Context: an optimization exercise on an open-source flow, tuned for small area and a short achievable clock period. The choices shown serve that exercise and are no tape-out recipe. Where RTL was checked, it was by simulation tests only, not by an equivalence proof against the original. Not every run is shown, and edits may drop behaviour that the tests do not exercise. Function not checked in runs 1, 6, 7 and 18: the RTL went through the layout flow alone.

[flow/flow/run.sh]
#!/bin/bash
set -euo pipefail
export BUFFER_PORTS_ARGS="-buffer_cell sky130_fd_sc_hd__buf_1"
bash standard.sh > standard_flow.log 2>&1
[flow/standard.sh]
#!/bin/bash
# synth_recipe.tcl (not shown) runs the flow's synth.tcl, then flattens the netlist and writes it again
# the make line also repeats each setting of config.mk as NAME=value (left out here)
make -C /OpenROAD-flow-scripts/flow DESIGN_CONFIG=/design/flow/config.mk WORK_HOME=/design/flow/orfs CLKGATE_MAP_FILE= SYNTH_SCRIPT=/design/flow/synth_recipe.tcl "${@:-finish}"
[flow/config.mk]
export PLATFORM = sky130hd
export DESIGN_NAME = residual_block
export DESIGN_NICKNAME = residual_block
export VERILOG_FILES = /design/flow/design.v
export SDC_FILE = /design/flow/constraint.sdc
export NUM_CORES = 4
export LEC_CHECK = 0
export CAP_MARGIN = 20
export CORE_MARGIN = 2
export CORE_UTILIZATION = 40
export SLEW_MARGIN = 20
export SYNTH_HIERARCHICAL = 1
[flow/constraint.sdc]
create_clock -name core_clock -period 10.0 [get_ports {clk}]
set_input_delay 2.0000 -clock core_clock [delete_from_list [all_inputs] [get_ports {clk}]]
set_output_delay 2.0000 -clock core_clock [all_outputs]
set_load 0.01 [all_outputs]
[flow/design.v]
`timescale 1ns / 1ps
module residual_block (
    input clk,
    input rst,
    input start,
    output reg done,
    input  signed [127:0] input_tensor,
    input  [7:0]  conv1_weights_flat,
    input  [7:0]  conv1_bias_flat,
    input  [31:0] conv2_weights_flat,
    input  [7:0]  conv2_bias_flat,
    input  [7:0]  conv3_weights_flat,
    input  [7:0]  conv3_bias_flat,
    input  [7:0]  conv_shortcut_weights_flat,
    input  [7:0]  conv_shortcut_bias_flat,
    output reg signed [71:0] output_tensor
);
    reg [3:0] cnt;
    always @(posedge clk or posedge rst) begin
        if (rst) begin
            cnt  <= 4'd0;
            done <= 1'b0;
        end else if (!start) begin
            cnt  <= 4'd0;
            done <= 1'b0;
        end else begin
            if (cnt != 4'd11) cnt <= cnt + 4'd1;
            if (cnt == 4'd11) done <= 1'b1;
        end
    end
    wire [3:0] cnt_n = !start ? 4'd0 : (cnt != 4'd11) ? cnt + 4'd1 : cnt;
    reg [1:0] ohn, own;
    always @(*) begin
        case (cnt_n)
            4'd0: begin ohn = 2'd0; own = 2'd0; end
            4'd1: begin ohn = 2'd0; own = 2'd1; end
            4'd2: begin ohn = 2'd0; own = 2'd2; end
            4'd3: begin ohn = 2'd1; own = 2'd0; end
            4'd4: begin ohn = 2'd1; own = 2'd1; end
            4'd5: begin ohn = 2'd1; own = 2'd2; end
            4'd6: begin ohn = 2'd2; own = 2'd0; end
            4'd7: begin ohn = 2'd2; own = 2'd1; end
            default: begin ohn = 2'd2; own = 2'd2; end
        endcase
    end
    reg hr0, hr1, hc0, hc1, ohp, owp;
    always @(posedge clk) begin
        hr0 <= ohn != 2'd0;
        hr1 <= ohn == 2'd2;
        hc0 <= own != 2'd0;
        hc1 <= own == 2'd2;
        ohp <= ohn[0];
        owp <= own[0];
    end
    reg [7:0] X0, X1, X2, X3, WR0, WR1, WR2, WR3;
    always @(posedge clk) begin
        X0  <= input_tensor[{hr0, 1'b0, hc0, 1'b0}*8 +: 8];
        X1  <= input_tensor[{hr0, 1'b0, hc1, 1'b1}*8 +: 8];
        X2  <= input_tensor[{hr1, 1'b1, hc0, 1'b0}*8 +: 8];
        X3  <= input_tensor[{hr1, 1'b1, hc1, 1'b1}*8 +: 8];
        WR0 <= conv2_weights_flat[{ohp, owp}*8 +: 8];
        WR1 <= conv2_weights_flat[{ohp, ~owp}*8 +: 8];
        WR2 <= conv2_weights_flat[{~ohp, owp}*8 +: 8];
        WR3 <= conv2_weights_flat[{~ohp, ~owp}*8 +: 8];
    end
    reg [7:0] w1r, w3r, wsr;
    always @(posedge clk) begin
        w1r <= conv1_weights_flat;
        w3r <= conv3_weights_flat;
        wsr <= (cnt == 4'd0) ? conv3_weights_flat : conv_shortcut_weights_flat;
    end
    reg [7:0] Zr, swr;
    wire p1 = ~(w1r[0] & w3r[0]);
    wire p2 = ~(w1r[0] & w3r[1]);
    wire p3 = ~(w1r[0] & w3r[2]);
    wire p4 = ~(w1r[0] & w3r[3]);
    wire p5 = ~(w1r[0] & w3r[4]);
    wire p6 = ~(w1r[0] & w3r[5]);
    wire p7 = ~(w1r[0] & w3r[6]);
    wire p8 = ~(w1r[0] & w3r[7]);
    wire p9 = ~(w1r[1] & w3r[0]);
    wire p10 = ~(w1r[1] & w3r[1]);
    wire p11 = ~(w1r[1] & w3r[2]);
    wire p12 = ~(w1r[1] & w3r[3]);
    wire p13 = ~(w1r[1] & w3r[4]);
    wire p14 = ~(w1r[1] & w3r[5]);
    wire p15 = ~(w1r[1] & w3r[6]);
    wire p16 = ~(w1r[2] & w3r[0]);
    wire p17 = ~(w1r[2] & w3r[1]);
    wire p18 = ~(w1r[2] & w3r[2]);
    wire p19 = ~(w1r[2] & w3r[3]);
    wire p20 = ~(w1r[2] & w3r[4]);
    wire p21 = ~(w1r[2] & w3r[5]);
    wire p22 = ~(w1r[3] & w3r[0]);
    wire p23 = ~(w1r[3] & w3r[1]);
    wire p24 = ~(w1r[3] & w3r[2]);
    wire p25 = ~(w1r[3] & w3r[3]);
    wire p26 = ~(w1r[3] & w3r[4]);
    wire p27 = ~(w1r[4] & w3r[0]);
    wire p28 = ~(w1r[4] & w3r[1]);
    wire p29 = ~(w1r[4] & w3r[2]);
    wire p30 = ~(w1r[4] & w3r[3]);
    wire p31 = ~(w1r[5] & w3r[0]);
    wire p32 = ~(w1r[5] & w3r[1]);
    wire p33 = ~(w1r[5] & w3r[2]);
    wire p34 = ~(w1r[6] & w3r[0]);
    wire p35 = ~(w1r[6] & w3r[1]);
    wire p36 = ~(w1r[7] & w3r[0]);
    wire s37, c37;
    fa3 u37 (.a(p3), .b(p10), .c(p16), .s(s37), .co(c37));
    wire s38, c38;
    fa3 u38 (.a(p4), .b(p11), .c(p17), .s(s38), .co(c38));
    wire s39, c39;
    fa3 u39 (.a(p22), .b(c37), .c(s38), .s(s39), .co(c39));
    wire s40, c40;
    fa3 u40 (.a(p5), .b(p12), .c(p18), .s(s40), .co(c40));
    wire s41, c41;
    fa3 u41 (.a(p23), .b(p27), .c(c38), .s(s41), .co(c41));
    wire s42, c42;
    fa3 u42 (.a(s40), .b(c39), .c(s41), .s(s42), .co(c42));
    wire s43, c43;
    fa3 u43 (.a(p6), .b(p13), .c(p19), .s(s43), .co(c43));
    wire s44, c44;
    fa3 u44 (.a(p24), .b(p28), .c(p31), .s(s44), .co(c44));
    wire s45, c45;
    fa3 u45 (.a(c40), .b(s43), .c(s44), .s(s45), .co(c45));
    wire s46, c46;
    fa3 u46 (.a(c41), .b(s45), .c(c42), .s(s46), .co(c46));
    wire s47, c47;
    fa3 u47 (.a(p7), .b(p14), .c(p20), .s(s47), .co(c47));
    wire s48, c48;
    fa3 u48 (.a(p25), .b(p29), .c(p32), .s(s48), .co(c48));
    wire s49, c49;
    fa3 u49 (.a(p34), .b(c43), .c(c44), .s(s49), .co(c49));
    wire s50, c50;
    fa3 u50 (.a(s47), .b(s48), .c(c45), .s(s50), .co(c50));
    wire s51, c51;
    fa3 u51 (.a(s49), .b(s50), .c(c46), .s(s51), .co(c51));
    wire n52 = p8 ^ p15;
    wire n53 = p21 ^ p26;
    wire n54 = p30 ^ p33;
    wire n55 = p35 ^ p36;
    wire n56 = n52 ^ n53;
    wire n57 = n54 ^ n55;
    wire n58 = c47 ^ c48;
    wire n59 = n56 ^ n57;
    wire n60 = n58 ^ n59;
    wire n61 = c49 ^ n60;
    wire n62 = n61 ^ c50;
    reg [9:0] Wr;
    always @(posedge clk) Wr <= {c51, n62, s51, s46, s42, s39, s37, p9, p2, p1};
    wire p63 = ~(conv3_weights_flat[0] & conv1_bias_flat[0]);
    wire p64 = ~(conv3_weights_flat[0] & conv1_bias_flat[1]);
    wire p65 = ~(conv3_weights_flat[0] & conv1_bias_flat[2]);
    wire p66 = ~(conv3_weights_flat[0] & conv1_bias_flat[3]);
    wire p67 = ~(conv3_weights_flat[0] & conv1_bias_flat[4]);
    wire p68 = ~(conv3_weights_flat[0] & conv1_bias_flat[5]);
    wire p69 = ~(conv3_weights_flat[0] & conv1_bias_flat[6]);
    wire p70 = ~(conv3_weights_flat[0] & conv1_bias_flat[7]);
    wire p71 = ~(conv3_weights_flat[1] & conv1_bias_flat[0]);
    wire p72 = ~(conv3_weights_flat[1] & conv1_bias_flat[1]);
    wire p73 = ~(conv3_weights_flat[1] & conv1_bias_flat[2]);
    wire p74 = ~(conv3_weights_flat[1] & conv1_bias_flat[3]);
    wire p75 = ~(conv3_weights_flat[1] & conv1_bias_flat[4]);
    wire p76 = ~(conv3_weights_flat[1] & conv1_bias_flat[5]);
    wire p77 = ~(conv3_weights_flat[1] & conv1_bias_flat[6]);
    wire p78 = ~(conv3_weights_flat[2] & conv1_bias_flat[0]);
    wire p79 = ~(conv3_weights_flat[2] & conv1_bias_flat[1]);
    wire p80 = ~(conv3_weights_flat[2] & conv1_bias_flat[2]);
    wire p81 = ~(conv3_weights_flat[2] & conv1_bias_flat[3]);
    wire p82 = ~(conv3_weights_flat[2] & conv1_bias_flat[4]);
    wire p83 = ~(conv3_weights_flat[2] & conv1_bias_flat[5]);
    wire p84 = ~(conv3_weights_flat[3] & conv1_bias_flat[0]);
    wire p85 = ~(conv3_weights_flat[3] & conv1_bias_flat[1]);
    wire p86 = ~(conv3_weights_flat[3] & conv1_bias_flat[2]);
    wire p87 = ~(conv3_weights_flat[3] & conv1_bias_flat[3]);
    wire p88 = ~(conv3_weights_flat[3] & conv1_bias_flat[4]);
    wire p89 = ~(conv3_weights_flat[4] & conv1_bias_flat[0]);
    wire p90 = ~(conv3_weights_flat[4] & conv1_bias_flat[1]);
    wire p91 = ~(conv3_weights_flat[4] & conv1_bias_flat[2]);
    wire p92 = ~(conv3_weights_flat[4] & conv1_bias_flat[3]);
    wire p93 = ~(conv3_weights_flat[5] & conv1_bias_flat[0]);
    wire p94 = ~(conv3_weights_flat[5] & conv1_bias_flat[1]);
    wire p95 = ~(conv3_weights_flat[5] & conv1_bias_flat[2]);
    wire p96 = ~(conv3_weights_flat[6] & conv1_bias_flat[0]);
    wire p97 = ~(conv3_weights_flat[6] & conv1_bias_flat[1]);
    wire p98 = ~(conv3_weights_flat[7] & conv1_bias_flat[0]);
    wire s99, c99;
    fa3 u99 (.a(p65), .b(p72), .c(p78), .s(s99), .co(c99));
    wire s100, c100;
    fa3 u100 (.a(p66), .b(p73), .c(p79), .s(s100), .co(c100));
    wire s101, c101;
    fa3 u101 (.a(p84), .b(c99), .c(s100), .s(s101), .co(c101));
    wire s102, c102;
    fa3 u102 (.a(p67), .b(p74), .c(p80), .s(s102), .co(c102));
    wire s103, c103;
    fa3 u103 (.a(p85), .b(p89), .c(c100), .s(s103), .co(c103));
    wire s104, c104;
    fa3 u104 (.a(p68), .b(p75), .c(p81), .s(s104), .co(c104));
    wire s105, c105;
    fa3 u105 (.a(p86), .b(p90), .c(p93), .s(s105), .co(c105));
    wire s106, c106;
    fa3 u106 (.a(c102), .b(s104), .c(s105), .s(s106), .co(c106));
    wire s107, c107;
    fa3 u107 (.a(p69), .b(p76), .c(p82), .s(s107), .co(c107));
    wire s108, c108;
    fa3 u108 (.a(p87), .b(p91), .c(p94), .s(s108), .co(c108));
    wire s109, c109;
    fa3 u109 (.a(p96), .b(c104), .c(c105), .s(s109), .co(c109));
    wire n110 = p70 ^ p77;
    wire n111 = p83 ^ p88;
    wire n112 = p92 ^ p95;
    wire n113 = p97 ^ p98;
    wire n114 = n110 ^ n111;
    wire n115 = n112 ^ n113;
    wire n116 = c107 ^ c108;
    wire n117 = n114 ^ n115;
    wire n118 = n116 ^ n117;
    reg [15:0] Z1;
    always @(posedge clk) Z1 <= {n118, c109, s109, c106, s108, s107, s106, c103, s103, c101, s102, s101, s99, p71, p64, p63};
    wire s119, c119;
    fa3 u119 (.a(Z1[5]), .b(Z1[6]), .c(Z1[7]), .s(s119), .co(c119));
    wire s120, c120;
    fa3 u120 (.a(Z1[8]), .b(Z1[9]), .c(c119), .s(s120), .co(c120));
    wire s121, c121;
    fa3 u121 (.a(Z1[10]), .b(Z1[11]), .c(Z1[12]), .s(s121), .co(c121));
    wire s122, c122;
    fa3 u122 (.a(Z1[13]), .b(s121), .c(c120), .s(s122), .co(c122));
    wire n123 = Z1[14] ^ Z1[15];
    wire n124 = n123 ^ c121;
    wire [7:0] Z_n_a = {n124, s122, s120, s119, Z1[4], Z1[3], Z1[1], Z1[0]};
    wire [7:0] Z_n_b = {c122, 1'b0, 1'b0, 1'b0, 1'b0, 1'b0, Z1[2], 1'b0};
    wire [7:0] Z_n = 8'd1 - Z_n_a - Z_n_b;
    wire [7:0] sw_n = WR0 + WR1 + WR2 + WR3;
    always @(posedge clk) begin Zr <= Z_n; swr <= sw_n; end
    wire p125 = ~(X0[0] & WR0[0]);
    wire p126 = ~(X0[0] & WR0[1]);
    wire p127 = ~(X0[0] & WR0[2]);
    wire p128 = ~(X0[0] & WR0[3]);
    wire p129 = ~(X0[0] & WR0[4]);
    wire p130 = ~(X0[0] & WR0[5]);
    wire p131 = ~(X0[0] & WR0[6]);
    wire p132 = ~(X0[0] & WR0[7]);
    wire p133 = ~(X0[1] & WR0[0]);
    wire p134 = ~(X0[1] & WR0[1]);
    wire p135 = ~(X0[1] & WR0[2]);
    wire p136 = ~(X0[1] & WR0[3]);
    wire p137 = ~(X0[1] & WR0[4]);
    wire p138 = ~(X0[1] & WR0[5]);
    wire p139 = ~(X0[1] & WR0[6]);
    wire p140 = ~(X0[2] & WR0[0]);
    wire p141 = ~(X0[2] & WR0[1]);
    wire p142 = ~(X0[2] & WR0[2]);
    wire p143 = ~(X0[2] & WR0[3]);
    wire p144 = ~(X0[2] & WR0[4]);
    wire p145 = ~(X0[2] & WR0[5]);
    wire p146 = ~(X0[3] & WR0[0]);
    wire p147 = ~(X0[3] & WR0[1]);
    wire p148 = ~(X0[3] & WR0[2]);
    wire p149 = ~(X0[3] & WR0[3]);
    wire p150 = ~(X0[3] & WR0[4]);
    wire p151 = ~(X0[4] & WR0[0]);
    wire p152 = ~(X0[4] & WR0[1]);
    wire p153 = ~(X0[4] & WR0[2]);
    wire p154 = ~(X0[4] & WR0[3]);
    wire p155 = ~(X0[5] & WR0[0]);
    wire p156 = ~(X0[5] & WR0[1]);
    wire p157 = ~(X0[5] & WR0[2]);
    wire p158 = ~(X0[6] & WR0[0]);
    wire p159 = ~(X0[6] & WR0[1]);
    wire p160 = ~(X0[7] & WR0[0]);
    wire p161 = ~(X1[0] & WR1[0]);
    wire p162 = ~(X1[0] & WR1[1]);
    wire p163 = ~(X1[0] & WR1[2]);
    wire p164 = ~(X1[0] & WR1[3]);
    wire p165 = ~(X1[0] & WR1[4]);
    wire p166 = ~(X1[0] & WR1[5]);
    wire p167 = ~(X1[0] & WR1[6]);
    wire p168 = ~(X1[0] & WR1[7]);
    wire p169 = ~(X1[1] & WR1[0]);
    wire p170 = ~(X1[1] & WR1[1]);
    wire p171 = ~(X1[1] & WR1[2]);
    wire p172 = ~(X1[1] & WR1[3]);
    wire p173 = ~(X1[1] & WR1[4]);
    wire p174 = ~(X1[1] & WR1[5]);
    wire p175 = ~(X1[1] & WR1[6]);
    wire p176 = ~(X1[2] & WR1[0]);
    wire p177 = ~(X1[2] & WR1[1]);
    wire p178 = ~(X1[2] & WR1[2]);
    wire p179 = ~(X1[2] & WR1[3]);
    wire p180 = ~(X1[2] & WR1[4]);
    wire p181 = ~(X1[2] & WR1[5]);
    wire p182 = ~(X1[3] & WR1[0]);
    wire p183 = ~(X1[3] & WR1[1]);
    wire p184 = ~(X1[3] & WR1[2]);
    wire p185 = ~(X1[3] & WR1[3]);
    wire p186 = ~(X1[3] & WR1[4]);
    wire p187 = ~(X1[4] & WR1[0]);
    wire p188 = ~(X1[4] & WR1[1]);
    wire p189 = ~(X1[4] & WR1[2]);
    wire p190 = ~(X1[4] & WR1[3]);
    wire p191 = ~(X1[5] & WR1[0]);
    wire p192 = ~(X1[5] & WR1[1]);
    wire p193 = ~(X1[5] & WR1[2]);
    wire p194 = ~(X1[6] & WR1[0]);
    wire p195 = ~(X1[6] & WR1[1]);
    wire p196 = ~(X1[7] & WR1[0]);
    wire p197 = ~(X2[0] & WR2[0]);
    wire p198 = ~(X2[0] & WR2[1]);
    wire p199 = ~(X2[0] & WR2[2]);
    wire p200 = ~(X2[0] & WR2[3]);
    wire p201 = ~(X2[0] & WR2[4]);
    wire p202 = ~(X2[0] & WR2[5]);
    wire p203 = ~(X2[0] & WR2[6]);
    wire p204 = ~(X2[0] & WR2[7]);
    wire p205 = ~(X2[1] & WR2[0]);
    wire p206 = ~(X2[1] & WR2[1]);
    wire p207 = ~(X2[1] & WR2[2]);
    wire p208 = ~(X2[1] & WR2[3]);
    wire p209 = ~(X2[1] & WR2[4]);
    wire p210 = ~(X2[1] & WR2[5]);
    wire p211 = ~(X2[1] & WR2[6]);
    wire p212 = ~(X2[2] & WR2[0]);
    wire p213 = ~(X2[2] & WR2[1]);
    wire p214 = ~(X2[2] & WR2[2]);
    wire p215 = ~(X2[2] & WR2[3]);
    wire p216 = ~(X2[2] & WR2[4]);
    wire p217 = ~(X2[2] & WR2[5]);
    wire p218 = ~(X2[3] & WR2[0]);
    wire p219 = ~(X2[3] & WR2[1]);
    wire p220 = ~(X2[3] & WR2[2]);
    wire p221 = ~(X2[3] & WR2[3]);
    wire p222 = ~(X2[3] & WR2[4]);
    wire p223 = ~(X2[4] & WR2[0]);
    wire p224 = ~(X2[4] & WR2[1]);
    wire p225 = ~(X2[4] & WR2[2]);
    wire p226 = ~(X2[4] & WR2[3]);
    wire p227 = ~(X2[5] & WR2[0]);
    wire p228 = ~(X2[5] & WR2[1]);
    wire p229 = ~(X2[5] & WR2[2]);
    wire p230 = ~(X2[6] & WR2[0]);
    wire p231 = ~(X2[6] & WR2[1]);
    wire p232 = ~(X2[7] & WR2[0]);
    wire p233 = ~(X3[0] & WR3[0]);
    wire p234 = ~(X3[0] & WR3[1]);
    wire p235 = ~(X3[0] & WR3[2]);
    wire p236 = ~(X3[0] & WR3[3]);
    wire p237 = ~(X3[0] & WR3[4]);
    wire p238 = ~(X3[0] & WR3[5]);
    wire p239 = ~(X3[0] & WR3[6]);
    wire p240 = ~(X3[0] & WR3[7]);
    wire p241 = ~(X3[1] & WR3[0]);
    wire p242 = ~(X3[1] & WR3[1]);
    wire p243 = ~(X3[1] & WR3[2]);
    wire p244 = ~(X3[1] & WR3[3]);
    wire p245 = ~(X3[1] & WR3[4]);
    wire p246 = ~(X3[1] & WR3[5]);
    wire p247 = ~(X3[1] & WR3[6]);
    wire p248 = ~(X3[2] & WR3[0]);
    wire p249 = ~(X3[2] & WR3[1]);
    wire p250 = ~(X3[2] & WR3[2]);
    wire p251 = ~(X3[2] & WR3[3]);
    wire p252 = ~(X3[2] & WR3[4]);
    wire p253 = ~(X3[2] & WR3[5]);
    wire p254 = ~(X3[3] & WR3[0]);
    wire p255 = ~(X3[3] & WR3[1]);
    wire p256 = ~(X3[3] & WR3[2]);
    wire p257 = ~(X3[3] & WR3[3]);
    wire p258 = ~(X3[3] & WR3[4]);
    wire p259 = ~(X3[4] & WR3[0]);
    wire p260 = ~(X3[4] & WR3[1]);
    wire p261 = ~(X3[4] & WR3[2]);
    wire p262 = ~(X3[4] & WR3[3]);
    wire p263 = ~(X3[5] & WR3[0]);
    wire p264 = ~(X3[5] & WR3[1]);
    wire p265 = ~(X3[5] & WR3[2]);
    wire p266 = ~(X3[6] & WR3[0]);
    wire p267 = ~(X3[6] & WR3[1]);
    wire p268 = ~(X3[7] & WR3[0]);
    wire s269, c269;
    fa3 u269 (.a(p125), .b(p161), .c(p197), .s(s269), .co(c269));
    wire s270, c270;
    fa3 u270 (.a(p126), .b(p133), .c(p162), .s(s270), .co(c270));
    wire s271, c271;
    fa3 u271 (.a(p169), .b(p198), .c(p205), .s(s271), .co(c271));
    wire s272, c272;
    fa3 u272 (.a(p234), .b(p241), .c(c269), .s(s272), .co(c272));
    wire s273, c273;
    fa3 u273 (.a(s270), .b(s271), .c(s272), .s(s273), .co(c273));
    wire s274, c274;
    fa3 u274 (.a(p127), .b(p134), .c(p140), .s(s274), .co(c274));
    wire s275, c275;
    fa3 u275 (.a(p163), .b(p170), .c(p176), .s(s275), .co(c275));
    wire s276, c276;
    fa3 u276 (.a(p199), .b(p206), .c(p212), .s(s276), .co(c276));
    wire s277, c277;
    fa3 u277 (.a(p235), .b(p242), .c(p248), .s(s277), .co(c277));
    wire s278, c278;
    fa3 u278 (.a(c270), .b(c271), .c(s274), .s(s278), .co(c278));
    wire s279, c279;
    fa3 u279 (.a(s275), .b(s276), .c(s277), .s(s279), .co(c279));
    wire s280, c280;
    fa3 u280 (.a(c272), .b(s278), .c(s279), .s(s280), .co(c280));
    wire s281, c281;
    fa3 u281 (.a(p128), .b(p135), .c(p141), .s(s281), .co(c281));
    wire s282, c282;
    fa3 u282 (.a(p146), .b(p164), .c(p171), .s(s282), .co(c282));
    wire s283, c283;
    fa3 u283 (.a(p177), .b(p182), .c(p200), .s(s283), .co(c283));
    wire s284, c284;
    fa3 u284 (.a(p207), .b(p213), .c(p218), .s(s284), .co(c284));
    wire s285, c285;
    fa3 u285 (.a(p236), .b(p243), .c(p249), .s(s285), .co(c285));
    wire s286, c286;
    fa3 u286 (.a(p254), .b(c274), .c(c275), .s(s286), .co(c286));
    wire s287, c287;
    fa3 u287 (.a(c276), .b(c277), .c(s281), .s(s287), .co(c287));
    wire s288, c288;
    fa3 u288 (.a(s282), .b(s283), .c(s284), .s(s288), .co(c288));
    wire s289, c289;
    fa3 u289 (.a(s285), .b(c278), .c(c279), .s(s289), .co(c289));
    wire s290, c290;
    fa3 u290 (.a(s286), .b(s287), .c(s288), .s(s290), .co(c290));
    wire s291, c291;
    fa3 u291 (.a(c280), .b(s289), .c(s290), .s(s291), .co(c291));
    wire s292, c292;
    fa3 u292 (.a(p129), .b(p136), .c(p142), .s(s292), .co(c292));
    wire s293, c293;
    fa3 u293 (.a(p147), .b(p151), .c(p165), .s(s293), .co(c293));
    wire s294, c294;
    fa3 u294 (.a(p172), .b(p178), .c(p183), .s(s294), .co(c294));
    wire s295, c295;
    fa3 u295 (.a(p187), .b(p201), .c(p208), .s(s295), .co(c295));
    wire s296, c296;
    fa3 u296 (.a(p214), .b(p219), .c(p223), .s(s296), .co(c296));
    wire s297, c297;
    fa3 u297 (.a(p237), .b(p244), .c(p250), .s(s297), .co(c297));
    wire s298, c298;
    fa3 u298 (.a(p255), .b(p259), .c(c281), .s(s298), .co(c298));
    wire s299, c299;
    fa3 u299 (.a(c282), .b(c283), .c(c284), .s(s299), .co(c299));
    wire s300, c300;
    fa3 u300 (.a(c285), .b(s292), .c(s293), .s(s300), .co(c300));
    wire s301, c301;
    fa3 u301 (.a(s294), .b(s295), .c(s296), .s(s301), .co(c301));
    wire s302, c302;
    fa3 u302 (.a(s297), .b(c286), .c(c287), .s(s302), .co(c302));
    wire s303, c303;
    fa3 u303 (.a(c288), .b(s298), .c(s299), .s(s303), .co(c303));
    wire s304, c304;
    fa3 u304 (.a(s300), .b(s301), .c(c289), .s(s304), .co(c304));
    wire s305, c305;
    fa3 u305 (.a(c290), .b(s302), .c(s303), .s(s305), .co(c305));
    wire s306, c306;
    fa3 u306 (.a(s304), .b(c291), .c(s305), .s(s306), .co(c306));
    wire s307, c307;
    fa3 u307 (.a(p130), .b(p137), .c(p143), .s(s307), .co(c307));
    wire s308, c308;
    fa3 u308 (.a(p148), .b(p152), .c(p155), .s(s308), .co(c308));
    wire s309, c309;
    fa3 u309 (.a(p166), .b(p173), .c(p179), .s(s309), .co(c309));
    wire s310, c310;
    fa3 u310 (.a(p184), .b(p188), .c(p191), .s(s310), .co(c310));
    wire s311, c311;
    fa3 u311 (.a(p202), .b(p209), .c(p215), .s(s311), .co(c311));
    wire s312, c312;
    fa3 u312 (.a(p220), .b(p224), .c(p227), .s(s312), .co(c312));
    wire s313, c313;
    fa3 u313 (.a(p238), .b(p245), .c(p251), .s(s313), .co(c313));
    wire s314, c314;
    fa3 u314 (.a(p256), .b(p260), .c(p263), .s(s314), .co(c314));
    wire s315, c315;
    fa3 u315 (.a(c292), .b(c293), .c(c294), .s(s315), .co(c315));
    wire s316, c316;
    fa3 u316 (.a(c295), .b(c296), .c(c297), .s(s316), .co(c316));
    wire s317, c317;
    fa3 u317 (.a(s307), .b(s308), .c(s309), .s(s317), .co(c317));
    wire s318, c318;
    fa3 u318 (.a(s310), .b(s311), .c(s312), .s(s318), .co(c318));
    wire s319, c319;
    fa3 u319 (.a(s313), .b(s314), .c(c298), .s(s319), .co(c319));
    wire s320, c320;
    fa3 u320 (.a(c299), .b(c300), .c(c301), .s(s320), .co(c320));
    wire s321, c321;
    fa3 u321 (.a(s315), .b(s316), .c(s317), .s(s321), .co(c321));
    wire s322, c322;
    fa3 u322 (.a(s318), .b(c302), .c(c303), .s(s322), .co(c322));
    wire s323, c323;
    fa3 u323 (.a(s319), .b(s320), .c(s321), .s(s323), .co(c323));
    wire s324, c324;
    fa3 u324 (.a(c304), .b(c305), .c(s322), .s(s324), .co(c324));
    wire s325, c325;
    fa3 u325 (.a(s323), .b(c306), .c(s324), .s(s325), .co(c325));
    wire s326, c326;
    fa3 u326 (.a(p131), .b(p138), .c(p144), .s(s326), .co(c326));
    wire s327, c327;
    fa3 u327 (.a(p149), .b(p153), .c(p156), .s(s327), .co(c327));
    wire s328, c328;
    fa3 u328 (.a(p158), .b(p167), .c(p174), .s(s328), .co(c328));
    wire s329, c329;
    fa3 u329 (.a(p180), .b(p185), .c(p189), .s(s329), .co(c329));
    wire s330, c330;
    fa3 u330 (.a(p192), .b(p194), .c(p203), .s(s330), .co(c330));
    wire s331, c331;
    fa3 u331 (.a(p210), .b(p216), .c(p221), .s(s331), .co(c331));
    wire s332, c332;
    fa3 u332 (.a(p225), .b(p228), .c(p230), .s(s332), .co(c332));
    wire s333, c333;
    fa3 u333 (.a(p239), .b(p246), .c(p252), .s(s333), .co(c333));
    wire s334, c334;
    fa3 u334 (.a(p257), .b(p261), .c(p264), .s(s334), .co(c334));
    wire s335, c335;
    fa3 u335 (.a(p266), .b(c307), .c(c308), .s(s335), .co(c335));
    wire s336, c336;
    fa3 u336 (.a(c309), .b(c310), .c(c311), .s(s336), .co(c336));
    wire s337, c337;
    fa3 u337 (.a(c312), .b(c313), .c(c314), .s(s337), .co(c337));
    wire s338, c338;
    fa3 u338 (.a(s326), .b(s327), .c(s328), .s(s338), .co(c338));
    wire s339, c339;
    fa3 u339 (.a(s329), .b(s330), .c(s331), .s(s339), .co(c339));
    wire s340, c340;
    fa3 u340 (.a(s332), .b(s333), .c(s334), .s(s340), .co(c340));
    wire s341, c341;
    fa3 u341 (.a(c315), .b(c316), .c(c317), .s(s341), .co(c341));
    wire s342, c342;
    fa3 u342 (.a(c318), .b(s335), .c(s336), .s(s342), .co(c342));
    wire s343, c343;
    fa3 u343 (.a(s337), .b(s338), .c(s339), .s(s343), .co(c343));
    wire s344, c344;
    fa3 u344 (.a(s340), .b(c319), .c(c320), .s(s344), .co(c344));
    wire s345, c345;
    fa3 u345 (.a(c321), .b(s341), .c(s342), .s(s345), .co(c345));
    wire s346, c346;
    fa3 u346 (.a(s343), .b(c322), .c(s344), .s(s346), .co(c346));
    wire s347, c347;
    fa3 u347 (.a(c323), .b(s345), .c(c324), .s(s347), .co(c347));
    wire n348 = p132 ^ p139;
    wire n349 = p145 ^ p150;
    wire n350 = p154 ^ p157;
    wire n351 = p159 ^ p160;
    wire n352 = p168 ^ p175;
    wire n353 = p181 ^ p186;
    wire n354 = p190 ^ p193;
    wire n355 = p195 ^ p196;
    wire n356 = p204 ^ p211;
    wire n357 = p217 ^ p222;
    wire n358 = p226 ^ p229;
    wire n359 = p231 ^ p232;
    wire n360 = p240 ^ p247;
    wire n361 = p253 ^ p258;
    wire n362 = p262 ^ p265;
    wire n363 = p267 ^ p268;
    wire n364 = n348 ^ n349;
    wire n365 = n350 ^ n351;
    wire n366 = n352 ^ n353;
    wire n367 = n354 ^ n355;
    wire n368 = n356 ^ n357;
    wire n369 = n358 ^ n359;
    wire n370 = n360 ^ n361;
    wire n371 = n362 ^ n363;
    wire n372 = c326 ^ c327;
    wire n373 = c328 ^ c329;
    wire n374 = c330 ^ c331;
    wire n375 = c332 ^ c333;
    wire n376 = c334 ^ n364;
    wire n377 = n365 ^ n366;
    wire n378 = n367 ^ n368;
    wire n379 = n369 ^ n370;
    wire n380 = n371 ^ n372;
    wire n381 = n373 ^ n374;
    wire n382 = n375 ^ n376;
    wire n383 = n377 ^ n378;
    wire n384 = n379 ^ c335;
    wire n385 = c336 ^ c337;
    wire n386 = n380 ^ n381;
    wire n387 = n382 ^ n383;
    wire n388 = c338 ^ c339;
    wire n389 = c340 ^ n384;
    wire n390 = n385 ^ n386;
    wire n391 = n387 ^ n388;
    wire n392 = n389 ^ n390;
    wire n393 = c341 ^ c342;
    wire n394 = n391 ^ c343;
    wire n395 = n392 ^ n393;
    wire n396 = n394 ^ c344;
    wire n397 = n395 ^ c345;
    wire n398 = n396 ^ n397;
    wire n399 = c346 ^ n398;
    reg [12:0] S2;
    always @(posedge clk) S2 <= {c347, n399, s347, c325, s346, s325, s306, s291, s280, c273, s273, s269, p233};
    reg [7:0] XS;
    wire [3:0] js = (cnt >= 4'd9) ? 4'd8 : cnt - 4'd1;
    always @(posedge clk) XS <= (cnt == 4'd0) ? conv2_bias_flat : input_tensor[js*8 +: 8];
    wire s400, c400;
    fa3 u400 (.a(S2[8]), .b(S2[9]), .c(S2[10]), .s(s400), .co(c400));
    wire n401 = S2[11] ^ S2[12];
    wire [7:0] S_a = {n401, s400, S2[7], S2[6], S2[5], S2[3], S2[2], S2[0]};
    wire [7:0] S_b = {c400, 1'b0, 1'b0, 1'b0, 1'b0, S2[4], 1'b0, S2[1]};
    wire [7:0] S = 8'd4 - S_a - S_b;
    wire [7:0] Wv_a = {Wr[8], Wr[7], Wr[6], Wr[5], Wr[4], Wr[3], Wr[1], Wr[0]};
    wire [7:0] Wv_b = {Wr[9], 1'b0, 1'b0, 1'b0, 1'b0, 1'b0, Wr[2], 1'b0};
    wire [7:0] Wv = 8'd1 - Wv_a - Wv_b;
    wire p402 = ~(Wv[0] & S[0]);
    wire p403 = ~(Wv[0] & S[1]);
    wire p404 = ~(Wv[0] & S[2]);
    wire p405 = ~(Wv[0] & S[3]);
    wire p406 = ~(Wv[0] & S[4]);
    wire p407 = ~(Wv[0] & S[5]);
    wire p408 = ~(Wv[0] & S[6]);
    wire p409 = ~(Wv[0] & S[7]);
    wire p410 = ~(Wv[1] & S[0]);
    wire p411 = ~(Wv[1] & S[1]);
    wire p412 = ~(Wv[1] & S[2]);
    wire p413 = ~(Wv[1] & S[3]);
    wire p414 = ~(Wv[1] & S[4]);
    wire p415 = ~(Wv[1] & S[5]);
    wire p416 = ~(Wv[1] & S[6]);
    wire p417 = ~(Wv[2] & S[0]);
    wire p418 = ~(Wv[2] & S[1]);
    wire p419 = ~(Wv[2] & S[2]);
    wire p420 = ~(Wv[2] & S[3]);
    wire p421 = ~(Wv[2] & S[4]);
    wire p422 = ~(Wv[2] & S[5]);
    wire p423 = ~(Wv[3] & S[0]);
    wire p424 = ~(Wv[3] & S[1]);
    wire p425 = ~(Wv[3] & S[2]);
    wire p426 = ~(Wv[3] & S[3]);
    wire p427 = ~(Wv[3] & S[4]);
    wire p428 = ~(Wv[4] & S[0]);
    wire p429 = ~(Wv[4] & S[1]);
    wire p430 = ~(Wv[4] & S[2]);
    wire p431 = ~(Wv[4] & S[3]);
    wire p432 = ~(Wv[5] & S[0]);
    wire p433 = ~(Wv[5] & S[1]);
    wire p434 = ~(Wv[5] & S[2]);
    wire p435 = ~(Wv[6] & S[0]);
    wire p436 = ~(Wv[6] & S[1]);
    wire p437 = ~(Wv[7] & S[0]);
    wire s438, c438;
    fa3 u438 (.a(p404), .b(p411), .c(p417), .s(s438), .co(c438));
    wire s439, c439;
    fa3 u439 (.a(p405), .b(p412), .c(p418), .s(s439), .co(c439));
    wire s440, c440;
    fa3 u440 (.a(p423), .b(c438), .c(s439), .s(s440), .co(c440));
    wire s441, c441;
    fa3 u441 (.a(p406), .b(p413), .c(p419), .s(s441), .co(c441));
    wire s442, c442;
    fa3 u442 (.a(p424), .b(p428), .c(c439), .s(s442), .co(c442));
    wire s443, c443;
    fa3 u443 (.a(s441), .b(c440), .c(s442), .s(s443), .co(c443));
    wire s444, c444;
    fa3 u444 (.a(p407), .b(p414), .c(p420), .s(s444), .co(c444));
    wire s445, c445;
    fa3 u445 (.a(p425), .b(p429), .c(p432), .s(s445), .co(c445));
    wire s446, c446;
    fa3 u446 (.a(c441), .b(s444), .c(s445), .s(s446), .co(c446));
    wire s447, c447;
    ha2 u447 (.a(c442), .b(s446), .s(s447), .co(c447));
    wire s448, c448;
    fa3 u448 (.a(p408), .b(p415), .c(p421), .s(s448), .co(c448));
    wire s449, c449;
    fa3 u449 (.a(p426), .b(p430), .c(p433), .s(s449), .co(c449));
    wire s450, c450;
    fa3 u450 (.a(p435), .b(c444), .c(c445), .s(s450), .co(c450));
    wire s451, c451;
    fa3 u451 (.a(s448), .b(s449), .c(c446), .s(s451), .co(c451));
    wire n452 = p409 ^ p416;
    wire n453 = p422 ^ p427;
    wire n454 = p431 ^ p434;
    wire n455 = p436 ^ p437;
    wire n456 = n452 ^ n453;
    wire n457 = n454 ^ n455;
    wire n458 = c448 ^ c449;
    wire n459 = n456 ^ n457;
    wire n460 = n458 ^ n459;
    wire n461 = c450 ^ n460;
    reg [12:0] T3;
    always @(posedge clk) T3 <= {c451, n461, s451, c447, s450, c443, s447, s443, s440, s438, p410, p403, p402};
    wire [7:0] uadd = (cnt == 4'd1) ? conv3_bias_flat : conv_shortcut_bias_flat;
    wire p462 = ~(wsr[0] & XS[0]);
    wire p463 = ~(wsr[0] & XS[1]);
    wire p464 = ~(wsr[0] & XS[2]);
    wire p465 = ~(wsr[0] & XS[3]);
    wire p466 = ~(wsr[0] & XS[4]);
    wire p467 = ~(wsr[0] & XS[5]);
    wire p468 = ~(wsr[0] & XS[6]);
    wire p469 = ~(wsr[0] & XS[7]);
    wire p470 = ~(wsr[1] & XS[0]);
    wire p471 = ~(wsr[1] & XS[1]);
    wire p472 = ~(wsr[1] & XS[2]);
    wire p473 = ~(wsr[1] & XS[3]);
    wire p474 = ~(wsr[1] & XS[4]);
    wire p475 = ~(wsr[1] & XS[5]);
    wire p476 = ~(wsr[1] & XS[6]);
    wire p477 = ~(wsr[2] & XS[0]);
    wire p478 = ~(wsr[2] & XS[1]);
    wire p479 = ~(wsr[2] & XS[2]);
    wire p480 = ~(wsr[2] & XS[3]);
    wire p481 = ~(wsr[2] & XS[4]);
    wire p482 = ~(wsr[2] & XS[5]);
    wire p483 = ~(wsr[3] & XS[0]);
    wire p484 = ~(wsr[3] & XS[1]);
    wire p485 = ~(wsr[3] & XS[2]);
    wire p486 = ~(wsr[3] & XS[3]);
    wire p487 = ~(wsr[3] & XS[4]);
    wire p488 = ~(wsr[4] & XS[0]);
    wire p489 = ~(wsr[4] & XS[1]);
    wire p490 = ~(wsr[4] & XS[2]);
    wire p491 = ~(wsr[4] & XS[3]);
    wire p492 = ~(wsr[5] & XS[0]);
    wire p493 = ~(wsr[5] & XS[1]);
    wire p494 = ~(wsr[5] & XS[2]);
    wire p495 = ~(wsr[6] & XS[0]);
    wire p496 = ~(wsr[6] & XS[1]);
    wire p497 = ~(wsr[7] & XS[0]);
    wire n498 = ~uadd[0];
    wire n499 = ~uadd[1];
    wire n500 = ~uadd[2];
    wire n501 = ~uadd[3];
    wire n502 = ~uadd[4];
    wire n503 = ~uadd[5];
    wire n504 = ~uadd[6];
    wire n505 = ~uadd[7];
    wire s506, c506;
    fa3 u506 (.a(p463), .b(p470), .c(n499), .s(s506), .co(c506));
    wire s507, c507;
    fa3 u507 (.a(p464), .b(p471), .c(p477), .s(s507), .co(c507));
    wire s508, c508;
    ha2 u508 (.a(s507), .b(n500), .s(s508), .co(c508));
    wire s509, c509;
    fa3 u509 (.a(p465), .b(p472), .c(p478), .s(s509), .co(c509));
    wire s510, c510;
    fa3 u510 (.a(p483), .b(c507), .c(s509), .s(s510), .co(c510));
    wire s511, c511;
    fa3 u511 (.a(s510), .b(n501), .c(c508), .s(s511), .co(c511));
    wire s512, c512;
    fa3 u512 (.a(p466), .b(p473), .c(p479), .s(s512), .co(c512));
    wire s513, c513;
    fa3 u513 (.a(p484), .b(p488), .c(c509), .s(s513), .co(c513));
    wire s514, c514;
    fa3 u514 (.a(s512), .b(c510), .c(s513), .s(s514), .co(c514));
    wire s515, c515;
    ha2 u515 (.a(s514), .b(n502), .s(s515), .co(c515));
    wire s516, c516;
    fa3 u516 (.a(p467), .b(p474), .c(p480), .s(s516), .co(c516));
    wire s517, c517;
    fa3 u517 (.a(p485), .b(p489), .c(p492), .s(s517), .co(c517));
    wire s518, c518;
    fa3 u518 (.a(c512), .b(s516), .c(s517), .s(s518), .co(c518));
    wire s519, c519;
    fa3 u519 (.a(c513), .b(s518), .c(c514), .s(s519), .co(c519));
    wire s520, c520;
    fa3 u520 (.a(s519), .b(n503), .c(c515), .s(s520), .co(c520));
    wire s521, c521;
    fa3 u521 (.a(p468), .b(p475), .c(p481), .s(s521), .co(c521));
    wire s522, c522;
    fa3 u522 (.a(p486), .b(p490), .c(p493), .s(s522), .co(c522));
    wire s523, c523;
    fa3 u523 (.a(p495), .b(c516), .c(c517), .s(s523), .co(c523));
    wire s524, c524;
    fa3 u524 (.a(s521), .b(s522), .c(c518), .s(s524), .co(c524));
    wire s525, c525;
    fa3 u525 (.a(s523), .b(s524), .c(c519), .s(s525), .co(c525));
    wire s526, c526;
    ha2 u526 (.a(n504), .b(s525), .s(s526), .co(c526));
    wire n527 = p469 ^ p476;
    wire n528 = p482 ^ p487;
    wire n529 = p491 ^ p494;
    wire n530 = p496 ^ p497;
    wire n531 = n527 ^ n528;
    wire n532 = n529 ^ n530;
    wire n533 = c521 ^ c522;
    wire n534 = n531 ^ n532;
    wire n535 = n533 ^ n534;
    wire n536 = c523 ^ n535;
    wire n537 = n536 ^ c524;
    wire n538 = n537 ^ n505;
    wire n539 = c525 ^ n538;
    reg [12:0] U3;
    always @(posedge clk) U3 <= {n539, c526, c520, s526, s520, c511, s515, s511, c506, s508, s506, n498, p462};
    wire p540 = ~(Zr[0] & swr[0]);
    wire p541 = ~(Zr[0] & swr[1]);
    wire p542 = ~(Zr[0] & swr[2]);
    wire p543 = ~(Zr[0] & swr[3]);
    wire p544 = ~(Zr[0] & swr[4]);
    wire p545 = ~(Zr[0] & swr[5]);
    wire p546 = ~(Zr[0] & swr[6]);
    wire p547 = ~(Zr[0] & swr[7]);
    wire p548 = ~(Zr[1] & swr[0]);
    wire p549 = ~(Zr[1] & swr[1]);
    wire p550 = ~(Zr[1] & swr[2]);
    wire p551 = ~(Zr[1] & swr[3]);
    wire p552 = ~(Zr[1] & swr[4]);
    wire p553 = ~(Zr[1] & swr[5]);
    wire p554 = ~(Zr[1] & swr[6]);
    wire p555 = ~(Zr[2] & swr[0]);
    wire p556 = ~(Zr[2] & swr[1]);
    wire p557 = ~(Zr[2] & swr[2]);
    wire p558 = ~(Zr[2] & swr[3]);
    wire p559 = ~(Zr[2] & swr[4]);
    wire p560 = ~(Zr[2] & swr[5]);
    wire p561 = ~(Zr[3] & swr[0]);
    wire p562 = ~(Zr[3] & swr[1]);
    wire p563 = ~(Zr[3] & swr[2]);
    wire p564 = ~(Zr[3] & swr[3]);
    wire p565 = ~(Zr[3] & swr[4]);
    wire p566 = ~(Zr[4] & swr[0]);
    wire p567 = ~(Zr[4] & swr[1]);
    wire p568 = ~(Zr[4] & swr[2]);
    wire p569 = ~(Zr[4] & swr[3]);
    wire p570 = ~(Zr[5] & swr[0]);
    wire p571 = ~(Zr[5] & swr[1]);
    wire p572 = ~(Zr[5] & swr[2]);
    wire p573 = ~(Zr[6] & swr[0]);
    wire p574 = ~(Zr[6] & swr[1]);
    wire p575 = ~(Zr[7] & swr[0]);
    wire s576, c576;
    fa3 u576 (.a(U3[0]), .b(U3[1]), .c(p540), .s(s576), .co(c576));
    wire s577, c577;
    fa3 u577 (.a(U3[2]), .b(p541), .c(p548), .s(s577), .co(c577));
    wire s578, c578;
    fa3 u578 (.a(U3[3]), .b(U3[4]), .c(p542), .s(s578), .co(c578));
    wire s579, c579;
    fa3 u579 (.a(p549), .b(p555), .c(c577), .s(s579), .co(c579));
    wire s580, c580;
    fa3 u580 (.a(U3[5]), .b(p543), .c(p550), .s(s580), .co(c580));
    wire s581, c581;
    fa3 u581 (.a(p556), .b(p561), .c(c578), .s(s581), .co(c581));
    wire s582, c582;
    fa3 u582 (.a(s580), .b(c579), .c(s581), .s(s582), .co(c582));
    wire s583, c583;
    fa3 u583 (.a(U3[6]), .b(U3[7]), .c(p544), .s(s583), .co(c583));
    wire s584, c584;
    fa3 u584 (.a(p551), .b(p557), .c(p562), .s(s584), .co(c584));
    wire s585, c585;
    fa3 u585 (.a(p566), .b(c580), .c(s583), .s(s585), .co(c585));
    wire s586, c586;
    fa3 u586 (.a(s584), .b(c581), .c(s585), .s(s586), .co(c586));
    wire s587, c587;
    fa3 u587 (.a(U3[8]), .b(p545), .c(p552), .s(s587), .co(c587));
    wire s588, c588;
    fa3 u588 (.a(p558), .b(p563), .c(p567), .s(s588), .co(c588));
    wire s589, c589;
    fa3 u589 (.a(p570), .b(c583), .c(c584), .s(s589), .co(c589));
    wire s590, c590;
    fa3 u590 (.a(s587), .b(s588), .c(c585), .s(s590), .co(c590));
    wire s591, c591;
    fa3 u591 (.a(s589), .b(c586), .c(s590), .s(s591), .co(c591));
    wire s592, c592;
    fa3 u592 (.a(U3[9]), .b(U3[10]), .c(p546), .s(s592), .co(c592));
    wire s593, c593;
    fa3 u593 (.a(p553), .b(p559), .c(p564), .s(s593), .co(c593));
    wire s594, c594;
    fa3 u594 (.a(p568), .b(p571), .c(p573), .s(s594), .co(c594));
    wire s595, c595;
    fa3 u595 (.a(c587), .b(c588), .c(s592), .s(s595), .co(c595));
    wire s596, c596;
    fa3 u596 (.a(s593), .b(s594), .c(c589), .s(s596), .co(c596));
    wire s597, c597;
    fa3 u597 (.a(s595), .b(c590), .c(s596), .s(s597), .co(c597));
    wire n598 = U3[11] ^ U3[12];
    wire n599 = p547 ^ p554;
    wire n600 = p560 ^ p565;
    wire n601 = p569 ^ p572;
    wire n602 = p574 ^ p575;
    wire n603 = n598 ^ n599;
    wire n604 = n600 ^ n601;
    wire n605 = n602 ^ c592;
    wire n606 = c593 ^ c594;
    wire n607 = n603 ^ n604;
    wire n608 = n605 ^ n606;
    wire n609 = n607 ^ n608;
    wire n610 = c595 ^ n609;
    wire n611 = c596 ^ n610;
    reg [12:0] Cp;
    always @(posedge clk) if (cnt == 4'd2) Cp <= {c597, n611, s597, c591, s591, s586, c582, s582, s579, s578, s577, c576, s576};
    wire s612, c612;
    fa3 u612 (.a(T3[1]), .b(T3[2]), .c(Cp[1]), .s(s612), .co(c612));
    wire s613, c613;
    fa3 u613 (.a(T3[3]), .b(Cp[3]), .c(Cp[4]), .s(s613), .co(c613));
    wire s614, c614;
    fa3 u614 (.a(T3[4]), .b(Cp[5]), .c(c613), .s(s614), .co(c614));
    wire s615, c615;
    fa3 u615 (.a(T3[5]), .b(Cp[6]), .c(Cp[7]), .s(s615), .co(c615));
    wire s616, c616;
    fa3 u616 (.a(T3[6]), .b(T3[7]), .c(Cp[8]), .s(s616), .co(c616));
    wire s617, c617;
    fa3 u617 (.a(T3[8]), .b(T3[9]), .c(T3[10]), .s(s617), .co(c617));
    wire s618, c618;
    fa3 u618 (.a(Cp[9]), .b(Cp[10]), .c(c616), .s(s618), .co(c618));
    wire n619 = T3[11] ^ T3[12];
    wire n620 = Cp[11] ^ Cp[12];
    wire n621 = n619 ^ n620;
    wire n622 = c617 ^ n621;
    wire s623, c623;
    fa3 u623 (.a(T3[0]), .b(Cp[0]), .c(U3[0]), .s(s623), .co(c623));
    wire s624, c624;
    fa3 u624 (.a(Cp[2]), .b(U3[2]), .c(c623), .s(s624), .co(c624));
    wire s625, c625;
    fa3 u625 (.a(U3[3]), .b(U3[4]), .c(c612), .s(s625), .co(c625));
    wire s626, c626;
    fa3 u626 (.a(s613), .b(c624), .c(s625), .s(s626), .co(c626));
    wire s627, c627;
    fa3 u627 (.a(U3[5]), .b(c625), .c(s614), .s(s627), .co(c627));
    wire s628, c628;
    fa3 u628 (.a(U3[6]), .b(U3[7]), .c(s615), .s(s628), .co(c628));
    wire s629, c629;
    fa3 u629 (.a(c614), .b(s628), .c(c627), .s(s629), .co(c629));
    wire s630, c630;
    fa3 u630 (.a(U3[8]), .b(c615), .c(s616), .s(s630), .co(c630));
    wire s631, c631;
    fa3 u631 (.a(c628), .b(s630), .c(c629), .s(s631), .co(c631));
    wire s632, c632;
    fa3 u632 (.a(U3[9]), .b(U3[10]), .c(s617), .s(s632), .co(c632));
    wire s633, c633;
    fa3 u633 (.a(s618), .b(c630), .c(s632), .s(s633), .co(c633));
    wire n634 = U3[11] ^ U3[12];
    wire n635 = n634 ^ n622;
    wire n636 = c618 ^ n635;
    wire n637 = c632 ^ n636;
    wire [7:0] T_a = {n622, s617, c615, s615, s614, c612, Cp[2], T3[0]};
    wire [7:0] T_b = {c618, s618, s616, c614, 1'b0, s613, s612, Cp[0]};
    wire [7:0] T = 8'd2 - T_a - T_b;
    wire [7:0] TU_a = {n637, s633, s631, s629, c626, s626, s612, U3[1]};
    wire [7:0] TU_b = {c633, c631, 1'b0, 1'b0, s627, 1'b0, s624, s623};
    wire [7:0] TU = 8'd2 - TU_a - TU_b;
    wire [7:0] Um1_a = {U3[11], U3[9], U3[8], U3[6], U3[5], U3[3], U3[2], U3[0]};
    wire [7:0] Um1_b = {U3[12], U3[10], 1'b0, U3[7], 1'b0, U3[4], 1'b0, U3[1]};
    wire [7:0] Um1 = 8'd255 - Um1_a - Um1_b;
    wire [7:0] O = T[7] ? Um1 : TU;
    wire done_n = start && (done || cnt == 4'd11);
    reg shift;
    always @(posedge clk) shift <= !done_n && cnt_n >= 4'd4;
    always @(posedge clk) output_tensor[71:64] <= O;
    always @(posedge clk)
        if (shift) output_tensor[63:0] <= output_tensor[71:8];
endmodule
module fa3 (input a, input b, input c, output s, output co);
    assign s  = a ^ b ^ c;
    assign co = (a & b) | (a & c) | (b & c);
endmodule
module ha2 (input a, input b, output s, output co);
    assign s  = a ^ b;
    assign co = a & b;
endmodule
==> metrics.md, run 1 <==
| Metric | Value |
|---|---|
| Worst r2r path cells | 14 |
| Tot GR Track Use | 20.6% |
| Synth async-reset ratio | 1.82% |
| Post-Syn Instances | 1480 |
| Cell Rows | 77 |
| Syn. warnings | 7 |
| Post-Synth XOR/XNOR Area | 8.26% |
| Mux share of post-synthesis cell area | 13.9% |
| Vias in the first global route | 13009 |
| Fillers | 4119 |
| Synth Cell Area | 17800 um2 |
| Worst Hold Class | reg2reg |
| Worst r2r src | Wr[2]$_DFF_P_ |
| Crit path largest cell delay | 0.46 ns |
| RePlAce Congestion | 1.00 |
| CP Launch Type | flip-flop |
| CP Max Fanout | 9 |
| Clk buf depth | 3 |
| WL/cell | 19.8 um |
| Setup-failing EPs final | 0 |
| Placement Setup Slack | 5.95 ns |
| Largest net degree at the start of global routing | 65 |
| Worst EP required | 10.47 ns |
| Clock Skews | 0.0244 ns |
| Core Area | 44100 um2 |
| Post-Route WL | 47000 um |
| Via/cell ratio | 5.11 |
| Hold path cells | 1 |
| Initial drt markers | 704 |
| Max Cap Viol | 0 |
| CTS clk-pin slew, worst paths | 0.06 ns |
| Drt drc | 0 |
| N_diodes | 0 |
| CP endpoint kind | flip-flop |
| Initial core utilization | 40.4% |
| Leading cell types in the layout, fill and taps excluded | nand2_1 (339), buf_1 (291), fa_1 (198), dfxtp_1 (188), xnor2_1 (121) |
| Die height | 215 um |
| CP max-delay cell | ha_1 |
| # H-tree levels | 1 |
| Status | complete, no violations |
| Sequential-to-total area share from yosys stat | 35.2% |
| Crit path time final | 4.06 ns |
| Inserted Clock Buffers | 31 |
[run 1: cell usage after synthesis, drive strengths merged (35+ instances only)]
cell	instances	area, um2
nand2	339	1270
fa	198	3960
dfxtp	192	3840
a21oi	37	185
mux2i	40	400
xor2	35	307
clkbuf	37	139
inv	99	372
xnor2	124	1120
ha	63	788
edfxtp	77	2310
mux4	88	1980
[run 1: flip-flops by register name, summed over array words and instances, names as in the netlist, 8 cells and up]
name,cells
output_tensor,72
Z1,16
Cp,13
S2,13
T3,13
U3,13
Wr,10
WR0,8
WR1,8
WR2,8
WR3,8
X0,8
X1,8
X2,8
X3,8
XS,8
Zr,8
swr,8
w1r,8
w3r,8
wsr,8
[run 1: per-layer routing]
metal | share of wire (%) | vias to the layer above
met5 | 0.028 | -
met4 | 4.5 | 2
met3 | 6.8 | 100
met2 | 50 | 561
met1 | 39 | 5983
li1 | - | 5456
[run 1: cell type report]
| type | count | area (um2) | area share (%) |
|---|---|---|---|
| multi-input combinational | 1050 | 10900 | 53.1 |
| sequential | 274 | 6290 | 30.6 |
| timing repair buffer | 296 | 1130 | 5.50 |
| clock buffer | 38 | 853 | 4.15 |
| tap | 592 | 741 | 3.61 |
| inverter | 99 | 372 | 1.81 |
| clock inverter | 20 | 249 | 1.21 |
[run 1: per-module statistics from Yosys, one instance, submodules excluded]
module          flops+latches  area [um2]  copies in the design  cells
fa3                         0        20.0                   181      1
ha2                         0        12.5                     4      1
residual_block            274       14100                     1   1295
[run 1: per-stage QoR]
step / cell area (um2) / utilization [%] / cells
finish: 20500 / 46.6 / 2369
global route: 20500 / 46.6 / 2369
CTS: 20500 / 46.6 / 2369
detailed placement: 19400 / 44.1 / 2311
global placement: 19400 / 44.0 / 2311
floorplan: 17800 / - / 1480
[run 1: critical path: cells and delay by family, from the launching register on]
kind	cells	cell delay, ns
simple gates	1	0.10
fa+ha+maj	4	1.71
compound gates	2	0.36
buf+inv	1	0.10
flops	1	0.31
xor+xnor	6	1.35
Run 1, selected gate families:
Scale: 3 px per um.
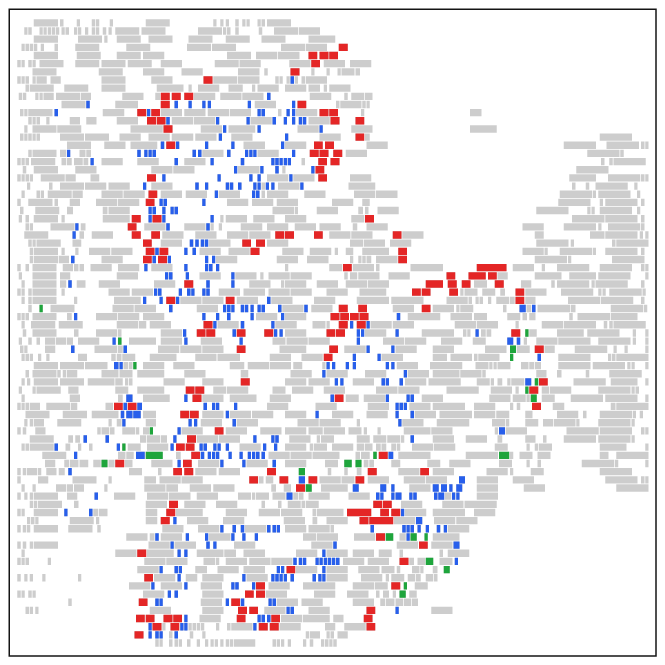
Key: blue = nand cells [cells 362]; green = nor cells [cells 26]; red = xor and xnor cells [cells 161]

Run 1, nets reached from selected ports:
Scale: 1.5 px per um.
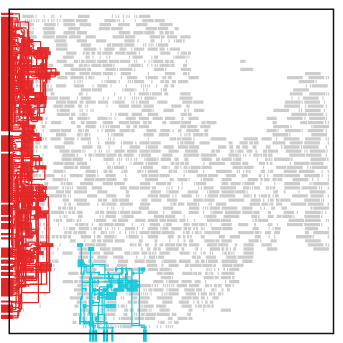
Key: cyan = conv3_weights_flat [bits 8, direction input, edge bottom, end cells 52, wire 746 um]; red = input_tensor [bits 128, direction input, edge left, end cells 72, wire 5380 um]

Run 1, routing congestion map:
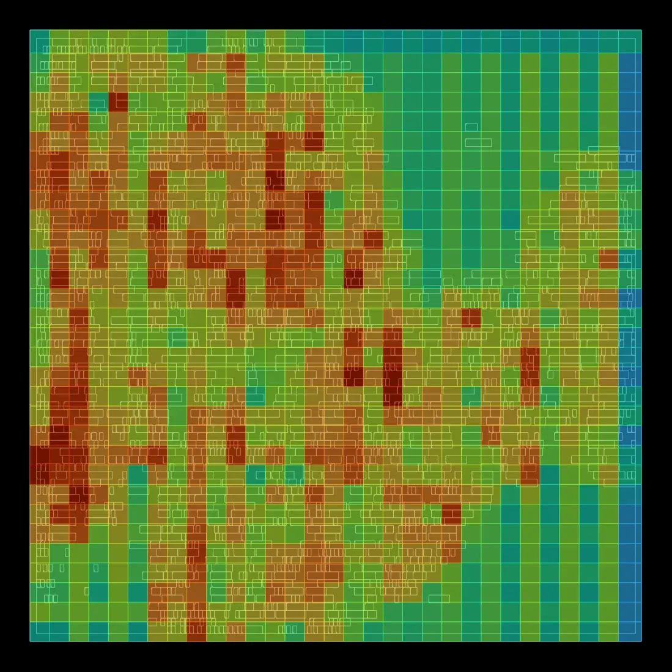
met2 Usage GRT: 36.3%
GR Util met1: 25.3%
met3 Resource Use GR: 3.20%

Run 1, M3 wires:
Scale: 1.5 px per um.
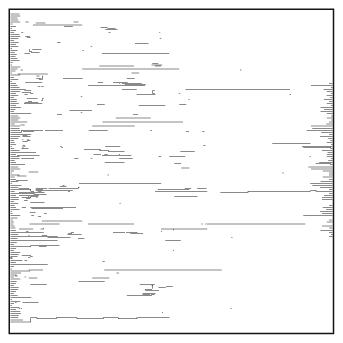

==> run 2: a larger rewrite; changed files in full <==
==> flow/design.v <==
`timescale 1ns / 1ps
module residual_block (
    input clk,
    input rst,
    input start,
    output reg done,
    input  signed [127:0] input_tensor,
    input  [7:0]  conv1_weights_flat,
    input  [7:0]  conv1_bias_flat,
    input  [31:0] conv2_weights_flat,
    input  [7:0]  conv2_bias_flat,
    input  [7:0]  conv3_weights_flat,
    input  [7:0]  conv3_bias_flat,
    input  [7:0]  conv_shortcut_weights_flat,
    input  [7:0]  conv_shortcut_bias_flat,
    output reg signed [71:0] output_tensor
);
    reg [3:0] cnt;
    always @(posedge clk or posedge rst) begin
        if (rst) begin
            cnt  <= 4'd0;
            done <= 1'b0;
        end else if (!start) begin
            cnt  <= 4'd0;
            done <= 1'b0;
        end else begin
            if (cnt != 4'd11) cnt <= cnt + 4'd1;
            if (cnt == 4'd11) done <= 1'b1;
        end
    end
    wire [3:0] cnt_n = !start ? 4'd0 : (cnt != 4'd11) ? cnt + 4'd1 : cnt;
    reg [1:0] ohn, own;
    always @(*) begin
        case (cnt_n)
            4'd0: begin ohn = 2'd0; own = 2'd0; end
            4'd1: begin ohn = 2'd0; own = 2'd1; end
            4'd2: begin ohn = 2'd0; own = 2'd2; end
            4'd3: begin ohn = 2'd1; own = 2'd0; end
            4'd4: begin ohn = 2'd1; own = 2'd1; end
            4'd5: begin ohn = 2'd1; own = 2'd2; end
            4'd6: begin ohn = 2'd2; own = 2'd0; end
            4'd7: begin ohn = 2'd2; own = 2'd1; end
            default: begin ohn = 2'd2; own = 2'd2; end
        endcase
    end
    reg hr0, hr1, hc0, hc1, ohp, owp;
    always @(posedge clk) begin
        hr0 <= ohn != 2'd0;
        hr1 <= ohn == 2'd2;
        hc0 <= own != 2'd0;
        hc1 <= own == 2'd2;
        ohp <= ohn[0];
        owp <= own[0];
    end
    reg [7:0] X0, X1, X2, X3, WR0, WR1, WR2, WR3;
    always @(posedge clk) begin
        X0  <= input_tensor[{hr0, 1'b0, hc0, 1'b0}*8 +: 8];
        X1  <= input_tensor[{hr0, 1'b0, hc1, 1'b1}*8 +: 8];
        X2  <= input_tensor[{hr1, 1'b1, hc0, 1'b0}*8 +: 8];
        X3  <= input_tensor[{hr1, 1'b1, hc1, 1'b1}*8 +: 8];
        WR0 <= conv2_weights_flat[{ohp, owp}*8 +: 8];
        WR1 <= conv2_weights_flat[{ohp, ~owp}*8 +: 8];
        WR2 <= conv2_weights_flat[{~ohp, owp}*8 +: 8];
        WR3 <= conv2_weights_flat[{~ohp, ~owp}*8 +: 8];
    end
    reg [7:0] w1r, w3r, wsr;
    always @(posedge clk) begin
        w1r <= conv1_weights_flat;
        w3r <= conv3_weights_flat;
        wsr <= (cnt == 4'd0) ? conv3_weights_flat : conv_shortcut_weights_flat;
    end
    reg [7:0] Zr, swr;
    wire p1 = ~(w1r[0] & w3r[0]);
    wire p2 = ~(w1r[0] & w3r[1]);
    wire p3 = ~(w1r[0] & w3r[2]);
    wire p4 = ~(w1r[0] & w3r[3]);
    wire p5 = ~(w1r[0] & w3r[4]);
    wire p6 = ~(w1r[0] & w3r[5]);
    wire p7 = ~(w1r[0] & w3r[6]);
    wire p8 = ~(w1r[0] & w3r[7]);
    wire p9 = ~(w1r[1] & w3r[0]);
    wire p10 = ~(w1r[1] & w3r[1]);
    wire p11 = ~(w1r[1] & w3r[2]);
    wire p12 = ~(w1r[1] & w3r[3]);
    wire p13 = ~(w1r[1] & w3r[4]);
    wire p14 = ~(w1r[1] & w3r[5]);
    wire p15 = ~(w1r[1] & w3r[6]);
    wire p16 = ~(w1r[2] & w3r[0]);
    wire p17 = ~(w1r[2] & w3r[1]);
    wire p18 = ~(w1r[2] & w3r[2]);
    wire p19 = ~(w1r[2] & w3r[3]);
    wire p20 = ~(w1r[2] & w3r[4]);
    wire p21 = ~(w1r[2] & w3r[5]);
    wire p22 = ~(w1r[3] & w3r[0]);
    wire p23 = ~(w1r[3] & w3r[1]);
    wire p24 = ~(w1r[3] & w3r[2]);
    wire p25 = ~(w1r[3] & w3r[3]);
    wire p26 = ~(w1r[3] & w3r[4]);
    wire p27 = ~(w1r[4] & w3r[0]);
    wire p28 = ~(w1r[4] & w3r[1]);
    wire p29 = ~(w1r[4] & w3r[2]);
    wire p30 = ~(w1r[4] & w3r[3]);
    wire p31 = ~(w1r[5] & w3r[0]);
    wire p32 = ~(w1r[5] & w3r[1]);
    wire p33 = ~(w1r[5] & w3r[2]);
    wire p34 = ~(w1r[6] & w3r[0]);
    wire p35 = ~(w1r[6] & w3r[1]);
    wire p36 = ~(w1r[7] & w3r[0]);
    wire s37, c37;
    fa3 u37 (.a(p3), .b(p10), .c(p16), .s(s37), .co(c37));
    wire s38, c38;
    fa3 u38 (.a(p4), .b(p11), .c(p17), .s(s38), .co(c38));
    wire s39, c39;
    fa3 u39 (.a(p22), .b(c37), .c(s38), .s(s39), .co(c39));
    wire s40, c40;
    fa3 u40 (.a(p5), .b(p12), .c(p18), .s(s40), .co(c40));
    wire s41, c41;
    fa3 u41 (.a(p23), .b(p27), .c(c38), .s(s41), .co(c41));
    wire s42, c42;
    fa3 u42 (.a(s40), .b(c39), .c(s41), .s(s42), .co(c42));
    wire s43, c43;
    fa3 u43 (.a(p6), .b(p13), .c(p19), .s(s43), .co(c43));
    wire s44, c44;
    fa3 u44 (.a(p24), .b(p28), .c(p31), .s(s44), .co(c44));
    wire s45, c45;
    fa3 u45 (.a(c40), .b(s43), .c(s44), .s(s45), .co(c45));
    wire s46, c46;
    fa3 u46 (.a(c41), .b(s45), .c(c42), .s(s46), .co(c46));
    wire s47, c47;
    fa3 u47 (.a(p7), .b(p14), .c(p20), .s(s47), .co(c47));
    wire s48, c48;
    fa3 u48 (.a(p25), .b(p29), .c(p32), .s(s48), .co(c48));
    wire s49, c49;
    fa3 u49 (.a(p34), .b(c43), .c(c44), .s(s49), .co(c49));
    wire s50, c50;
    fa3 u50 (.a(s47), .b(s48), .c(c45), .s(s50), .co(c50));
    wire s51, c51;
    fa3 u51 (.a(s49), .b(s50), .c(c46), .s(s51), .co(c51));
    wire s52;
    xor2 u52 (.a(p8), .b(p15), .y(s52));
    wire s53;
    xor2 u53 (.a(p21), .b(p26), .y(s53));
    wire s54;
    xor2 u54 (.a(p30), .b(p33), .y(s54));
    wire s55;
    xor2 u55 (.a(p35), .b(p36), .y(s55));
    wire s56;
    xor2 u56 (.a(s52), .b(s53), .y(s56));
    wire s57;
    xor2 u57 (.a(s54), .b(s55), .y(s57));
    wire s58;
    xor2 u58 (.a(c47), .b(c48), .y(s58));
    wire s59;
    xor2 u59 (.a(s56), .b(s57), .y(s59));
    wire s60;
    xor2 u60 (.a(s58), .b(s59), .y(s60));
    wire s61;
    xor2 u61 (.a(c49), .b(s60), .y(s61));
    wire s62;
    xor2 u62 (.a(s61), .b(c50), .y(s62));
    reg [9:0] Wr;
    always @(posedge clk) Wr <= {c51, s62, s51, s46, s42, s39, s37, p9, p2, p1};
    wire p63 = ~(conv3_weights_flat[0] & conv1_bias_flat[0]);
    wire p64 = ~(conv3_weights_flat[0] & conv1_bias_flat[1]);
    wire p65 = ~(conv3_weights_flat[0] & conv1_bias_flat[2]);
    wire p66 = ~(conv3_weights_flat[0] & conv1_bias_flat[3]);
    wire p67 = ~(conv3_weights_flat[0] & conv1_bias_flat[4]);
    wire p68 = ~(conv3_weights_flat[0] & conv1_bias_flat[5]);
    wire p69 = ~(conv3_weights_flat[0] & conv1_bias_flat[6]);
    wire p70 = ~(conv3_weights_flat[0] & conv1_bias_flat[7]);
    wire p71 = ~(conv3_weights_flat[1] & conv1_bias_flat[0]);
    wire p72 = ~(conv3_weights_flat[1] & conv1_bias_flat[1]);
    wire p73 = ~(conv3_weights_flat[1] & conv1_bias_flat[2]);
    wire p74 = ~(conv3_weights_flat[1] & conv1_bias_flat[3]);
    wire p75 = ~(conv3_weights_flat[1] & conv1_bias_flat[4]);
    wire p76 = ~(conv3_weights_flat[1] & conv1_bias_flat[5]);
    wire p77 = ~(conv3_weights_flat[1] & conv1_bias_flat[6]);
    wire p78 = ~(conv3_weights_flat[2] & conv1_bias_flat[0]);
    wire p79 = ~(conv3_weights_flat[2] & conv1_bias_flat[1]);
    wire p80 = ~(conv3_weights_flat[2] & conv1_bias_flat[2]);
    wire p81 = ~(conv3_weights_flat[2] & conv1_bias_flat[3]);
    wire p82 = ~(conv3_weights_flat[2] & conv1_bias_flat[4]);
    wire p83 = ~(conv3_weights_flat[2] & conv1_bias_flat[5]);
    wire p84 = ~(conv3_weights_flat[3] & conv1_bias_flat[0]);
    wire p85 = ~(conv3_weights_flat[3] & conv1_bias_flat[1]);
    wire p86 = ~(conv3_weights_flat[3] & conv1_bias_flat[2]);
    wire p87 = ~(conv3_weights_flat[3] & conv1_bias_flat[3]);
    wire p88 = ~(conv3_weights_flat[3] & conv1_bias_flat[4]);
    wire p89 = ~(conv3_weights_flat[4] & conv1_bias_flat[0]);
    wire p90 = ~(conv3_weights_flat[4] & conv1_bias_flat[1]);
    wire p91 = ~(conv3_weights_flat[4] & conv1_bias_flat[2]);
    wire p92 = ~(conv3_weights_flat[4] & conv1_bias_flat[3]);
    wire p93 = ~(conv3_weights_flat[5] & conv1_bias_flat[0]);
    wire p94 = ~(conv3_weights_flat[5] & conv1_bias_flat[1]);
    wire p95 = ~(conv3_weights_flat[5] & conv1_bias_flat[2]);
    wire p96 = ~(conv3_weights_flat[6] & conv1_bias_flat[0]);
    wire p97 = ~(conv3_weights_flat[6] & conv1_bias_flat[1]);
    wire p98 = ~(conv3_weights_flat[7] & conv1_bias_flat[0]);
    wire s99, c99;
    fa3 u99 (.a(p65), .b(p72), .c(p78), .s(s99), .co(c99));
    wire s100, c100;
    fa3 u100 (.a(p66), .b(p73), .c(p79), .s(s100), .co(c100));
    wire s101, c101;
    fa3 u101 (.a(p84), .b(c99), .c(s100), .s(s101), .co(c101));
    wire s102, c102;
    fa3 u102 (.a(p67), .b(p74), .c(p80), .s(s102), .co(c102));
    wire s103, c103;
    fa3 u103 (.a(p85), .b(p89), .c(c100), .s(s103), .co(c103));
    wire s104, c104;
    fa3 u104 (.a(p68), .b(p75), .c(p81), .s(s104), .co(c104));
    wire s105, c105;
    fa3 u105 (.a(p86), .b(p90), .c(p93), .s(s105), .co(c105));
    wire s106, c106;
    fa3 u106 (.a(c102), .b(s104), .c(s105), .s(s106), .co(c106));
    wire s107, c107;
    fa3 u107 (.a(p69), .b(p76), .c(p82), .s(s107), .co(c107));
    wire s108, c108;
    fa3 u108 (.a(p87), .b(p91), .c(p94), .s(s108), .co(c108));
    wire s109, c109;
    fa3 u109 (.a(p96), .b(c104), .c(c105), .s(s109), .co(c109));
    wire s110;
    xor2 u110 (.a(p70), .b(p77), .y(s110));
    wire s111;
    xor2 u111 (.a(p83), .b(p88), .y(s111));
    wire s112;
    xor2 u112 (.a(p92), .b(p95), .y(s112));
    wire s113;
    xor2 u113 (.a(p97), .b(p98), .y(s113));
    wire s114;
    xor2 u114 (.a(s110), .b(s111), .y(s114));
    wire s115;
    xor2 u115 (.a(s112), .b(s113), .y(s115));
    wire s116;
    xor2 u116 (.a(c107), .b(c108), .y(s116));
    wire s117;
    xor2 u117 (.a(s114), .b(s115), .y(s117));
    wire s118;
    xor2 u118 (.a(s116), .b(s117), .y(s118));
    reg [15:0] Z1;
    always @(posedge clk) Z1 <= {s118, c109, s109, c106, s108, s107, s106, c103, s103, c101, s102, s101, s99, p71, p64, p63};
    wire s119, c119;
    fa3 u119 (.a(Z1[5]), .b(Z1[6]), .c(Z1[7]), .s(s119), .co(c119));
    wire s120, c120;
    fa3 u120 (.a(Z1[8]), .b(Z1[9]), .c(c119), .s(s120), .co(c120));
    wire s121, c121;
    fa3 u121 (.a(Z1[10]), .b(Z1[11]), .c(Z1[12]), .s(s121), .co(c121));
    wire s122, c122;
    fa3 u122 (.a(Z1[13]), .b(s121), .c(c120), .s(s122), .co(c122));
    wire s123;
    xor2 u123 (.a(Z1[14]), .b(Z1[15]), .y(s123));
    wire s124;
    xor2 u124 (.a(s123), .b(c121), .y(s124));
    wire [7:0] Z_n_a = {s124, s122, s120, s119, Z1[4], Z1[3], Z1[1], Z1[0]};
    wire [7:0] Z_n_b = {c122, 1'b0, 1'b0, 1'b0, 1'b0, 1'b0, Z1[2], 1'b0};
    wire [7:0] Z_n = 8'd1 - Z_n_a - Z_n_b;
    wire [7:0] sw_n = WR0 + WR1 + WR2 + WR3;
    always @(posedge clk) begin Zr <= Z_n; swr <= sw_n; end
    wire p125 = ~(X0[0] & WR0[0]);
    wire p126 = ~(X0[0] & WR0[1]);
    wire p127 = ~(X0[0] & WR0[2]);
    wire p128 = ~(X0[0] & WR0[3]);
    wire p129 = ~(X0[0] & WR0[4]);
    wire p130 = ~(X0[0] & WR0[5]);
    wire p131 = ~(X0[0] & WR0[6]);
    wire p132 = ~(X0[0] & WR0[7]);
    wire p133 = ~(X0[1] & WR0[0]);
    wire p134 = ~(X0[1] & WR0[1]);
    wire p135 = ~(X0[1] & WR0[2]);
    wire p136 = ~(X0[1] & WR0[3]);
    wire p137 = ~(X0[1] & WR0[4]);
    wire p138 = ~(X0[1] & WR0[5]);
    wire p139 = ~(X0[1] & WR0[6]);
    wire p140 = ~(X0[2] & WR0[0]);
    wire p141 = ~(X0[2] & WR0[1]);
    wire p142 = ~(X0[2] & WR0[2]);
    wire p143 = ~(X0[2] & WR0[3]);
    wire p144 = ~(X0[2] & WR0[4]);
    wire p145 = ~(X0[2] & WR0[5]);
    wire p146 = ~(X0[3] & WR0[0]);
    wire p147 = ~(X0[3] & WR0[1]);
    wire p148 = ~(X0[3] & WR0[2]);
    wire p149 = ~(X0[3] & WR0[3]);
    wire p150 = ~(X0[3] & WR0[4]);
    wire p151 = ~(X0[4] & WR0[0]);
    wire p152 = ~(X0[4] & WR0[1]);
    wire p153 = ~(X0[4] & WR0[2]);
    wire p154 = ~(X0[4] & WR0[3]);
    wire p155 = ~(X0[5] & WR0[0]);
    wire p156 = ~(X0[5] & WR0[1]);
    wire p157 = ~(X0[5] & WR0[2]);
    wire p158 = ~(X0[6] & WR0[0]);
    wire p159 = ~(X0[6] & WR0[1]);
    wire p160 = ~(X0[7] & WR0[0]);
    wire p161 = ~(X1[0] & WR1[0]);
    wire p162 = ~(X1[0] & WR1[1]);
    wire p163 = ~(X1[0] & WR1[2]);
    wire p164 = ~(X1[0] & WR1[3]);
    wire p165 = ~(X1[0] & WR1[4]);
    wire p166 = ~(X1[0] & WR1[5]);
    wire p167 = ~(X1[0] & WR1[6]);
    wire p168 = ~(X1[0] & WR1[7]);
    wire p169 = ~(X1[1] & WR1[0]);
    wire p170 = ~(X1[1] & WR1[1]);
    wire p171 = ~(X1[1] & WR1[2]);
    wire p172 = ~(X1[1] & WR1[3]);
    wire p173 = ~(X1[1] & WR1[4]);
    wire p174 = ~(X1[1] & WR1[5]);
    wire p175 = ~(X1[1] & WR1[6]);
    wire p176 = ~(X1[2] & WR1[0]);
    wire p177 = ~(X1[2] & WR1[1]);
    wire p178 = ~(X1[2] & WR1[2]);
    wire p179 = ~(X1[2] & WR1[3]);
    wire p180 = ~(X1[2] & WR1[4]);
    wire p181 = ~(X1[2] & WR1[5]);
    wire p182 = ~(X1[3] & WR1[0]);
    wire p183 = ~(X1[3] & WR1[1]);
    wire p184 = ~(X1[3] & WR1[2]);
    wire p185 = ~(X1[3] & WR1[3]);
    wire p186 = ~(X1[3] & WR1[4]);
    wire p187 = ~(X1[4] & WR1[0]);
    wire p188 = ~(X1[4] & WR1[1]);
    wire p189 = ~(X1[4] & WR1[2]);
    wire p190 = ~(X1[4] & WR1[3]);
    wire p191 = ~(X1[5] & WR1[0]);
    wire p192 = ~(X1[5] & WR1[1]);
    wire p193 = ~(X1[5] & WR1[2]);
    wire p194 = ~(X1[6] & WR1[0]);
    wire p195 = ~(X1[6] & WR1[1]);
    wire p196 = ~(X1[7] & WR1[0]);
    wire p197 = ~(X2[0] & WR2[0]);
    wire p198 = ~(X2[0] & WR2[1]);
    wire p199 = ~(X2[0] & WR2[2]);
    wire p200 = ~(X2[0] & WR2[3]);
    wire p201 = ~(X2[0] & WR2[4]);
    wire p202 = ~(X2[0] & WR2[5]);
    wire p203 = ~(X2[0] & WR2[6]);
    wire p204 = ~(X2[0] & WR2[7]);
    wire p205 = ~(X2[1] & WR2[0]);
    wire p206 = ~(X2[1] & WR2[1]);
    wire p207 = ~(X2[1] & WR2[2]);
    wire p208 = ~(X2[1] & WR2[3]);
    wire p209 = ~(X2[1] & WR2[4]);
    wire p210 = ~(X2[1] & WR2[5]);
    wire p211 = ~(X2[1] & WR2[6]);
    wire p212 = ~(X2[2] & WR2[0]);
    wire p213 = ~(X2[2] & WR2[1]);
    wire p214 = ~(X2[2] & WR2[2]);
    wire p215 = ~(X2[2] & WR2[3]);
    wire p216 = ~(X2[2] & WR2[4]);
    wire p217 = ~(X2[2] & WR2[5]);
    wire p218 = ~(X2[3] & WR2[0]);
    wire p219 = ~(X2[3] & WR2[1]);
    wire p220 = ~(X2[3] & WR2[2]);
    wire p221 = ~(X2[3] & WR2[3]);
    wire p222 = ~(X2[3] & WR2[4]);
    wire p223 = ~(X2[4] & WR2[0]);
    wire p224 = ~(X2[4] & WR2[1]);
    wire p225 = ~(X2[4] & WR2[2]);
    wire p226 = ~(X2[4] & WR2[3]);
    wire p227 = ~(X2[5] & WR2[0]);
    wire p228 = ~(X2[5] & WR2[1]);
    wire p229 = ~(X2[5] & WR2[2]);
    wire p230 = ~(X2[6] & WR2[0]);
    wire p231 = ~(X2[6] & WR2[1]);
    wire p232 = ~(X2[7] & WR2[0]);
    wire p233 = ~(X3[0] & WR3[0]);
    wire p234 = ~(X3[0] & WR3[1]);
    wire p235 = ~(X3[0] & WR3[2]);
    wire p236 = ~(X3[0] & WR3[3]);
    wire p237 = ~(X3[0] & WR3[4]);
    wire p238 = ~(X3[0] & WR3[5]);
    wire p239 = ~(X3[0] & WR3[6]);
    wire p240 = ~(X3[0] & WR3[7]);
    wire p241 = ~(X3[1] & WR3[0]);
    wire p242 = ~(X3[1] & WR3[1]);
    wire p243 = ~(X3[1] & WR3[2]);
    wire p244 = ~(X3[1] & WR3[3]);
    wire p245 = ~(X3[1] & WR3[4]);
    wire p246 = ~(X3[1] & WR3[5]);
    wire p247 = ~(X3[1] & WR3[6]);
    wire p248 = ~(X3[2] & WR3[0]);
    wire p249 = ~(X3[2] & WR3[1]);
    wire p250 = ~(X3[2] & WR3[2]);
    wire p251 = ~(X3[2] & WR3[3]);
    wire p252 = ~(X3[2] & WR3[4]);
    wire p253 = ~(X3[2] & WR3[5]);
    wire p254 = ~(X3[3] & WR3[0]);
    wire p255 = ~(X3[3] & WR3[1]);
    wire p256 = ~(X3[3] & WR3[2]);
    wire p257 = ~(X3[3] & WR3[3]);
    wire p258 = ~(X3[3] & WR3[4]);
    wire p259 = ~(X3[4] & WR3[0]);
    wire p260 = ~(X3[4] & WR3[1]);
    wire p261 = ~(X3[4] & WR3[2]);
    wire p262 = ~(X3[4] & WR3[3]);
    wire p263 = ~(X3[5] & WR3[0]);
    wire p264 = ~(X3[5] & WR3[1]);
    wire p265 = ~(X3[5] & WR3[2]);
    wire p266 = ~(X3[6] & WR3[0]);
    wire p267 = ~(X3[6] & WR3[1]);
    wire p268 = ~(X3[7] & WR3[0]);
    wire s269, c269;
    fa3 u269 (.a(p125), .b(p161), .c(p197), .s(s269), .co(c269));
    wire s270, c270;
    fa3 u270 (.a(p126), .b(p133), .c(p162), .s(s270), .co(c270));
    wire s271, c271;
    fa3 u271 (.a(p169), .b(p198), .c(p205), .s(s271), .co(c271));
    wire s272, c272;
    fa3 u272 (.a(p234), .b(p241), .c(c269), .s(s272), .co(c272));
    wire s273, c273;
    fa3 u273 (.a(s270), .b(s271), .c(s272), .s(s273), .co(c273));
    wire s274, c274;
    fa3 u274 (.a(p127), .b(p134), .c(p140), .s(s274), .co(c274));
    wire s275, c275;
    fa3 u275 (.a(p163), .b(p170), .c(p176), .s(s275), .co(c275));
    wire s276, c276;
    fa3 u276 (.a(p199), .b(p206), .c(p212), .s(s276), .co(c276));
    wire s277, c277;
    fa3 u277 (.a(p235), .b(p242), .c(p248), .s(s277), .co(c277));
    wire s278, c278;
    fa3 u278 (.a(c270), .b(c271), .c(s274), .s(s278), .co(c278));
    wire s279, c279;
    fa3 u279 (.a(s275), .b(s276), .c(s277), .s(s279), .co(c279));
    wire s280, c280;
    fa3 u280 (.a(c272), .b(s278), .c(s279), .s(s280), .co(c280));
    wire s281, c281;
    fa3 u281 (.a(p128), .b(p135), .c(p141), .s(s281), .co(c281));
    wire s282, c282;
    fa3 u282 (.a(p146), .b(p164), .c(p171), .s(s282), .co(c282));
    wire s283, c283;
    fa3 u283 (.a(p177), .b(p182), .c(p200), .s(s283), .co(c283));
    wire s284, c284;
    fa3 u284 (.a(p207), .b(p213), .c(p218), .s(s284), .co(c284));
    wire s285, c285;
    fa3 u285 (.a(p236), .b(p243), .c(p249), .s(s285), .co(c285));
    wire s286, c286;
    fa3 u286 (.a(p254), .b(c274), .c(c275), .s(s286), .co(c286));
    wire s287, c287;
    fa3 u287 (.a(c276), .b(c277), .c(s281), .s(s287), .co(c287));
    wire s288, c288;
    fa3 u288 (.a(s282), .b(s283), .c(s284), .s(s288), .co(c288));
    wire s289, c289;
    fa3 u289 (.a(s285), .b(c278), .c(c279), .s(s289), .co(c289));
    wire s290, c290;
    fa3 u290 (.a(s286), .b(s287), .c(s288), .s(s290), .co(c290));
    wire s291, c291;
    fa3 u291 (.a(c280), .b(s289), .c(s290), .s(s291), .co(c291));
    wire s292, c292;
    fa3 u292 (.a(p129), .b(p136), .c(p142), .s(s292), .co(c292));
    wire s293, c293;
    fa3 u293 (.a(p147), .b(p151), .c(p165), .s(s293), .co(c293));
    wire s294, c294;
    fa3 u294 (.a(p172), .b(p178), .c(p183), .s(s294), .co(c294));
    wire s295, c295;
    fa3 u295 (.a(p187), .b(p201), .c(p208), .s(s295), .co(c295));
    wire s296, c296;
    fa3 u296 (.a(p214), .b(p219), .c(p223), .s(s296), .co(c296));
    wire s297, c297;
    fa3 u297 (.a(p237), .b(p244), .c(p250), .s(s297), .co(c297));
    wire s298, c298;
    fa3 u298 (.a(p255), .b(p259), .c(c281), .s(s298), .co(c298));
    wire s299, c299;
    fa3 u299 (.a(c282), .b(c283), .c(c284), .s(s299), .co(c299));
    wire s300, c300;
    fa3 u300 (.a(c285), .b(s292), .c(s293), .s(s300), .co(c300));
    wire s301, c301;
    fa3 u301 (.a(s294), .b(s295), .c(s296), .s(s301), .co(c301));
    wire s302, c302;
    fa3 u302 (.a(s297), .b(c286), .c(c287), .s(s302), .co(c302));
    wire s303, c303;
    fa3 u303 (.a(c288), .b(s298), .c(s299), .s(s303), .co(c303));
    wire s304, c304;
    fa3 u304 (.a(s300), .b(s301), .c(c289), .s(s304), .co(c304));
    wire s305, c305;
    fa3 u305 (.a(c290), .b(s302), .c(s303), .s(s305), .co(c305));
    wire s306, c306;
    fa3 u306 (.a(s304), .b(c291), .c(s305), .s(s306), .co(c306));
    wire s307, c307;
    fa3 u307 (.a(p130), .b(p137), .c(p143), .s(s307), .co(c307));
    wire s308, c308;
    fa3 u308 (.a(p148), .b(p152), .c(p155), .s(s308), .co(c308));
    wire s309, c309;
    fa3 u309 (.a(p166), .b(p173), .c(p179), .s(s309), .co(c309));
    wire s310, c310;
    fa3 u310 (.a(p184), .b(p188), .c(p191), .s(s310), .co(c310));
    wire s311, c311;
    fa3 u311 (.a(p202), .b(p209), .c(p215), .s(s311), .co(c311));
    wire s312, c312;
    fa3 u312 (.a(p220), .b(p224), .c(p227), .s(s312), .co(c312));
    wire s313, c313;
    fa3 u313 (.a(p238), .b(p245), .c(p251), .s(s313), .co(c313));
    wire s314, c314;
    fa3 u314 (.a(p256), .b(p260), .c(p263), .s(s314), .co(c314));
    wire s315, c315;
    fa3 u315 (.a(c292), .b(c293), .c(c294), .s(s315), .co(c315));
    wire s316, c316;
    fa3 u316 (.a(c295), .b(c296), .c(c297), .s(s316), .co(c316));
    wire s317, c317;
    fa3 u317 (.a(s307), .b(s308), .c(s309), .s(s317), .co(c317));
    wire s318, c318;
    fa3 u318 (.a(s310), .b(s311), .c(s312), .s(s318), .co(c318));
    wire s319, c319;
    fa3 u319 (.a(s313), .b(s314), .c(c298), .s(s319), .co(c319));
    wire s320, c320;
    fa3 u320 (.a(c299), .b(c300), .c(c301), .s(s320), .co(c320));
    wire s321, c321;
    fa3 u321 (.a(s315), .b(s316), .c(s317), .s(s321), .co(c321));
    wire s322, c322;
    fa3 u322 (.a(s318), .b(c302), .c(c303), .s(s322), .co(c322));
    wire s323, c323;
    fa3 u323 (.a(s319), .b(s320), .c(s321), .s(s323), .co(c323));
    wire s324, c324;
    fa3 u324 (.a(c304), .b(c305), .c(s322), .s(s324), .co(c324));
    wire s325, c325;
    fa3 u325 (.a(p131), .b(p138), .c(p144), .s(s325), .co(c325));
    wire s326, c326;
    fa3 u326 (.a(p149), .b(p153), .c(p156), .s(s326), .co(c326));
    wire s327, c327;
    fa3 u327 (.a(p158), .b(p167), .c(p174), .s(s327), .co(c327));
    wire s328, c328;
    fa3 u328 (.a(p180), .b(p185), .c(p189), .s(s328), .co(c328));
    wire s329, c329;
    fa3 u329 (.a(p192), .b(p194), .c(p203), .s(s329), .co(c329));
    wire s330, c330;
    fa3 u330 (.a(p210), .b(p216), .c(p221), .s(s330), .co(c330));
    wire s331, c331;
    fa3 u331 (.a(p225), .b(p228), .c(p230), .s(s331), .co(c331));
    wire s332, c332;
    fa3 u332 (.a(p239), .b(p246), .c(p252), .s(s332), .co(c332));
    wire s333, c333;
    fa3 u333 (.a(p257), .b(p261), .c(p264), .s(s333), .co(c333));
    wire s334, c334;
    fa3 u334 (.a(p266), .b(c307), .c(c308), .s(s334), .co(c334));
    wire s335, c335;
    fa3 u335 (.a(c309), .b(c310), .c(c311), .s(s335), .co(c335));
    wire s336, c336;
    fa3 u336 (.a(c312), .b(c313), .c(c314), .s(s336), .co(c336));
    wire s337, c337;
    fa3 u337 (.a(s325), .b(s326), .c(s327), .s(s337), .co(c337));
    wire s338, c338;
    fa3 u338 (.a(s328), .b(s329), .c(s330), .s(s338), .co(c338));
    wire s339, c339;
    fa3 u339 (.a(s331), .b(s332), .c(s333), .s(s339), .co(c339));
    wire s340, c340;
    fa3 u340 (.a(c315), .b(c316), .c(c317), .s(s340), .co(c340));
    wire s341, c341;
    fa3 u341 (.a(c318), .b(s334), .c(s335), .s(s341), .co(c341));
    wire s342, c342;
    fa3 u342 (.a(s336), .b(s337), .c(s338), .s(s342), .co(c342));
    wire s343, c343;
    fa3 u343 (.a(s339), .b(c319), .c(c320), .s(s343), .co(c343));
    wire s344, c344;
    fa3 u344 (.a(c321), .b(s340), .c(s341), .s(s344), .co(c344));
    wire s345, c345;
    fa3 u345 (.a(s342), .b(c322), .c(s343), .s(s345), .co(c345));
    wire s346;
    xor2 u346 (.a(p132), .b(p139), .y(s346));
    wire s347;
    xor2 u347 (.a(p145), .b(p150), .y(s347));
    wire s348;
    xor2 u348 (.a(p154), .b(p157), .y(s348));
    wire s349;
    xor2 u349 (.a(p159), .b(p160), .y(s349));
    wire s350;
    xor2 u350 (.a(p168), .b(p175), .y(s350));
    wire s351;
    xor2 u351 (.a(p181), .b(p186), .y(s351));
    wire s352;
    xor2 u352 (.a(p190), .b(p193), .y(s352));
    wire s353;
    xor2 u353 (.a(p195), .b(p196), .y(s353));
    wire s354;
    xor2 u354 (.a(p204), .b(p211), .y(s354));
    wire s355;
    xor2 u355 (.a(p217), .b(p222), .y(s355));
    wire s356;
    xor2 u356 (.a(p226), .b(p229), .y(s356));
    wire s357;
    xor2 u357 (.a(p231), .b(p232), .y(s357));
    wire s358;
    xor2 u358 (.a(p240), .b(p247), .y(s358));
    wire s359;
    xor2 u359 (.a(p253), .b(p258), .y(s359));
    wire s360;
    xor2 u360 (.a(p262), .b(p265), .y(s360));
    wire s361;
    xor2 u361 (.a(p267), .b(p268), .y(s361));
    wire s362;
    xor2 u362 (.a(s346), .b(s347), .y(s362));
    wire s363;
    xor2 u363 (.a(s348), .b(s349), .y(s363));
    wire s364;
    xor2 u364 (.a(s350), .b(s351), .y(s364));
    wire s365;
    xor2 u365 (.a(s352), .b(s353), .y(s365));
    wire s366;
    xor2 u366 (.a(s354), .b(s355), .y(s366));
    wire s367;
    xor2 u367 (.a(s356), .b(s357), .y(s367));
    wire s368;
    xor2 u368 (.a(s358), .b(s359), .y(s368));
    wire s369;
    xor2 u369 (.a(s360), .b(s361), .y(s369));
    wire s370;
    xor2 u370 (.a(c325), .b(c326), .y(s370));
    wire s371;
    xor2 u371 (.a(c327), .b(c328), .y(s371));
    wire s372;
    xor2 u372 (.a(c329), .b(c330), .y(s372));
    wire s373;
    xor2 u373 (.a(c331), .b(c332), .y(s373));
    wire s374;
    xor2 u374 (.a(c333), .b(s362), .y(s374));
    wire s375;
    xor2 u375 (.a(s363), .b(s364), .y(s375));
    wire s376;
    xor2 u376 (.a(s365), .b(s366), .y(s376));
    wire s377;
    xor2 u377 (.a(s367), .b(s368), .y(s377));
    wire s378;
    xor2 u378 (.a(s369), .b(s370), .y(s378));
    wire s379;
    xor2 u379 (.a(s371), .b(s372), .y(s379));
    wire s380;
    xor2 u380 (.a(s373), .b(s374), .y(s380));
    wire s381;
    xor2 u381 (.a(s375), .b(s376), .y(s381));
    wire s382;
    xor2 u382 (.a(s377), .b(c334), .y(s382));
    wire s383;
    xor2 u383 (.a(c335), .b(c336), .y(s383));
    wire s384;
    xor2 u384 (.a(s378), .b(s379), .y(s384));
    wire s385;
    xor2 u385 (.a(s380), .b(s381), .y(s385));
    wire s386;
    xor2 u386 (.a(c337), .b(c338), .y(s386));
    wire s387;
    xor2 u387 (.a(c339), .b(s382), .y(s387));
    wire s388;
    xor2 u388 (.a(s383), .b(s384), .y(s388));
    wire s389;
    xor2 u389 (.a(s385), .b(s386), .y(s389));
    wire s390;
    xor2 u390 (.a(s387), .b(s388), .y(s390));
    wire s391;
    xor2 u391 (.a(c340), .b(c341), .y(s391));
    wire s392;
    xor2 u392 (.a(s389), .b(c342), .y(s392));
    wire s393;
    xor2 u393 (.a(s390), .b(s391), .y(s393));
    wire s394;
    xor2 u394 (.a(s392), .b(c343), .y(s394));
    wire s395;
    xor2 u395 (.a(s393), .b(c344), .y(s395));
    wire s396;
    xor2 u396 (.a(s394), .b(s395), .y(s396));
    reg [15:0] S2;
    always @(posedge clk) S2 <= {s396, c345, s345, c324, s344, c323, s324, c306, s323, s306, s291, s280, c273, s273, s269, p233};
    reg [7:0] XS;
    wire [3:0] js = (cnt >= 4'd9) ? 4'd8 : cnt - 4'd1;
    always @(posedge clk) XS <= (cnt == 4'd0) ? conv2_bias_flat : input_tensor[js*8 +: 8];
    wire s397, c397;
    fa3 u397 (.a(S2[7]), .b(S2[8]), .c(S2[9]), .s(s397), .co(c397));
    wire s398, c398;
    fa3 u398 (.a(S2[10]), .b(S2[11]), .c(S2[12]), .s(s398), .co(c398));
    wire s399, c399;
    fa3 u399 (.a(S2[13]), .b(c397), .c(s398), .s(s399), .co(c399));
    wire s400;
    xor2 u400 (.a(S2[14]), .b(S2[15]), .y(s400));
    wire s401;
    xor2 u401 (.a(s400), .b(c398), .y(s401));
    wire [7:0] S_a = {s401, s399, s397, S2[6], S2[5], S2[3], S2[2], S2[0]};
    wire [7:0] S_b = {c399, 1'b0, 1'b0, 1'b0, 1'b0, S2[4], 1'b0, S2[1]};
    wire [7:0] S = 8'd4 - S_a - S_b;
    wire [7:0] Wv_a = {Wr[8], Wr[7], Wr[6], Wr[5], Wr[4], Wr[3], Wr[1], Wr[0]};
    wire [7:0] Wv_b = {Wr[9], 1'b0, 1'b0, 1'b0, 1'b0, 1'b0, Wr[2], 1'b0};
    wire [7:0] Wv = 8'd1 - Wv_a - Wv_b;
    wire p402 = ~(Wv[0] & S[0]);
    wire p403 = ~(Wv[0] & S[1]);
    wire p404 = ~(Wv[0] & S[2]);
    wire p405 = ~(Wv[0] & S[3]);
    wire p406 = ~(Wv[0] & S[4]);
    wire p407 = ~(Wv[0] & S[5]);
    wire p408 = ~(Wv[0] & S[6]);
    wire p409 = ~(Wv[0] & S[7]);
    wire p410 = ~(Wv[1] & S[0]);
    wire p411 = ~(Wv[1] & S[1]);
    wire p412 = ~(Wv[1] & S[2]);
    wire p413 = ~(Wv[1] & S[3]);
    wire p414 = ~(Wv[1] & S[4]);
    wire p415 = ~(Wv[1] & S[5]);
    wire p416 = ~(Wv[1] & S[6]);
    wire p417 = ~(Wv[2] & S[0]);
    wire p418 = ~(Wv[2] & S[1]);
    wire p419 = ~(Wv[2] & S[2]);
    wire p420 = ~(Wv[2] & S[3]);
    wire p421 = ~(Wv[2] & S[4]);
    wire p422 = ~(Wv[2] & S[5]);
    wire p423 = ~(Wv[3] & S[0]);
    wire p424 = ~(Wv[3] & S[1]);
    wire p425 = ~(Wv[3] & S[2]);
    wire p426 = ~(Wv[3] & S[3]);
    wire p427 = ~(Wv[3] & S[4]);
    wire p428 = ~(Wv[4] & S[0]);
    wire p429 = ~(Wv[4] & S[1]);
    wire p430 = ~(Wv[4] & S[2]);
    wire p431 = ~(Wv[4] & S[3]);
    wire p432 = ~(Wv[5] & S[0]);
    wire p433 = ~(Wv[5] & S[1]);
    wire p434 = ~(Wv[5] & S[2]);
    wire p435 = ~(Wv[6] & S[0]);
    wire p436 = ~(Wv[6] & S[1]);
    wire p437 = ~(Wv[7] & S[0]);
    wire s438, c438;
    fa3 u438 (.a(p404), .b(p411), .c(p417), .s(s438), .co(c438));
    wire s439, c439;
    fa3 u439 (.a(p405), .b(p412), .c(p418), .s(s439), .co(c439));
    wire s440, c440;
    fa3 u440 (.a(p423), .b(c438), .c(s439), .s(s440), .co(c440));
    wire s441, c441;
    fa3 u441 (.a(p406), .b(p413), .c(p419), .s(s441), .co(c441));
    wire s442, c442;
    fa3 u442 (.a(p424), .b(p428), .c(c439), .s(s442), .co(c442));
    wire s443, c443;
    ha2 u443 (.a(s441), .b(c440), .s(s443), .co(c443));
    wire s444, c444;
    fa3 u444 (.a(p407), .b(p414), .c(p420), .s(s444), .co(c444));
    wire s445, c445;
    fa3 u445 (.a(p425), .b(p429), .c(p432), .s(s445), .co(c445));
    wire s446, c446;
    fa3 u446 (.a(c441), .b(s444), .c(s445), .s(s446), .co(c446));
    wire s447, c447;
    fa3 u447 (.a(p408), .b(p415), .c(p421), .s(s447), .co(c447));
    wire s448, c448;
    fa3 u448 (.a(p426), .b(p430), .c(p433), .s(s448), .co(c448));
    wire s449, c449;
    fa3 u449 (.a(p435), .b(c444), .c(c445), .s(s449), .co(c449));
    wire s450;
    xor2 u450 (.a(p409), .b(p416), .y(s450));
    wire s451;
    xor2 u451 (.a(p422), .b(p427), .y(s451));
    wire s452;
    xor2 u452 (.a(p431), .b(p434), .y(s452));
    wire s453;
    xor2 u453 (.a(p436), .b(p437), .y(s453));
    wire s454;
    xor2 u454 (.a(s450), .b(s451), .y(s454));
    wire s455;
    xor2 u455 (.a(s452), .b(s453), .y(s455));
    wire s456;
    xor2 u456 (.a(c447), .b(c448), .y(s456));
    wire s457;
    xor2 u457 (.a(s454), .b(s455), .y(s457));
    wire s458;
    xor2 u458 (.a(s456), .b(s457), .y(s458));
    reg [15:0] T3;
    always @(posedge clk) T3 <= {s458, c449, s449, c446, s448, s447, c443, s446, c442, s443, s442, s440, s438, p410, p403, p402};
    wire [7:0] uadd = (cnt == 4'd1) ? conv3_bias_flat : conv_shortcut_bias_flat;
    wire p459 = ~(wsr[0] & XS[0]);
    wire p460 = ~(wsr[0] & XS[1]);
    wire p461 = ~(wsr[0] & XS[2]);
    wire p462 = ~(wsr[0] & XS[3]);
    wire p463 = ~(wsr[0] & XS[4]);
    wire p464 = ~(wsr[0] & XS[5]);
    wire p465 = ~(wsr[0] & XS[6]);
    wire p466 = ~(wsr[0] & XS[7]);
    wire p467 = ~(wsr[1] & XS[0]);
    wire p468 = ~(wsr[1] & XS[1]);
    wire p469 = ~(wsr[1] & XS[2]);
    wire p470 = ~(wsr[1] & XS[3]);
    wire p471 = ~(wsr[1] & XS[4]);
    wire p472 = ~(wsr[1] & XS[5]);
    wire p473 = ~(wsr[1] & XS[6]);
    wire p474 = ~(wsr[2] & XS[0]);
    wire p475 = ~(wsr[2] & XS[1]);
    wire p476 = ~(wsr[2] & XS[2]);
    wire p477 = ~(wsr[2] & XS[3]);
    wire p478 = ~(wsr[2] & XS[4]);
    wire p479 = ~(wsr[2] & XS[5]);
    wire p480 = ~(wsr[3] & XS[0]);
    wire p481 = ~(wsr[3] & XS[1]);
    wire p482 = ~(wsr[3] & XS[2]);
    wire p483 = ~(wsr[3] & XS[3]);
    wire p484 = ~(wsr[3] & XS[4]);
    wire p485 = ~(wsr[4] & XS[0]);
    wire p486 = ~(wsr[4] & XS[1]);
    wire p487 = ~(wsr[4] & XS[2]);
    wire p488 = ~(wsr[4] & XS[3]);
    wire p489 = ~(wsr[5] & XS[0]);
    wire p490 = ~(wsr[5] & XS[1]);
    wire p491 = ~(wsr[5] & XS[2]);
    wire p492 = ~(wsr[6] & XS[0]);
    wire p493 = ~(wsr[6] & XS[1]);
    wire p494 = ~(wsr[7] & XS[0]);
    wire n495 = ~uadd[0];
    wire n496 = ~uadd[1];
    wire n497 = ~uadd[2];
    wire n498 = ~uadd[3];
    wire n499 = ~uadd[4];
    wire n500 = ~uadd[5];
    wire n501 = ~uadd[6];
    wire n502 = ~uadd[7];
    wire s503, c503;
    fa3 u503 (.a(p460), .b(p467), .c(n496), .s(s503), .co(c503));
    wire s504, c504;
    fa3 u504 (.a(p461), .b(p468), .c(p474), .s(s504), .co(c504));
    wire s505, c505;
    ha2 u505 (.a(s504), .b(n497), .s(s505), .co(c505));
    wire s506, c506;
    fa3 u506 (.a(p462), .b(p469), .c(p475), .s(s506), .co(c506));
    wire s507, c507;
    fa3 u507 (.a(p480), .b(c504), .c(s506), .s(s507), .co(c507));
    wire s508, c508;
    fa3 u508 (.a(s507), .b(n498), .c(c505), .s(s508), .co(c508));
    wire s509, c509;
    fa3 u509 (.a(p463), .b(p470), .c(p476), .s(s509), .co(c509));
    wire s510, c510;
    fa3 u510 (.a(p481), .b(p485), .c(c506), .s(s510), .co(c510));
    wire s511, c511;
    fa3 u511 (.a(s509), .b(c507), .c(s510), .s(s511), .co(c511));
    wire s512, c512;
    ha2 u512 (.a(s511), .b(n499), .s(s512), .co(c512));
    wire s513, c513;
    fa3 u513 (.a(p464), .b(p471), .c(p477), .s(s513), .co(c513));
    wire s514, c514;
    fa3 u514 (.a(p482), .b(p486), .c(p489), .s(s514), .co(c514));
    wire s515, c515;
    fa3 u515 (.a(c509), .b(s513), .c(s514), .s(s515), .co(c515));
    wire s516, c516;
    fa3 u516 (.a(c510), .b(s515), .c(c511), .s(s516), .co(c516));
    wire s517, c517;
    fa3 u517 (.a(s516), .b(n500), .c(c512), .s(s517), .co(c517));
    wire s518, c518;
    fa3 u518 (.a(p465), .b(p472), .c(p478), .s(s518), .co(c518));
    wire s519, c519;
    fa3 u519 (.a(p483), .b(p487), .c(p490), .s(s519), .co(c519));
    wire s520, c520;
    fa3 u520 (.a(p492), .b(c513), .c(c514), .s(s520), .co(c520));
    wire s521, c521;
    fa3 u521 (.a(s518), .b(s519), .c(c515), .s(s521), .co(c521));
    wire s522, c522;
    fa3 u522 (.a(s520), .b(s521), .c(c516), .s(s522), .co(c522));
    wire s523, c523;
    ha2 u523 (.a(n501), .b(s522), .s(s523), .co(c523));
    wire s524;
    xor2 u524 (.a(p466), .b(p473), .y(s524));
    wire s525;
    xor2 u525 (.a(p479), .b(p484), .y(s525));
    wire s526;
    xor2 u526 (.a(p488), .b(p491), .y(s526));
    wire s527;
    xor2 u527 (.a(p493), .b(p494), .y(s527));
    wire s528;
    xor2 u528 (.a(s524), .b(s525), .y(s528));
    wire s529;
    xor2 u529 (.a(s526), .b(s527), .y(s529));
    wire s530;
    xor2 u530 (.a(c518), .b(c519), .y(s530));
    wire s531;
    xor2 u531 (.a(s528), .b(s529), .y(s531));
    wire s532;
    xor2 u532 (.a(s530), .b(s531), .y(s532));
    wire s533;
    xor2 u533 (.a(c520), .b(s532), .y(s533));
    wire s534;
    xor2 u534 (.a(s533), .b(c521), .y(s534));
    wire s535;
    xor2 u535 (.a(s534), .b(n502), .y(s535));
    wire s536;
    xor2 u536 (.a(c522), .b(s535), .y(s536));
    reg [12:0] U3;
    always @(posedge clk) U3 <= {s536, c523, c517, s523, s517, c508, s512, s508, c503, s505, s503, n495, p459};
    wire p537 = ~(Zr[0] & swr[0]);
    wire p538 = ~(Zr[0] & swr[1]);
    wire p539 = ~(Zr[0] & swr[2]);
    wire p540 = ~(Zr[0] & swr[3]);
    wire p541 = ~(Zr[0] & swr[4]);
    wire p542 = ~(Zr[0] & swr[5]);
    wire p543 = ~(Zr[0] & swr[6]);
    wire p544 = ~(Zr[0] & swr[7]);
    wire p545 = ~(Zr[1] & swr[0]);
    wire p546 = ~(Zr[1] & swr[1]);
    wire p547 = ~(Zr[1] & swr[2]);
    wire p548 = ~(Zr[1] & swr[3]);
    wire p549 = ~(Zr[1] & swr[4]);
    wire p550 = ~(Zr[1] & swr[5]);
    wire p551 = ~(Zr[1] & swr[6]);
    wire p552 = ~(Zr[2] & swr[0]);
    wire p553 = ~(Zr[2] & swr[1]);
    wire p554 = ~(Zr[2] & swr[2]);
    wire p555 = ~(Zr[2] & swr[3]);
    wire p556 = ~(Zr[2] & swr[4]);
    wire p557 = ~(Zr[2] & swr[5]);
    wire p558 = ~(Zr[3] & swr[0]);
    wire p559 = ~(Zr[3] & swr[1]);
    wire p560 = ~(Zr[3] & swr[2]);
    wire p561 = ~(Zr[3] & swr[3]);
    wire p562 = ~(Zr[3] & swr[4]);
    wire p563 = ~(Zr[4] & swr[0]);
    wire p564 = ~(Zr[4] & swr[1]);
    wire p565 = ~(Zr[4] & swr[2]);
    wire p566 = ~(Zr[4] & swr[3]);
    wire p567 = ~(Zr[5] & swr[0]);
    wire p568 = ~(Zr[5] & swr[1]);
    wire p569 = ~(Zr[5] & swr[2]);
    wire p570 = ~(Zr[6] & swr[0]);
    wire p571 = ~(Zr[6] & swr[1]);
    wire p572 = ~(Zr[7] & swr[0]);
    wire s573, c573;
    fa3 u573 (.a(U3[0]), .b(U3[1]), .c(p537), .s(s573), .co(c573));
    wire s574, c574;
    fa3 u574 (.a(U3[2]), .b(p538), .c(p545), .s(s574), .co(c574));
    wire s575, c575;
    fa3 u575 (.a(U3[3]), .b(U3[4]), .c(p539), .s(s575), .co(c575));
    wire s576, c576;
    fa3 u576 (.a(p546), .b(p552), .c(c574), .s(s576), .co(c576));
    wire s577, c577;
    fa3 u577 (.a(U3[5]), .b(p540), .c(p547), .s(s577), .co(c577));
    wire s578, c578;
    fa3 u578 (.a(p553), .b(p558), .c(c575), .s(s578), .co(c578));
    wire s579, c579;
    fa3 u579 (.a(s577), .b(c576), .c(s578), .s(s579), .co(c579));
    wire s580, c580;
    fa3 u580 (.a(U3[6]), .b(U3[7]), .c(p541), .s(s580), .co(c580));
    wire s581, c581;
    fa3 u581 (.a(p548), .b(p554), .c(p559), .s(s581), .co(c581));
    wire s582, c582;
    fa3 u582 (.a(p563), .b(c577), .c(s580), .s(s582), .co(c582));
    wire s583, c583;
    fa3 u583 (.a(s581), .b(c578), .c(s582), .s(s583), .co(c583));
    wire s584, c584;
    fa3 u584 (.a(U3[8]), .b(p542), .c(p549), .s(s584), .co(c584));
    wire s585, c585;
    fa3 u585 (.a(p555), .b(p560), .c(p564), .s(s585), .co(c585));
    wire s586, c586;
    fa3 u586 (.a(p567), .b(c580), .c(c581), .s(s586), .co(c586));
    wire s587, c587;
    fa3 u587 (.a(s584), .b(s585), .c(c582), .s(s587), .co(c587));
    wire s588, c588;
    fa3 u588 (.a(s586), .b(c583), .c(s587), .s(s588), .co(c588));
    wire s589, c589;
    fa3 u589 (.a(U3[9]), .b(U3[10]), .c(p543), .s(s589), .co(c589));
    wire s590, c590;
    fa3 u590 (.a(p550), .b(p556), .c(p561), .s(s590), .co(c590));
    wire s591, c591;
    fa3 u591 (.a(p565), .b(p568), .c(p570), .s(s591), .co(c591));
    wire s592, c592;
    fa3 u592 (.a(c584), .b(c585), .c(s589), .s(s592), .co(c592));
    wire s593, c593;
    fa3 u593 (.a(s590), .b(s591), .c(c586), .s(s593), .co(c593));
    wire s594, c594;
    fa3 u594 (.a(s592), .b(c587), .c(s593), .s(s594), .co(c594));
    wire s595;
    xor2 u595 (.a(U3[11]), .b(U3[12]), .y(s595));
    wire s596;
    xor2 u596 (.a(p544), .b(p551), .y(s596));
    wire s597;
    xor2 u597 (.a(p557), .b(p562), .y(s597));
    wire s598;
    xor2 u598 (.a(p566), .b(p569), .y(s598));
    wire s599;
    xor2 u599 (.a(p571), .b(p572), .y(s599));
    wire s600;
    xor2 u600 (.a(s595), .b(s596), .y(s600));
    wire s601;
    xor2 u601 (.a(s597), .b(s598), .y(s601));
    wire s602;
    xor2 u602 (.a(s599), .b(c589), .y(s602));
    wire s603;
    xor2 u603 (.a(c590), .b(c591), .y(s603));
    wire s604;
    xor2 u604 (.a(s600), .b(s601), .y(s604));
    wire s605;
    xor2 u605 (.a(s602), .b(s603), .y(s605));
    wire s606;
    xor2 u606 (.a(s604), .b(s605), .y(s606));
    wire s607;
    xor2 u607 (.a(c592), .b(s606), .y(s607));
    wire s608;
    xor2 u608 (.a(c593), .b(s607), .y(s608));
    reg [12:0] Cp;
    always @(posedge clk) if (cnt == 4'd2) Cp <= {c594, s608, s594, c588, s588, s583, c579, s579, s576, s575, s574, c573, s573};
    wire s609, c609;
    fa3 u609 (.a(T3[1]), .b(T3[2]), .c(Cp[1]), .s(s609), .co(c609));
    wire s610, c610;
    fa3 u610 (.a(T3[3]), .b(Cp[3]), .c(Cp[4]), .s(s610), .co(c610));
    wire s611, c611;
    fa3 u611 (.a(T3[4]), .b(Cp[5]), .c(c610), .s(s611), .co(c611));
    wire s612, c612;
    fa3 u612 (.a(T3[5]), .b(T3[6]), .c(Cp[6]), .s(s612), .co(c612));
    wire s613, c613;
    fa3 u613 (.a(Cp[7]), .b(s612), .c(c611), .s(s613), .co(c613));
    wire s614, c614;
    fa3 u614 (.a(T3[7]), .b(T3[8]), .c(T3[9]), .s(s614), .co(c614));
    wire s615, c615;
    fa3 u615 (.a(Cp[8]), .b(c612), .c(s614), .s(s615), .co(c615));
    wire s616, c616;
    fa3 u616 (.a(T3[10]), .b(T3[11]), .c(T3[12]), .s(s616), .co(c616));
    wire s617, c617;
    fa3 u617 (.a(T3[13]), .b(Cp[9]), .c(Cp[10]), .s(s617), .co(c617));
    wire s618, c618;
    fa3 u618 (.a(c614), .b(s616), .c(s617), .s(s618), .co(c618));
    wire s619;
    xor2 u619 (.a(T3[14]), .b(T3[15]), .y(s619));
    wire s620;
    xor2 u620 (.a(Cp[11]), .b(Cp[12]), .y(s620));
    wire s621;
    xor2 u621 (.a(s619), .b(s620), .y(s621));
    wire s622;
    xor2 u622 (.a(c616), .b(c617), .y(s622));
    wire s623;
    xor2 u623 (.a(s621), .b(s622), .y(s623));
    wire s624, c624;
    fa3 u624 (.a(T3[0]), .b(Cp[0]), .c(U3[0]), .s(s624), .co(c624));
    wire s625, c625;
    fa3 u625 (.a(Cp[2]), .b(U3[2]), .c(c624), .s(s625), .co(c625));
    wire s626, c626;
    fa3 u626 (.a(U3[3]), .b(U3[4]), .c(c609), .s(s626), .co(c626));
    wire s627, c627;
    fa3 u627 (.a(s610), .b(c625), .c(s626), .s(s627), .co(c627));
    wire s628, c628;
    fa3 u628 (.a(U3[5]), .b(c626), .c(s611), .s(s628), .co(c628));
    wire s629, c629;
    fa3 u629 (.a(U3[6]), .b(U3[7]), .c(s613), .s(s629), .co(c629));
    wire s630, c630;
    fa3 u630 (.a(U3[8]), .b(s615), .c(c613), .s(s630), .co(c630));
    wire s631, c631;
    fa3 u631 (.a(U3[9]), .b(U3[10]), .c(c615), .s(s631), .co(c631));
    wire s632, c632;
    fa3 u632 (.a(s618), .b(s631), .c(c630), .s(s632), .co(c632));
    wire s633;
    xor2 u633 (.a(U3[11]), .b(U3[12]), .y(s633));
    wire s634;
    xor2 u634 (.a(s633), .b(s623), .y(s634));
    wire s635;
    xor2 u635 (.a(c618), .b(s634), .y(s635));
    wire s636;
    xor2 u636 (.a(s635), .b(c631), .y(s636));
    wire [7:0] T_a = {s623, c615, s615, s613, s611, c609, Cp[2], T3[0]};
    wire [7:0] T_b = {c618, s618, c613, 1'b0, 1'b0, s610, s609, Cp[0]};
    wire [7:0] T = 8'd2 - T_a - T_b;
    wire [7:0] TU_a = {s636, s632, c629, c628, c627, s627, s609, U3[1]};
    wire [7:0] TU_b = {c632, 1'b0, s630, s629, s628, 1'b0, s625, s624};
    wire [7:0] TU = 8'd2 - TU_a - TU_b;
    wire [7:0] Um1_a = {U3[11], U3[9], U3[8], U3[6], U3[5], U3[3], U3[2], U3[0]};
    wire [7:0] Um1_b = {U3[12], U3[10], 1'b0, U3[7], 1'b0, U3[4], 1'b0, U3[1]};
    wire [7:0] Um1 = 8'd255 - Um1_a - Um1_b;
    wire [7:0] O = T[7] ? Um1 : TU;
    wire done_n = start && (done || cnt == 4'd11);
    reg shift;
    always @(posedge clk) shift <= !done_n && cnt_n >= 4'd4;
    always @(posedge clk) output_tensor[71:64] <= O;
    always @(posedge clk)
        if (shift) output_tensor[63:0] <= output_tensor[71:8];
endmodule
module fa3 (input a, input b, input c, output s, output co);
    assign s  = a ^ b ^ c;
    assign co = (a & b) | (a & c) | (b & c);
endmodule
module ha2 (input a, input b, output s, output co);
    assign s  = a ^ b;
    assign co = a & b;
endmodule
module xor2 (input a, input b, output y);
    assign y = a ^ b;
endmodule
==> flow/flow/run.sh <==
#!/bin/bash
set -euo pipefail
export BUFFER_PORTS_ARGS="-buffer_cell sky130_fd_sc_hd__buf_1"
export SETUP_SLACK_MARGIN=6.3
export TNS_END_PERCENT=0
bash standard.sh > standard_flow.log 2>&1
Run 2, M3 wires:
Scale: 1.5 px per um.
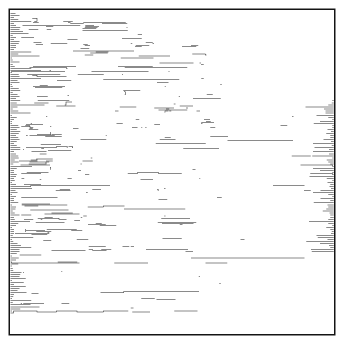
The layer carries 3750 um of wire. The layer holds 7.3% of the routed length. 376 nets have wire on it.

Run 2, floorplan with the power grid:
Scale: 2 px per um. Pins as bars on the die edge.
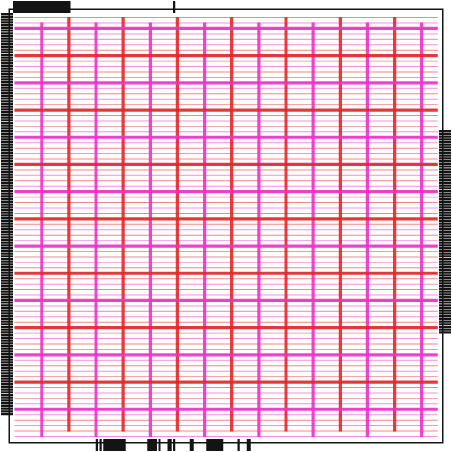
Key: magenta = VSS; red = VDD
78 met1 rails follow the rows. 15 straps on met5. 15 straps on met4.

==> run 2 against run 1 <==
- wire length rose by 10%
- critical path depth decreased by 1
- critical endpoint is now output_tensor[71]$_DFF_P_
- sequential share of layout area increased by 0.23 points
- via count increased by 5.4%
- cell area is 1.1% higher
==> metrics.md, run 2 <==
| Metric | Value |
|---|---|
| Post-Route WL | 51600 um |
| Syn. warnings | 7 |
| Drt drc | 0 |
| Synth Cell Area | 18000 um2 |
| Largest net degree at the start of global routing | 65 |
| Most frequent cell after synthesis | nand2_1 |
| Crit path time final | 3.56 ns |
| Vias in the first global route | 13576 |
| WL/cell | 21.1 um |
| Leading cell types in the layout, fill and taps excluded | nand2_1 (384), buf_1 (291), dfxtp_1 (196), fa_1 (196), xor2_1 (133) |
| Max Cap Viol | 0 |
| CP Launch Type | flip-flop |
| Biggest register | output_tensor |
| CTS clk-pin slew, worst paths | 0.06 ns |
| Synth top cells by count | nand2_1 (384), dfxtp_1 (198), fa_1 (197), xor2_1 (133), inv_1 (104) |
| RePlAce Congestion | 0.953 |
| Synth async-reset ratio | 1.79% |
| Worst r2r src | Cp[3]$_DFFE_PN_ |
| Share of the synthesized area in the top cell type | 22.1% |
| Clock Skews | 0.0143 ns |
| Post-Synth XOR/XNOR Area | 8.10% |
| Initial drt markers | 784 |
| Crit path largest cell delay | 0.58 ns |
| Cell Rows | 77 |
| Synth area leaders | dfxtp_1 (22%), fa_1 (22%), edfxtp_1 (13%) |
| Status | complete, no violations |
| Tot GR Track Use | 22.2% |
| Inserted Clock Buffers | 31 |
| Placement Setup Slack | 6.37 ns |
| Die height | 216 um |
| Worst Hold Class | reg2reg |
| Buf/Inv on CP | 2 |
## run 2: changes by cell type after synthesis, sizes merged, moves of 8 or more
cell    previous run  this run
a21oi             37        23
a22o               8         0
a32oi              0        15
mux4              88        71
nand2            339       384
o211ai             1        12
o21ai             14        22
xnor2            124        31
xor2              35       133
## run 2: final timing paths
path	to	slack (ns)	depth (start not counted)
min reg2reg	Zr[0]$_DFF_P_	0.36	1
max reg2reg	output_tensor[71]$_DFF_P_	6.44	13
min	Zr[0]$_DFF_P_	0.36	1
max in group asynchronous	done$_DFFE_PP0P_	8.42	2
max	output_tensor[71]$_DFF_P_	6.44	13
min in group asynchronous	cnt[1]$_DFF_PP0_	1.34	2
## run 2: kinds of logic after synthesis
logic type / count (synthesis)
AOI/OAI and AO/OA: 115
xor gates and xnor gates: 164
adders and majority gates: 260
buffers and inverters: 162
DFF: 280
muxes: 115
and+or+nand+nor: 460
## run 2: metal layers
metal / GRT usage [%] / up-vias / part of all wire, %
met4: 8.45 / 0 / 3.8
met1: 29.6 / 6294 / 42
met2: 36.6 / 641 / 47
li1: - / 5727 / -
met5: 0 / - / 0
met3: 3.59 / 94 / 7.3
## run 2: timing repair
item,4_1_cts,5_1_grt
buffers inserted,0,4
setup endpoints to repair,0,13
resized for setup,0,4
## run 2: per-stage QoR
step | cell area, um2 | std cells | hold WS [ns] | utilization (%)
3_5_place_dp | 19600 | 2389 | 0.355 | 44.3
2_1_floorplan | 18000 | 1556 | 0.338 | -
4_1_cts | 20700 | 2447 | 0.365 | 46.8
5_1_grt | 20800 | 2451 | 0.382 | 46.9
3_3_place_gp | 19600 | 2389 | 0.357 | 44.3
6_report | 20800 | 2452 | 0.364 | 46.9
## run 2: layout make-up
cell class,instances,area [um2],share of cell area [%]
clock buffer,38,885,4.26
multi-input combinational,1114,10900,52.7
clock inverter,20,229,1.10
sequential,280,6400,30.8
inverter,105,398,1.92
antenna,1,2.50,0.0120
tap,592,741,3.57
timing repair buffer,302,1170,5.66
## run 2: modules after synthesis (local to each module, per instance)
module	times used	cell area, um2	flops+latches
fa3	180	20.0	0
residual_block	1	13300	280
ha2	4	12.5	0
xor2	120	8.76	0
Run 2, nets reached from selected ports:
Scale: 1.5 px per um.
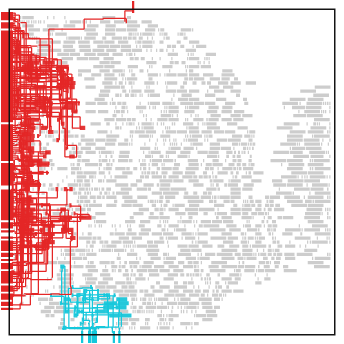

==> inputs of run 3 (changes only) <==
--- a/flow/flow/run.sh
+++ b/flow/flow/run.sh
@@ -4,3 +4,2 @@
 export SETUP_SLACK_MARGIN=6.3
-export TNS_END_PERCENT=0
 bash standard.sh > standard_flow.log 2>&1
Run 3, nets reached from selected ports:
Scale: 1.5 px per um.
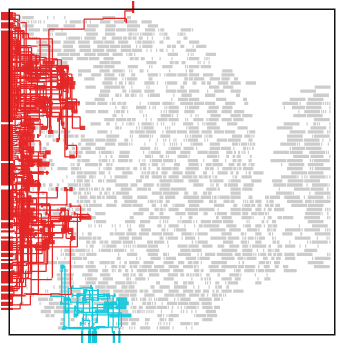
Key: cyan = conv3_weights_flat [bits 8, direction input, edge bottom, end cells 52, wire 661 um]; red = input_tensor [bits 128, direction input, edge 127 left, 1 top, end cells 109, wire 6700 um]

==> run 3 against run 2 <==
- worst hold slack about the same
- area after synthesis unchanged
- sequential share of layout area about the same
- synthesized cell count unchanged
- wire length about the same
- via count about the same
- worst setup slack better by 0.069 ns
- non-clock buffer count unchanged
- cell count unchanged
- critical endpoint unchanged
==> metrics.md, run 3 <==
| Metric | Value |
|---|---|
| Worst r2r src | Cp[3]$_DFFE_PN_ |
| Clock Skews | 0.0143 ns |
| RR Endpoint | output_tensor[71]$_DFF_P_ |
| Met3 wire length | 3760 um |
| R2R setup slack | 6.51 ns |
| Syn. warnings | 7 |
| Sequential-to-total area share from yosys stat | 35.6% |
| Synth async-reset ratio | 1.79% |
| Largest net degree at the start of global routing | 65 |
| Crit path largest cell delay | 0.49 ns |
| Status | complete, no violations |
| Area leader, netlist | dfxtp_1 |
| Biggest register | output_tensor |
| Clk buf depth | 3 |
| Post-Syn Instances | 1556 |
| Synth top cells by count | nand2_1 (384), dfxtp_1 (198), fa_1 (197), xor2_1 (133), inv_1 (104) |
| Max Cap Viol | 0 |
| Worst r2r path cells | 13 |
| Post-Route WL | 51600 um |
| Die height | 216 um |
| Max reg flops | 72 |
| Fin area | 20800 um2 |
| Detail Route met2 WL | 24100 um |
| WL/cell | 21.1 um |
| Synth Cell Area | 18000 um2 |
| Hold path cells | 1 |
| CP max-delay cell | fa_2 |
| Share of the synthesized area in the top cell type | 22.1% |
| Core Area | 44300 um2 |
| CP Max Fanout | 3 |
| End point of the worst hold path | Zr[0]$_DFF_P_ |
| Most frequent cell after synthesis | nand2_1 |
| Setup-failing EPs final | 0 |
| Vias in the first global route | 13576 |
Run 3, M3 wires:
Scale: 1.5 px per um.
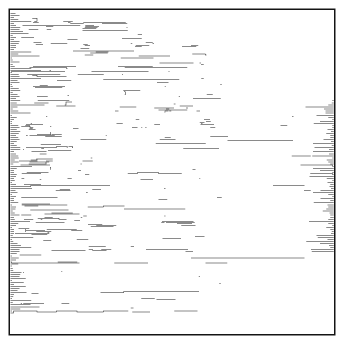
The wires run mostly horizontal. The layer holds 7.3% of the routed length.

run 3: cell types whose count changed in the layout (fill, tap and decap cells not counted):
cell / delta
fa_2: +1
fa_1: -1
o21ai_1: +1
o21ai_0: -1
run 3: repair_timing:
action                                  4_1_cts  5_1_grt
endpoints found under the setup margin        0       13
resized for setup                             0        6
setup buffers                                 0        4
hold buffers                                  0        0
run 3: area by class of cell:
class | count | area (um2)
well taps | 592 | 741
inverters | 105 | 398
multi-input cells | 1114 | 10900
fillers | 4144 | 23500
diodes | 1 | 2.50
flip-flops and latches | 280 | 6400
repair buffers | 302 | 1170
clock inverters | 20 | 229
clock buffers | 38 | 885
run 3: stage by stage:
step / setup WS [ns] / utilization, % / hold WS (ns)
2_1_floorplan: 6.56 / - / 0.338
3_3_place_gp: 6.42 / 44.3 / 0.357
3_5_place_dp: 6.37 / 44.3 / 0.355
4_1_cts: 6.36 / 46.8 / 0.365
5_1_grt: 6.30 / 46.9 / 0.382
6_report: 6.51 / 46.9 / 0.364
run 3: kinds of logic (layout without fill, tap and decap cells):
logic type / after synthesis / after routing / share of synthesized area [%]
buf+inv: 162 / 465 / 3.58
simple gates: 460 / 460 / 10.5
mux: 115 / 115 / 11.4
compound gates: 115 / 115 / 4.44
other cells: 0 / 1 / 0
fa+ha+maj: 260 / 260 / 26.3
flops: 280 / 280 / 35.6
xor+xnor: 164 / 164 / 8.10
run 3: modules after synthesis (local to each module, per instance):
module	cells inside	times used	flip-flops and latches	cell area (um2)
fa3	1	180	0	20.0
ha2	1	4	0	12.5
residual_block	1252	1	280	13300
xor2	1	120	0	8.76
run 3: critical path: cells and delay by family (launching register included):
| family | cells | cell delay [ns] |
|---|---|---|
| buffers and inverters | 2 | 0.14 |
| multiplexers | 1 | 0.08 |
| XOR/XNOR | 1 | 0.13 |
| adder cells (fa/ha/maj) | 6 | 2.32 |
| flip-flops | 1 | 0.39 |
| AND/OR/NAND/NOR | 2 | 0.21 |
| AO/OA/AOI/OAI | 1 | 0.10 |
Run 3, routing congestion map:
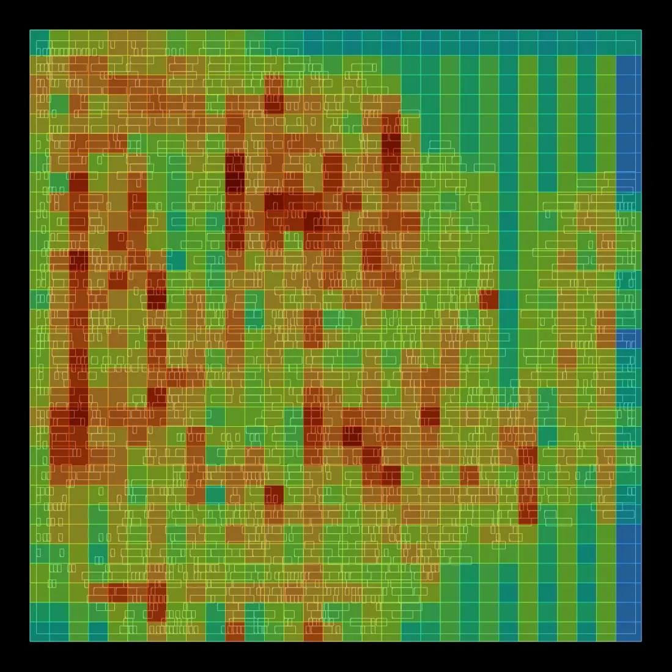

==> inputs of run 4 (changes only) <==
==> flow/flow/run.sh (replaced) <==
#!/bin/bash
set -euo pipefail
export BUFFER_PORTS_ARGS="-buffer_cell sky130_fd_sc_hd__buf_1"
bash standard.sh > standard_flow.log 2>&1
Run 4, routing congestion map:
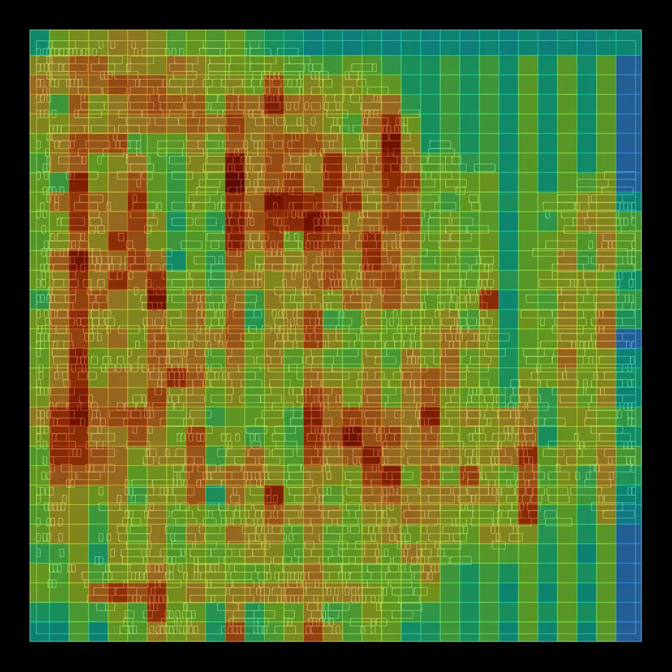
GR Util met1: 29.6%
WL/cell: 21.1 um
busiest grt layer: met2
met2 Usage GRT: 36.6%

Run 4, nets reached from selected ports:
Scale: 1.5 px per um.
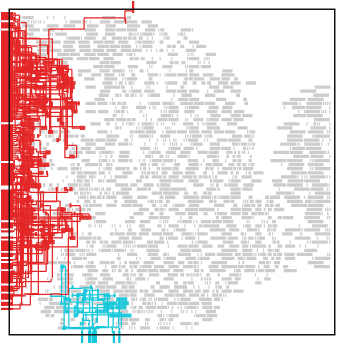
Key: cyan = conv3_weights_flat [bits 8, direction input, edge bottom, end cells 52, wire 660 um]; red = input_tensor [bits 128, direction input, edge 127 left, 1 top, end cells 109, wire 6740 um]

==> run 4 against run 3 <==
- still clean on timing, DRC and antenna
- utilization shrank 0.099 points
- die area did not move
- area after synthesis unchanged
- via count grew 0.19%
- largest cell class unchanged
==> metrics.md, run 4 <==
| Metric | Value |
|---|---|
| Status | complete, no violations |
| Synth Cell Area | 18000 um2 |
| Highest routed metal layer | met4 |
| Post-synthesis compound-gate area fraction | 4.44% |
| Crit path largest cell delay | 0.99 ns |
| Post-Synth XOR/XNOR Area | 8.10% |
| Clk buf depth | 3 |
| Synth area leaders | dfxtp_1 (22%), fa_1 (22%), edfxtp_1 (13%) |
| Max Cap Viol | 0 |
| Fillers | 4143 |
| Detail Route met2 WL | 24100 um |
| Met3 Resource Use GR | 3.59% |
| Main combinational cell family by area after synthesis | adder cells |
| Most frequent cell after synthesis | nand2_1 |
| CP max-delay cell | ha_1 |
| Sequential-to-total area share from yosys stat | 35.6% |
| Die height | 216 um |
| Leading cell types in the layout, fill and taps excluded | nand2_1 (384), buf_1 (291), fa_1 (197), dfxtp_1 (196), xor2_1 (133) |
| Post-synthesis simple-gate area fraction | 10.5% |
| Max reg flops | 72 |
| Inserted Clock Buffers | 31 |
| RePlAce Congestion | 0.953 |
| Mux share of post-synthesis cell area | 11.4% |
| CP Launch Type | flip-flop |
| Cell Rows | 77 |
| Area leader, netlist | dfxtp_1 |
| Setup-failing EPs final | 0 |
| # H-tree levels | 1 |
| # Post-CTS Setup Buffers | 0 |
| Synth Area in Adders | 26.3% |
| Initial drt markers | 730 |
| CTS clk-pin slew, worst paths | 0.07 ns |
| Share of the synthesized area in the top cell type | 22.1% |
| Core Area | 44300 um2 |
| Hold buffer count at cts | 0 |
run 4: cell counts after synthesis:
No cell type changed its count.
run 4: logic make-up after synthesis:
| group | Yosys count |
|---|---|
| xor+xnor | 164 |
| buf+inv | 162 |
| simple gates | 460 |
| fa+ha+maj | 260 |
| mux | 115 |
| flops | 280 |
| compound gates | 115 |
run 4: worst max-delay path, delay by kind of cell (launching register included):
family | cells | cell delay [ns]
AOI/OAI and AO/OA | 4 | 1.06
DFF | 1 | 0.32
buffers and inverters | 3 | 1.17
adders and majority gates | 1 | 0.99
and+or+nand+nor | 1 | 0.07
run 4: area by class of cell:
type / instances / area (um2) / share of cell area (%)
multi-input combinational: 1114 / 10900 / 52.7
sequential: 280 / 6400 / 30.9
timing repair buffer: 298 / 1140 / 5.52
clock buffer: 38 / 885 / 4.27
tap: 592 / 741 / 3.57
inverter: 105 / 394 / 1.90
clock inverter: 20 / 229 / 1.10
antenna: 1 / 2.50 / 0.0121
run 4: worst paths after layout:
kind,from,end,slack [ns],cells after the start
hold / removal,Z1[0]$_DFF_P_,Zr[0]$_DFF_P_,0.36,1
min in group asynchronous,rst,cnt[1]$_DFF_PP0_,1.34,2
setup reg to reg,cnt[0]$_DFF_PP0_,XS[2]$_DFF_P_,6.28,9
hold reg to reg,Z1[0]$_DFF_P_,Zr[0]$_DFF_P_,0.36,1
setup / recovery,cnt[0]$_DFF_PP0_,XS[2]$_DFF_P_,6.28,9
max in group asynchronous,rst,done$_DFFE_PP0P_,8.42,2
run 4: stage by stage:
| step | setup slack, ns | utilization, % | area (um2) | instances |
|---|---|---|---|---|
| 6_report | 6.28 | 46.8 | 20700 | 2448 |
| 5_1_grt | 6.02 | 46.8 | 20700 | 2447 |
| 4_1_cts | 6.36 | 46.8 | 20700 | 2447 |
| 3_5_place_dp | 6.37 | 44.3 | 19600 | 2389 |
| 3_3_place_gp | 6.42 | 44.3 | 19600 | 2389 |
| 2_1_floorplan | 6.56 | - | 18000 | 1556 |
run 4: modules after synthesis (local to each module, per instance):
module          times used  cells inside  area, um2
fa3                    180             1       20.0
ha2                      4             1       12.5
residual_block           1          1252      13300
xor2                   120             1       8.76
Run 4, selected gate families:
Scale: 3 px per um.
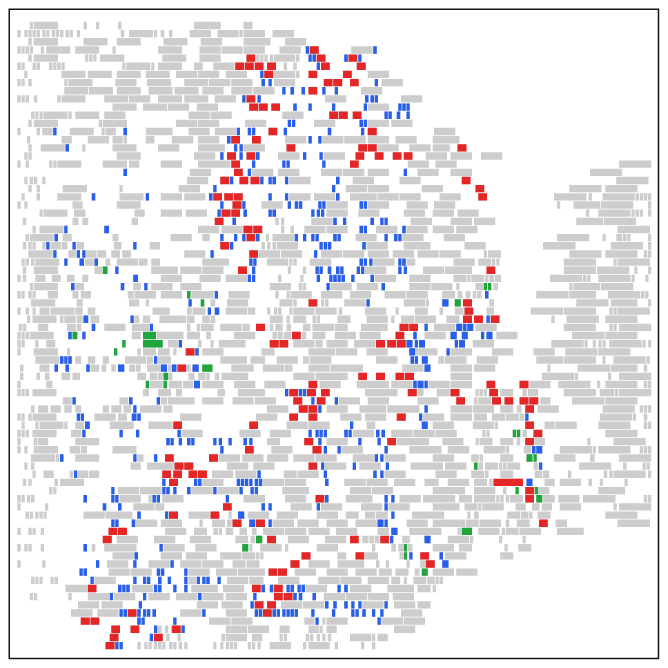

==> inputs of run 5 (changes only) <==
==> flow/flow/run.sh (replaced) <==
#!/bin/bash
set -euo pipefail
export BUFFER_PORTS_ARGS="-buffer_cell sky130_fd_sc_hd__buf_1"
export SETUP_SLACK_MARGIN=6.7
export TNS_END_PERCENT=0
bash standard.sh > standard_flow.log 2>&1
Run 5, selected gate families:
Scale: 3 px per um.
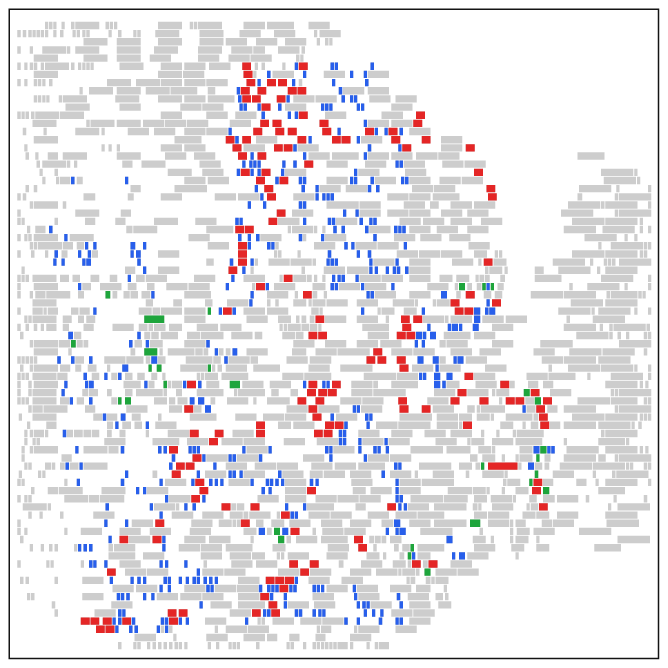
Key: blue = nand cells [cells 418]; red = xor and xnor cells [cells 164]; green = nor cells [cells 29]

Run 5, routing congestion map:
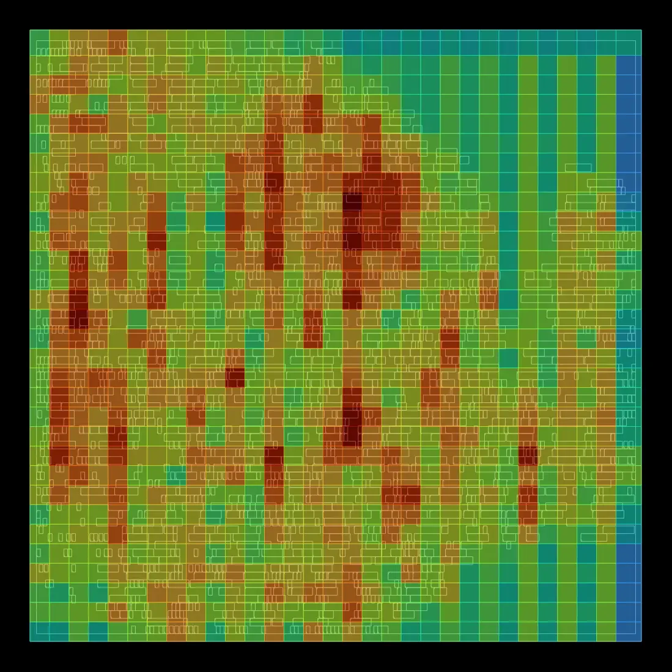
Tot GR Track Use: 22.5%
WL/cell: 21.2 um

==> run 5 against run 4 <==
- clock-buffer cell count up 3
- critical path depth grew 2
- flip-flop and latch count is the same
- cell count is essentially flat
- worst hold slack better by 0.016 ns
- largest cell class unchanged
- highest routed layer is now met5
==> metrics.md, run 5 <==
| Metric | Value |
|---|---|
| Most frequent cell after synthesis | nand2_1 |
| CP endpoint kind | flip-flop |
| Initial drt markers | 738 |
| Clock Skews | 0.0352 ns |
| Synth area leaders | dfxtp_1 (22%), fa_1 (22%), edfxtp_1 (13%) |
| Biggest register | output_tensor |
| Synth Area in Adders | 26.3% |
| Post-synthesis simple-gate area fraction | 10.5% |
| Crit path largest cell delay | 0.57 ns |
| # Post-CTS Setup Buffers | 2 |
| CP Launch Type | flip-flop |
| Drt drc | 0 |
| Via/cell ratio | 5.17 |
| Post-Route WL | 52000 um |
| Synth top cells by count | nand2_1 (384), dfxtp_1 (198), fa_1 (197), xor2_1 (133), inv_1 (104) |
| N_diodes | 0 |
| Area leader, netlist | dfxtp_1 |
| Die height | 216 um |
| Cell Rows | 77 |
| Hold buffer count at cts | 0 |
| # H-tree levels | 1 |
| Synth async-reset ratio | 1.79% |
| Core Area | 44300 um2 |
| Initial core utilization | 40.5% |
| Status | complete, no violations |
| Sequential-to-total area share from yosys stat | 35.6% |
| Worst Hold Class | reg2reg |
| Post-Syn Instances | 1556 |
| CTS clk-pin slew, worst paths | 0.06 ns |
| Post-CTS sizing | 3 |
| Synth Cell Area | 18000 um2 |
| Clk buf depth | 3 |
| Largest net degree at the start of global routing | 65 |
| Syn. warnings | 7 |
| Post-Synth XOR/XNOR Area | 8.10% |
| Max Cap Viol | 0 |
| Leading cell types in the layout, fill and taps excluded | nand2_1 (384), buf_1 (291), dfxtp_1 (196), fa_1 (193), xor2_1 (133) |
| Inserted Clock Buffers | 30 |
| Setup-failing EPs final | 0 |
| Worst EP required | 10.48 ns |
[run 5: cell counts after synthesis]
Identical to the previous run, type by type.
[run 5: per-module statistics from Yosys (local to each module, per instance)]
module / cells / flops+latches
residual_block: 1252 / 280
fa3: 1 / 0
ha2: 1 / 0
xor2: 1 / 0
[run 5: worst max-delay path: cells and delay by family (launching register included)]
family / cells / cell delay [ns]
AO/OA/AOI/OAI: 3 / 0.48
multiplexers: 1 / 0.36
XOR/XNOR: 1 / 0.25
flip-flops: 1 / 0.39
adder cells (fa/ha/maj): 4 / 1.60
buffers and inverters: 2 / 0.15
[run 5: cell type report]
type / count / area (um2)
Tap cell: 592 / 741
Multi-Input combinational cell: 1114 / 11000
Sequential cell: 280 / 6400
Fill cell: 4137 / 23600
Timing Repair Buffer: 304 / 1190
Clock buffer: 41 / 858
Clock inverter: 14 / 141
Inverter: 105 / 398
[run 5: routing by layer]
layer / track usage [%] / vias up / wire [um]
met2: 37.7 / 595 / 24700
met3: 3.96 / 82 / 3880
met5: 0 / - / 13
met4: 6.69 / 2 / 1450
met1: 29.8 / 6277 / 21900
li1: - / 5707 / -
[run 5: logic make-up after synthesis]
logic type               Yosys count
AND/OR/NAND/NOR                  460
flip-flops                       280
adder cells (fa/ha/maj)          260
XOR/XNOR                         164
buffers and inverters            162
AO/OA/AOI/OAI                    115
multiplexers                     115
[run 5: worst paths after layout]
kind	from	cells after the start	endpoint	slack [ns]
min	Z1[0]$_DFF_P_	1	Zr[0]$_DFF_P_	0.38
max	Cp[4]$_DFFE_PN_	11	output_tensor[66]$_DFF_P_	6.64
min in group asynchronous	rst	2	done$_DFFE_PP0P_	1.34
min reg2reg	Z1[0]$_DFF_P_	1	Zr[0]$_DFF_P_	0.38
max in group asynchronous	rst	2	cnt[3]$_DFF_PP0_	8.46
max reg2reg	Cp[4]$_DFFE_PN_	11	output_tensor[66]$_DFF_P_	6.64
[run 5: through the flow]
| stage | hold WS (ns) | instance area, um2 | instances | setup slack (ns) |
|---|---|---|---|---|
| 2_1_floorplan | 0.338 | 18000 | 1556 | 6.65 |
| 3_3_place_gp | 0.364 | 19600 | 2389 | 6.41 |
| 3_5_place_dp | 0.367 | 19600 | 2389 | 6.34 |
| 4_1_cts | 0.383 | 20600 | 2446 | 6.58 |
| 5_1_grt | 0.386 | 20700 | 2450 | 6.49 |
| 6_report | 0.380 | 20700 | 2450 | 6.64 |
Run 5, M3 wires:
Scale: 1.5 px per um.
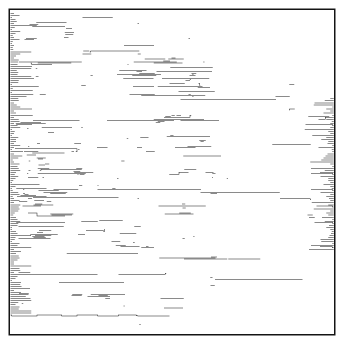

==> inputs of run 6 (changes only) <==
--- a/flow/design.v
+++ b/flow/design.v
@@ -30,6 +30,6 @@
     end
-    wire [3:0] cnt_n = !start ? 4'd0 : (cnt != 4'd11) ? cnt + 4'd1 : cnt;
+    wire [3:0] cnt_inc = (cnt != 4'd11) ? cnt + 4'd1 : cnt;
     reg [1:0] ohn, own;
     always @(*) begin
-        case (cnt_n)
+        case (cnt_inc)
             4'd0: begin ohn = 2'd0; own = 2'd0; end
@@ -47,8 +47,8 @@
     always @(posedge clk) begin
-        hr0 <= ohn != 2'd0;
-        hr1 <= ohn == 2'd2;
-        hc0 <= own != 2'd0;
-        hc1 <= own == 2'd2;
-        ohp <= ohn[0];
-        owp <= own[0];
+        hr0 <= start & (ohn != 2'd0);
+        hr1 <= start & (ohn == 2'd2);
+        hc0 <= start & (own != 2'd0);
+        hc1 <= start & (own == 2'd2);
+        ohp <= start & ohn[0];
+        owp <= start & own[0];
     end
@@ -65,2 +65,8 @@
     end
+    reg first;
+    reg [3:0] xs_i;
+    always @(posedge clk) begin
+        first <= !start;
+        xs_i  <= (cnt_inc >= 4'd9) ? 4'd8 : cnt_inc - 4'd1;
+    end
     reg [7:0] w1r, w3r, wsr;
@@ -69,3 +75,3 @@
         w3r <= conv3_weights_flat;
-        wsr <= (cnt == 4'd0) ? conv3_weights_flat : conv_shortcut_weights_flat;
+        wsr <= first ? conv3_weights_flat : conv_shortcut_weights_flat;
     end
@@ -660,4 +666,3 @@
     reg [7:0] XS;
-    wire [3:0] js = (cnt >= 4'd9) ? 4'd8 : cnt - 4'd1;
-    always @(posedge clk) XS <= (cnt == 4'd0) ? conv2_bias_flat : input_tensor[js*8 +: 8];
+    always @(posedge clk) XS <= first ? conv2_bias_flat : input_tensor[xs_i*8 +: 8];
     wire s397, c397;
@@ -725,3 +730,3 @@
     wire s443, c443;
-    ha2 u443 (.a(s441), .b(c440), .s(s443), .co(c443));
+    fa3 u443 (.a(s441), .b(c440), .c(s442), .s(s443), .co(c443));
     wire s444, c444;
@@ -733,313 +738,319 @@
     wire s447, c447;
-    fa3 u447 (.a(p408), .b(p415), .c(p421), .s(s447), .co(c447));
+    ha2 u447 (.a(c442), .b(s446), .s(s447), .co(c447));
     wire s448, c448;
-    fa3 u448 (.a(p426), .b(p430), .c(p433), .s(s448), .co(c448));
+    fa3 u448 (.a(p408), .b(p415), .c(p421), .s(s448), .co(c448));
     wire s449, c449;
-    fa3 u449 (.a(p435), .b(c444), .c(c445), .s(s449), .co(c449));
-    wire s450;
-    xor2 u450 (.a(p409), .b(p416), .y(s450));
-    wire s451;
-    xor2 u451 (.a(p422), .b(p427), .y(s451));
-    wire s452;
-    xor2 u452 (.a(p431), .b(p434), .y(s452));
+    fa3 u449 (.a(p426), .b(p430), .c(p433), .s(s449), .co(c449));
+    wire s450, c450;
+    fa3 u450 (.a(p435), .b(c444), .c(c445), .s(s450), .co(c450));
+    wire s451, c451;
+    fa3 u451 (.a(s448), .b(s449), .c(c446), .s(s451), .co(c451));
+    wire s452, c452;
+    ha2 u452 (.a(s450), .b(c447), .s(s452), .co(c452));
     wire s453;
-    xor2 u453 (.a(p436), .b(p437), .y(s453));
+    xor2 u453 (.a(p409), .b(p416), .y(s453));
     wire s454;
-    xor2 u454 (.a(s450), .b(s451), .y(s454));
+    xor2 u454 (.a(p422), .b(p427), .y(s454));
     wire s455;
-    xor2 u455 (.a(s452), .b(s453), .y(s455));
+    xor2 u455 (.a(p431), .b(p434), .y(s455));
     wire s456;
-    xor2 u456 (.a(c447), .b(c448), .y(s456));
+    xor2 u456 (.a(p436), .b(p437), .y(s456));
     wire s457;
-    xor2 u457 (.a(s454), .b(s455), .y(s457));
+    xor2 u457 (.a(s453), .b(s454), .y(s457));
     wire s458;
-    xor2 u458 (.a(s456), .b(s457), .y(s458));
-    reg [15:0] T3;
-    always @(posedge clk) T3 <= {s458, c449, s449, c446, s448, s447, c443, s446, c442, s443, s442, s440, s438, p410, p403, p402};
+    xor2 u458 (.a(s455), .b(s456), .y(s458));
+    wire s459;
+    xor2 u459 (.a(c448), .b(c449), .y(s459));
+    wire s460;
+    xor2 u460 (.a(s457), .b(s458), .y(s460));
+    wire s461;
+    xor2 u461 (.a(s459), .b(s460), .y(s461));
+    wire s462;
+    xor2 u462 (.a(c450), .b(s461), .y(s462));
+    reg [12:0] T3;
+    always @(posedge clk) T3 <= {c452, c451, s462, s452, s451, c443, s447, s443, s440, s438, p410, p403, p402};
     wire [7:0] uadd = (cnt == 4'd1) ? conv3_bias_flat : conv_shortcut_bias_flat;
-    wire p459 = ~(wsr[0] & XS[0]);
-    wire p460 = ~(wsr[0] & XS[1]);
-    wire p461 = ~(wsr[0] & XS[2]);
-    wire p462 = ~(wsr[0] & XS[3]);
-    wire p463 = ~(wsr[0] & XS[4]);
-    wire p464 = ~(wsr[0] & XS[5]);
-    wire p465 = ~(wsr[0] & XS[6]);
-    wire p466 = ~(wsr[0] & XS[7]);
-    wire p467 = ~(wsr[1] & XS[0]);
-    wire p468 = ~(wsr[1] & XS[1]);
-    wire p469 = ~(wsr[1] & XS[2]);
-    wire p470 = ~(wsr[1] & XS[3]);
-    wire p471 = ~(wsr[1] & XS[4]);
-    wire p472 = ~(wsr[1] & XS[5]);
-    wire p473 = ~(wsr[1] & XS[6]);
-    wire p474 = ~(wsr[2] & XS[0]);
-    wire p475 = ~(wsr[2] & XS[1]);
-    wire p476 = ~(wsr[2] & XS[2]);
-    wire p477 = ~(wsr[2] & XS[3]);
-    wire p478 = ~(wsr[2] & XS[4]);
-    wire p479 = ~(wsr[2] & XS[5]);
-    wire p480 = ~(wsr[3] & XS[0]);
-    wire p481 = ~(wsr[3] & XS[1]);
-    wire p482 = ~(wsr[3] & XS[2]);
-    wire p483 = ~(wsr[3] & XS[3]);
-    wire p484 = ~(wsr[3] & XS[4]);
-    wire p485 = ~(wsr[4] & XS[0]);
-    wire p486 = ~(wsr[4] & XS[1]);
-    wire p487 = ~(wsr[4] & XS[2]);
-    wire p488 = ~(wsr[4] & XS[3]);
-    wire p489 = ~(wsr[5] & XS[0]);
-    wire p490 = ~(wsr[5] & XS[1]);
-    wire p491 = ~(wsr[5] & XS[2]);
-    wire p492 = ~(wsr[6] & XS[0]);
-    wire p493 = ~(wsr[6] & XS[1]);
-    wire p494 = ~(wsr[7] & XS[0]);
-    wire n495 = ~uadd[0];
-    wire n496 = ~uadd[1];
-    wire n497 = ~uadd[2];
-    wire n498 = ~uadd[3];
-    wire n499 = ~uadd[4];
-    wire n500 = ~uadd[5];
-    wire n501 = ~uadd[6];
-    wire n502 = ~uadd[7];
-    wire s503, c503;
-    fa3 u503 (.a(p460), .b(p467), .c(n496), .s(s503), .co(c503));
-    wire s504, c504;
-    fa3 u504 (.a(p461), .b(p468), .c(p474), .s(s504), .co(c504));
-    wire s505, c505;
-    ha2 u505 (.a(s504), .b(n497), .s(s505), .co(c505));
-    wire s506, c506;
-    fa3 u506 (.a(p462), .b(p469), .c(p475), .s(s506), .co(c506));
+    wire p463 = ~(wsr[0] & XS[0]);
+    wire p464 = ~(wsr[0] & XS[1]);
+    wire p465 = ~(wsr[0] & XS[2]);
+    wire p466 = ~(wsr[0] & XS[3]);
+    wire p467 = ~(wsr[0] & XS[4]);
+    wire p468 = ~(wsr[0] & XS[5]);
+    wire p469 = ~(wsr[0] & XS[6]);
+    wire p470 = ~(wsr[0] & XS[7]);
+    wire p471 = ~(wsr[1] & XS[0]);
+    wire p472 = ~(wsr[1] & XS[1]);
+    wire p473 = ~(wsr[1] & XS[2]);
+    wire p474 = ~(wsr[1] & XS[3]);
+    wire p475 = ~(wsr[1] & XS[4]);
+    wire p476 = ~(wsr[1] & XS[5]);
+    wire p477 = ~(wsr[1] & XS[6]);
+    wire p478 = ~(wsr[2] & XS[0]);
+    wire p479 = ~(wsr[2] & XS[1]);
+    wire p480 = ~(wsr[2] & XS[2]);
+    wire p481 = ~(wsr[2] & XS[3]);
+    wire p482 = ~(wsr[2] & XS[4]);
+    wire p483 = ~(wsr[2] & XS[5]);
+    wire p484 = ~(wsr[3] & XS[0]);
+    wire p485 = ~(wsr[3] & XS[1]);
+    wire p486 = ~(wsr[3] & XS[2]);
+    wire p487 = ~(wsr[3] & XS[3]);
+    wire p488 = ~(wsr[3] & XS[4]);
+    wire p489 = ~(wsr[4] & XS[0]);
+    wire p490 = ~(wsr[4] & XS[1]);
+    wire p491 = ~(wsr[4] & XS[2]);
+    wire p492 = ~(wsr[4] & XS[3]);
+    wire p493 = ~(wsr[5] & XS[0]);
+    wire p494 = ~(wsr[5] & XS[1]);
+    wire p495 = ~(wsr[5] & XS[2]);
+    wire p496 = ~(wsr[6] & XS[0]);
+    wire p497 = ~(wsr[6] & XS[1]);
+    wire p498 = ~(wsr[7] & XS[0]);
+    wire n499 = ~uadd[0];
+    wire n500 = ~uadd[1];
+    wire n501 = ~uadd[2];
+    wire n502 = ~uadd[3];
+    wire n503 = ~uadd[4];
+    wire n504 = ~uadd[5];
+    wire n505 = ~uadd[6];
+    wire n506 = ~uadd[7];
     wire s507, c507;
-    fa3 u507 (.a(p480), .b(c504), .c(s506), .s(s507), .co(c507));
+    fa3 u507 (.a(p464), .b(p471), .c(n500), .s(s507), .co(c507));
     wire s508, c508;
-    fa3 u508 (.a(s507), .b(n498), .c(c505), .s(s508), .co(c508));
+    fa3 u508 (.a(p465), .b(p472), .c(p478), .s(s508), .co(c508));
     wire s509, c509;
-    fa3 u509 (.a(p463), .b(p470), .c(p476), .s(s509), .co(c509));
+    ha2 u509 (.a(s508), .b(n501), .s(s509), .co(c509));
     wire s510, c510;
-    fa3 u510 (.a(p481), .b(p485), .c(c506), .s(s510), .co(c510));
+    fa3 u510 (.a(p466), .b(p473), .c(p479), .s(s510), .co(c510));
     wire s511, c511;
-    fa3 u511 (.a(s509), .b(c507), .c(s510), .s(s511), .co(c511));
+    fa3 u511 (.a(p484), .b(c508), .c(s510), .s(s511), .co(c511));
     wire s512, c512;
-    ha2 u512 (.a(s511), .b(n499), .s(s512), .co(c512));
+    fa3 u512 (.a(s511), .b(n502), .c(c509), .s(s512), .co(c512));
     wire s513, c513;
-    fa3 u513 (.a(p464), .b(p471), .c(p477), .s(s513), .co(c513));
+    fa3 u513 (.a(p467), .b(p474), .c(p480), .s(s513), .co(c513));
     wire s514, c514;
-    fa3 u514 (.a(p482), .b(p486), .c(p489), .s(s514), .co(c514));
+    fa3 u514 (.a(p485), .b(p489), .c(c510), .s(s514), .co(c514));
     wire s515, c515;
-    fa3 u515 (.a(c509), .b(s513), .c(s514), .s(s515), .co(c515));
+    fa3 u515 (.a(s513), .b(c511), .c(s514), .s(s515), .co(c515));
     wire s516, c516;
-    fa3 u516 (.a(c510), .b(s515), .c(c511), .s(s516), .co(c516));
+    ha2 u516 (.a(s515), .b(n503), .s(s516), .co(c516));
     wire s517, c517;
-    fa3 u517 (.a(s516), .b(n500), .c(c512), .s(s517), .co(c517));
+    fa3 u517 (.a(p468), .b(p475), .c(p481), .s(s517), .co(c517));
     wire s518, c518;
-    fa3 u518 (.a(p465), .b(p472), .c(p478), .s(s518), .co(c518));
+    fa3 u518 (.a(p486), .b(p490), .c(p493), .s(s518), .co(c518));
     wire s519, c519;
-    fa3 u519 (.a(p483), .b(p487), .c(p490), .s(s519), .co(c519));
+    fa3 u519 (.a(c513), .b(s517), .c(s518), .s(s519), .co(c519));
     wire s520, c520;
-    fa3 u520 (.a(p492), .b(c513), .c(c514), .s(s520), .co(c520));
+    fa3 u520 (.a(c514), .b(s519), .c(c515), .s(s520), .co(c520));
     wire s521, c521;
-    fa3 u521 (.a(s518), .b(s519), .c(c515), .s(s521), .co(c521));
+    fa3 u521 (.a(s520), .b(n504), .c(c516), .s(s521), .co(c521));
     wire s522, c522;
-    fa3 u522 (.a(s520), .b(s521), .c(c516), .s(s522), .co(c522));
+    fa3 u522 (.a(p469), .b(p476), .c(p482), .s(s522), .co(c522));
     wire s523, c523;
-    ha2 u523 (.a(n501), .b(s522), .s(s523), .co(c523));
-    wire s524;
-    xor2 u524 (.a(p466), .b(p473), .y(s524));
-    wire s525;
-    xor2 u525 (.a(p479), .b(p484), .y(s525));
-    wire s526;
-    xor2 u526 (.a(p488), .b(p491), .y(s526));
-    wire s527;
-    xor2 u527 (.a(p493), .b(p494), .y(s527));
+    fa3 u523 (.a(p487), .b(p491), .c(p494), .s(s523), .co(c523));
+    wire s524, c524;
+    fa3 u524 (.a(p496), .b(c517), .c(c518), .s(s524), .co(c524));
+    wire s525, c525;
+    fa3 u525 (.a(s522), .b(s523), .c(c519), .s(s525), .co(c525));
+    wire s526, c526;
+    fa3 u526 (.a(s524), .b(s525), .c(c520), .s(s526), .co(c526));
+    wire s527, c527;
+    ha2 u527 (.a(n505), .b(s526), .s(s527), .co(c527));
     wire s528;
-    xor2 u528 (.a(s524), .b(s525), .y(s528));
+    xor2 u528 (.a(p470), .b(p477), .y(s528));
     wire s529;
-    xor2 u529 (.a(s526), .b(s527), .y(s529));
+    xor2 u529 (.a(p483), .b(p488), .y(s529));
     wire s530;
-    xor2 u530 (.a(c518), .b(c519), .y(s530));
+    xor2 u530 (.a(p492), .b(p495), .y(s530));
     wire s531;
-    xor2 u531 (.a(s528), .b(s529), .y(s531));
+    xor2 u531 (.a(p497), .b(p498), .y(s531));
     wire s532;
-    xor2 u532 (.a(s530), .b(s531), .y(s532));
+    xor2 u532 (.a(s528), .b(s529), .y(s532));
     wire s533;
-    xor2 u533 (.a(c520), .b(s532), .y(s533));
+    xor2 u533 (.a(s530), .b(s531), .y(s533));
     wire s534;
-    xor2 u534 (.a(s533), .b(c521), .y(s534));
+    xor2 u534 (.a(c522), .b(c523), .y(s534));
     wire s535;
-    xor2 u535 (.a(s534), .b(n502), .y(s535));
+    xor2 u535 (.a(s532), .b(s533), .y(s535));
     wire s536;
-    xor2 u536 (.a(c522), .b(s535), .y(s536));
+    xor2 u536 (.a(s534), .b(s535), .y(s536));
+    wire s537;
+    xor2 u537 (.a(c524), .b(s536), .y(s537));
+    wire s538;
+    xor2 u538 (.a(s537), .b(c525), .y(s538));
+    wire s539;
+    xor2 u539 (.a(s538), .b(n506), .y(s539));
+    wire s540;
+    xor2 u540 (.a(c526), .b(s539), .y(s540));
     reg [12:0] U3;
-    always @(posedge clk) U3 <= {s536, c523, c517, s523, s517, c508, s512, s508, c503, s505, s503, n495, p459};
-    wire p537 = ~(Zr[0] & swr[0]);
-    wire p538 = ~(Zr[0] & swr[1]);
-    wire p539 = ~(Zr[0] & swr[2]);
-    wire p540 = ~(Zr[0] & swr[3]);
-    wire p541 = ~(Zr[0] & swr[4]);
-    wire p542 = ~(Zr[0] & swr[5]);
-    wire p543 = ~(Zr[0] & swr[6]);
-    wire p544 = ~(Zr[0] & swr[7]);
-    wire p545 = ~(Zr[1] & swr[0]);
-    wire p546 = ~(Zr[1] & swr[1]);
-    wire p547 = ~(Zr[1] & swr[2]);
-    wire p548 = ~(Zr[1] & swr[3]);
-    wire p549 = ~(Zr[1] & swr[4]);
-    wire p550 = ~(Zr[1] & swr[5]);
-    wire p551 = ~(Zr[1] & swr[6]);
-    wire p552 = ~(Zr[2] & swr[0]);
-    wire p553 = ~(Zr[2] & swr[1]);
-    wire p554 = ~(Zr[2] & swr[2]);
-    wire p555 = ~(Zr[2] & swr[3]);
-    wire p556 = ~(Zr[2] & swr[4]);
-    wire p557 = ~(Zr[2] & swr[5]);
-    wire p558 = ~(Zr[3] & swr[0]);
-    wire p559 = ~(Zr[3] & swr[1]);
-    wire p560 = ~(Zr[3] & swr[2]);
-    wire p561 = ~(Zr[3] & swr[3]);
-    wire p562 = ~(Zr[3] & swr[4]);
-    wire p563 = ~(Zr[4] & swr[0]);
-    wire p564 = ~(Zr[4] & swr[1]);
-    wire p565 = ~(Zr[4] & swr[2]);
-    wire p566 = ~(Zr[4] & swr[3]);
-    wire p567 = ~(Zr[5] & swr[0]);
-    wire p568 = ~(Zr[5] & swr[1]);
-    wire p569 = ~(Zr[5] & swr[2]);
-    wire p570 = ~(Zr[6] & swr[0]);
-    wire p571 = ~(Zr[6] & swr[1]);
-    wire p572 = ~(Zr[7] & swr[0]);
-    wire s573, c573;
-    fa3 u573 (.a(U3[0]), .b(U3[1]), .c(p537), .s(s573), .co(c573));
-    wire s574, c574;
-    fa3 u574 (.a(U3[2]), .b(p538), .c(p545), .s(s574), .co(c574));
-    wire s575, c575;
-    fa3 u575 (.a(U3[3]), .b(U3[4]), .c(p539), .s(s575), .co(c575));
-    wire s576, c576;
-    fa3 u576 (.a(p546), .b(p552), .c(c574), .s(s576), .co(c576));
+    always @(posedge clk) U3 <= {s540, c527, c521, s527, s521, c512, s516, s512, c507, s509, s507, n499, p463};
+    wire p541 = ~(Zr[0] & swr[0]);
+    wire p542 = ~(Zr[0] & swr[1]);
+    wire p543 = ~(Zr[0] & swr[2]);
+    wire p544 = ~(Zr[0] & swr[3]);
+    wire p545 = ~(Zr[0] & swr[4]);
+    wire p546 = ~(Zr[0] & swr[5]);
+    wire p547 = ~(Zr[0] & swr[6]);
+    wire p548 = ~(Zr[0] & swr[7]);
+    wire p549 = ~(Zr[1] & swr[0]);
+    wire p550 = ~(Zr[1] & swr[1]);
+    wire p551 = ~(Zr[1] & swr[2]);
+    wire p552 = ~(Zr[1] & swr[3]);
+    wire p553 = ~(Zr[1] & swr[4]);
+    wire p554 = ~(Zr[1] & swr[5]);
+    wire p555 = ~(Zr[1] & swr[6]);
+    wire p556 = ~(Zr[2] & swr[0]);
+    wire p557 = ~(Zr[2] & swr[1]);
+    wire p558 = ~(Zr[2] & swr[2]);
+    wire p559 = ~(Zr[2] & swr[3]);
+    wire p560 = ~(Zr[2] & swr[4]);
+    wire p561 = ~(Zr[2] & swr[5]);
+    wire p562 = ~(Zr[3] & swr[0]);
+    wire p563 = ~(Zr[3] & swr[1]);
+    wire p564 = ~(Zr[3] & swr[2]);
+    wire p565 = ~(Zr[3] & swr[3]);
+    wire p566 = ~(Zr[3] & swr[4]);
+    wire p567 = ~(Zr[4] & swr[0]);
+    wire p568 = ~(Zr[4] & swr[1]);
+    wire p569 = ~(Zr[4] & swr[2]);
+    wire p570 = ~(Zr[4] & swr[3]);
+    wire p571 = ~(Zr[5] & swr[0]);
+    wire p572 = ~(Zr[5] & swr[1]);
+    wire p573 = ~(Zr[5] & swr[2]);
+    wire p574 = ~(Zr[6] & swr[0]);
+    wire p575 = ~(Zr[6] & swr[1]);
+    wire p576 = ~(Zr[7] & swr[0]);
     wire s577, c577;
-    fa3 u577 (.a(U3[5]), .b(p540), .c(p547), .s(s577), .co(c577));
+    fa3 u577 (.a(U3[0]), .b(U3[1]), .c(p541), .s(s577), .co(c577));
     wire s578, c578;
-    fa3 u578 (.a(p553), .b(p558), .c(c575), .s(s578), .co(c578));
+    fa3 u578 (.a(U3[2]), .b(p542), .c(p549), .s(s578), .co(c578));
     wire s579, c579;
-    fa3 u579 (.a(s577), .b(c576), .c(s578), .s(s579), .co(c579));
+    fa3 u579 (.a(U3[3]), .b(U3[4]), .c(p543), .s(s579), .co(c579));
     wire s580, c580;
-    fa3 u580 (.a(U3[6]), .b(U3[7]), .c(p541), .s(s580), .co(c580));
+    fa3 u580 (.a(p550), .b(p556), .c(c578), .s(s580), .co(c580));
     wire s581, c581;
-    fa3 u581 (.a(p548), .b(p554), .c(p559), .s(s581), .co(c581));
+    fa3 u581 (.a(U3[5]), .b(p544), .c(p551), .s(s581), .co(c581));
     wire s582, c582;
-    fa3 u582 (.a(p563), .b(c577), .c(s580), .s(s582), .co(c582));
+    fa3 u582 (.a(p557), .b(p562), .c(c579), .s(s582), .co(c582));
     wire s583, c583;
-    fa3 u583 (.a(s581), .b(c578), .c(s582), .s(s583), .co(c583));
+    fa3 u583 (.a(s581), .b(c580), .c(s582), .s(s583), .co(c583));
     wire s584, c584;
-    fa3 u584 (.a(U3[8]), .b(p542), .c(p549), .s(s584), .co(c584));
+    fa3 u584 (.a(U3[6]), .b(U3[7]), .c(p545), .s(s584), .co(c584));
     wire s585, c585;
-    fa3 u585 (.a(p555), .b(p560), .c(p564), .s(s585), .co(c585));
+    fa3 u585 (.a(p552), .b(p558), .c(p563), .s(s585), .co(c585));
     wire s586, c586;
-    fa3 u586 (.a(p567), .b(c580), .c(c581), .s(s586), .co(c586));
+    fa3 u586 (.a(p567), .b(c581), .c(s584), .s(s586), .co(c586));
     wire s587, c587;
-    fa3 u587 (.a(s584), .b(s585), .c(c582), .s(s587), .co(c587));
+    fa3 u587 (.a(s585), .b(c582), .c(s586), .s(s587), .co(c587));
     wire s588, c588;
-    fa3 u588 (.a(s586), .b(c583), .c(s587), .s(s588), .co(c588));
+    fa3 u588 (.a(U3[8]), .b(p546), .c(p553), .s(s588), .co(c588));
     wire s589, c589;
-    fa3 u589 (.a(U3[9]), .b(U3[10]), .c(p543), .s(s589), .co(c589));
+    fa3 u589 (.a(p559), .b(p564), .c(p568), .s(s589), .co(c589));
     wire s590, c590;
-    fa3 u590 (.a(p550), .b(p556), .c(p561), .s(s590), .co(c590));
+    fa3 u590 (.a(p571), .b(c584), .c(c585), .s(s590), .co(c590));
     wire s591, c591;
-    fa3 u591 (.a(p565), .b(p568), .c(p570), .s(s591), .co(c591));
+    fa3 u591 (.a(s588), .b(s589), .c(c586), .s(s591), .co(c591));
     wire s592, c592;
-    fa3 u592 (.a(c584), .b(c585), .c(s589), .s(s592), .co(c592));
+    fa3 u592 (.a(s590), .b(c587), .c(s591), .s(s592), .co(c592));
     wire s593, c593;
-    fa3 u593 (.a(s590), .b(s591), .c(c586), .s(s593), .co(c593));
+    fa3 u593 (.a(U3[9]), .b(U3[10]), .c(p547), .s(s593), .co(c593));
     wire s594, c594;
-    fa3 u594 (.a(s592), .b(c587), .c(s593), .s(s594), .co(c594));
-    wire s595;
-    xor2 u595 (.a(U3[11]), .b(U3[12]), .y(s595));
-    wire s596;
-    xor2 u596 (.a(p544), .b(p551), .y(s596));
-    wire s597;
-    xor2 u597 (.a(p557), .b(p562), .y(s597));
-    wire s598;
-    xor2 u598 (.a(p566), .b(p569), .y(s598));
+    fa3 u594 (.a(p554), .b(p560), .c(p565), .s(s594), .co(c594));
+    wire s595, c595;
+    fa3 u595 (.a(p569), .b(p572), .c(p574), .s(s595), .co(c595));
+    wire s596, c596;
+    fa3 u596 (.a(c588), .b(c589), .c(s593), .s(s596), .co(c596));
+    wire s597, c597;
+    fa3 u597 (.a(s594), .b(s595), .c(c590), .s(s597), .co(c597));
+    wire s598, c598;
+    fa3 u598 (.a(s596), .b(c591), .c(s597), .s(s598), .co(c598));
     wire s599;
-    xor2 u599 (.a(p571), .b(p572), .y(s599));
+    xor2 u599 (.a(U3[11]), .b(U3[12]), .y(s599));
     wire s600;
-    xor2 u600 (.a(s595), .b(s596), .y(s600));
+    xor2 u600 (.a(p548), .b(p555), .y(s600));
     wire s601;
-    xor2 u601 (.a(s597), .b(s598), .y(s601));
+    xor2 u601 (.a(p561), .b(p566), .y(s601));
     wire s602;
-    xor2 u602 (.a(s599), .b(c589), .y(s602));
+    xor2 u602 (.a(p570), .b(p573), .y(s602));
     wire s603;
-    xor2 u603 (.a(c590), .b(c591), .y(s603));
+    xor2 u603 (.a(p575), .b(p576), .y(s603));
     wire s604;
-    xor2 u604 (.a(s600), .b(s601), .y(s604));
+    xor2 u604 (.a(s599), .b(s600), .y(s604));
     wire s605;
-    xor2 u605 (.a(s602), .b(s603), .y(s605));
+    xor2 u605 (.a(s601), .b(s602), .y(s605));
     wire s606;
-    xor2 u606 (.a(s604), .b(s605), .y(s606));
+    xor2 u606 (.a(s603), .b(c593), .y(s606));
     wire s607;
-    xor2 u607 (.a(c592), .b(s606), .y(s607));
+    xor2 u607 (.a(c594), .b(c595), .y(s607));
     wire s608;
-    xor2 u608 (.a(c593), .b(s607), .y(s608));
+    xor2 u608 (.a(s604), .b(s605), .y(s608));
+    wire s609;
+    xor2 u609 (.a(s606), .b(s607), .y(s609));
+    wire s610;
+    xor2 u610 (.a(s608), .b(s609), .y(s610));
+    wire s611;
+    xor2 u611 (.a(c596), .b(s610), .y(s611));
+    wire s612;
+    xor2 u612 (.a(c597), .b(s611), .y(s612));
     reg [12:0] Cp;
-    always @(posedge clk) if (cnt == 4'd2) Cp <= {c594, s608, s594, c588, s588, s583, c579, s579, s576, s575, s574, c573, s573};
-    wire s609, c609;
-    fa3 u609 (.a(T3[1]), .b(T3[2]), .c(Cp[1]), .s(s609), .co(c609));
-    wire s610, c610;
-    fa3 u610 (.a(T3[3]), .b(Cp[3]), .c(Cp[4]), .s(s610), .co(c610));
-    wire s611, c611;
-    fa3 u611 (.a(T3[4]), .b(Cp[5]), .c(c610), .s(s611), .co(c611));
-    wire s612, c612;
-    fa3 u612 (.a(T3[5]), .b(T3[6]), .c(Cp[6]), .s(s612), .co(c612));
+    always @(posedge clk) if (cnt == 4'd2) Cp <= {c598, s612, s598, c592, s592, s587, c583, s583, s580, s579, s578, c577, s577};
     wire s613, c613;
-    fa3 u613 (.a(Cp[7]), .b(s612), .c(c611), .s(s613), .co(c613));
+    fa3 u613 (.a(T3[1]), .b(T3[2]), .c(Cp[1]), .s(s613), .co(c613));
     wire s614, c614;
-    fa3 u614 (.a(T3[7]), .b(T3[8]), .c(T3[9]), .s(s614), .co(c614));
+    fa3 u614 (.a(T3[3]), .b(Cp[3]), .c(Cp[4]), .s(s614), .co(c614));
     wire s615, c615;
-    fa3 u615 (.a(Cp[8]), .b(c612), .c(s614), .s(s615), .co(c615));
+    fa3 u615 (.a(T3[4]), .b(Cp[5]), .c(c614), .s(s615), .co(c615));
     wire s616, c616;
-    fa3 u616 (.a(T3[10]), .b(T3[11]), .c(T3[12]), .s(s616), .co(c616));
+    fa3 u616 (.a(T3[5]), .b(Cp[6]), .c(Cp[7]), .s(s616), .co(c616));
     wire s617, c617;
-    fa3 u617 (.a(T3[13]), .b(Cp[9]), .c(Cp[10]), .s(s617), .co(c617));
+    fa3 u617 (.a(T3[6]), .b(T3[7]), .c(Cp[8]), .s(s617), .co(c617));
     wire s618, c618;
-    fa3 u618 (.a(c614), .b(s616), .c(s617), .s(s618), .co(c618));
-    wire s619;
-    xor2 u619 (.a(T3[14]), .b(T3[15]), .y(s619));
+    fa3 u618 (.a(T3[8]), .b(T3[9]), .c(Cp[9]), .s(s618), .co(c618));
+    wire s619, c619;
+    fa3 u619 (.a(Cp[10]), .b(c617), .c(s618), .s(s619), .co(c619));
     wire s620;
-    xor2 u620 (.a(Cp[11]), .b(Cp[12]), .y(s620));
+    xor2 u620 (.a(T3[10]), .b(T3[11]), .y(s620));
     wire s621;
-    xor2 u621 (.a(s619), .b(s620), .y(s621));
+    xor2 u621 (.a(T3[12]), .b(Cp[11]), .y(s621));
     wire s622;
-    xor2 u622 (.a(c616), .b(c617), .y(s622));
+    xor2 u622 (.a(Cp[12]), .b(s620), .y(s622));
     wire s623;
-    xor2 u623 (.a(s621), .b(s622), .y(s623));
-    wire s624, c624;
-    fa3 u624 (.a(T3[0]), .b(Cp[0]), .c(U3[0]), .s(s624), .co(c624));
+    xor2 u623 (.a(s621), .b(c618), .y(s623));
+    wire s624;
+    xor2 u624 (.a(s622), .b(s623), .y(s624));
     wire s625, c625;
-    fa3 u625 (.a(Cp[2]), .b(U3[2]), .c(c624), .s(s625), .co(c625));
+    fa3 u625 (.a(T3[0]), .b(Cp[0]), .c(U3[0]), .s(s625), .co(c625));
     wire s626, c626;
-    fa3 u626 (.a(U3[3]), .b(U3[4]), .c(c609), .s(s626), .co(c626));
+    fa3 u626 (.a(Cp[2]), .b(U3[2]), .c(c625), .s(s626), .co(c626));
     wire s627, c627;
-    fa3 u627 (.a(s610), .b(c625), .c(s626), .s(s627), .co(c627));
+    fa3 u627 (.a(U3[3]), .b(U3[4]), .c(c613), .s(s627), .co(c627));
     wire s628, c628;
-    fa3 u628 (.a(U3[5]), .b(c626), .c(s611), .s(s628), .co(c628));
+    fa3 u628 (.a(s614), .b(c626), .c(s627), .s(s628), .co(c628));
     wire s629, c629;
-    fa3 u629 (.a(U3[6]), .b(U3[7]), .c(s613), .s(s629), .co(c629));
+    fa3 u629 (.a(U3[5]), .b(c627), .c(s615), .s(s629), .co(c629));
     wire s630, c630;
-    fa3 u630 (.a(U3[8]), .b(s615), .c(c613), .s(s630), .co(c630));
+    fa3 u630 (.a(U3[6]), .b(U3[7]), .c(s616), .s(s630), .co(c630));
     wire s631, c631;
-    fa3 u631 (.a(U3[9]), .b(U3[10]), .c(c615), .s(s631), .co(c631));
+    fa3 u631 (.a(c615), .b(s630), .c(c629), .s(s631), .co(c631));
     wire s632, c632;
-    fa3 u632 (.a(s618), .b(s631), .c(c630), .s(s632), .co(c632));
-    wire s633;
-    xor2 u633 (.a(U3[11]), .b(U3[12]), .y(s633));
-    wire s634;
-    xor2 u634 (.a(s633), .b(s623), .y(s634));
-    wire s635;
-    xor2 u635 (.a(c618), .b(s634), .y(s635));
+    fa3 u632 (.a(U3[8]), .b(c616), .c(s617), .s(s632), .co(c632));
+    wire s633, c633;
+    fa3 u633 (.a(c630), .b(s632), .c(c631), .s(s633), .co(c633));
+    wire s634, c634;
+    fa3 u634 (.a(U3[9]), .b(U3[10]), .c(c632), .s(s634), .co(c634));
+    wire s635, c635;
+    fa3 u635 (.a(s619), .b(s634), .c(c633), .s(s635), .co(c635));
     wire s636;
-    xor2 u636 (.a(s635), .b(c631), .y(s636));
-    wire [7:0] T_a = {s623, c615, s615, s613, s611, c609, Cp[2], T3[0]};
-    wire [7:0] T_b = {c618, s618, c613, 1'b0, 1'b0, s610, s609, Cp[0]};
+    xor2 u636 (.a(U3[11]), .b(U3[12]), .y(s636));
+    wire s637;
+    xor2 u637 (.a(s636), .b(s624), .y(s637));
+    wire s638;
+    xor2 u638 (.a(c619), .b(s637), .y(s638));
+    wire s639;
+    xor2 u639 (.a(s638), .b(c634), .y(s639));
+    wire [7:0] T_a = {s624, s619, c616, s616, s615, c613, Cp[2], T3[0]};
+    wire [7:0] T_b = {c619, 1'b0, s617, c615, 1'b0, s614, s613, Cp[0]};
     wire [7:0] T = 8'd2 - T_a - T_b;
-    wire [7:0] TU_a = {s636, s632, c629, c628, c627, s627, s609, U3[1]};
-    wire [7:0] TU_b = {c632, 1'b0, s630, s629, s628, 1'b0, s625, s624};
+    wire [7:0] TU_a = {s639, s635, s633, s631, c628, s628, s613, U3[1]};
+    wire [7:0] TU_b = {c635, 1'b0, 1'b0, 1'b0, s629, 1'b0, s626, s625};
     wire [7:0] TU = 8'd2 - TU_a - TU_b;
@@ -1049,5 +1060,4 @@
     wire [7:0] O = T[7] ? Um1 : TU;
-    wire done_n = start && (done || cnt == 4'd11);
     reg shift;
-    always @(posedge clk) shift <= !done_n && cnt_n >= 4'd4;
+    always @(posedge clk) shift <= start & !done & (cnt != 4'd11) & (cnt_inc >= 4'd4);
     always @(posedge clk) output_tensor[71:64] <= O;
==> flow/flow/run.sh (replaced) <==
#!/bin/bash
set -euo pipefail
export BUFFER_PORTS_ARGS="-buffer_cell sky130_fd_sc_hd__buf_1"
export SETUP_SLACK_MARGIN=7.0
bash standard.sh > standard_flow.log 2>&1
Run 6, M3 wires:
Scale: 1.5 px per um.
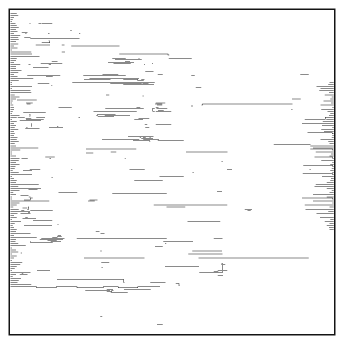
328 nets have wire on it. The layer holds 6.8% of the routed length. The layer carries 3100 um of wire. The wires run mostly horizontal. The longest straight run is 73.1 um.

Run 6, floorplan with the power grid:
Scale: 2 px per um. Pins as bars on the die edge.
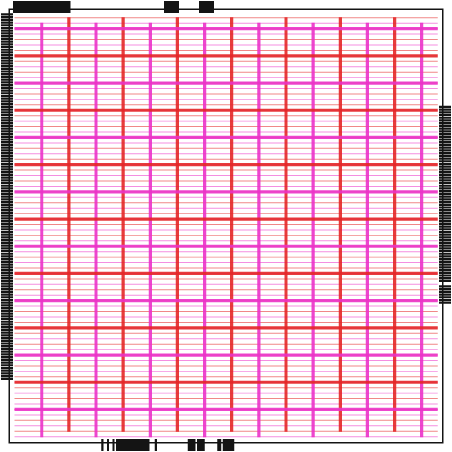
Key: magenta = VSS; red = VDD
292 signal pins sit on the boundary. 78 met1 rails follow the rows. The core has 77 rows.

==> run 6 against run 5 <==
- still clean
- via count down 1.3%
- wire length decreased by 12%
- cell count rose by 0.37%
- critical path depth did not move
==> metrics.md, run 6 <==
| Metric | Value |
|---|---|
| Leading cell types in the layout, fill and taps excluded | nand2_1 (311), buf_1 (217), fa_1 (159), dfxtp_1 (139), xor2_1 (130) |
| Final std cells w/o fill | 2459 |
| Die height | 216 um |
| Placement Setup Slack | 6.22 ns |
| CTS clk-pin slew, worst paths | 0.06 ns |
| Most frequent cell after synthesis | nand2_1 |
| Synth Cell Area | 18000 um2 |
| Crit path largest cell delay | 0.57 ns |
| Max reg flops | 72 |
| Tot GR Track Use | 19.5% |
| Sequential-to-total area share from yosys stat | 35.8% |
| Met2 Usage GRT | 34.5% |
| Fin area | 22000 um2 |
| Status | complete, no violations |
| GR Util met1 | 23.4% |
| Synth async-reset ratio | 1.77% |
| Mux share of post-synthesis cell area | 14.2% |
| Worst EP required | 10.44 ns |
| N_diodes | 0 |
| Worst Hold Class | reg2reg |
| Area after DPL | 19700 um2 |
| Synth area leaders | dfxtp_1 (22%), fa_1 (22%), edfxtp_1 (13%) |
| Post-route worst setup slack | 6.32 ns |
| # placed instances | 2310 |
| Initial core utilization | 40.6% |
| Initial drt markers | 676 |
| Drt drc | 0 |
| Vias in the first global route | 13552 |
| Busiest grt layer | met2 |
| Cell Rows | 77 |
| RePlAce Congestion | 0.923 |
| Synth top cells by count | nand2_1 (317), dfxtp_1 (200), fa_1 (198), xor2_1 (133), inv_1 (104) |
| Clk buf depth | 3 |
| Largest net degree at the start of global routing | 65 |
| Post-Route WL | 45700 um |
| Met3 Resource Use GR | 3.38% |
| Max Cap Viol | 0 |
| Crit path time final | 3.68 ns |
| Wl on met1 | 17800 um |
| Final core utilization | 49.7% |
| Clock Skews | 0.0125 ns |
| Main combinational cell family by area after synthesis | adder cells |
| Biggest regs | output_tensor: 72 flops, S2: 16 flops, Z1: 16 flops |
run 6: cell types whose count changed after synthesis, moves of 6 or more:
| cell | previous run | this run |
|---|---|---|
| mux4_2 | 71 | 96 |
| nand2_1 | 384 | 317 |
| nor2b_1 | 6 | 14 |
| o211ai_1 | 12 | 2 |
| clkbuf_1 | 41 | 35 |
| o22ai_1 | 14 | 0 |
| a32oi_1 | 15 | 0 |
| a221oi_1 | 0 | 8 |
| mux2i_1 | 39 | 27 |
| nor2_1 | 16 | 26 |
| a211oi_1 | 1 | 10 |
run 6: cell families (layout without fill, tap and decap cells):
logic type	Yosys count	in the layout
DFF	282	282
adders and majority gates	258	258
muxes	134	134
xor gates and xnor gates	163	163
buffers and inverters	158	548
AOI/OAI and AO/OA	79	79
and+or+nand+nor	403	403
run 6: worst max-delay path: cells and delay by family (launching register included):
kind	cells	cell delay [ns]
adders and majority gates	7	2.69
DFF	1	0.39
AOI/OAI and AO/OA	2	0.20
xor gates and xnor gates	1	0.18
muxes	1	0.08
run 6: worst paths after layout:
kind	startpoint	to	slack [ns]
worst max-delay path	Cp[3]$_DFFE_PN_	output_tensor[71]$_DFF_P_	6.32
worst max register to register	Cp[3]$_DFFE_PN_	output_tensor[71]$_DFF_P_	6.32
max in group asynchronous	rst	cnt[3]$_DFF_PP0_	8.55
min in group asynchronous	rst	cnt[0]$_DFF_PP0_	1.29
worst min register to register	Z1[0]$_DFF_P_	Zr[0]$_DFF_P_	0.37
worst min-delay path	Z1[0]$_DFF_P_	Zr[0]$_DFF_P_	0.37
run 6: cell type report:
type                       count  area [um2]  area share [%]
multi-input combinational   1037       11300            51.4
sequential                   282        6600            29.9
timing repair buffer         388        2000            9.09
clock buffer                  36         816            3.70
tap                          592         741            3.36
inverter                     104         390            1.77
clock inverter                20         173           0.784
run 6: repair_timing:
| item | in CTS | in global routing |
|---|---|---|
| cloned | 0 | 0 |
| resized for setup | 137 | 104 |
| hold buffers | 0 | 0 |
| endpoints found under the setup margin | 103 | 97 |
| buffers inserted | 67 | 26 |
| pin swaps | 23 | 34 |
Run 6, nets reached from selected ports:
Scale: 1.5 px per um.
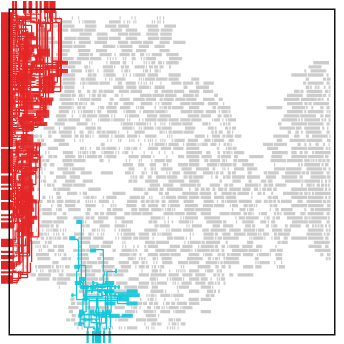

==> inputs of run 7 (changes only) <==
==> flow/flow/run.sh (replaced) <==
#!/bin/bash
set -euo pipefail
export BUFFER_PORTS_ARGS="-buffer_cell sky130_fd_sc_hd__buf_1"
export SETUP_SLACK_MARGIN=6.7
export TNS_END_PERCENT=0
bash standard.sh > standard_flow.log 2>&1
Run 7, nets reached from selected ports:
Scale: 1.5 px per um.
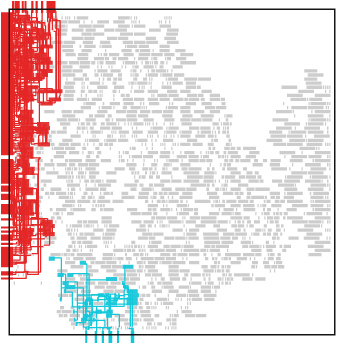
Key: red = input_tensor [bits 128, direction input, edge 113 left, 15 top, end cells 64, wire 5020 um]; cyan = conv3_weights_flat [bits 8, direction input, edge bottom, end cells 52, wire 742 um]

Run 7, routing congestion map:
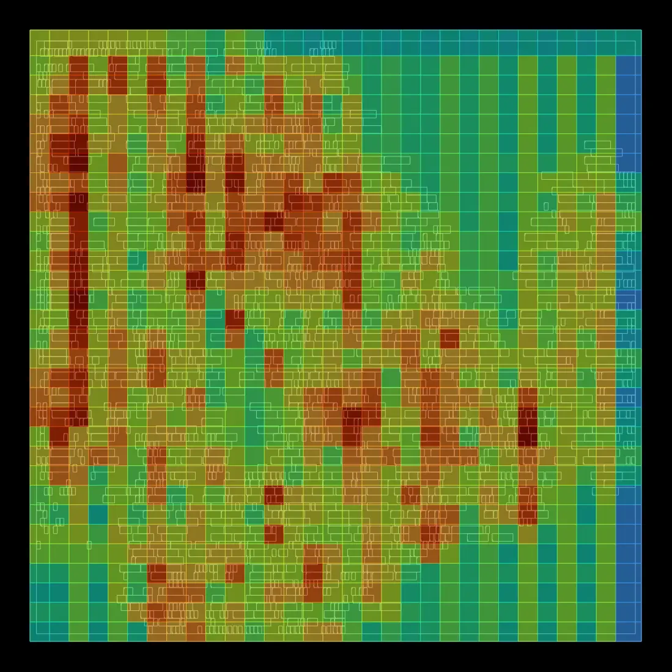
met2 Usage GRT: 34.0%
WL/cell: 19.1 um

==> run 7 against run 6 <==
- highest routed layer unchanged
- largest cell class unchanged
- flip-flop and latch count unchanged
- still clean on timing, DRC and antenna
- non-clock buffer count decreased by 93
- utilization decreased by 2.8 points
- critical path depth unchanged
- worst hold slack lost 0.0091 ns
==> metrics.md, run 7 <==
| Metric | Value |
|---|---|
| Status | complete, no violations |
| Post-Syn Instances | 1477 |
| Final std cells w/o fill | 2368 |
| Hold buffer count at cts | 0 |
| Tot GR Track Use | 19.5% |
| Family with the most delay on the worst path | adder cells |
| Via/cell ratio | 5.12 |
| Cell Rows | 77 |
| Core Area | 44300 um2 |
| Buf/Inv on CP | 0 |
| Levels on crit path | 11 |
| Synth Cell Area | 18000 um2 |
| Crit path time final | 3.64 ns |
| Fin area | 20800 um2 |
| Worst EP required | 10.45 ns |
| Critical path launch point | Cp[4]$_DFFE_PN_ |
| Biggest register | output_tensor |
| Crit path largest cell delay | 0.57 ns |
| Synth top cells by count | nand2_1 (317), dfxtp_1 (200), fa_1 (198), xor2_1 (133), inv_1 (104) |
| CP Max Fanout | 3 |
| # H-tree levels | 1 |
| Hold Path Origin | Z1[0]$_DFF_P_ |
| Area leader, netlist | dfxtp_1 |
| Worst r2r path cells | 11 |
| Most frequent cell after synthesis | nand2_1 |
| Fin Hold WS | 0.365 ns |
| Drt drc | 0 |
| CTS clk-pin slew, worst paths | 0.06 ns |
| Initial core utilization | 40.6% |
| Inserted Clock Buffers | 31 |
| R2R setup slack | 6.36 ns |
| Syn. warnings | 7 |
| Die height | 216 um |
| Area after DPL | 19600 um2 |
==> run 7: worst min path at each step <==
stage / end / slack (ns)
5_1_grt: Zr[0]$_DFF_P_ / 0.39
3_3_place_gp: Zr[0]$_DFF_P_ / 0.35
6_report: Zr[0]$_DFF_P_ / 0.37
2_1_floorplan: Zr[0]$_DFF_P_ / 0.34
4_1_cts: Zr[0]$_DFF_P_ / 0.37
3_5_place_dp: Zr[0]$_DFF_P_ / 0.35
==> run 7: cell type report <==
class,count,area (um2),area share (%)
well taps,592,741,3.56
clock buffers,44,971,4.67
clock inverters,14,168,0.806
repair buffers,295,1120,5.40
inverters,104,390,1.88
flip-flops and latches,282,6450,31.0
multi-input cells,1037,11000,52.7
==> run 7: what timing repair did <==
item,CTS,global route
endpoints found under the setup margin,11,17
resized for setup,3,0
pin swaps,4,0
setup buffers,1,0
==> run 7: per-layer routing <==
layer	vias to the layer above	global-route usage (%)	routed length [um]
li1	5473	-	-
met4	0	8.42	1920
met5	-	0	0
met2	512	34.0	22200
met3	96	3.44	3180
met1	6049	23.7	17800
==> run 7: cell families after synthesis <==
family,after synthesis,share of synthesized area [%]
mux,134,14.2
compound gates,79,2.93
buf+inv,158,3.46
fa+ha+maj,258,26.2
xor+xnor,163,8.08
flops,282,35.8
simple gates,403,9.25
==> run 7: worst register-to-register path: stages (launching register included) <==
cell and delay, ns:
edfxtp_1 0.40, fa_2 0.38, fa_2 0.45, fa_2 0.36, fa_2 0.36, fa_2 0.35
fa_2 0.57, ha_4 0.22, a21oi_1 0.11, o21ai_1 0.08, xnor2_1 0.15, mux2i_1 0.08
==> run 7: per-module statistics from Yosys (local to each module, per instance) <==
module | cell area (um2) | flip-flops and latches | cells inside | times used
xor2 | 8.76 | 0 | 1 | 121
ha2 | 12.5 | 0 | 1 | 5
residual_block | 13200 | 282 | 1170 | 1
fa3 | 20.0 | 0 | 1 | 181
Run 7, selected gate families:
Scale: 3 px per um.
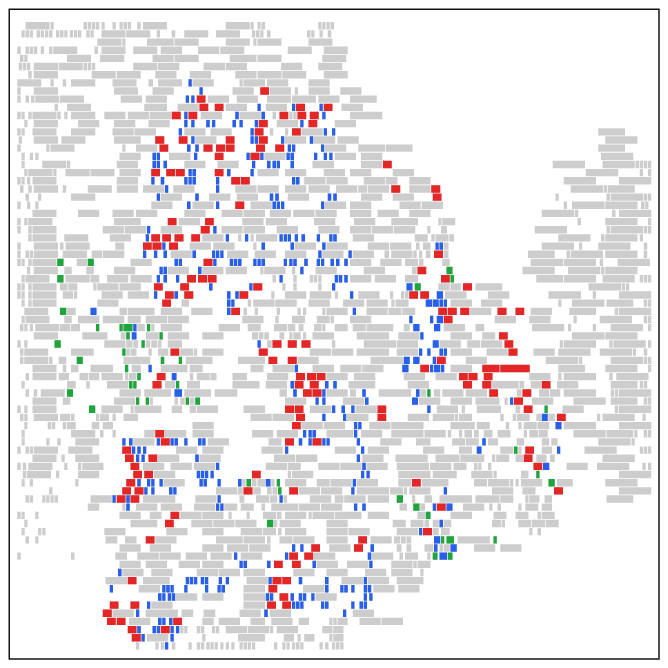

## Run 8: large edit since run 7, in outline
flow/design.v: 1077 -> 1087 lines; modules unchanged: 3
  residual_block: edited, 1065 -> 1075 lines
==> flow/flow/run.sh (replaced) <==
#!/bin/bash
set -euo pipefail
export BUFFER_PORTS_ARGS="-buffer_cell sky130_fd_sc_hd__buf_1"
export SETUP_SLACK_MARGIN=6.7
bash standard.sh > standard_flow.log 2>&1
Run 8, selected gate families:
Scale: 3 px per um.
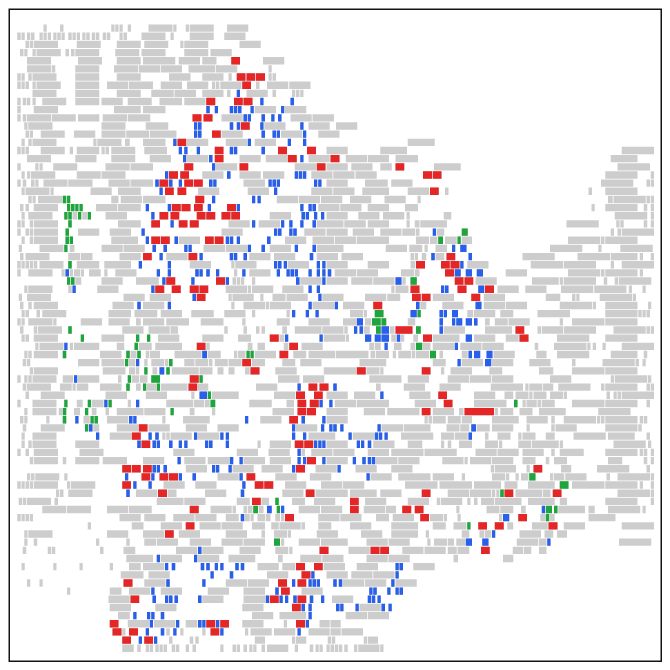
Key: blue = nand cells [cells 354]; green = nor cells [cells 74]; red = xor and xnor cells [cells 162]

Run 8, floorplan with the power grid:
Scale: 2 px per um. Pins as bars on the die edge.
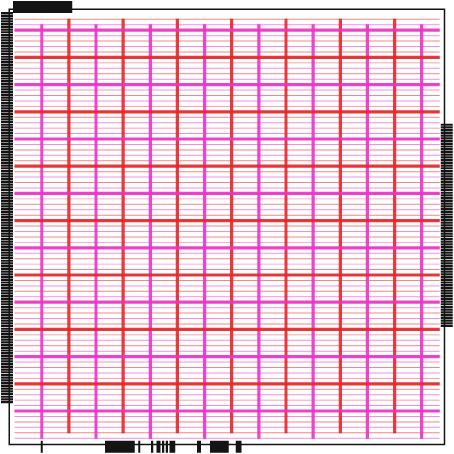
Key: red = VDD; magenta = VSS
15 straps on met4. 15 straps on met5. 78 met1 rails follow the rows. 292 signal pins sit on the boundary.

==> run 8 against run 7 <==
- wire length grew 1.7%
- cell count grew 2.0%
- first-iteration DRC count shrank 11%
- non-clock buffer count grew 4
- clock-buffer cell count grew 2
- fmax grew 8.1%
- cell area grew 1.5%
- area after synthesis grew 0.74%
- die area grew 0.72%
- largest cell class unchanged
- highest routed layer is now met5
==> metrics.md, run 8 <==
| Metric | Value |
|---|---|
| Share of the synthesized area in the top cell type | 22.0% |
| Layout area overhead | 16.5% |
| Via/cell ratio | 5.10 |
| Initial core utilization | 40.7% |
| Max Cap Viol | 0 |
| Sequential-to-total area share from yosys stat | 35.4% |
| Drt drc | 0 |
| Crit path time final | 3.36 ns |
| Worst EP required | 10.50 ns |
| Largest net degree at the start of global routing | 65 |
| Post-Route WL | 45900 um |
| Family with the most delay on the worst path | adder cells |
| Synth Cell Area | 18100 um2 |
| Max reg flops | 72 |
| Post-CTS sizing | 10 |
| Syn. warnings | 7 |
| Leading cell types in the layout, fill and taps excluded | nand2_1 (326), buf_1 (291), fa_1 (191), dfxtp_1 (168), xor2_1 (132) |
| Biggest regs | output_tensor: 72 flops, S2: 16 flops, Z1: 16 flops |
| Fillers | 4085 |
| N_diodes | 0 |
| Area after DPL | 19800 um2 |
| Setup-failing EPs final | 0 |
| CP Launch Type | flip-flop |
| Final core utilization | 47.4% |
| Biggest register | output_tensor |
| Most frequent cell after synthesis | nand2_1 |
| CP endpoint kind | flip-flop |
| # H-tree levels | 1 |
| Hold buffer count at cts | 0 |
| Synth top cells by count | nand2_1 (326), dfxtp_1 (199), fa_1 (192), xor2_1 (133), inv_1 (106) |
| Cell Rows | 77 |
| # Post-CTS Setup Buffers | 3 |
| Fin Hold WS | 0.363 ns |
| WL/cell | 19.0 um |
| Core Area | 44500 um2 |
| Status | complete, no violations |
| CP Max Fanout | 3 |
| RePlAce Congestion | 0.958 |
| Net Count, Synth | 2009 |
| Synth area leaders | dfxtp_1 (22%), fa_1 (21%), edfxtp_1 (13%) |
| Vias in the first global route | 13096 |
| Initial drt markers | 679 |
| CTS clk-pin slew, worst paths | 0.06 ns |
| Clock Skews | 0.0126 ns |
| Final Slew Violations | 0 |
| CP max-delay cell | fa_1 |
| Area leader, netlist | dfxtp_1 |
| Syn_area_per_cell | 11.9 um2 |
| Fin area | 21100 um2 |
| Die height | 217 um |
| Synth async-reset ratio | 1.78% |
| Crit path largest cell delay | 0.52 ns |
| Inserted Clock Buffers | 30 |
| Worst Hold Class | reg2reg |
run 8: final cells by class:
cell class / count / area, um2 / share of cell area [%]
multi-input combinational: 1080 / 11300 / 53.4
sequential: 281 / 6460 / 30.6
timing repair buffer: 299 / 1160 / 5.52
clock buffer: 46 / 925 / 4.38
tap: 592 / 741 / 3.51
inverter: 108 / 405 / 1.92
clock inverter: 10 / 139 / 0.658
run 8: kinds of logic (layout without fill, tap and decap cells):
kind of cell | Yosys count | count (layout) | share of synthesized area [%]
buf+inv | 157 | 463 | 3.39
simple gates | 440 | 440 | 9.92
xor+xnor | 162 | 162 | 7.93
flops | 281 | 281 | 35.4
compound gates | 78 | 78 | 2.78
fa+ha+maj | 272 | 272 | 26.7
mux | 128 | 128 | 13.8
run 8: metrics by stage:
step | cells | setup WS [ns]
global placement | 2355 | 6.36
detailed placement | 2355 | 6.32
global route | 2416 | 6.44
CTS | 2414 | 6.60
floorplan | 1518 | 6.70
finish | 2416 | 6.64
run 8: final timing paths:
kind | start | endpoint | slack, ns | cells past startpoint
max in group asynchronous | rst | cnt[0]$_DFF_PP0_ | 8.54 | 2
worst max-delay path | S2[10]$_DFF_P_ | T3[11]$_DFF_P_ | 6.64 | 14
min in group asynchronous | rst | cnt[2]$_DFF_PP0_ | 1.29 | 2
worst max register to register | S2[10]$_DFF_P_ | T3[11]$_DFF_P_ | 6.64 | 14
worst min-delay path | Z1[0]$_DFF_P_ | Zr[0]$_DFF_P_ | 0.36 | 1
worst min register to register | Z1[0]$_DFF_P_ | Zr[0]$_DFF_P_ | 0.36 | 1
run 8: modules after synthesis, one instance, submodules excluded:
module          cells  cell area [um2]  flip-flops and latches
residual_block   1206            13400                     281
fa3                 1             20.0                       0
ha2                 1             12.5                       0
xor2                1             8.76                       0
run 8: routing by layer:
metal  track usage, %  vias to the layer above  wire length, um  share of wire [%]
met4             5.43                        2             1110                2.4
met3             3.27                       67             2980                6.5
met1             24.7                     6138            18900                 41
met2             34.7                      479            22900                 50
li1                 -                     5631                -                  -
met5                0                        -               13              0.028
run 8: worst reg2reg max path, delay by kind of cell (launching register included):
kind            cells  cell delay [ns]
simple gates        1             0.32
buf+inv             1             0.05
compound gates      2             0.32
fa+ha+maj           4             1.23
xor+xnor            6             1.06
flops               1             0.33
Run 8, nets reached from selected ports:
Scale: 1.5 px per um.
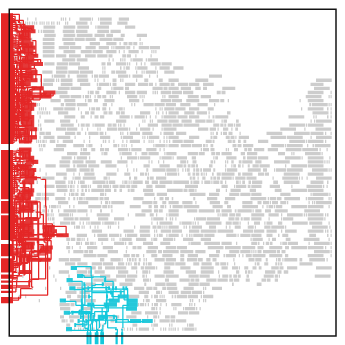

==> inputs of run 9 (changes only) <==
--- a/flow/flow/run.sh
+++ b/flow/flow/run.sh
@@ -4,2 +4,3 @@
 export SETUP_SLACK_MARGIN=6.7
+export TNS_END_PERCENT=0
 bash standard.sh > standard_flow.log 2>&1
Run 9, nets reached from selected ports:
Scale: 1.5 px per um.
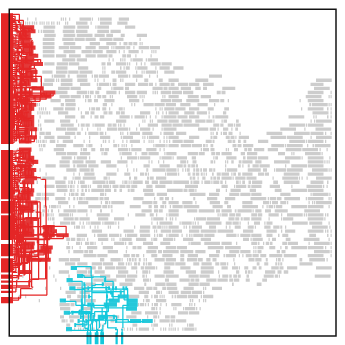
Key: cyan = conv3_weights_flat [bits 8, direction input, edge bottom, end cells 52, wire 680 um]; red = input_tensor [bits 128, direction input, edge left, end cells 64, wire 4010 um]

==> run 9 against run 8 <==
- first-iteration DRC count shrank 2.2%
- wire length down 0.53%
- flip-flop and latch count is the same
- cell count is 0.17% lower
- non-clock buffer count fell by 4
- clock-buffer cell count did not move
- clock skew about the same
- synthesized cell count stayed put
- via count is 0.56% lower
- worst setup slack got worse by 0.029 ns
==> metrics.md, run 9 <==
| Metric | Value |
|---|---|
| Status | complete, no violations |
| Share of the synthesized area in the top cell type | 22.0% |
| Max reg flops | 72 |
| Fin area | 20900 um2 |
| Final Slew Violations | 0 |
| Placement Setup Slack | 6.32 ns |
| Fin Hold WS | 0.362 ns |
| Worst Hold Class | reg2reg |
| CP Max Fanout | 3 |
| Worst r2r path cells | 15 |
| Syn_area_per_cell | 11.9 um2 |
| Synth area leaders | dfxtp_1 (22%), fa_1 (21%), edfxtp_1 (13%) |
| RePlAce Congestion | 0.958 |
| R2R setup slack | 6.61 ns |
| Register area | 6430 um2 |
| Multi-input gate area | 11200 um2 |
| Max Cap Viol | 0 |
| Biggest register | output_tensor |
| Cell Rows | 77 |
| Die height | 217 um |
| Synth top cells by count | nand2_1 (326), dfxtp_1 (199), fa_1 (192), xor2_1 (133), inv_1 (106) |
| Clock Skews | 0.0128 ns |
| # Post-CTS Setup Buffers | 0 |
| Largest net degree at the start of global routing | 65 |
| CTS clk-pin slew, worst paths | 0.06 ns |
| # H-tree levels | 1 |
| # placed instances | 2355 |
| Fillers | 4114 |
| Initial drt markers | 664 |
| Via/cell ratio | 5.08 |
| Leading cell types in the layout, fill and taps excluded | nand2_1 (326), buf_1 (291), dfxtp_1 (192), fa_1 (192), xor2_1 (133) |
| Crit path time final | 3.39 ns |
| Sequential-to-total area share from yosys stat | 35.4% |
| Area leader, netlist | dfxtp_1 |
| Worst EP required | 10.50 ns |
| Post-Route WL | 45600 um |
Run 9, routing congestion map:
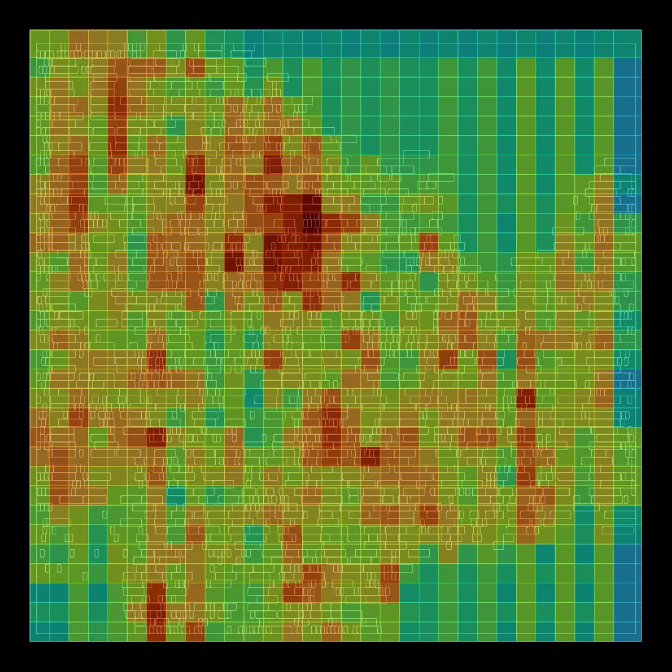
GR Util met1: 24.7%
Tot GR Track Use: 19.6%
met2 Usage GRT: 34.8%
final core utilization: 47.0%
WL/cell: 18.9 um

-- run 9: cell counts after synthesis --
No cell type changed its count.
-- run 9: worst paths after layout --
path	start	to
max in group asynchronous	rst	cnt[0]$_DFF_PP0_
hold reg to reg	Z1[0]$_DFF_P_	Zr[0]$_DFF_P_
hold / removal	Z1[0]$_DFF_P_	Zr[0]$_DFF_P_
setup reg to reg	S2[10]$_DFF_P_	T3[11]$_DFF_P_
min in group asynchronous	rst	cnt[2]$_DFF_PP0_
setup / recovery	S2[10]$_DFF_P_	T3[11]$_DFF_P_
-- run 9: critical path, stage by stage, from the launching register on --
cell and delay [ns]:
dfxtp_2 0.33, ha_4 0.24, fa_1 0.52, inv_2 0.05, ha_4 0.21, ha_4 0.27, nand2_1 0.06, a21oi_2 0.15
nor3_2 0.07, or3_4 0.37, xor2_1 0.18, xor2_1 0.18, xor2_1 0.18, xor2_1 0.20, xor2_1 0.19, xor2_1 0.14
-- run 9: per-module statistics from Yosys (local to each module, per instance) --
module	cells	times used	cell area, um2
fa3	1	175	20.0
residual_block	1206	1	13400
xor2	1	121	8.76
ha2	1	16	12.5
-- run 9: layout make-up --
class / instances / share of cell area, %
Sequential cell: 281 / 30.7
Inverter: 108 / 1.94
Tap cell: 592 / 3.54
Clock inverter: 10 / 0.663
Multi-Input combinational cell: 1080 / 53.4
Clock buffer: 46 / 4.42
Timing Repair Buffer: 295 / 5.36
-- run 9: cell families (layout without fill, tap and decap cells) --
family                   after synthesis  after routing  synth area share (%)
buffers and inverters                157            459                  3.39
AND/OR/NAND/NOR                      440            440                  9.92
flip-flops                           281            281                  35.4
multiplexers                         128            128                  13.8
adder cells (fa/ha/maj)              272            272                  26.7
XOR/XNOR                             162            162                  7.93
AO/OA/AOI/OAI                         78             78                  2.78
-- run 9: routing by layer --
layer	vias to the layer above	GRT usage [%]	share of wire [%]
met5	-	0	0.028
met4	2	5.23	2.4
met3	69	3.23	6.4
met2	477	34.8	50
met1	6080	24.7	41
li1	5620	-	-
Run 9, M3 wires:
Scale: 1.5 px per um.
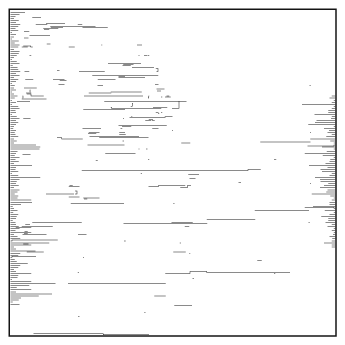

==> inputs of run 10 (changes only) <==
--- a/flow/config.mk
+++ b/flow/config.mk
@@ -10,2 +10,4 @@
 export CORE_UTILIZATION = 40
+export CTS_CLUSTER_DIAMETER = 200
+export CTS_CLUSTER_SIZE = 30
 export SLEW_MARGIN = 20
Run 10, M3 wires:
Scale: 1.5 px per um.
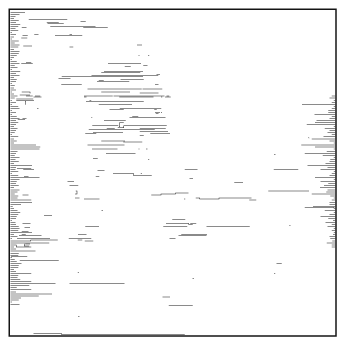
The layer holds 6.5% of the routed length. 324 nets have wire on it. The wires run mostly horizontal.

==> run 10 against run 9 <==
- worst hold slack better by 0.030 ns
- area after synthesis unchanged
- critical path type unchanged
- cell area down 3.4%
- global-route usage down 0.31 points
- first-iteration DRC count up 5.7%
==> metrics.md, run 10 <==
| Metric | Value |
|---|---|
| Area after DPL | 19800 um2 |
| Cell Rows | 77 |
| Max reg flops | 72 |
| Post-Syn Instances | 1518 |
| # Post-CTS Setup Buffers | 0 |
| N_diodes | 0 |
| Status | complete, no violations |
| # H-tree levels | 1 |
| Biggest register | output_tensor |
| Mux share of post-synthesis cell area | 13.8% |
| Vias in the first global route | 12876 |
| Worst EP required | 10.44 ns |
| Inserted Clock Buffers | 13 |
| Syn. warnings | 7 |
| Share of the synthesized area in the top cell type | 22.0% |
| End point of the worst hold path | Zr[0]$_DFF_P_ |
| Hold Path Origin | Z1[0]$_DFF_P_ |
| Drt drc | 0 |
| Syn_area_per_cell | 11.9 um2 |
| Buf/Inv on CP | 1 |
| Most frequent cell after synthesis | nand2_1 |
| Hold path cells | 1 |
| Core Area | 44500 um2 |
| Post-synthesis compound-gate area fraction | 2.78% |
| Synth async-reset ratio | 1.78% |
| Max Cap Viol | 0 |
| CTS clk-pin slew, worst paths | 0.11 ns |
| Final Slew Violations | 0 |
| Crit path cell chain | ha_4 > fa_1 > inv_1 > ha_4 > ha_4 > a21o_1 > o21a_1 > or3_1 > xor2_1 > xor2_1 > xor2_1 > xor2_1 > xor2_1 > xor2_1 |
| Post-synthesis simple-gate area fraction | 9.92% |
| Final std cells w/o fill | 2375 |
| Synth Area in Adders | 26.7% |
| # placed instances | 2355 |
| Fin area | 20200 um2 |
| Biggest regs | output_tensor: 72 flops, S2: 16 flops, Z1: 16 flops |
| Main combinational cell family by area after synthesis | adder cells |
| Sequential-to-total area share from yosys stat | 35.4% |
| Post-Route WL | 45000 um |
| Initial core utilization | 40.7% |
| Family with the most delay on the worst path | adder cells |
| CP Launch Type | flip-flop |
| R2R setup slack | 6.59 ns |
| Synth top cells by count | nand2_1 (326), dfxtp_1 (199), fa_1 (192), xor2_1 (133), inv_1 (106) |
| Tot GR Track Use | 19.3% |
| Post-Synth XOR/XNOR Area | 7.93% |
| Net Count, Synth | 2009 |
Run 10, nets reached from selected ports:
Scale: 1.5 px per um.
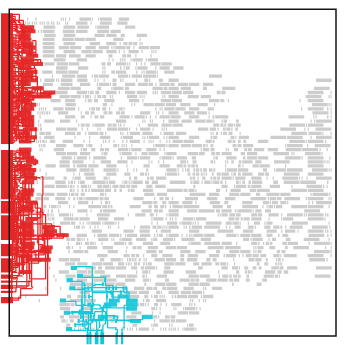
Key: cyan = conv3_weights_flat [bits 8, direction input, edge bottom, end cells 52, wire 677 um]; red = input_tensor [bits 128, direction input, edge left, end cells 64, wire 4050 um]

[run 10: changes by cell type in the layout (fill, tap and decap cells not counted), sizes merged]
cell and change:
buf -1, clkinv -4, clkinvlp -1, bufinv -3, clkbuf -28
[run 10: cells by family after synthesis]
logic type | Yosys count
flip-flops | 281
buffers and inverters | 157
adder cells (fa/ha/maj) | 272
AO/OA/AOI/OAI | 78
XOR/XNOR | 162
multiplexers | 128
AND/OR/NAND/NOR | 440
[run 10: modules after synthesis (local to each module, per instance)]
module          copies in the design  area, um2  flops+latches
fa3                              175       20.0              0
ha2                               16       12.5              0
residual_block                     1      13400            281
xor2                             121       8.76              0
[run 10: area by class of cell]
cell class,count,share of cell area [%]
Multi-Input combinational cell,1080,55.1
Sequential cell,281,31.8
Timing Repair Buffer,294,5.52
Tap cell,592,3.66
Inverter,108,2.01
Clock buffer,18,1.70
Clock inverter,2,0.142
[run 10: routing by layer]
layer  share of wire (%)  routed length (um)  vias up  global-route usage, %
met5               0.029                  13        -                      0
met4                 2.2                 996        2                   4.36
met3                 6.5                2910       53                   2.87
met2                  50               22500      481                   34.5
met1                  41               18600     6034                   24.7
li1                    -                   -     5560                      -
[run 10: worst max-delay path by stage]
stage,startpoint,to,slack [ns]
after detailed placement,conv3_weights_flat[0],Z1[9]$_DFF_P_,6.32
after CTS,S2[10]$_DFF_P_,T3[11]$_DFF_P_,6.59
after global placement,conv3_weights_flat[0],Z1[9]$_DFF_P_,6.36
final,S2[10]$_DFF_P_,T3[11]$_DFF_P_,6.59
after floorplan,S2[10]$_DFF_P_,T3[11]$_DFF_P_,6.70
after global routing,S2[10]$_DFF_P_,T3[11]$_DFF_P_,6.40
[run 10: timing repair]
action | CTS | global route
resized for setup | 6 | 0
endpoints found under the setup margin | 10 | 17
pin swaps | 3 | 1
[run 10: through the flow]
stage	worst slack (ns)	utilization (%)	hold slack (ns)
detailed placement	6.32	44.5	0.348
global placement	6.36	44.5	0.342
CTS	6.59	45.4	0.391
floorplan	6.70	-	0.338
global route	6.40	45.4	0.414
finish	6.59	45.4	0.392
Run 10, routing congestion map:
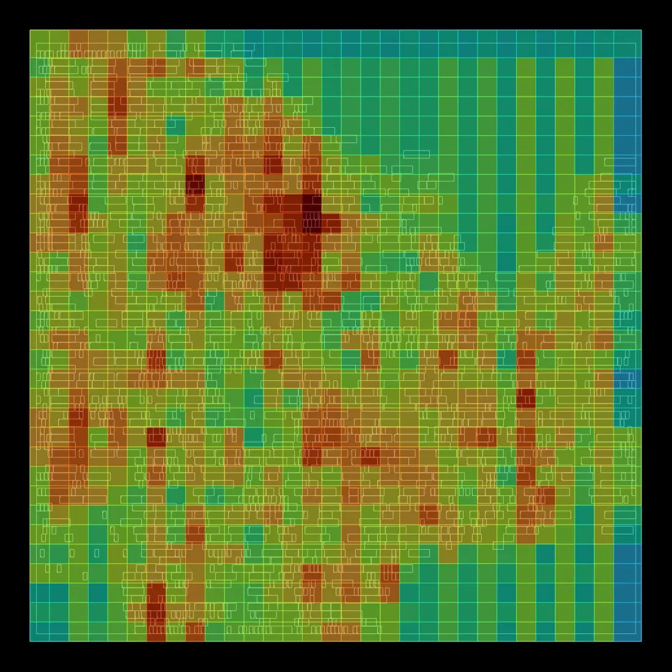

==> inputs of run 11 (changes only) <==
--- a/flow/config.mk
+++ b/flow/config.mk
@@ -10,4 +10,4 @@
 export CORE_UTILIZATION = 40
-export CTS_CLUSTER_DIAMETER = 200
-export CTS_CLUSTER_SIZE = 30
+export CTS_CLUSTER_DIAMETER = 150
+export CTS_CLUSTER_SIZE = 24
 export SLEW_MARGIN = 20
Run 11, routing congestion map:
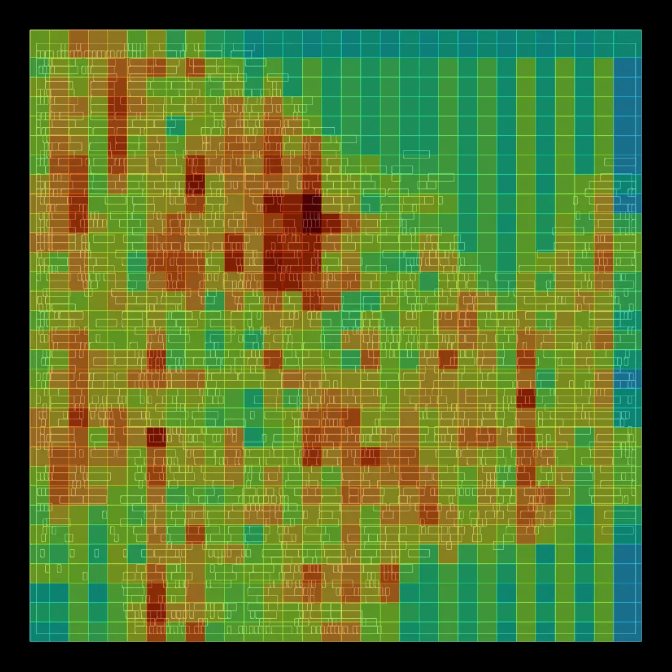
WL/cell: 18.9 um
met2 Usage GRT: 34.6%
final core utilization: 45.5%
GR Util met1: 24.7%

Run 11, M3 wires:
Scale: 1.5 px per um.
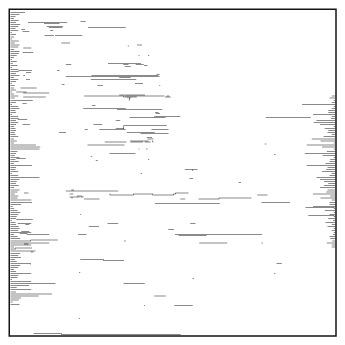
The layer carries 2730 um of wire. The wires run mostly horizontal.

==> run 11 against run 10 <==
- worst setup slack worse by 0.0083 ns
- area after synthesis stayed put
- wire length is essentially flat
- critical path type unchanged
==> metrics.md, run 11 <==
| Metric | Value |
|---|---|
| Status | complete, no violations |
| Final std cells w/o fill | 2378 |
| Worst EP required | 10.43 ns |
| Share of the synthesized area in the top cell type | 22.0% |
| Cell Rows | 77 |
| Clk buf depth | 3 |
| Critical Path Most Common Cell | xor2_1 |
| Post-Route WL | 45000 um |
| Largest net degree at the start of global routing | 65 |
| Hold buffer count at cts | 0 |
| Vias in the first global route | 12909 |
| N_diodes | 0 |
| Syn. warnings | 7 |
| CTS clk-pin slew, worst paths | 0.10 ns |
| Fin area | 20300 um2 |
| Core Area | 44500 um2 |
| Synth async-reset ratio | 1.78% |
| # placed instances | 2355 |
| Main combinational cell family by area after synthesis | adder cells |
| Fin Hold WS | 0.400 ns |
| Die height | 217 um |
| Placement Setup Slack | 6.32 ns |
| Leading cell types in the layout, fill and taps excluded | nand2_1 (326), buf_1 (291), dfxtp_1 (193), fa_1 (192), xor2_1 (133) |
| Tot GR Track Use | 19.3% |
| Initial drt markers | 774 |
| Sequential-to-total area share from yosys stat | 35.4% |
| Crit path largest cell delay | 0.48 ns |
| Max reg flops | 72 |
| Layout area overhead | 11.8% |
| Area after DPL | 19800 um2 |
run 11: cell counts after synthesis:
Identical to the previous run, type by type.
run 11: path summary, 6_finish.rpt:
check / from / end / slack [ns] / cells after the start
max: S2[10]$_DFF_P_ / T3[11]$_DFF_P_ / 6.58 / 14
min: Z1[0]$_DFF_P_ / Zr[0]$_DFF_P_ / 0.40 / 1
max reg2reg: S2[10]$_DFF_P_ / T3[11]$_DFF_P_ / 6.58 / 14
min reg2reg: Z1[0]$_DFF_P_ / Zr[0]$_DFF_P_ / 0.40 / 1
max in group asynchronous: rst / done$_DFFE_PP0P_ / 8.50 / 2
min in group asynchronous: rst / cnt[0]$_DFF_PP0_ / 1.33 / 2
run 11: metal layers:
metal	vias to the layer above	global-route usage (%)	part of all wire [%]
met1	6076	24.7	42
li1	5568	-	-
met5	-	0	0.029
met3	52	3.07	6.1
met2	458	34.6	50
met4	2	4.18	2.2
run 11: timing repair:
| item | CTS | global route |
|---|---|---|
| pin swaps | 3 | 1 |
| buffers inserted | 0 | 0 |
| resized for setup | 5 | 1 |
| endpoints found under the setup margin | 10 | 17 |
run 11: kinds of logic after synthesis:
family                     after synthesis
xor gates and xnor gates               162
adders and majority gates              272
AOI/OAI and AO/OA                       78
and+or+nand+nor                        440
muxes                                  128
buffers and inverters                  157
DFF                                    281
run 11: area by class of cell:
| class | instances | area, um2 | share of cell area (%) |
|---|---|---|---|
| multi-input combinational | 1080 | 11100 | 55.0 |
| sequential | 281 | 6430 | 31.8 |
| timing repair buffer | 294 | 1110 | 5.50 |
| tap | 592 | 741 | 3.66 |
| inverter | 108 | 405 | 2.00 |
| clock buffer | 21 | 398 | 1.96 |
| clock inverter | 2 | 17.5 | 0.0865 |
run 11: modules after synthesis, one instance, submodules excluded:
| module | flip-flops and latches | times used | cells inside | cell area [um2] |
|---|---|---|---|---|
| ha2 | 0 | 16 | 1 | 12.5 |
| residual_block | 281 | 1 | 1206 | 13400 |
| xor2 | 0 | 121 | 1 | 8.76 |
| fa3 | 0 | 175 | 1 | 20.0 |
Run 11, nets reached from selected ports:
Scale: 1.5 px per um.
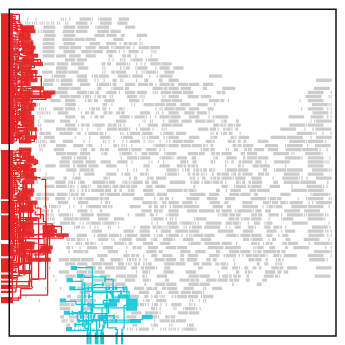

==> inputs of run 12 (changes only) <==
--- a/flow/config.mk
+++ b/flow/config.mk
@@ -9,3 +9,3 @@
 export CORE_MARGIN = 2
-export CORE_UTILIZATION = 40
+export CORE_UTILIZATION = 65
 export CTS_CLUSTER_DIAMETER = 150
Run 12, nets reached from selected ports:
Scale: 2 px per um.
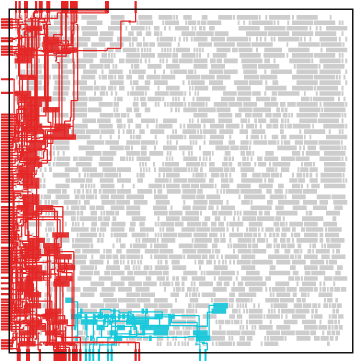
Key: red = input_tensor [bits 128, direction input, edge 89 left, 20 top, 19 bottom, end cells 64, wire 5100 um]; cyan = conv3_weights_flat [bits 8, direction input, edge bottom, end cells 52, wire 618 um]

==> run 12 against run 11 <==
- highest routed layer is now met4
- synthesized cell count is the same
- largest cell class unchanged
- die area shrank 38%
- wire length shrank 3.0%
- still clean
- critical path type unchanged
- area after synthesis is the same
==> metrics.md, run 12 <==
| Metric | Value |
|---|---|
| Final Slew Violations | 0 |
| Multi-input gate area | 11200 um2 |
| Core Area | 27600 um2 |
| Worst EP required | 10.43 ns |
| Synth async-reset ratio | 1.78% |
| Max reg flops | 72 |
| Synth area leaders | dfxtp_1 (22%), fa_1 (21%), edfxtp_1 (13%) |
| Inserted Clock Buffers | 15 |
| End point of the worst hold path | Zr[0]$_DFF_P_ |
| Fillers | 2054 |
| Via/cell ratio | 5.71 |
| CTS clk-pin slew, worst paths | 0.10 ns |
| Drt drc | 0 |
| CP Max Fanout | 3 |
| Fin Hold WS | 0.364 ns |
| Clock Skews | 0.0205 ns |
| # H-tree levels | 1 |
| WL/cell | 20.1 um |
| Setup-failing EPs final | 0 |
| Crit path time final | 3.39 ns |
| Post-Route WL | 43700 um |
| Status | complete, no violations |
| Hold Path Origin | Z1[0]$_DFF_P_ |
| Worst Hold Class | reg2reg |
| Share of the synthesized area in the top cell type | 22.0% |
| RePlAce Congestion | 0.949 |
| N_diodes | 0 |
| Syn_area_per_cell | 11.9 um2 |
| Area leader, netlist | dfxtp_1 |
| Biggest regs | output_tensor: 72 flops, S2: 16 flops, Z1: 16 flops |
| Synth top cells by count | nand2_1 (326), dfxtp_1 (199), fa_1 (192), xor2_1 (133), inv_1 (106) |
| Initial core utilization | 65.6% |
| CP endpoint kind | flip-flop |
| Net Count, Synth | 2009 |
| Final std cells w/o fill | 2168 |
| Hold path cells | 1 |
| Layout area overhead | 10.5% |
| Post-Syn Instances | 1518 |
Run 12, routing congestion map:
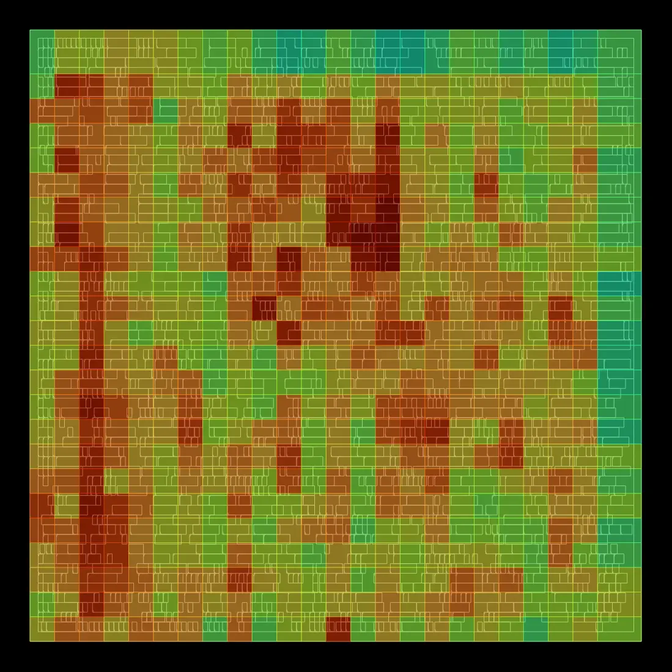
Tot GR Track Use: 30.5%
GR Util met1: 38.8%
final core utilization: 72.5%
met2 Usage GRT: 54.0%
met3 Resource Use GR: 3.68%

==> run 12: metal layers <==
layer	up-vias	wire (um)	GRT usage, %
met5	-	0	0
met4	0	1880	11.4
met3	106	3070	3.68
met2	647	22000	54.0
met1	6052	16700	38.8
li1	5570	-	-
==> run 12: final cells by class <==
class / count / share of cell area [%]
inverters: 108 / 2.02
multi-input cells: 1080 / 55.7
clock inverters: 1 / 0.0437
well taps: 378 / 2.36
flip-flops and latches: 281 / 32.1
repair buffers: 297 / 5.68
clock buffers: 23 / 2.02
==> run 12: Yosys stat by module, one instance, submodules excluded <==
module	times used	cell area [um2]	cells	flip-flops and latches
fa3	175	20.0	1	0
xor2	121	8.76	1	0
ha2	16	12.5	1	0
residual_block	1	13400	1206	281
==> run 12: worst max-delay path: stages, from the launching register on <==
cell and delay [ns]:
dfxtp_2 0.34, ha_4 0.23, fa_1 0.49, inv_2 0.04
ha_4 0.28, ha_4 0.21, a21o_1 0.17, o21a_1 0.16
or3_1 0.31, xor2_1 0.18, xor2_1 0.19, xor2_1 0.19
xor2_1 0.18, xor2_1 0.19, xor2_1 0.14
==> run 12: worst max path at each step <==
stage                                      from             end  slack (ns)
after global routing             S2[11]$_DFF_P_  T3[11]$_DFF_P_        6.48
final                            S2[11]$_DFF_P_  T3[11]$_DFF_P_        6.61
after detailed placement  conv3_weights_flat[0]   Z1[9]$_DFF_P_        6.37
after CTS                        S2[11]$_DFF_P_  T3[11]$_DFF_P_        6.59
after global placement    conv3_weights_flat[0]   Z1[9]$_DFF_P_        6.38
after floorplan                  S2[10]$_DFF_P_  T3[11]$_DFF_P_        6.70
==> run 12: logic make-up after synthesis <==
logic type                 synth area share (%)
and+or+nand+nor                            9.92
DFF                                        35.4
buffers and inverters                      3.39
muxes                                      13.8
xor gates and xnor gates                   7.93
AOI/OAI and AO/OA                          2.78
adders and majority gates                  26.7
==> run 12: per-stage QoR <==
step           worst slack, ns  util [%]  cell area [um2]
2_1_floorplan             6.70         -            18200
3_3_place_gp              6.38      70.7            19500
3_5_place_dp              6.37      70.7            19500
4_1_cts                   6.59      72.4            20000
5_1_grt                   6.48      72.5            20000
6_report                  6.61      72.5            20000
==> run 12: repair_timing <==
item,4_1_cts,5_1_grt
pin swaps,9,6
setup buffers,1,0
gates resized for setup,9,2
setup endpoints to repair,8,16
Run 12, M3 wires:
Scale: 2 px per um.
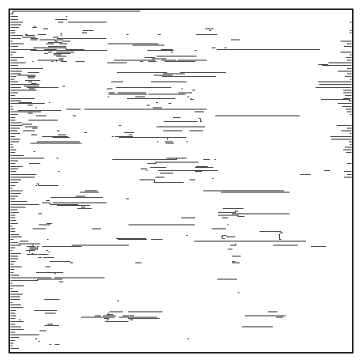

==> inputs of run 13 (changes only) <==
--- a/flow/config.mk
+++ b/flow/config.mk
@@ -10,4 +10,2 @@
 export CORE_UTILIZATION = 65
-export CTS_CLUSTER_DIAMETER = 150
-export CTS_CLUSTER_SIZE = 24
 export SLEW_MARGIN = 20
Run 13, M3 wires:
Scale: 2 px per um.
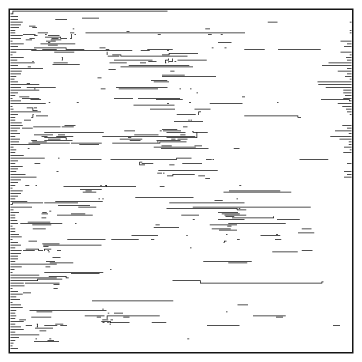
The wires run mostly horizontal. The longest straight run is 79.4 um. The layer holds 8.0% of the routed length.

Run 13, routing congestion map:
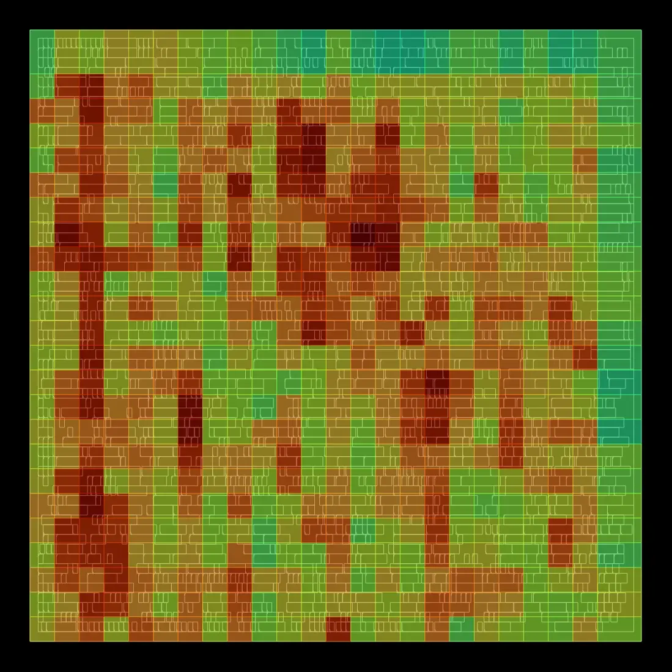
final core utilization: 74.8%
GR Util met1: 38.4%
Tot GR Track Use: 31.3%
met3 Resource Use GR: 5.32%
met2 Usage GRT: 53.7%

==> run 13 against run 12 <==
- critical endpoint unchanged
- still clean
- cell area grew 3.2%
- critical path type unchanged
- global-route usage grew 0.75 points
- clock skew grew 0.0014 ns
==> metrics.md, run 13 <==
| Metric | Value |
|---|---|
| Post-synthesis compound-gate area fraction | 2.78% |
| Share of the synthesized area in the top cell type | 22.0% |
| Post-Synth XOR/XNOR Area | 7.93% |
| RePlAce Congestion | 0.949 |
| CP max-delay cell | fa_1 |
| # H-tree levels | 1 |
| Leading cell types in the layout, fill and taps excluded | nand2_1 (325), buf_1 (291), dfxtp_1 (195), fa_1 (192), xor2_1 (132) |
| Biggest register | output_tensor |
| Final std cells w/o fill | 2198 |
| Core Area | 27600 um2 |
| Status | complete, no violations |
| Synth top cells by count | nand2_1 (326), dfxtp_1 (199), fa_1 (192), xor2_1 (133), inv_1 (106) |
| Synth area leaders | dfxtp_1 (22%), fa_1 (21%), edfxtp_1 (13%) |
| RR Endpoint | T3[11]$_DFF_P_ |
| Post-Syn Instances | 1518 |
| Max reg flops | 72 |
| Family with the most delay on the worst path | adder cells |
| Layout area overhead | 14.0% |
| Synth Cell Area | 18100 um2 |
| Mux share of post-synthesis cell area | 13.8% |
| Final Slew Violations | 0 |
| Multi-input gate area | 11200 um2 |
| Worst Hold Class | reg2reg |
| Vias in the first global route | 13125 |
| Area after DPL | 19500 um2 |
| CP endpoint kind | flip-flop |
| Post-Route WL | 44800 um |
| Sequential-to-total area share from yosys stat | 35.4% |
| Clock Skews | 0.0218 ns |
| Hold buffer count at cts | 0 |
| Syn_area_per_cell | 11.9 um2 |
| Crit path cell chain | ha_4 > fa_1 > inv_2 > ha_4 > ha_4 > a21o_1 > o21a_1 > or3_1 > xor2_1 > xor2_1 > xor2_1 > xor2_1 > xor2_1 > xor2_1 |
| CP Max Fanout | 3 |
| Via/cell ratio | 5.72 |
| Net Count, Synth | 2009 |
| Biggest regs | output_tensor: 72 flops, S2: 16 flops, Z1: 16 flops |
| Clk buf depth | 3 |
| Largest net degree at the start of global routing | 65 |
| Critical path launch point | S2[11]$_DFF_P_ |
| Crit path largest cell delay | 0.49 ns |
## run 13: changes by cell type in the layout (fill, tap and decap cells not counted), sizes merged
cell	delta
bufinv	+5
clkbuf	+13
clkinv	+9
clkinvlp	+1
inv	+2
## run 13: metrics by stage
stage	utilization [%]	worst slack (ns)
floorplan	-	6.70
global placement	70.7	6.38
detailed placement	70.7	6.37
CTS	74.6	6.54
global route	74.8	6.49
finish	74.8	6.58
## run 13: final cells by class
type	count	share of cell area [%]
clock buffer	36	3.89
clock inverter	18	1.12
inverter	108	1.96
multi-input combinational	1080	54.1
sequential	281	31.1
tap	378	2.29
timing repair buffer	297	5.51
## run 13: repair_timing
item,CTS,global route
gates resized for setup,6,7
buffers inserted,1,0
pin swaps,10,9
endpoints found under the setup margin,10,17
## run 13: how the worst min path moves through the flow
stage	slack (ns)	to	depth (start not counted)	start
floorplan	0.34	Zr[0]$_DFF_P_	1	Z1[0]$_DFF_P_
global placement	0.35	Zr[0]$_DFF_P_	1	Z1[0]$_DFF_P_
detailed placement	0.34	Zr[0]$_DFF_P_	1	Z1[0]$_DFF_P_
CTS	0.36	Zr[0]$_DFF_P_	1	Z1[0]$_DFF_P_
global route	0.38	Zr[0]$_DFF_P_	1	Z1[0]$_DFF_P_
finish	0.35	Zr[0]$_DFF_P_	1	Z1[0]$_DFF_P_
## run 13: metal layers
metal / track usage (%) / vias up / wire length, um
li1: - / 5617 / -
met5: 0 / - / 0
met2: 53.7 / 667 / 22100
met4: 15.7 / 0 / 2470
met3: 5.32 / 130 / 3580
met1: 38.4 / 6165 / 16700
## run 13: modules after synthesis (local to each module, per instance)
module / copies in the design / cells
xor2: 121 / 1
ha2: 16 / 1
fa3: 175 / 1
residual_block: 1 / 1206
## run 13: cell families after synthesis
family / after synthesis
multiplexers: 128
buffers and inverters: 157
XOR/XNOR: 162
adder cells (fa/ha/maj): 272
flip-flops: 281
AO/OA/AOI/OAI: 78
AND/OR/NAND/NOR: 440
Run 13, nets reached from selected ports:
Scale: 2 px per um.
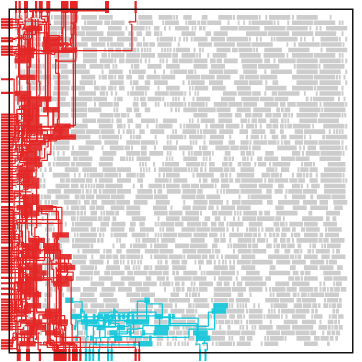

==> inputs of run 14 (changes only) <==
==> flow/flow/run.sh (replaced) <==
#!/bin/bash
set -euo pipefail
export BUFFER_PORTS_ARGS="-buffer_cell sky130_fd_sc_hd__buf_1"
export SETUP_SLACK_MARGIN=6.85
export TNS_END_PERCENT=0
bash standard.sh > standard_flow.log 2>&1
--- a/flow/config.mk
+++ b/flow/config.mk
@@ -10,2 +10,4 @@
 export CORE_UTILIZATION = 65
+export CTS_CLUSTER_DIAMETER = 150
+export CTS_CLUSTER_SIZE = 24
 export SLEW_MARGIN = 20
Run 14, nets reached from selected ports:
Scale: 2 px per um.
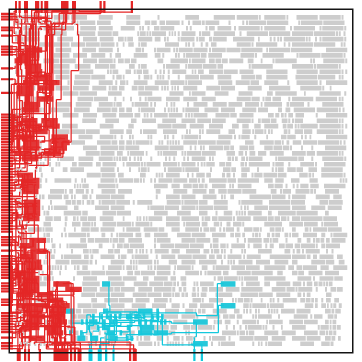
Key: cyan = conv3_weights_flat [bits 8, direction input, edge bottom, end cells 52, wire 652 um]; red = input_tensor [bits 128, direction input, edge 90 left, 20 bottom, 18 top, end cells 64, wire 5100 um]

==> run 14 against run 13 <==
- still clean
- area after synthesis stayed put
- flip-flop and latch count stayed put
- worst setup slack worse by 0.034 ns
- die area stayed put
==> metrics.md, run 14 <==
| Metric | Value |
|---|---|
| Vias in the first global route | 12539 |
| CP endpoint | output_tensor[71]$_DFF_P_ |
| Synth Cell Area | 18100 um2 |
| Share of the synthesized area in the top cell type | 22.0% |
| Cell Rows | 61 |
| Synth async-reset ratio | 1.78% |
| Crit path largest cell delay | 0.48 ns |
| Max reg flops | 72 |
| Final Slew Violations | 0 |
| Worst EP required | 10.37 ns |
| Worst r2r src | Cp[3]$_DFFE_PN_ |
| CP Max Fanout | 4 |
| Critical path launch point | Cp[3]$_DFFE_PN_ |
| WL/cell | 20.3 um |
| Syn. warnings | 7 |
| Via/cell ratio | 5.68 |
| Layout area overhead | 10.2% |
| Tot GR Track Use | 30.5% |
| RePlAce Congestion | 0.948 |
| RR Endpoint | output_tensor[71]$_DFF_P_ |
| Biggest register | output_tensor |
| Die height | 171 um |
| Status | complete, no violations |
| Most frequent cell after synthesis | nand2_1 |
| Crit path time final | 3.45 ns |
| Sequential-to-total area share from yosys stat | 35.4% |
| Post-Route WL | 44000 um |
| CP endpoint kind | flip-flop |
| Critical Path Most Common Cell | ha_1 |
| Largest net degree at the start of global routing | 65 |
| Buf/Inv on CP | 1 |
| Inserted Clock Buffers | 15 |
| Synth top cells by count | nand2_1 (326), dfxtp_1 (199), fa_1 (192), xor2_1 (133), inv_1 (106) |
| Post-Syn Instances | 1518 |
| Area leader, netlist | dfxtp_1 |
| Initial core utilization | 65.6% |
| Synth area leaders | dfxtp_1 (22%), fa_1 (21%), edfxtp_1 (13%) |
| Biggest regs | output_tensor: 72 flops, S2: 16 flops, Z1: 16 flops |
| Post-CTS sizing | 0 |
| Leading cell types in the layout, fill and taps excluded | nand2_1 (326), buf_1 (291), dfxtp_1 (196), fa_1 (192), xor2_1 (133) |
| Crit path cell chain | ha_1 > fa_1 > ha_1 > fa_1 > inv_1 > ha_1 > ha_1 > nor2b_1 > o31a_1 > o22ai_1 > xnor2_1 > mux2i_1 |
| # H-tree levels | 1 |
| Initial drt markers | 844 |
| R2R setup slack | 6.55 ns |
| CTS clk-pin slew, worst paths | 0.10 ns |
| Clk buf depth | 3 |
Run 14, selected gate families:
Scale: 3 px per um.
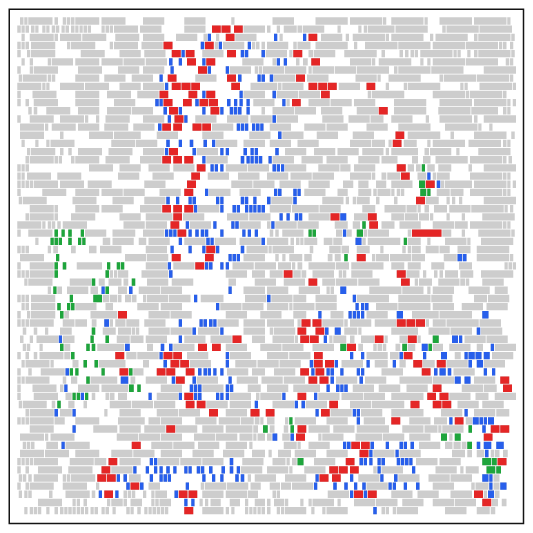
Key: green = nor cells [cells 74]; blue = nand cells [cells 354]; red = xor and xnor cells [cells 162]

## run 14: cell types whose count changed in the layout (fill, tap and decap cells not counted), sizes merged
cell,change
clkbuf,-14
diode,+2
clkinv,-9
bufinv,-5
clkinvlp,-1
inv,-2
buf,-1
## run 14: routing by layer
layer	part of all wire, %	GRT usage (%)
met1	39	38.1
met2	49	52.9
met4	4.2	12.8
met5	0.057	0
met3	7.5	5.00
## run 14: timing repair
action / in CTS / in global routing
hold endpoints to repair: 0 / 0
hold buffers: 0 / 0
pin swaps: 3 / 2
endpoints found under the setup margin: 19 / 30
## run 14: cells by family after synthesis
group / share of synthesized area, %
AND/OR/NAND/NOR: 9.92
buffers and inverters: 3.39
flip-flops: 35.4
XOR/XNOR: 7.93
AO/OA/AOI/OAI: 2.78
adder cells (fa/ha/maj): 26.7
multiplexers: 13.8
## run 14: cell type report
| type | count | area (um2) |
|---|---|---|
| timing repair buffer | 296 | 1130 |
| antenna | 2 | 5.00 |
| sequential | 281 | 6430 |
| fill | 2037 | 7670 |
| tap | 378 | 473 |
| inverter | 108 | 405 |
| clock buffer | 22 | 402 |
| multi-input combinational | 1080 | 11100 |
| clock inverter | 1 | 8.76 |
## run 14: through the flow
stage	std cells	hold WS, ns	util, %	instance area [um2]	setup WS, ns
after global routing	2166	0.394	72.2	20000	6.33
after CTS	2166	0.379	72.2	20000	6.52
after global placement	2143	0.348	70.7	19500	6.39
after detailed placement	2143	0.357	70.7	19500	6.33
final	2168	0.374	72.3	20000	6.55
after floorplan	1518	0.338	-	18200	6.72
## run 14: how the worst min path moves through the flow
stage                              from       endpoint  slack (ns)  cells past startpoint
after floorplan           Z1[0]$_DFF_P_  Zr[0]$_DFF_P_        0.34                      1
after global placement    Z1[0]$_DFF_P_  Zr[0]$_DFF_P_        0.35                      1
after detailed placement  Z1[0]$_DFF_P_  Zr[0]$_DFF_P_        0.36                      1
after CTS                 Z1[0]$_DFF_P_  Zr[0]$_DFF_P_        0.38                      1
after global routing      Z1[0]$_DFF_P_  Zr[0]$_DFF_P_        0.39                      1
final                     Z1[0]$_DFF_P_  Zr[0]$_DFF_P_        0.37                      1
## run 14: per-module statistics from Yosys, one instance, submodules excluded
module          times used  cells inside
fa3                    175             1
xor2                   121             1
residual_block           1          1206
ha2                     16             1
Run 14, routing congestion map:
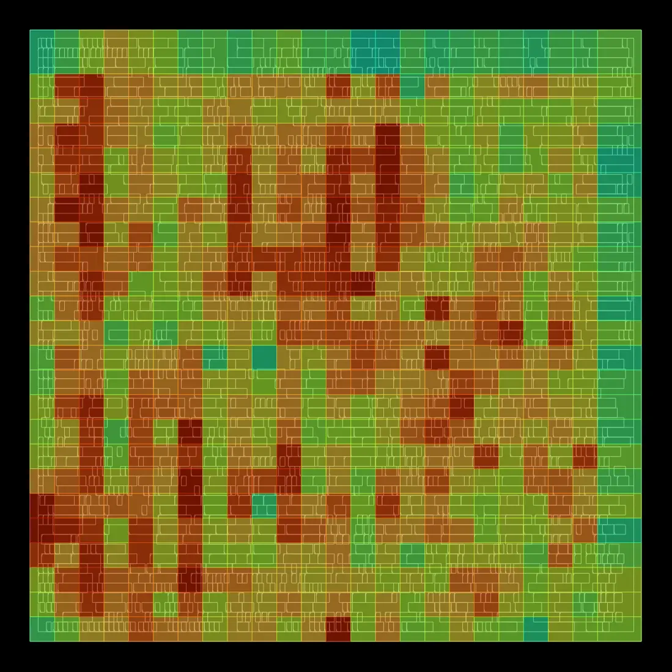

==> inputs of run 15 (changes only) <==
==> flow/flow/run.sh (replaced) <==
#!/bin/bash
set -euo pipefail
export BUFFER_PORTS_ARGS="-buffer_cell sky130_fd_sc_hd__buf_1"
export SETUP_SLACK_MARGIN=6.55
export TNS_END_PERCENT=0
bash standard.sh > standard_flow.log 2>&1
Run 15, routing congestion map:
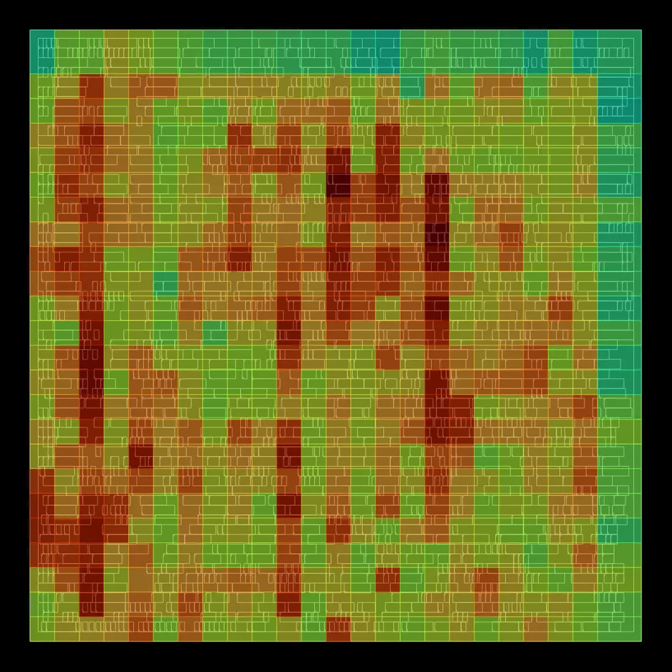
met3 Resource Use GR: 4.19%
GR Util met1: 39.1%
met2 Usage GRT: 53.2%
Tot GR Track Use: 30.6%
WL/cell: 20.3 um

==> run 15 against run 14 <==
- still clean
- wire length down 0.14%
- largest cell class unchanged
- highest routed layer is now met4
==> metrics.md, run 15 <==
| Metric | Value |
|---|---|
| Setup-failing EPs final | 0 |
| Biggest regs | output_tensor: 72 flops, S2: 16 flops, Z1: 16 flops |
| Multi-input gate area | 11100 um2 |
| Syn. warnings | 7 |
| CP Max Fanout | 5 |
| Cell Rows | 61 |
| Register area | 6430 um2 |
| Biggest register | output_tensor |
| Die height | 171 um |
| Buf/Inv on CP | 1 |
| Share of the synthesized area in the top cell type | 22.0% |
| Worst EP required | 10.38 ns |
| Net Count, Synth | 2009 |
| Crit path largest cell delay | 0.56 ns |
| Synth Area in Adders | 26.7% |
| Synth Cell Area | 18100 um2 |
| Status | complete, no violations |
| Inserted Clock Buffers | 15 |
| Post-synthesis simple-gate area fraction | 9.92% |
| Fillers | 2033 |
| CP endpoint kind | flip-flop |
| Critical Path Most Common Cell | fa_1 |
| Final Slew Violations | 0 |
| Area leader, netlist | dfxtp_1 |
| Family with the most delay on the worst path | adder cells |
| Fin Hold WS | 0.384 ns |
| Crit path cell chain | fa_1 > fa_1 > fa_1 > inv_1 > ha_1 > ha_1 > o21a_1 > o31a_1 > o22ai_2 > xnor2_1 > mux2i_1 |
| Post-Route WL | 43900 um |
| Post-Syn Instances | 1518 |
Run 15, floorplan with the power grid:
Scale: 3 px per um. Pins as bars on the die edge.
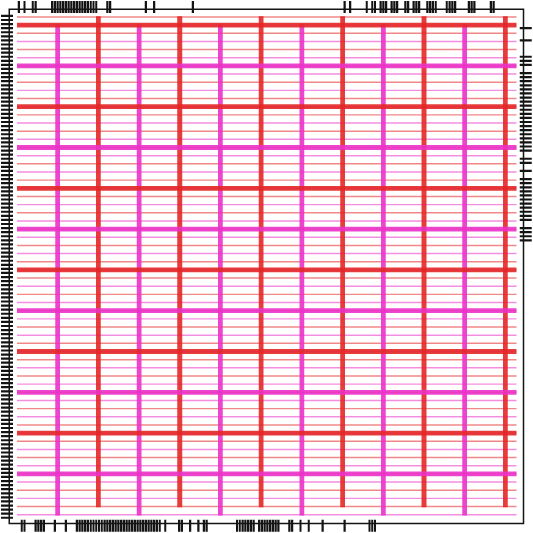
Key: magenta = VSS; red = VDD
62 met1 rails follow the rows. 292 signal pins sit on the boundary. 12 straps on met4.

## run 15: cell count changes in the layout (fill, tap and decap cells not counted), sizes merged
cell   before  now
diode       2    1
## run 15: stage by stage
| stage | std cells | worst slack, ns | utilization, % |
|---|---|---|---|
| after floorplan | 1518 | 6.55 | - |
| after global placement | 2143 | 6.40 | 70.6 |
| final | 2167 | 6.58 | 72.4 |
| after global routing | 2166 | 6.42 | 72.4 |
| after CTS | 2166 | 6.54 | 72.3 |
| after detailed placement | 2143 | 6.35 | 70.6 |
## run 15: cells by family (layout without fill, tap and decap cells)
logic type,Yosys count,in the layout
mux,128,128
flops,281,281
fa+ha+maj,272,272
compound gates,78,78
buf+inv,157,427
simple gates,440,440
xor+xnor,162,162
other cells,0,1
## run 15: final timing paths
check,slack [ns],cells after the start,endpoint
setup / recovery,6.58,11,output_tensor[71]$_DFF_P_
hold / removal,0.38,1,Zr[0]$_DFF_P_
setup reg to reg,6.58,11,output_tensor[71]$_DFF_P_
hold reg to reg,0.38,1,Zr[0]$_DFF_P_
max in group asynchronous,8.42,2,cnt[0]$_DFF_PP0_
min in group asynchronous,1.40,2,done$_DFFE_PP0P_
## run 15: per-layer routing
metal,wire length (um),vias to the layer above
li1,-,5568
met1,16800,6120
met2,22000,630
met3,3200,102
met4,1890,0
met5,0,-
## run 15: Yosys stat by module (local to each module, per instance)
module          cells inside  area [um2]
xor2                       1        8.76
ha2                        1        12.5
fa3                        1        20.0
residual_block          1206       13400
## run 15: final cells by class
| type | instances | area share, % |
|---|---|---|
| inverter | 108 | 2.03 |
| clock inverter | 1 | 0.0438 |
| timing repair buffer | 296 | 5.65 |
| tap | 378 | 2.37 |
| antenna | 1 | 0.0125 |
| sequential | 281 | 32.2 |
| multi-input combinational | 1080 | 55.7 |
| clock buffer | 22 | 2.01 |
## run 15: worst register-to-register path, cell delays in order, from the launching register on
cell,delay (ns)
edfxtp_1,0.40
fa_1,0.56
fa_1,0.46
fa_1,0.50
inv_1,0.05
ha_1,0.29
ha_1,0.36
o21a_1,0.21
o31a_1,0.13
o22ai_2,0.14
xnor2_1,0.13
mux2i_1,0.08
Run 15, selected gate families:
Scale: 3 px per um.
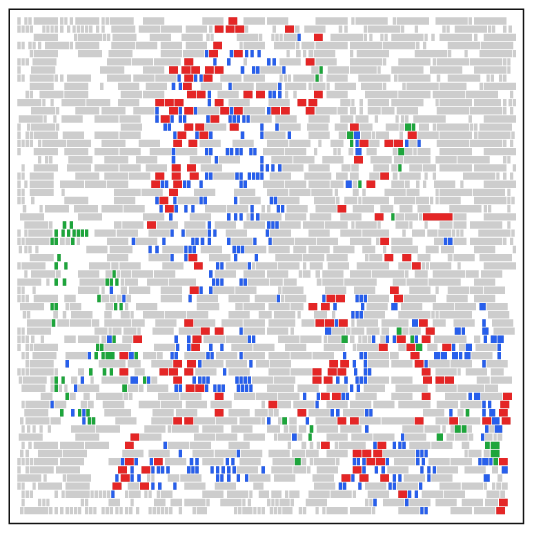

==> inputs of run 16 (changes only) <==
==> flow/flow/run.sh (replaced) <==
#!/bin/bash
set -euo pipefail
export BUFFER_PORTS_ARGS="-buffer_cell sky130_fd_sc_hd__buf_1"
export SETUP_SLACK_MARGIN=6.7
export TNS_END_PERCENT=0
bash standard.sh > standard_flow.log 2>&1
--- a/flow/config.mk
+++ b/flow/config.mk
@@ -12,2 +12,3 @@
 export CTS_CLUSTER_SIZE = 24
+export GPL_TIMING_DRIVEN = 1
 export SLEW_MARGIN = 20
Run 16, selected gate families:
Scale: 3 px per um.
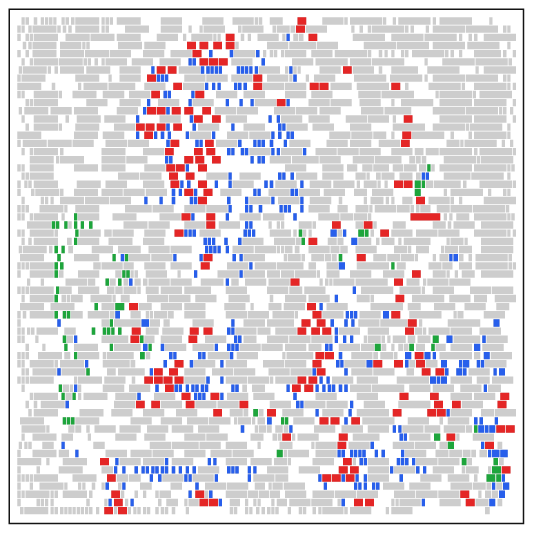
Key: red = xor and xnor cells [cells 162]; blue = nand cells [cells 354]; green = nor cells [cells 74]

Run 16, floorplan with the power grid:
Scale: 3 px per um. Pins as bars on the die edge.
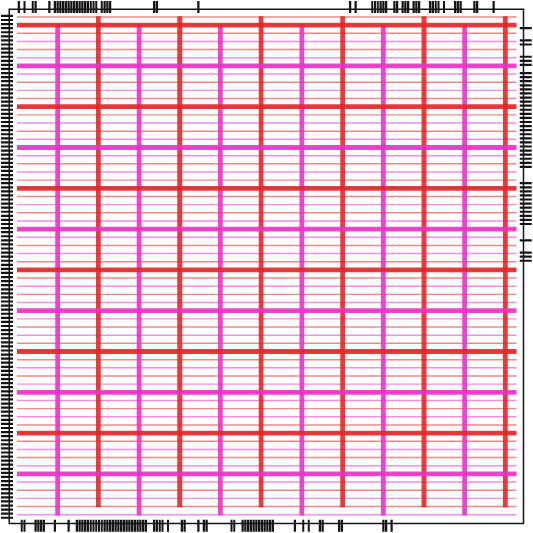
Key: red = VDD; magenta = VSS
292 signal pins sit on the boundary. 12 straps on met5.

==> run 16 against run 15 <==
- still clean on timing, DRC and antenna
- register-to-register slack improved by 0.03 ns
- worst hold slack got worse by 0.020 ns
- worst setup slack better by 0.032 ns
- flip-flop and latch count stayed put
- synthesized cell count unchanged
- first-iteration DRC count is 14% higher
- global-route usage barely moved
- utilization grew 0.090 points
- fmax grew 0.94%
- non-clock buffer count rose by 1
- sequential share of layout area hardly changed
==> metrics.md, run 16 <==
| Metric | Value |
|---|---|
| Placement Setup Slack | 6.37 ns |
| Worst EP required | 10.43 ns |
| Initial core utilization | 65.6% |
| CTS clk-pin slew, worst paths | 0.10 ns |
| Critical Path Most Common Cell | xor2_1 |
| Syn_area_per_cell | 11.9 um2 |
| Status | complete, no violations |
| Hold Path Origin | Z1[0]$_DFF_P_ |
| Synth async-reset ratio | 1.78% |
| CP Launch Type | flip-flop |
| GR Util met1 | 38.8% |
| Net Count, Synth | 2009 |
| Most frequent cell after synthesis | nand2_1 |
| Critical path launch point | S2[11]$_DFF_P_ |
| CP Max Fanout | 3 |
| Via/cell ratio | 5.71 |
| Clk buf depth | 3 |
| Final Slew Violations | 0 |
| Synth Cell Area | 18100 um2 |
| Fillers | 2054 |
| Inserted Clock Buffers | 15 |
| Max reg flops | 72 |
| RePlAce Congestion | 0.949 |
| Worst r2r src | S2[11]$_DFF_P_ |
| Core Area | 27600 um2 |
| Max Cap Viol | 0 |
| Worst Hold Class | reg2reg |
| Leading cell types in the layout, fill and taps excluded | nand2_1 (325), buf_1 (291), dfxtp_1 (194), fa_1 (192), xor2_1 (133) |
| CP endpoint | T3[11]$_DFF_P_ |
| Share of the synthesized area in the top cell type | 22.0% |
| Post-Route WL | 43700 um |
| Clock Skews | 0.0205 ns |
| CP arrival | 3.82 ns |
| Biggest regs | output_tensor: 72 flops, S2: 16 flops, Z1: 16 flops |
| Multi-input gate area | 11200 um2 |
| Crit path cell chain | ha_4 > fa_1 > inv_2 > ha_4 > ha_4 > a21o_1 > o21a_1 > or3_1 > xor2_1 > xor2_1 > xor2_1 > xor2_1 > xor2_1 > xor2_1 |
| Crit path time final | 3.39 ns |
| Post-route worst setup slack | 6.61 ns |
| Worst r2r path cells | 14 |
| Met2 Usage GRT | 54.0% |
| IO Count | 292 |
| Busiest grt layer | met2 |
| Synth top cells by count | nand2_1 (326), dfxtp_1 (199), fa_1 (192), xor2_1 (133), inv_1 (106) |
| Initial drt markers | 848 |
| Crit path largest cell delay | 0.49 ns |
| Area leader, netlist | dfxtp_1 |
| Met3 Resource Use GR | 3.68% |
| Vias in the first global route | 12704 |
| Register area | 6430 um2 |
| Layout area overhead | 10.5% |
| Setup-failing EPs final | 0 |
| Biggest register | output_tensor |
| Cell Rows | 61 |
| R2R setup slack | 6.61 ns |
| # H-tree levels | 1 |
| Post-Syn Instances | 1518 |
| WL/cell | 20.1 um |
[run 16: cell counts after synthesis]
Identical to the previous run, type by type.
[run 16: timing repair]
action / 4_1_cts / 5_1_grt
setup endpoints to repair: 8 / 16
buffers inserted: 1 / 0
gates resized for setup: 9 / 2
pin swaps: 9 / 6
[run 16: worst max-delay path: cells and delay by family (launching register included)]
family,cells,cell delay [ns]
buffers and inverters,1,0.04
adders and majority gates,4,1.21
DFF,1,0.34
AOI/OAI and AO/OA,2,0.33
and+or+nand+nor,1,0.31
xor gates and xnor gates,6,1.07
[run 16: final cells by class]
type,count,area share (%)
multi-input cells,1080,55.7
repair buffers,297,5.68
flip-flops and latches,281,32.1
clock inverters,1,0.0437
inverters,108,2.02
clock buffers,23,2.02
well taps,378,2.36
[run 16: how the worst min path moves through the flow]
| stage | slack [ns] | depth (start not counted) | endpoint |
|---|---|---|---|
| global placement | 0.35 | 1 | Zr[0]$_DFF_P_ |
| CTS | 0.36 | 1 | Zr[0]$_DFF_P_ |
| finish | 0.36 | 1 | Zr[0]$_DFF_P_ |
| floorplan | 0.34 | 1 | Zr[0]$_DFF_P_ |
| detailed placement | 0.34 | 1 | Zr[0]$_DFF_P_ |
| global route | 0.39 | 1 | Zr[0]$_DFF_P_ |
[run 16: through the flow]
| step | instance area (um2) | instances | hold WS [ns] | util (%) |
|---|---|---|---|---|
| floorplan | 18200 | 1518 | 0.338 | - |
| global placement | 19500 | 2143 | 0.345 | 70.7 |
| detailed placement | 19500 | 2143 | 0.341 | 70.7 |
| CTS | 20000 | 2168 | 0.365 | 72.4 |
| global route | 20000 | 2168 | 0.389 | 72.5 |
| finish | 20000 | 2168 | 0.364 | 72.5 |
[run 16: layer usage]
metal,vias to the layer above,wire [um]
li1,5570,-
met5,-,0
met3,106,3070
met2,647,22000
met4,0,1880
met1,6052,16700
[run 16: kinds of logic after synthesis]
kind of cell / after synthesis / share of synthesized area [%]
AO/OA/AOI/OAI: 78 / 2.78
multiplexers: 128 / 13.8
AND/OR/NAND/NOR: 440 / 9.92
adder cells (fa/ha/maj): 272 / 26.7
flip-flops: 281 / 35.4
buffers and inverters: 157 / 3.39
XOR/XNOR: 162 / 7.93
==> inputs of run 17 (changes only) <==
--- a/flow/config.mk
+++ b/flow/config.mk
@@ -10,5 +10,4 @@
 export CORE_UTILIZATION = 65
-export CTS_CLUSTER_DIAMETER = 150
-export CTS_CLUSTER_SIZE = 24
-export GPL_TIMING_DRIVEN = 1
+export CTS_CLUSTER_DIAMETER = 200
+export CTS_CLUSTER_SIZE = 30
 export SLEW_MARGIN = 20
Run 17, nets reached from selected ports:
Scale: 2 px per um.
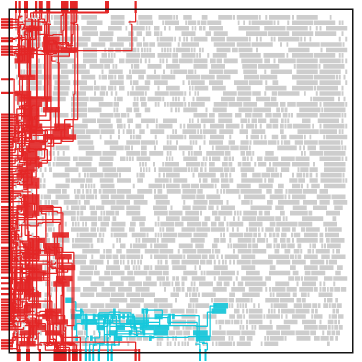
Key: cyan = conv3_weights_flat [bits 8, direction input, edge bottom, end cells 52, wire 649 um]; red = input_tensor [bits 128, direction input, edge 89 left, 20 top, 19 bottom, end cells 64, wire 5090 um]

==> run 17 against run 16 <==
- cell count is essentially flat
- sequential share of layout area is essentially flat
- worst setup slack lost 0.0057 ns
- clock skew grew 0.0030 ns
- worst hold slack gained 0.0043 ns
- area after synthesis is the same
- first-iteration DRC count grew 0.24%
- still clean
- die area is the same
- fmax shrank 0.17%
- register-to-register slack is essentially flat
- critical path depth is the same
==> metrics.md, run 17 <==
| Metric | Value |
|---|---|
| Status | complete, no violations |
| Inserted Clock Buffers | 13 |
| Synth Cell Area | 18100 um2 |
| Setup-failing EPs final | 0 |
| Share of the synthesized area in the top cell type | 22.0% |
| Synth top cells by count | nand2_1 (326), dfxtp_1 (199), fa_1 (192), xor2_1 (133), inv_1 (106) |
| Biggest register | output_tensor |
| Cell Rows | 61 |
| Post-Syn Instances | 1518 |
| Most frequent cell after synthesis | nand2_1 |
| RR Endpoint | T3[11]$_DFF_P_ |
| Detail Route met2 WL | 22200 um |
| Drt drc | 0 |
| Busiest grt layer | met2 |
| Worst r2r src | S2[11]$_DFF_P_ |
| Sequential-to-total area share from yosys stat | 35.4% |
| Hold Path Origin | Z1[0]$_DFF_P_ |
| Clk buf depth | 3 |
| CP arrival | 3.85 ns |
| Initial core utilization | 65.6% |
| Register area | 6430 um2 |
| R2R setup slack | 6.61 ns |
| Met2 Usage GRT | 54.0% |
| Tot GR Track Use | 30.4% |
| N_diodes | 0 |
| Hold buffer count at cts | 0 |
| Worst r2r path cells | 14 |
| Hold path cells | 1 |
| IO Count | 292 |
| Area leader, netlist | dfxtp_1 |
| Fin Hold WS | 0.368 ns |
| CTS clk-pin slew, worst paths | 0.12 ns |
| Core Area | 27600 um2 |
| Syn. warnings | 7 |
| Biggest regs | output_tensor: 72 flops, S2: 16 flops, Z1: 16 flops |
Run 17, routing congestion map:
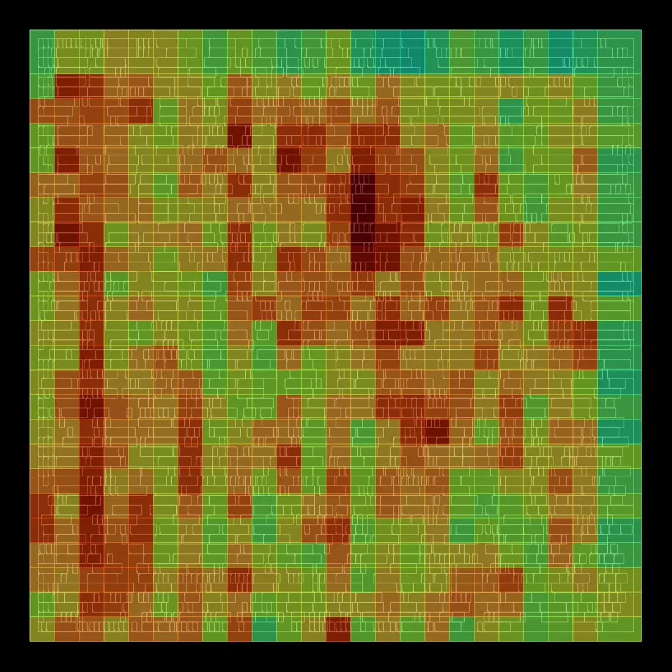
WL/cell: 20.2 um
GR Util met1: 38.6%
met3 Resource Use GR: 3.77%

-- run 17: cell count changes in the layout (fill, tap and decap cells not counted), sizes merged --
cell / delta
inv: +1
clkbuf: -3
-- run 17: cell families after synthesis --
kind of cell | count (synthesis) | synth area share, %
AO/OA/AOI/OAI | 78 | 2.78
XOR/XNOR | 162 | 7.93
adder cells (fa/ha/maj) | 272 | 26.7
buffers and inverters | 157 | 3.39
flip-flops | 281 | 35.4
multiplexers | 128 | 13.8
AND/OR/NAND/NOR | 440 | 9.92
-- run 17: worst max-delay path by stage --
stage	cells past startpoint	endpoint	slack [ns]	startpoint
after CTS	14	T3[11]$_DFF_P_	6.60	S2[11]$_DFF_P_
final	14	T3[11]$_DFF_P_	6.61	S2[11]$_DFF_P_
after global placement	4	Z1[9]$_DFF_P_	6.38	conv3_weights_flat[0]
after detailed placement	4	Z1[9]$_DFF_P_	6.37	conv3_weights_flat[0]
after global routing	14	T3[11]$_DFF_P_	6.49	S2[11]$_DFF_P_
after floorplan	14	T3[11]$_DFF_P_	6.70	S2[10]$_DFF_P_
-- run 17: stage by stage --
stage	cells	setup WS, ns
global placement	2143	6.38
detailed placement	2143	6.37
finish	2166	6.61
floorplan	1518	6.70
global route	2166	6.49
CTS	2166	6.60
-- run 17: cell type report --
cell class | instances | share of cell area (%)
clock buffers | 20 | 1.76
well taps | 378 | 2.36
inverters | 108 | 2.03
repair buffers | 297 | 5.69
flip-flops and latches | 281 | 32.1
multi-input cells | 1080 | 55.9
clock inverters | 2 | 0.144
-- run 17: modules after synthesis, one instance, submodules excluded --
module | cell area (um2) | flops+latches | times used | cells inside
residual_block | 13400 | 281 | 1 | 1206
fa3 | 20.0 | 0 | 175 | 1
ha2 | 12.5 | 0 | 16 | 1
xor2 | 8.76 | 0 | 121 | 1
-- run 17: critical path, cell delays in order (launching register included) --
cell,delay [ns]
dfxtp_2,0.35
ha_4,0.23
fa_1,0.49
inv_2,0.04
ha_4,0.29
ha_4,0.21
a21o_1,0.17
o21a_1,0.16
or3_1,0.32
xor2_1,0.18
xor2_1,0.19
xor2_1,0.19
xor2_1,0.18
xor2_1,0.19
xor2_1,0.14
-- run 17: repair_timing --
action | 4_1_cts | 5_1_grt
resized for setup | 9 | 5
buffers inserted | 1 | 0
hold endpoints to repair | 0 | 0
gates cloned | 0 | 0
endpoints found under the setup margin | 9 | 18
pin swaps | 9 | 8
Run 17, selected gate families:
Scale: 3 px per um.
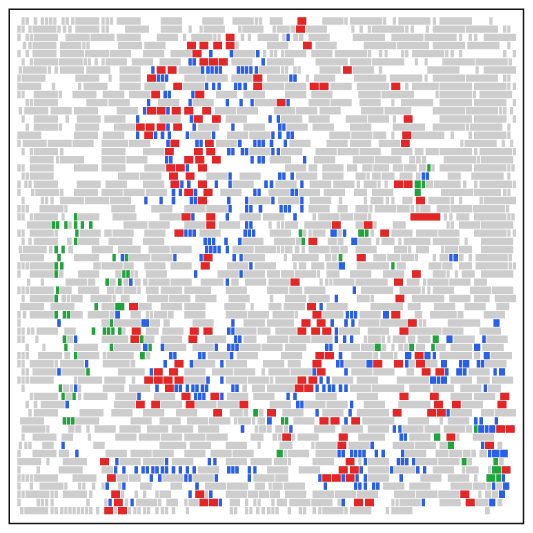

==> run 18: too many edits to list; what changed since run 17 <==
flow/design.v: 1087 -> 1056 lines; modules unchanged: 3
  residual_block: edited, 1075 -> 1044 lines
--- a/flow/config.mk
+++ b/flow/config.mk
@@ -9,6 +9,6 @@
 export CORE_MARGIN = 2
 export CORE_UTILIZATION = 65
-export CTS_CLUSTER_DIAMETER = 200
-export CTS_CLUSTER_SIZE = 30
+export CTS_CLUSTER_DIAMETER = 150
+export CTS_CLUSTER_SIZE = 24
 export SLEW_MARGIN = 20
 export SYNTH_HIERARCHICAL = 1
Run 18, selected gate families:
Scale: 3 px per um.
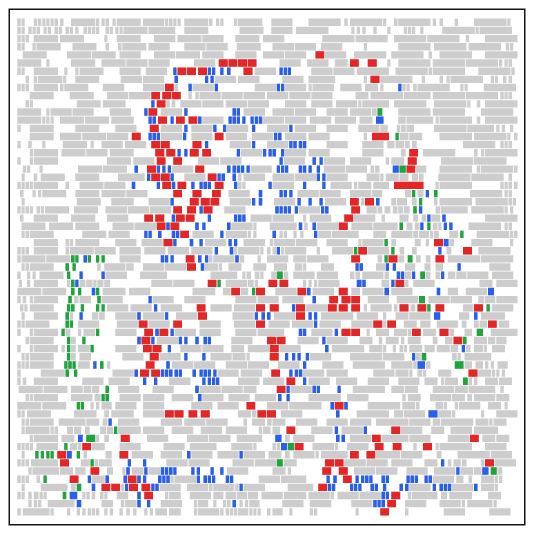
Key: blue = nand cells [cells 337]; red = xor and xnor cells [cells 169]; green = nor cells [cells 82]

Run 18, nets reached from selected ports:
Scale: 2 px per um.
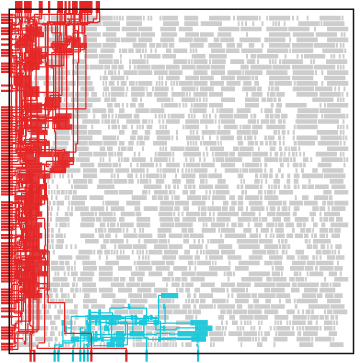
Key: red = input_tensor [bits 128, direction input, edge 96 left, 28 top, 4 bottom, end cells 64, wire 5400 um]; cyan = conv3_weights_flat [bits 8, direction input, edge bottom, end cells 52, wire 675 um]

==> run 18 against run 17 <==
- sequential share of layout area is 0.34 points lower
- global-route usage is 0.50 points higher
- first-iteration DRC count is 6.0% higher
- critical path type unchanged
- still clean
- critical path depth is 2 lower
- cell area is 0.49% higher
- synthesized cell count is 3.1% higher
- utilization is 0.16 points higher
- clock-buffer cell count is 1 higher
- critical endpoint is now output_tensor[71]$_DFF_P_
- flip-flop and latch count is 3 lower
==> metrics.md, run 18 <==
| Metric | Value |
|---|---|
| Worst Hold Class | reg2reg |
| Largest net degree at the start of global routing | 65 |
| Worst r2r src | Cp[2]$_DFFE_PN_ |
| CP arrival | 3.75 ns |
| Fillers | 2047 |
| Leading cell types in the layout, fill and taps excluded | nand2_1 (321), buf_1 (291), fa_1 (183), dfxtp_1 (181), xor2_1 (134) |
| Net Count, Synth | 2048 |
| Share of the synthesized area in the top cell type | 21.6% |
| Clk buf depth | 3 |
| Synth Cell Area | 18200 um2 |
| Tot GR Track Use | 30.9% |
| Initial core utilization | 65.7% |
| CTS clk-pin slew, worst paths | 0.10 ns |
| Initial drt markers | 901 |
| Worst r2r path cells | 12 |
| Hold Path Origin | Z1[0]$_DFF_P_ |
| Status | complete, no violations |
| Critical path launch point | Cp[2]$_DFFE_PN_ |
| Setup-failing EPs final | 0 |
| Inserted Clock Buffers | 15 |
-- run 18: cell types whose count changed in the layout (fill, tap and decap cells not counted), moves of 9 or more --
cell	delta
a21oi_1	+10
nor2_1	+10
dfxtp_1	-13
fa_1	-9
o21ai_0	+17
nand2b_1	-15
-- run 18: repair_timing --
action | in CTS | in global routing
pin swaps | 6 | 1
setup buffers | 3 | 1
endpoints found under the setup margin | 7 | 15
resized for setup | 24 | 11
-- run 18: final cells by class --
class                   count  area, um2  area share, %
inverters                 112        420           2.09
well taps                 378        473           2.35
repair buffers            299       1150           5.73
flip-flops and latches    278       6390           31.8
clock inverters             1       11.3         0.0560
clock buffers              21        398           1.98
multi-input cells        1111      11300           56.0
-- run 18: worst min-delay path by stage --
stage | endpoint | slack [ns] | cells past startpoint
after floorplan | Zr[0]$_DFF_P_ | 0.34 | 1
after global placement | Zr[0]$_DFF_P_ | 0.34 | 1
after detailed placement | Zr[0]$_DFF_P_ | 0.34 | 1
after CTS | Zr[0]$_DFF_P_ | 0.37 | 1
after global routing | Zr[0]$_DFF_P_ | 0.38 | 1
final | Zr[0]$_DFF_P_ | 0.36 | 1
-- run 18: Yosys stat by module (local to each module, per instance) --
module | flip-flops and latches | cell area [um2]
xor2 | 0 | 8.76
fa3 | 0 | 20.0
residual_block | 278 | 13600
ha2 | 0 | 12.5
-- run 18: metal layers --
layer / up-vias / track usage (%)
met5: - / 0
met4: 0 / 15.9
met3: 120 / 3.89
met2: 660 / 53.6
met1: 6253 / 38.3
li1: 5714 / -
-- run 18: kinds of logic after synthesis --
family,share of synthesized area [%]
fa+ha+maj,26.0
buf+inv,3.86
mux,13.5
compound gates,4.27
xor+xnor,8.13
flops,34.9
simple gates,9.31
-- run 18: critical path: stages, from the launching register on --
cell	delay, ns
edfxtp_1	0.42
fa_2	0.39
fa_1	0.39
fa_1	0.49
inv_1	0.04
ha_1	0.31
ha_4	0.27
nor2b_2	0.15
nor3_1	0.28
o21bai_1	0.11
a21oi_1	0.18
xnor2_1	0.14
mux2i_1	0.08
-- run 18: through the flow --
step                      area (um2)  hold slack (ns)  instances  setup WS (ns)
after floorplan                18200            0.338       1565           6.69
after global placement         19500            0.341       2174           6.41
after detailed placement       19500            0.345       2174           6.37
after CTS                      20100            0.365       2199           6.69
after global routing           20100            0.375       2200           6.48
final                          20100            0.365       2200           6.63

==> re-timing with driven ports <==
In the flow no input, the clock included, has a driving cell. The finished layouts below were timed again as built, in two steps.
Step 1, drivers: a clkbuf_16 drives clk and a buf_2 each remaining input, both assumed.
Step 2, shift: input delay + t, output delay - t, t = (earliest + latest rising clock arrival at the registers) / 2. This alone moves slack from input paths to output paths.
Slacks: ideal / step 1 / step 2; pairs: ideal / step 1.
| run | t, ns | slack for setup (ns) | pins driven straight from the clock port |
|---|---|---|---|
| run 1 | 0.641 | 5.941 / 5.941 / 5.941 | 1 |
| run 2 | 0.630 | 6.444 / 6.444 / 6.386 | 1 |
| run 3 | 0.630 | 6.513 / 6.513 / 6.383 | 1 |
| run 4 | 0.631 | 6.277 / 6.277 / 6.277 | 1 |
| run 5 | 0.639 | 6.643 / 6.643 / 6.373 | 1 |
| run 6 | 0.622 | 6.325 / 6.325 / 6.325 | 1 |
| run 7 | 0.619 | 6.363 / 6.363 / 6.344 | 1 |
| run 8 | 0.611 | 6.635 / 6.635 / 6.321 | 1 |
| run 9 | 0.611 | 6.607 / 6.607 / 6.321 | 1 |
| run 10 | 0.550 | 6.589 / 6.589 / 6.347 | 1 |
| run 11 | 0.553 | 6.581 / 6.581 / 6.333 | 1 |
| run 12 | 0.540 | 6.613 / 6.613 / 6.321 | 1 |
| run 13 | 0.599 | 6.579 / 6.579 / 6.315 | 1 |
| run 14 | 0.541 | 6.545 / 6.545 / 6.324 | 1 |
| run 15 | 0.540 | 6.581 / 6.581 / 6.312 | 1 |
| run 16 | 0.540 | 6.613 / 6.613 / 6.321 | 1 |
| run 17 | 0.549 | 6.608 / 6.608 / 6.337 | 1 |
| run 18 | 0.545 | 6.634 / 6.634 / 6.312 | 1 |
After both steps every run listed still meets setup and hold. The setup slack of run 18, which loses most, moves by 0.000 ns with the drivers and by -0.322 ns with both steps.
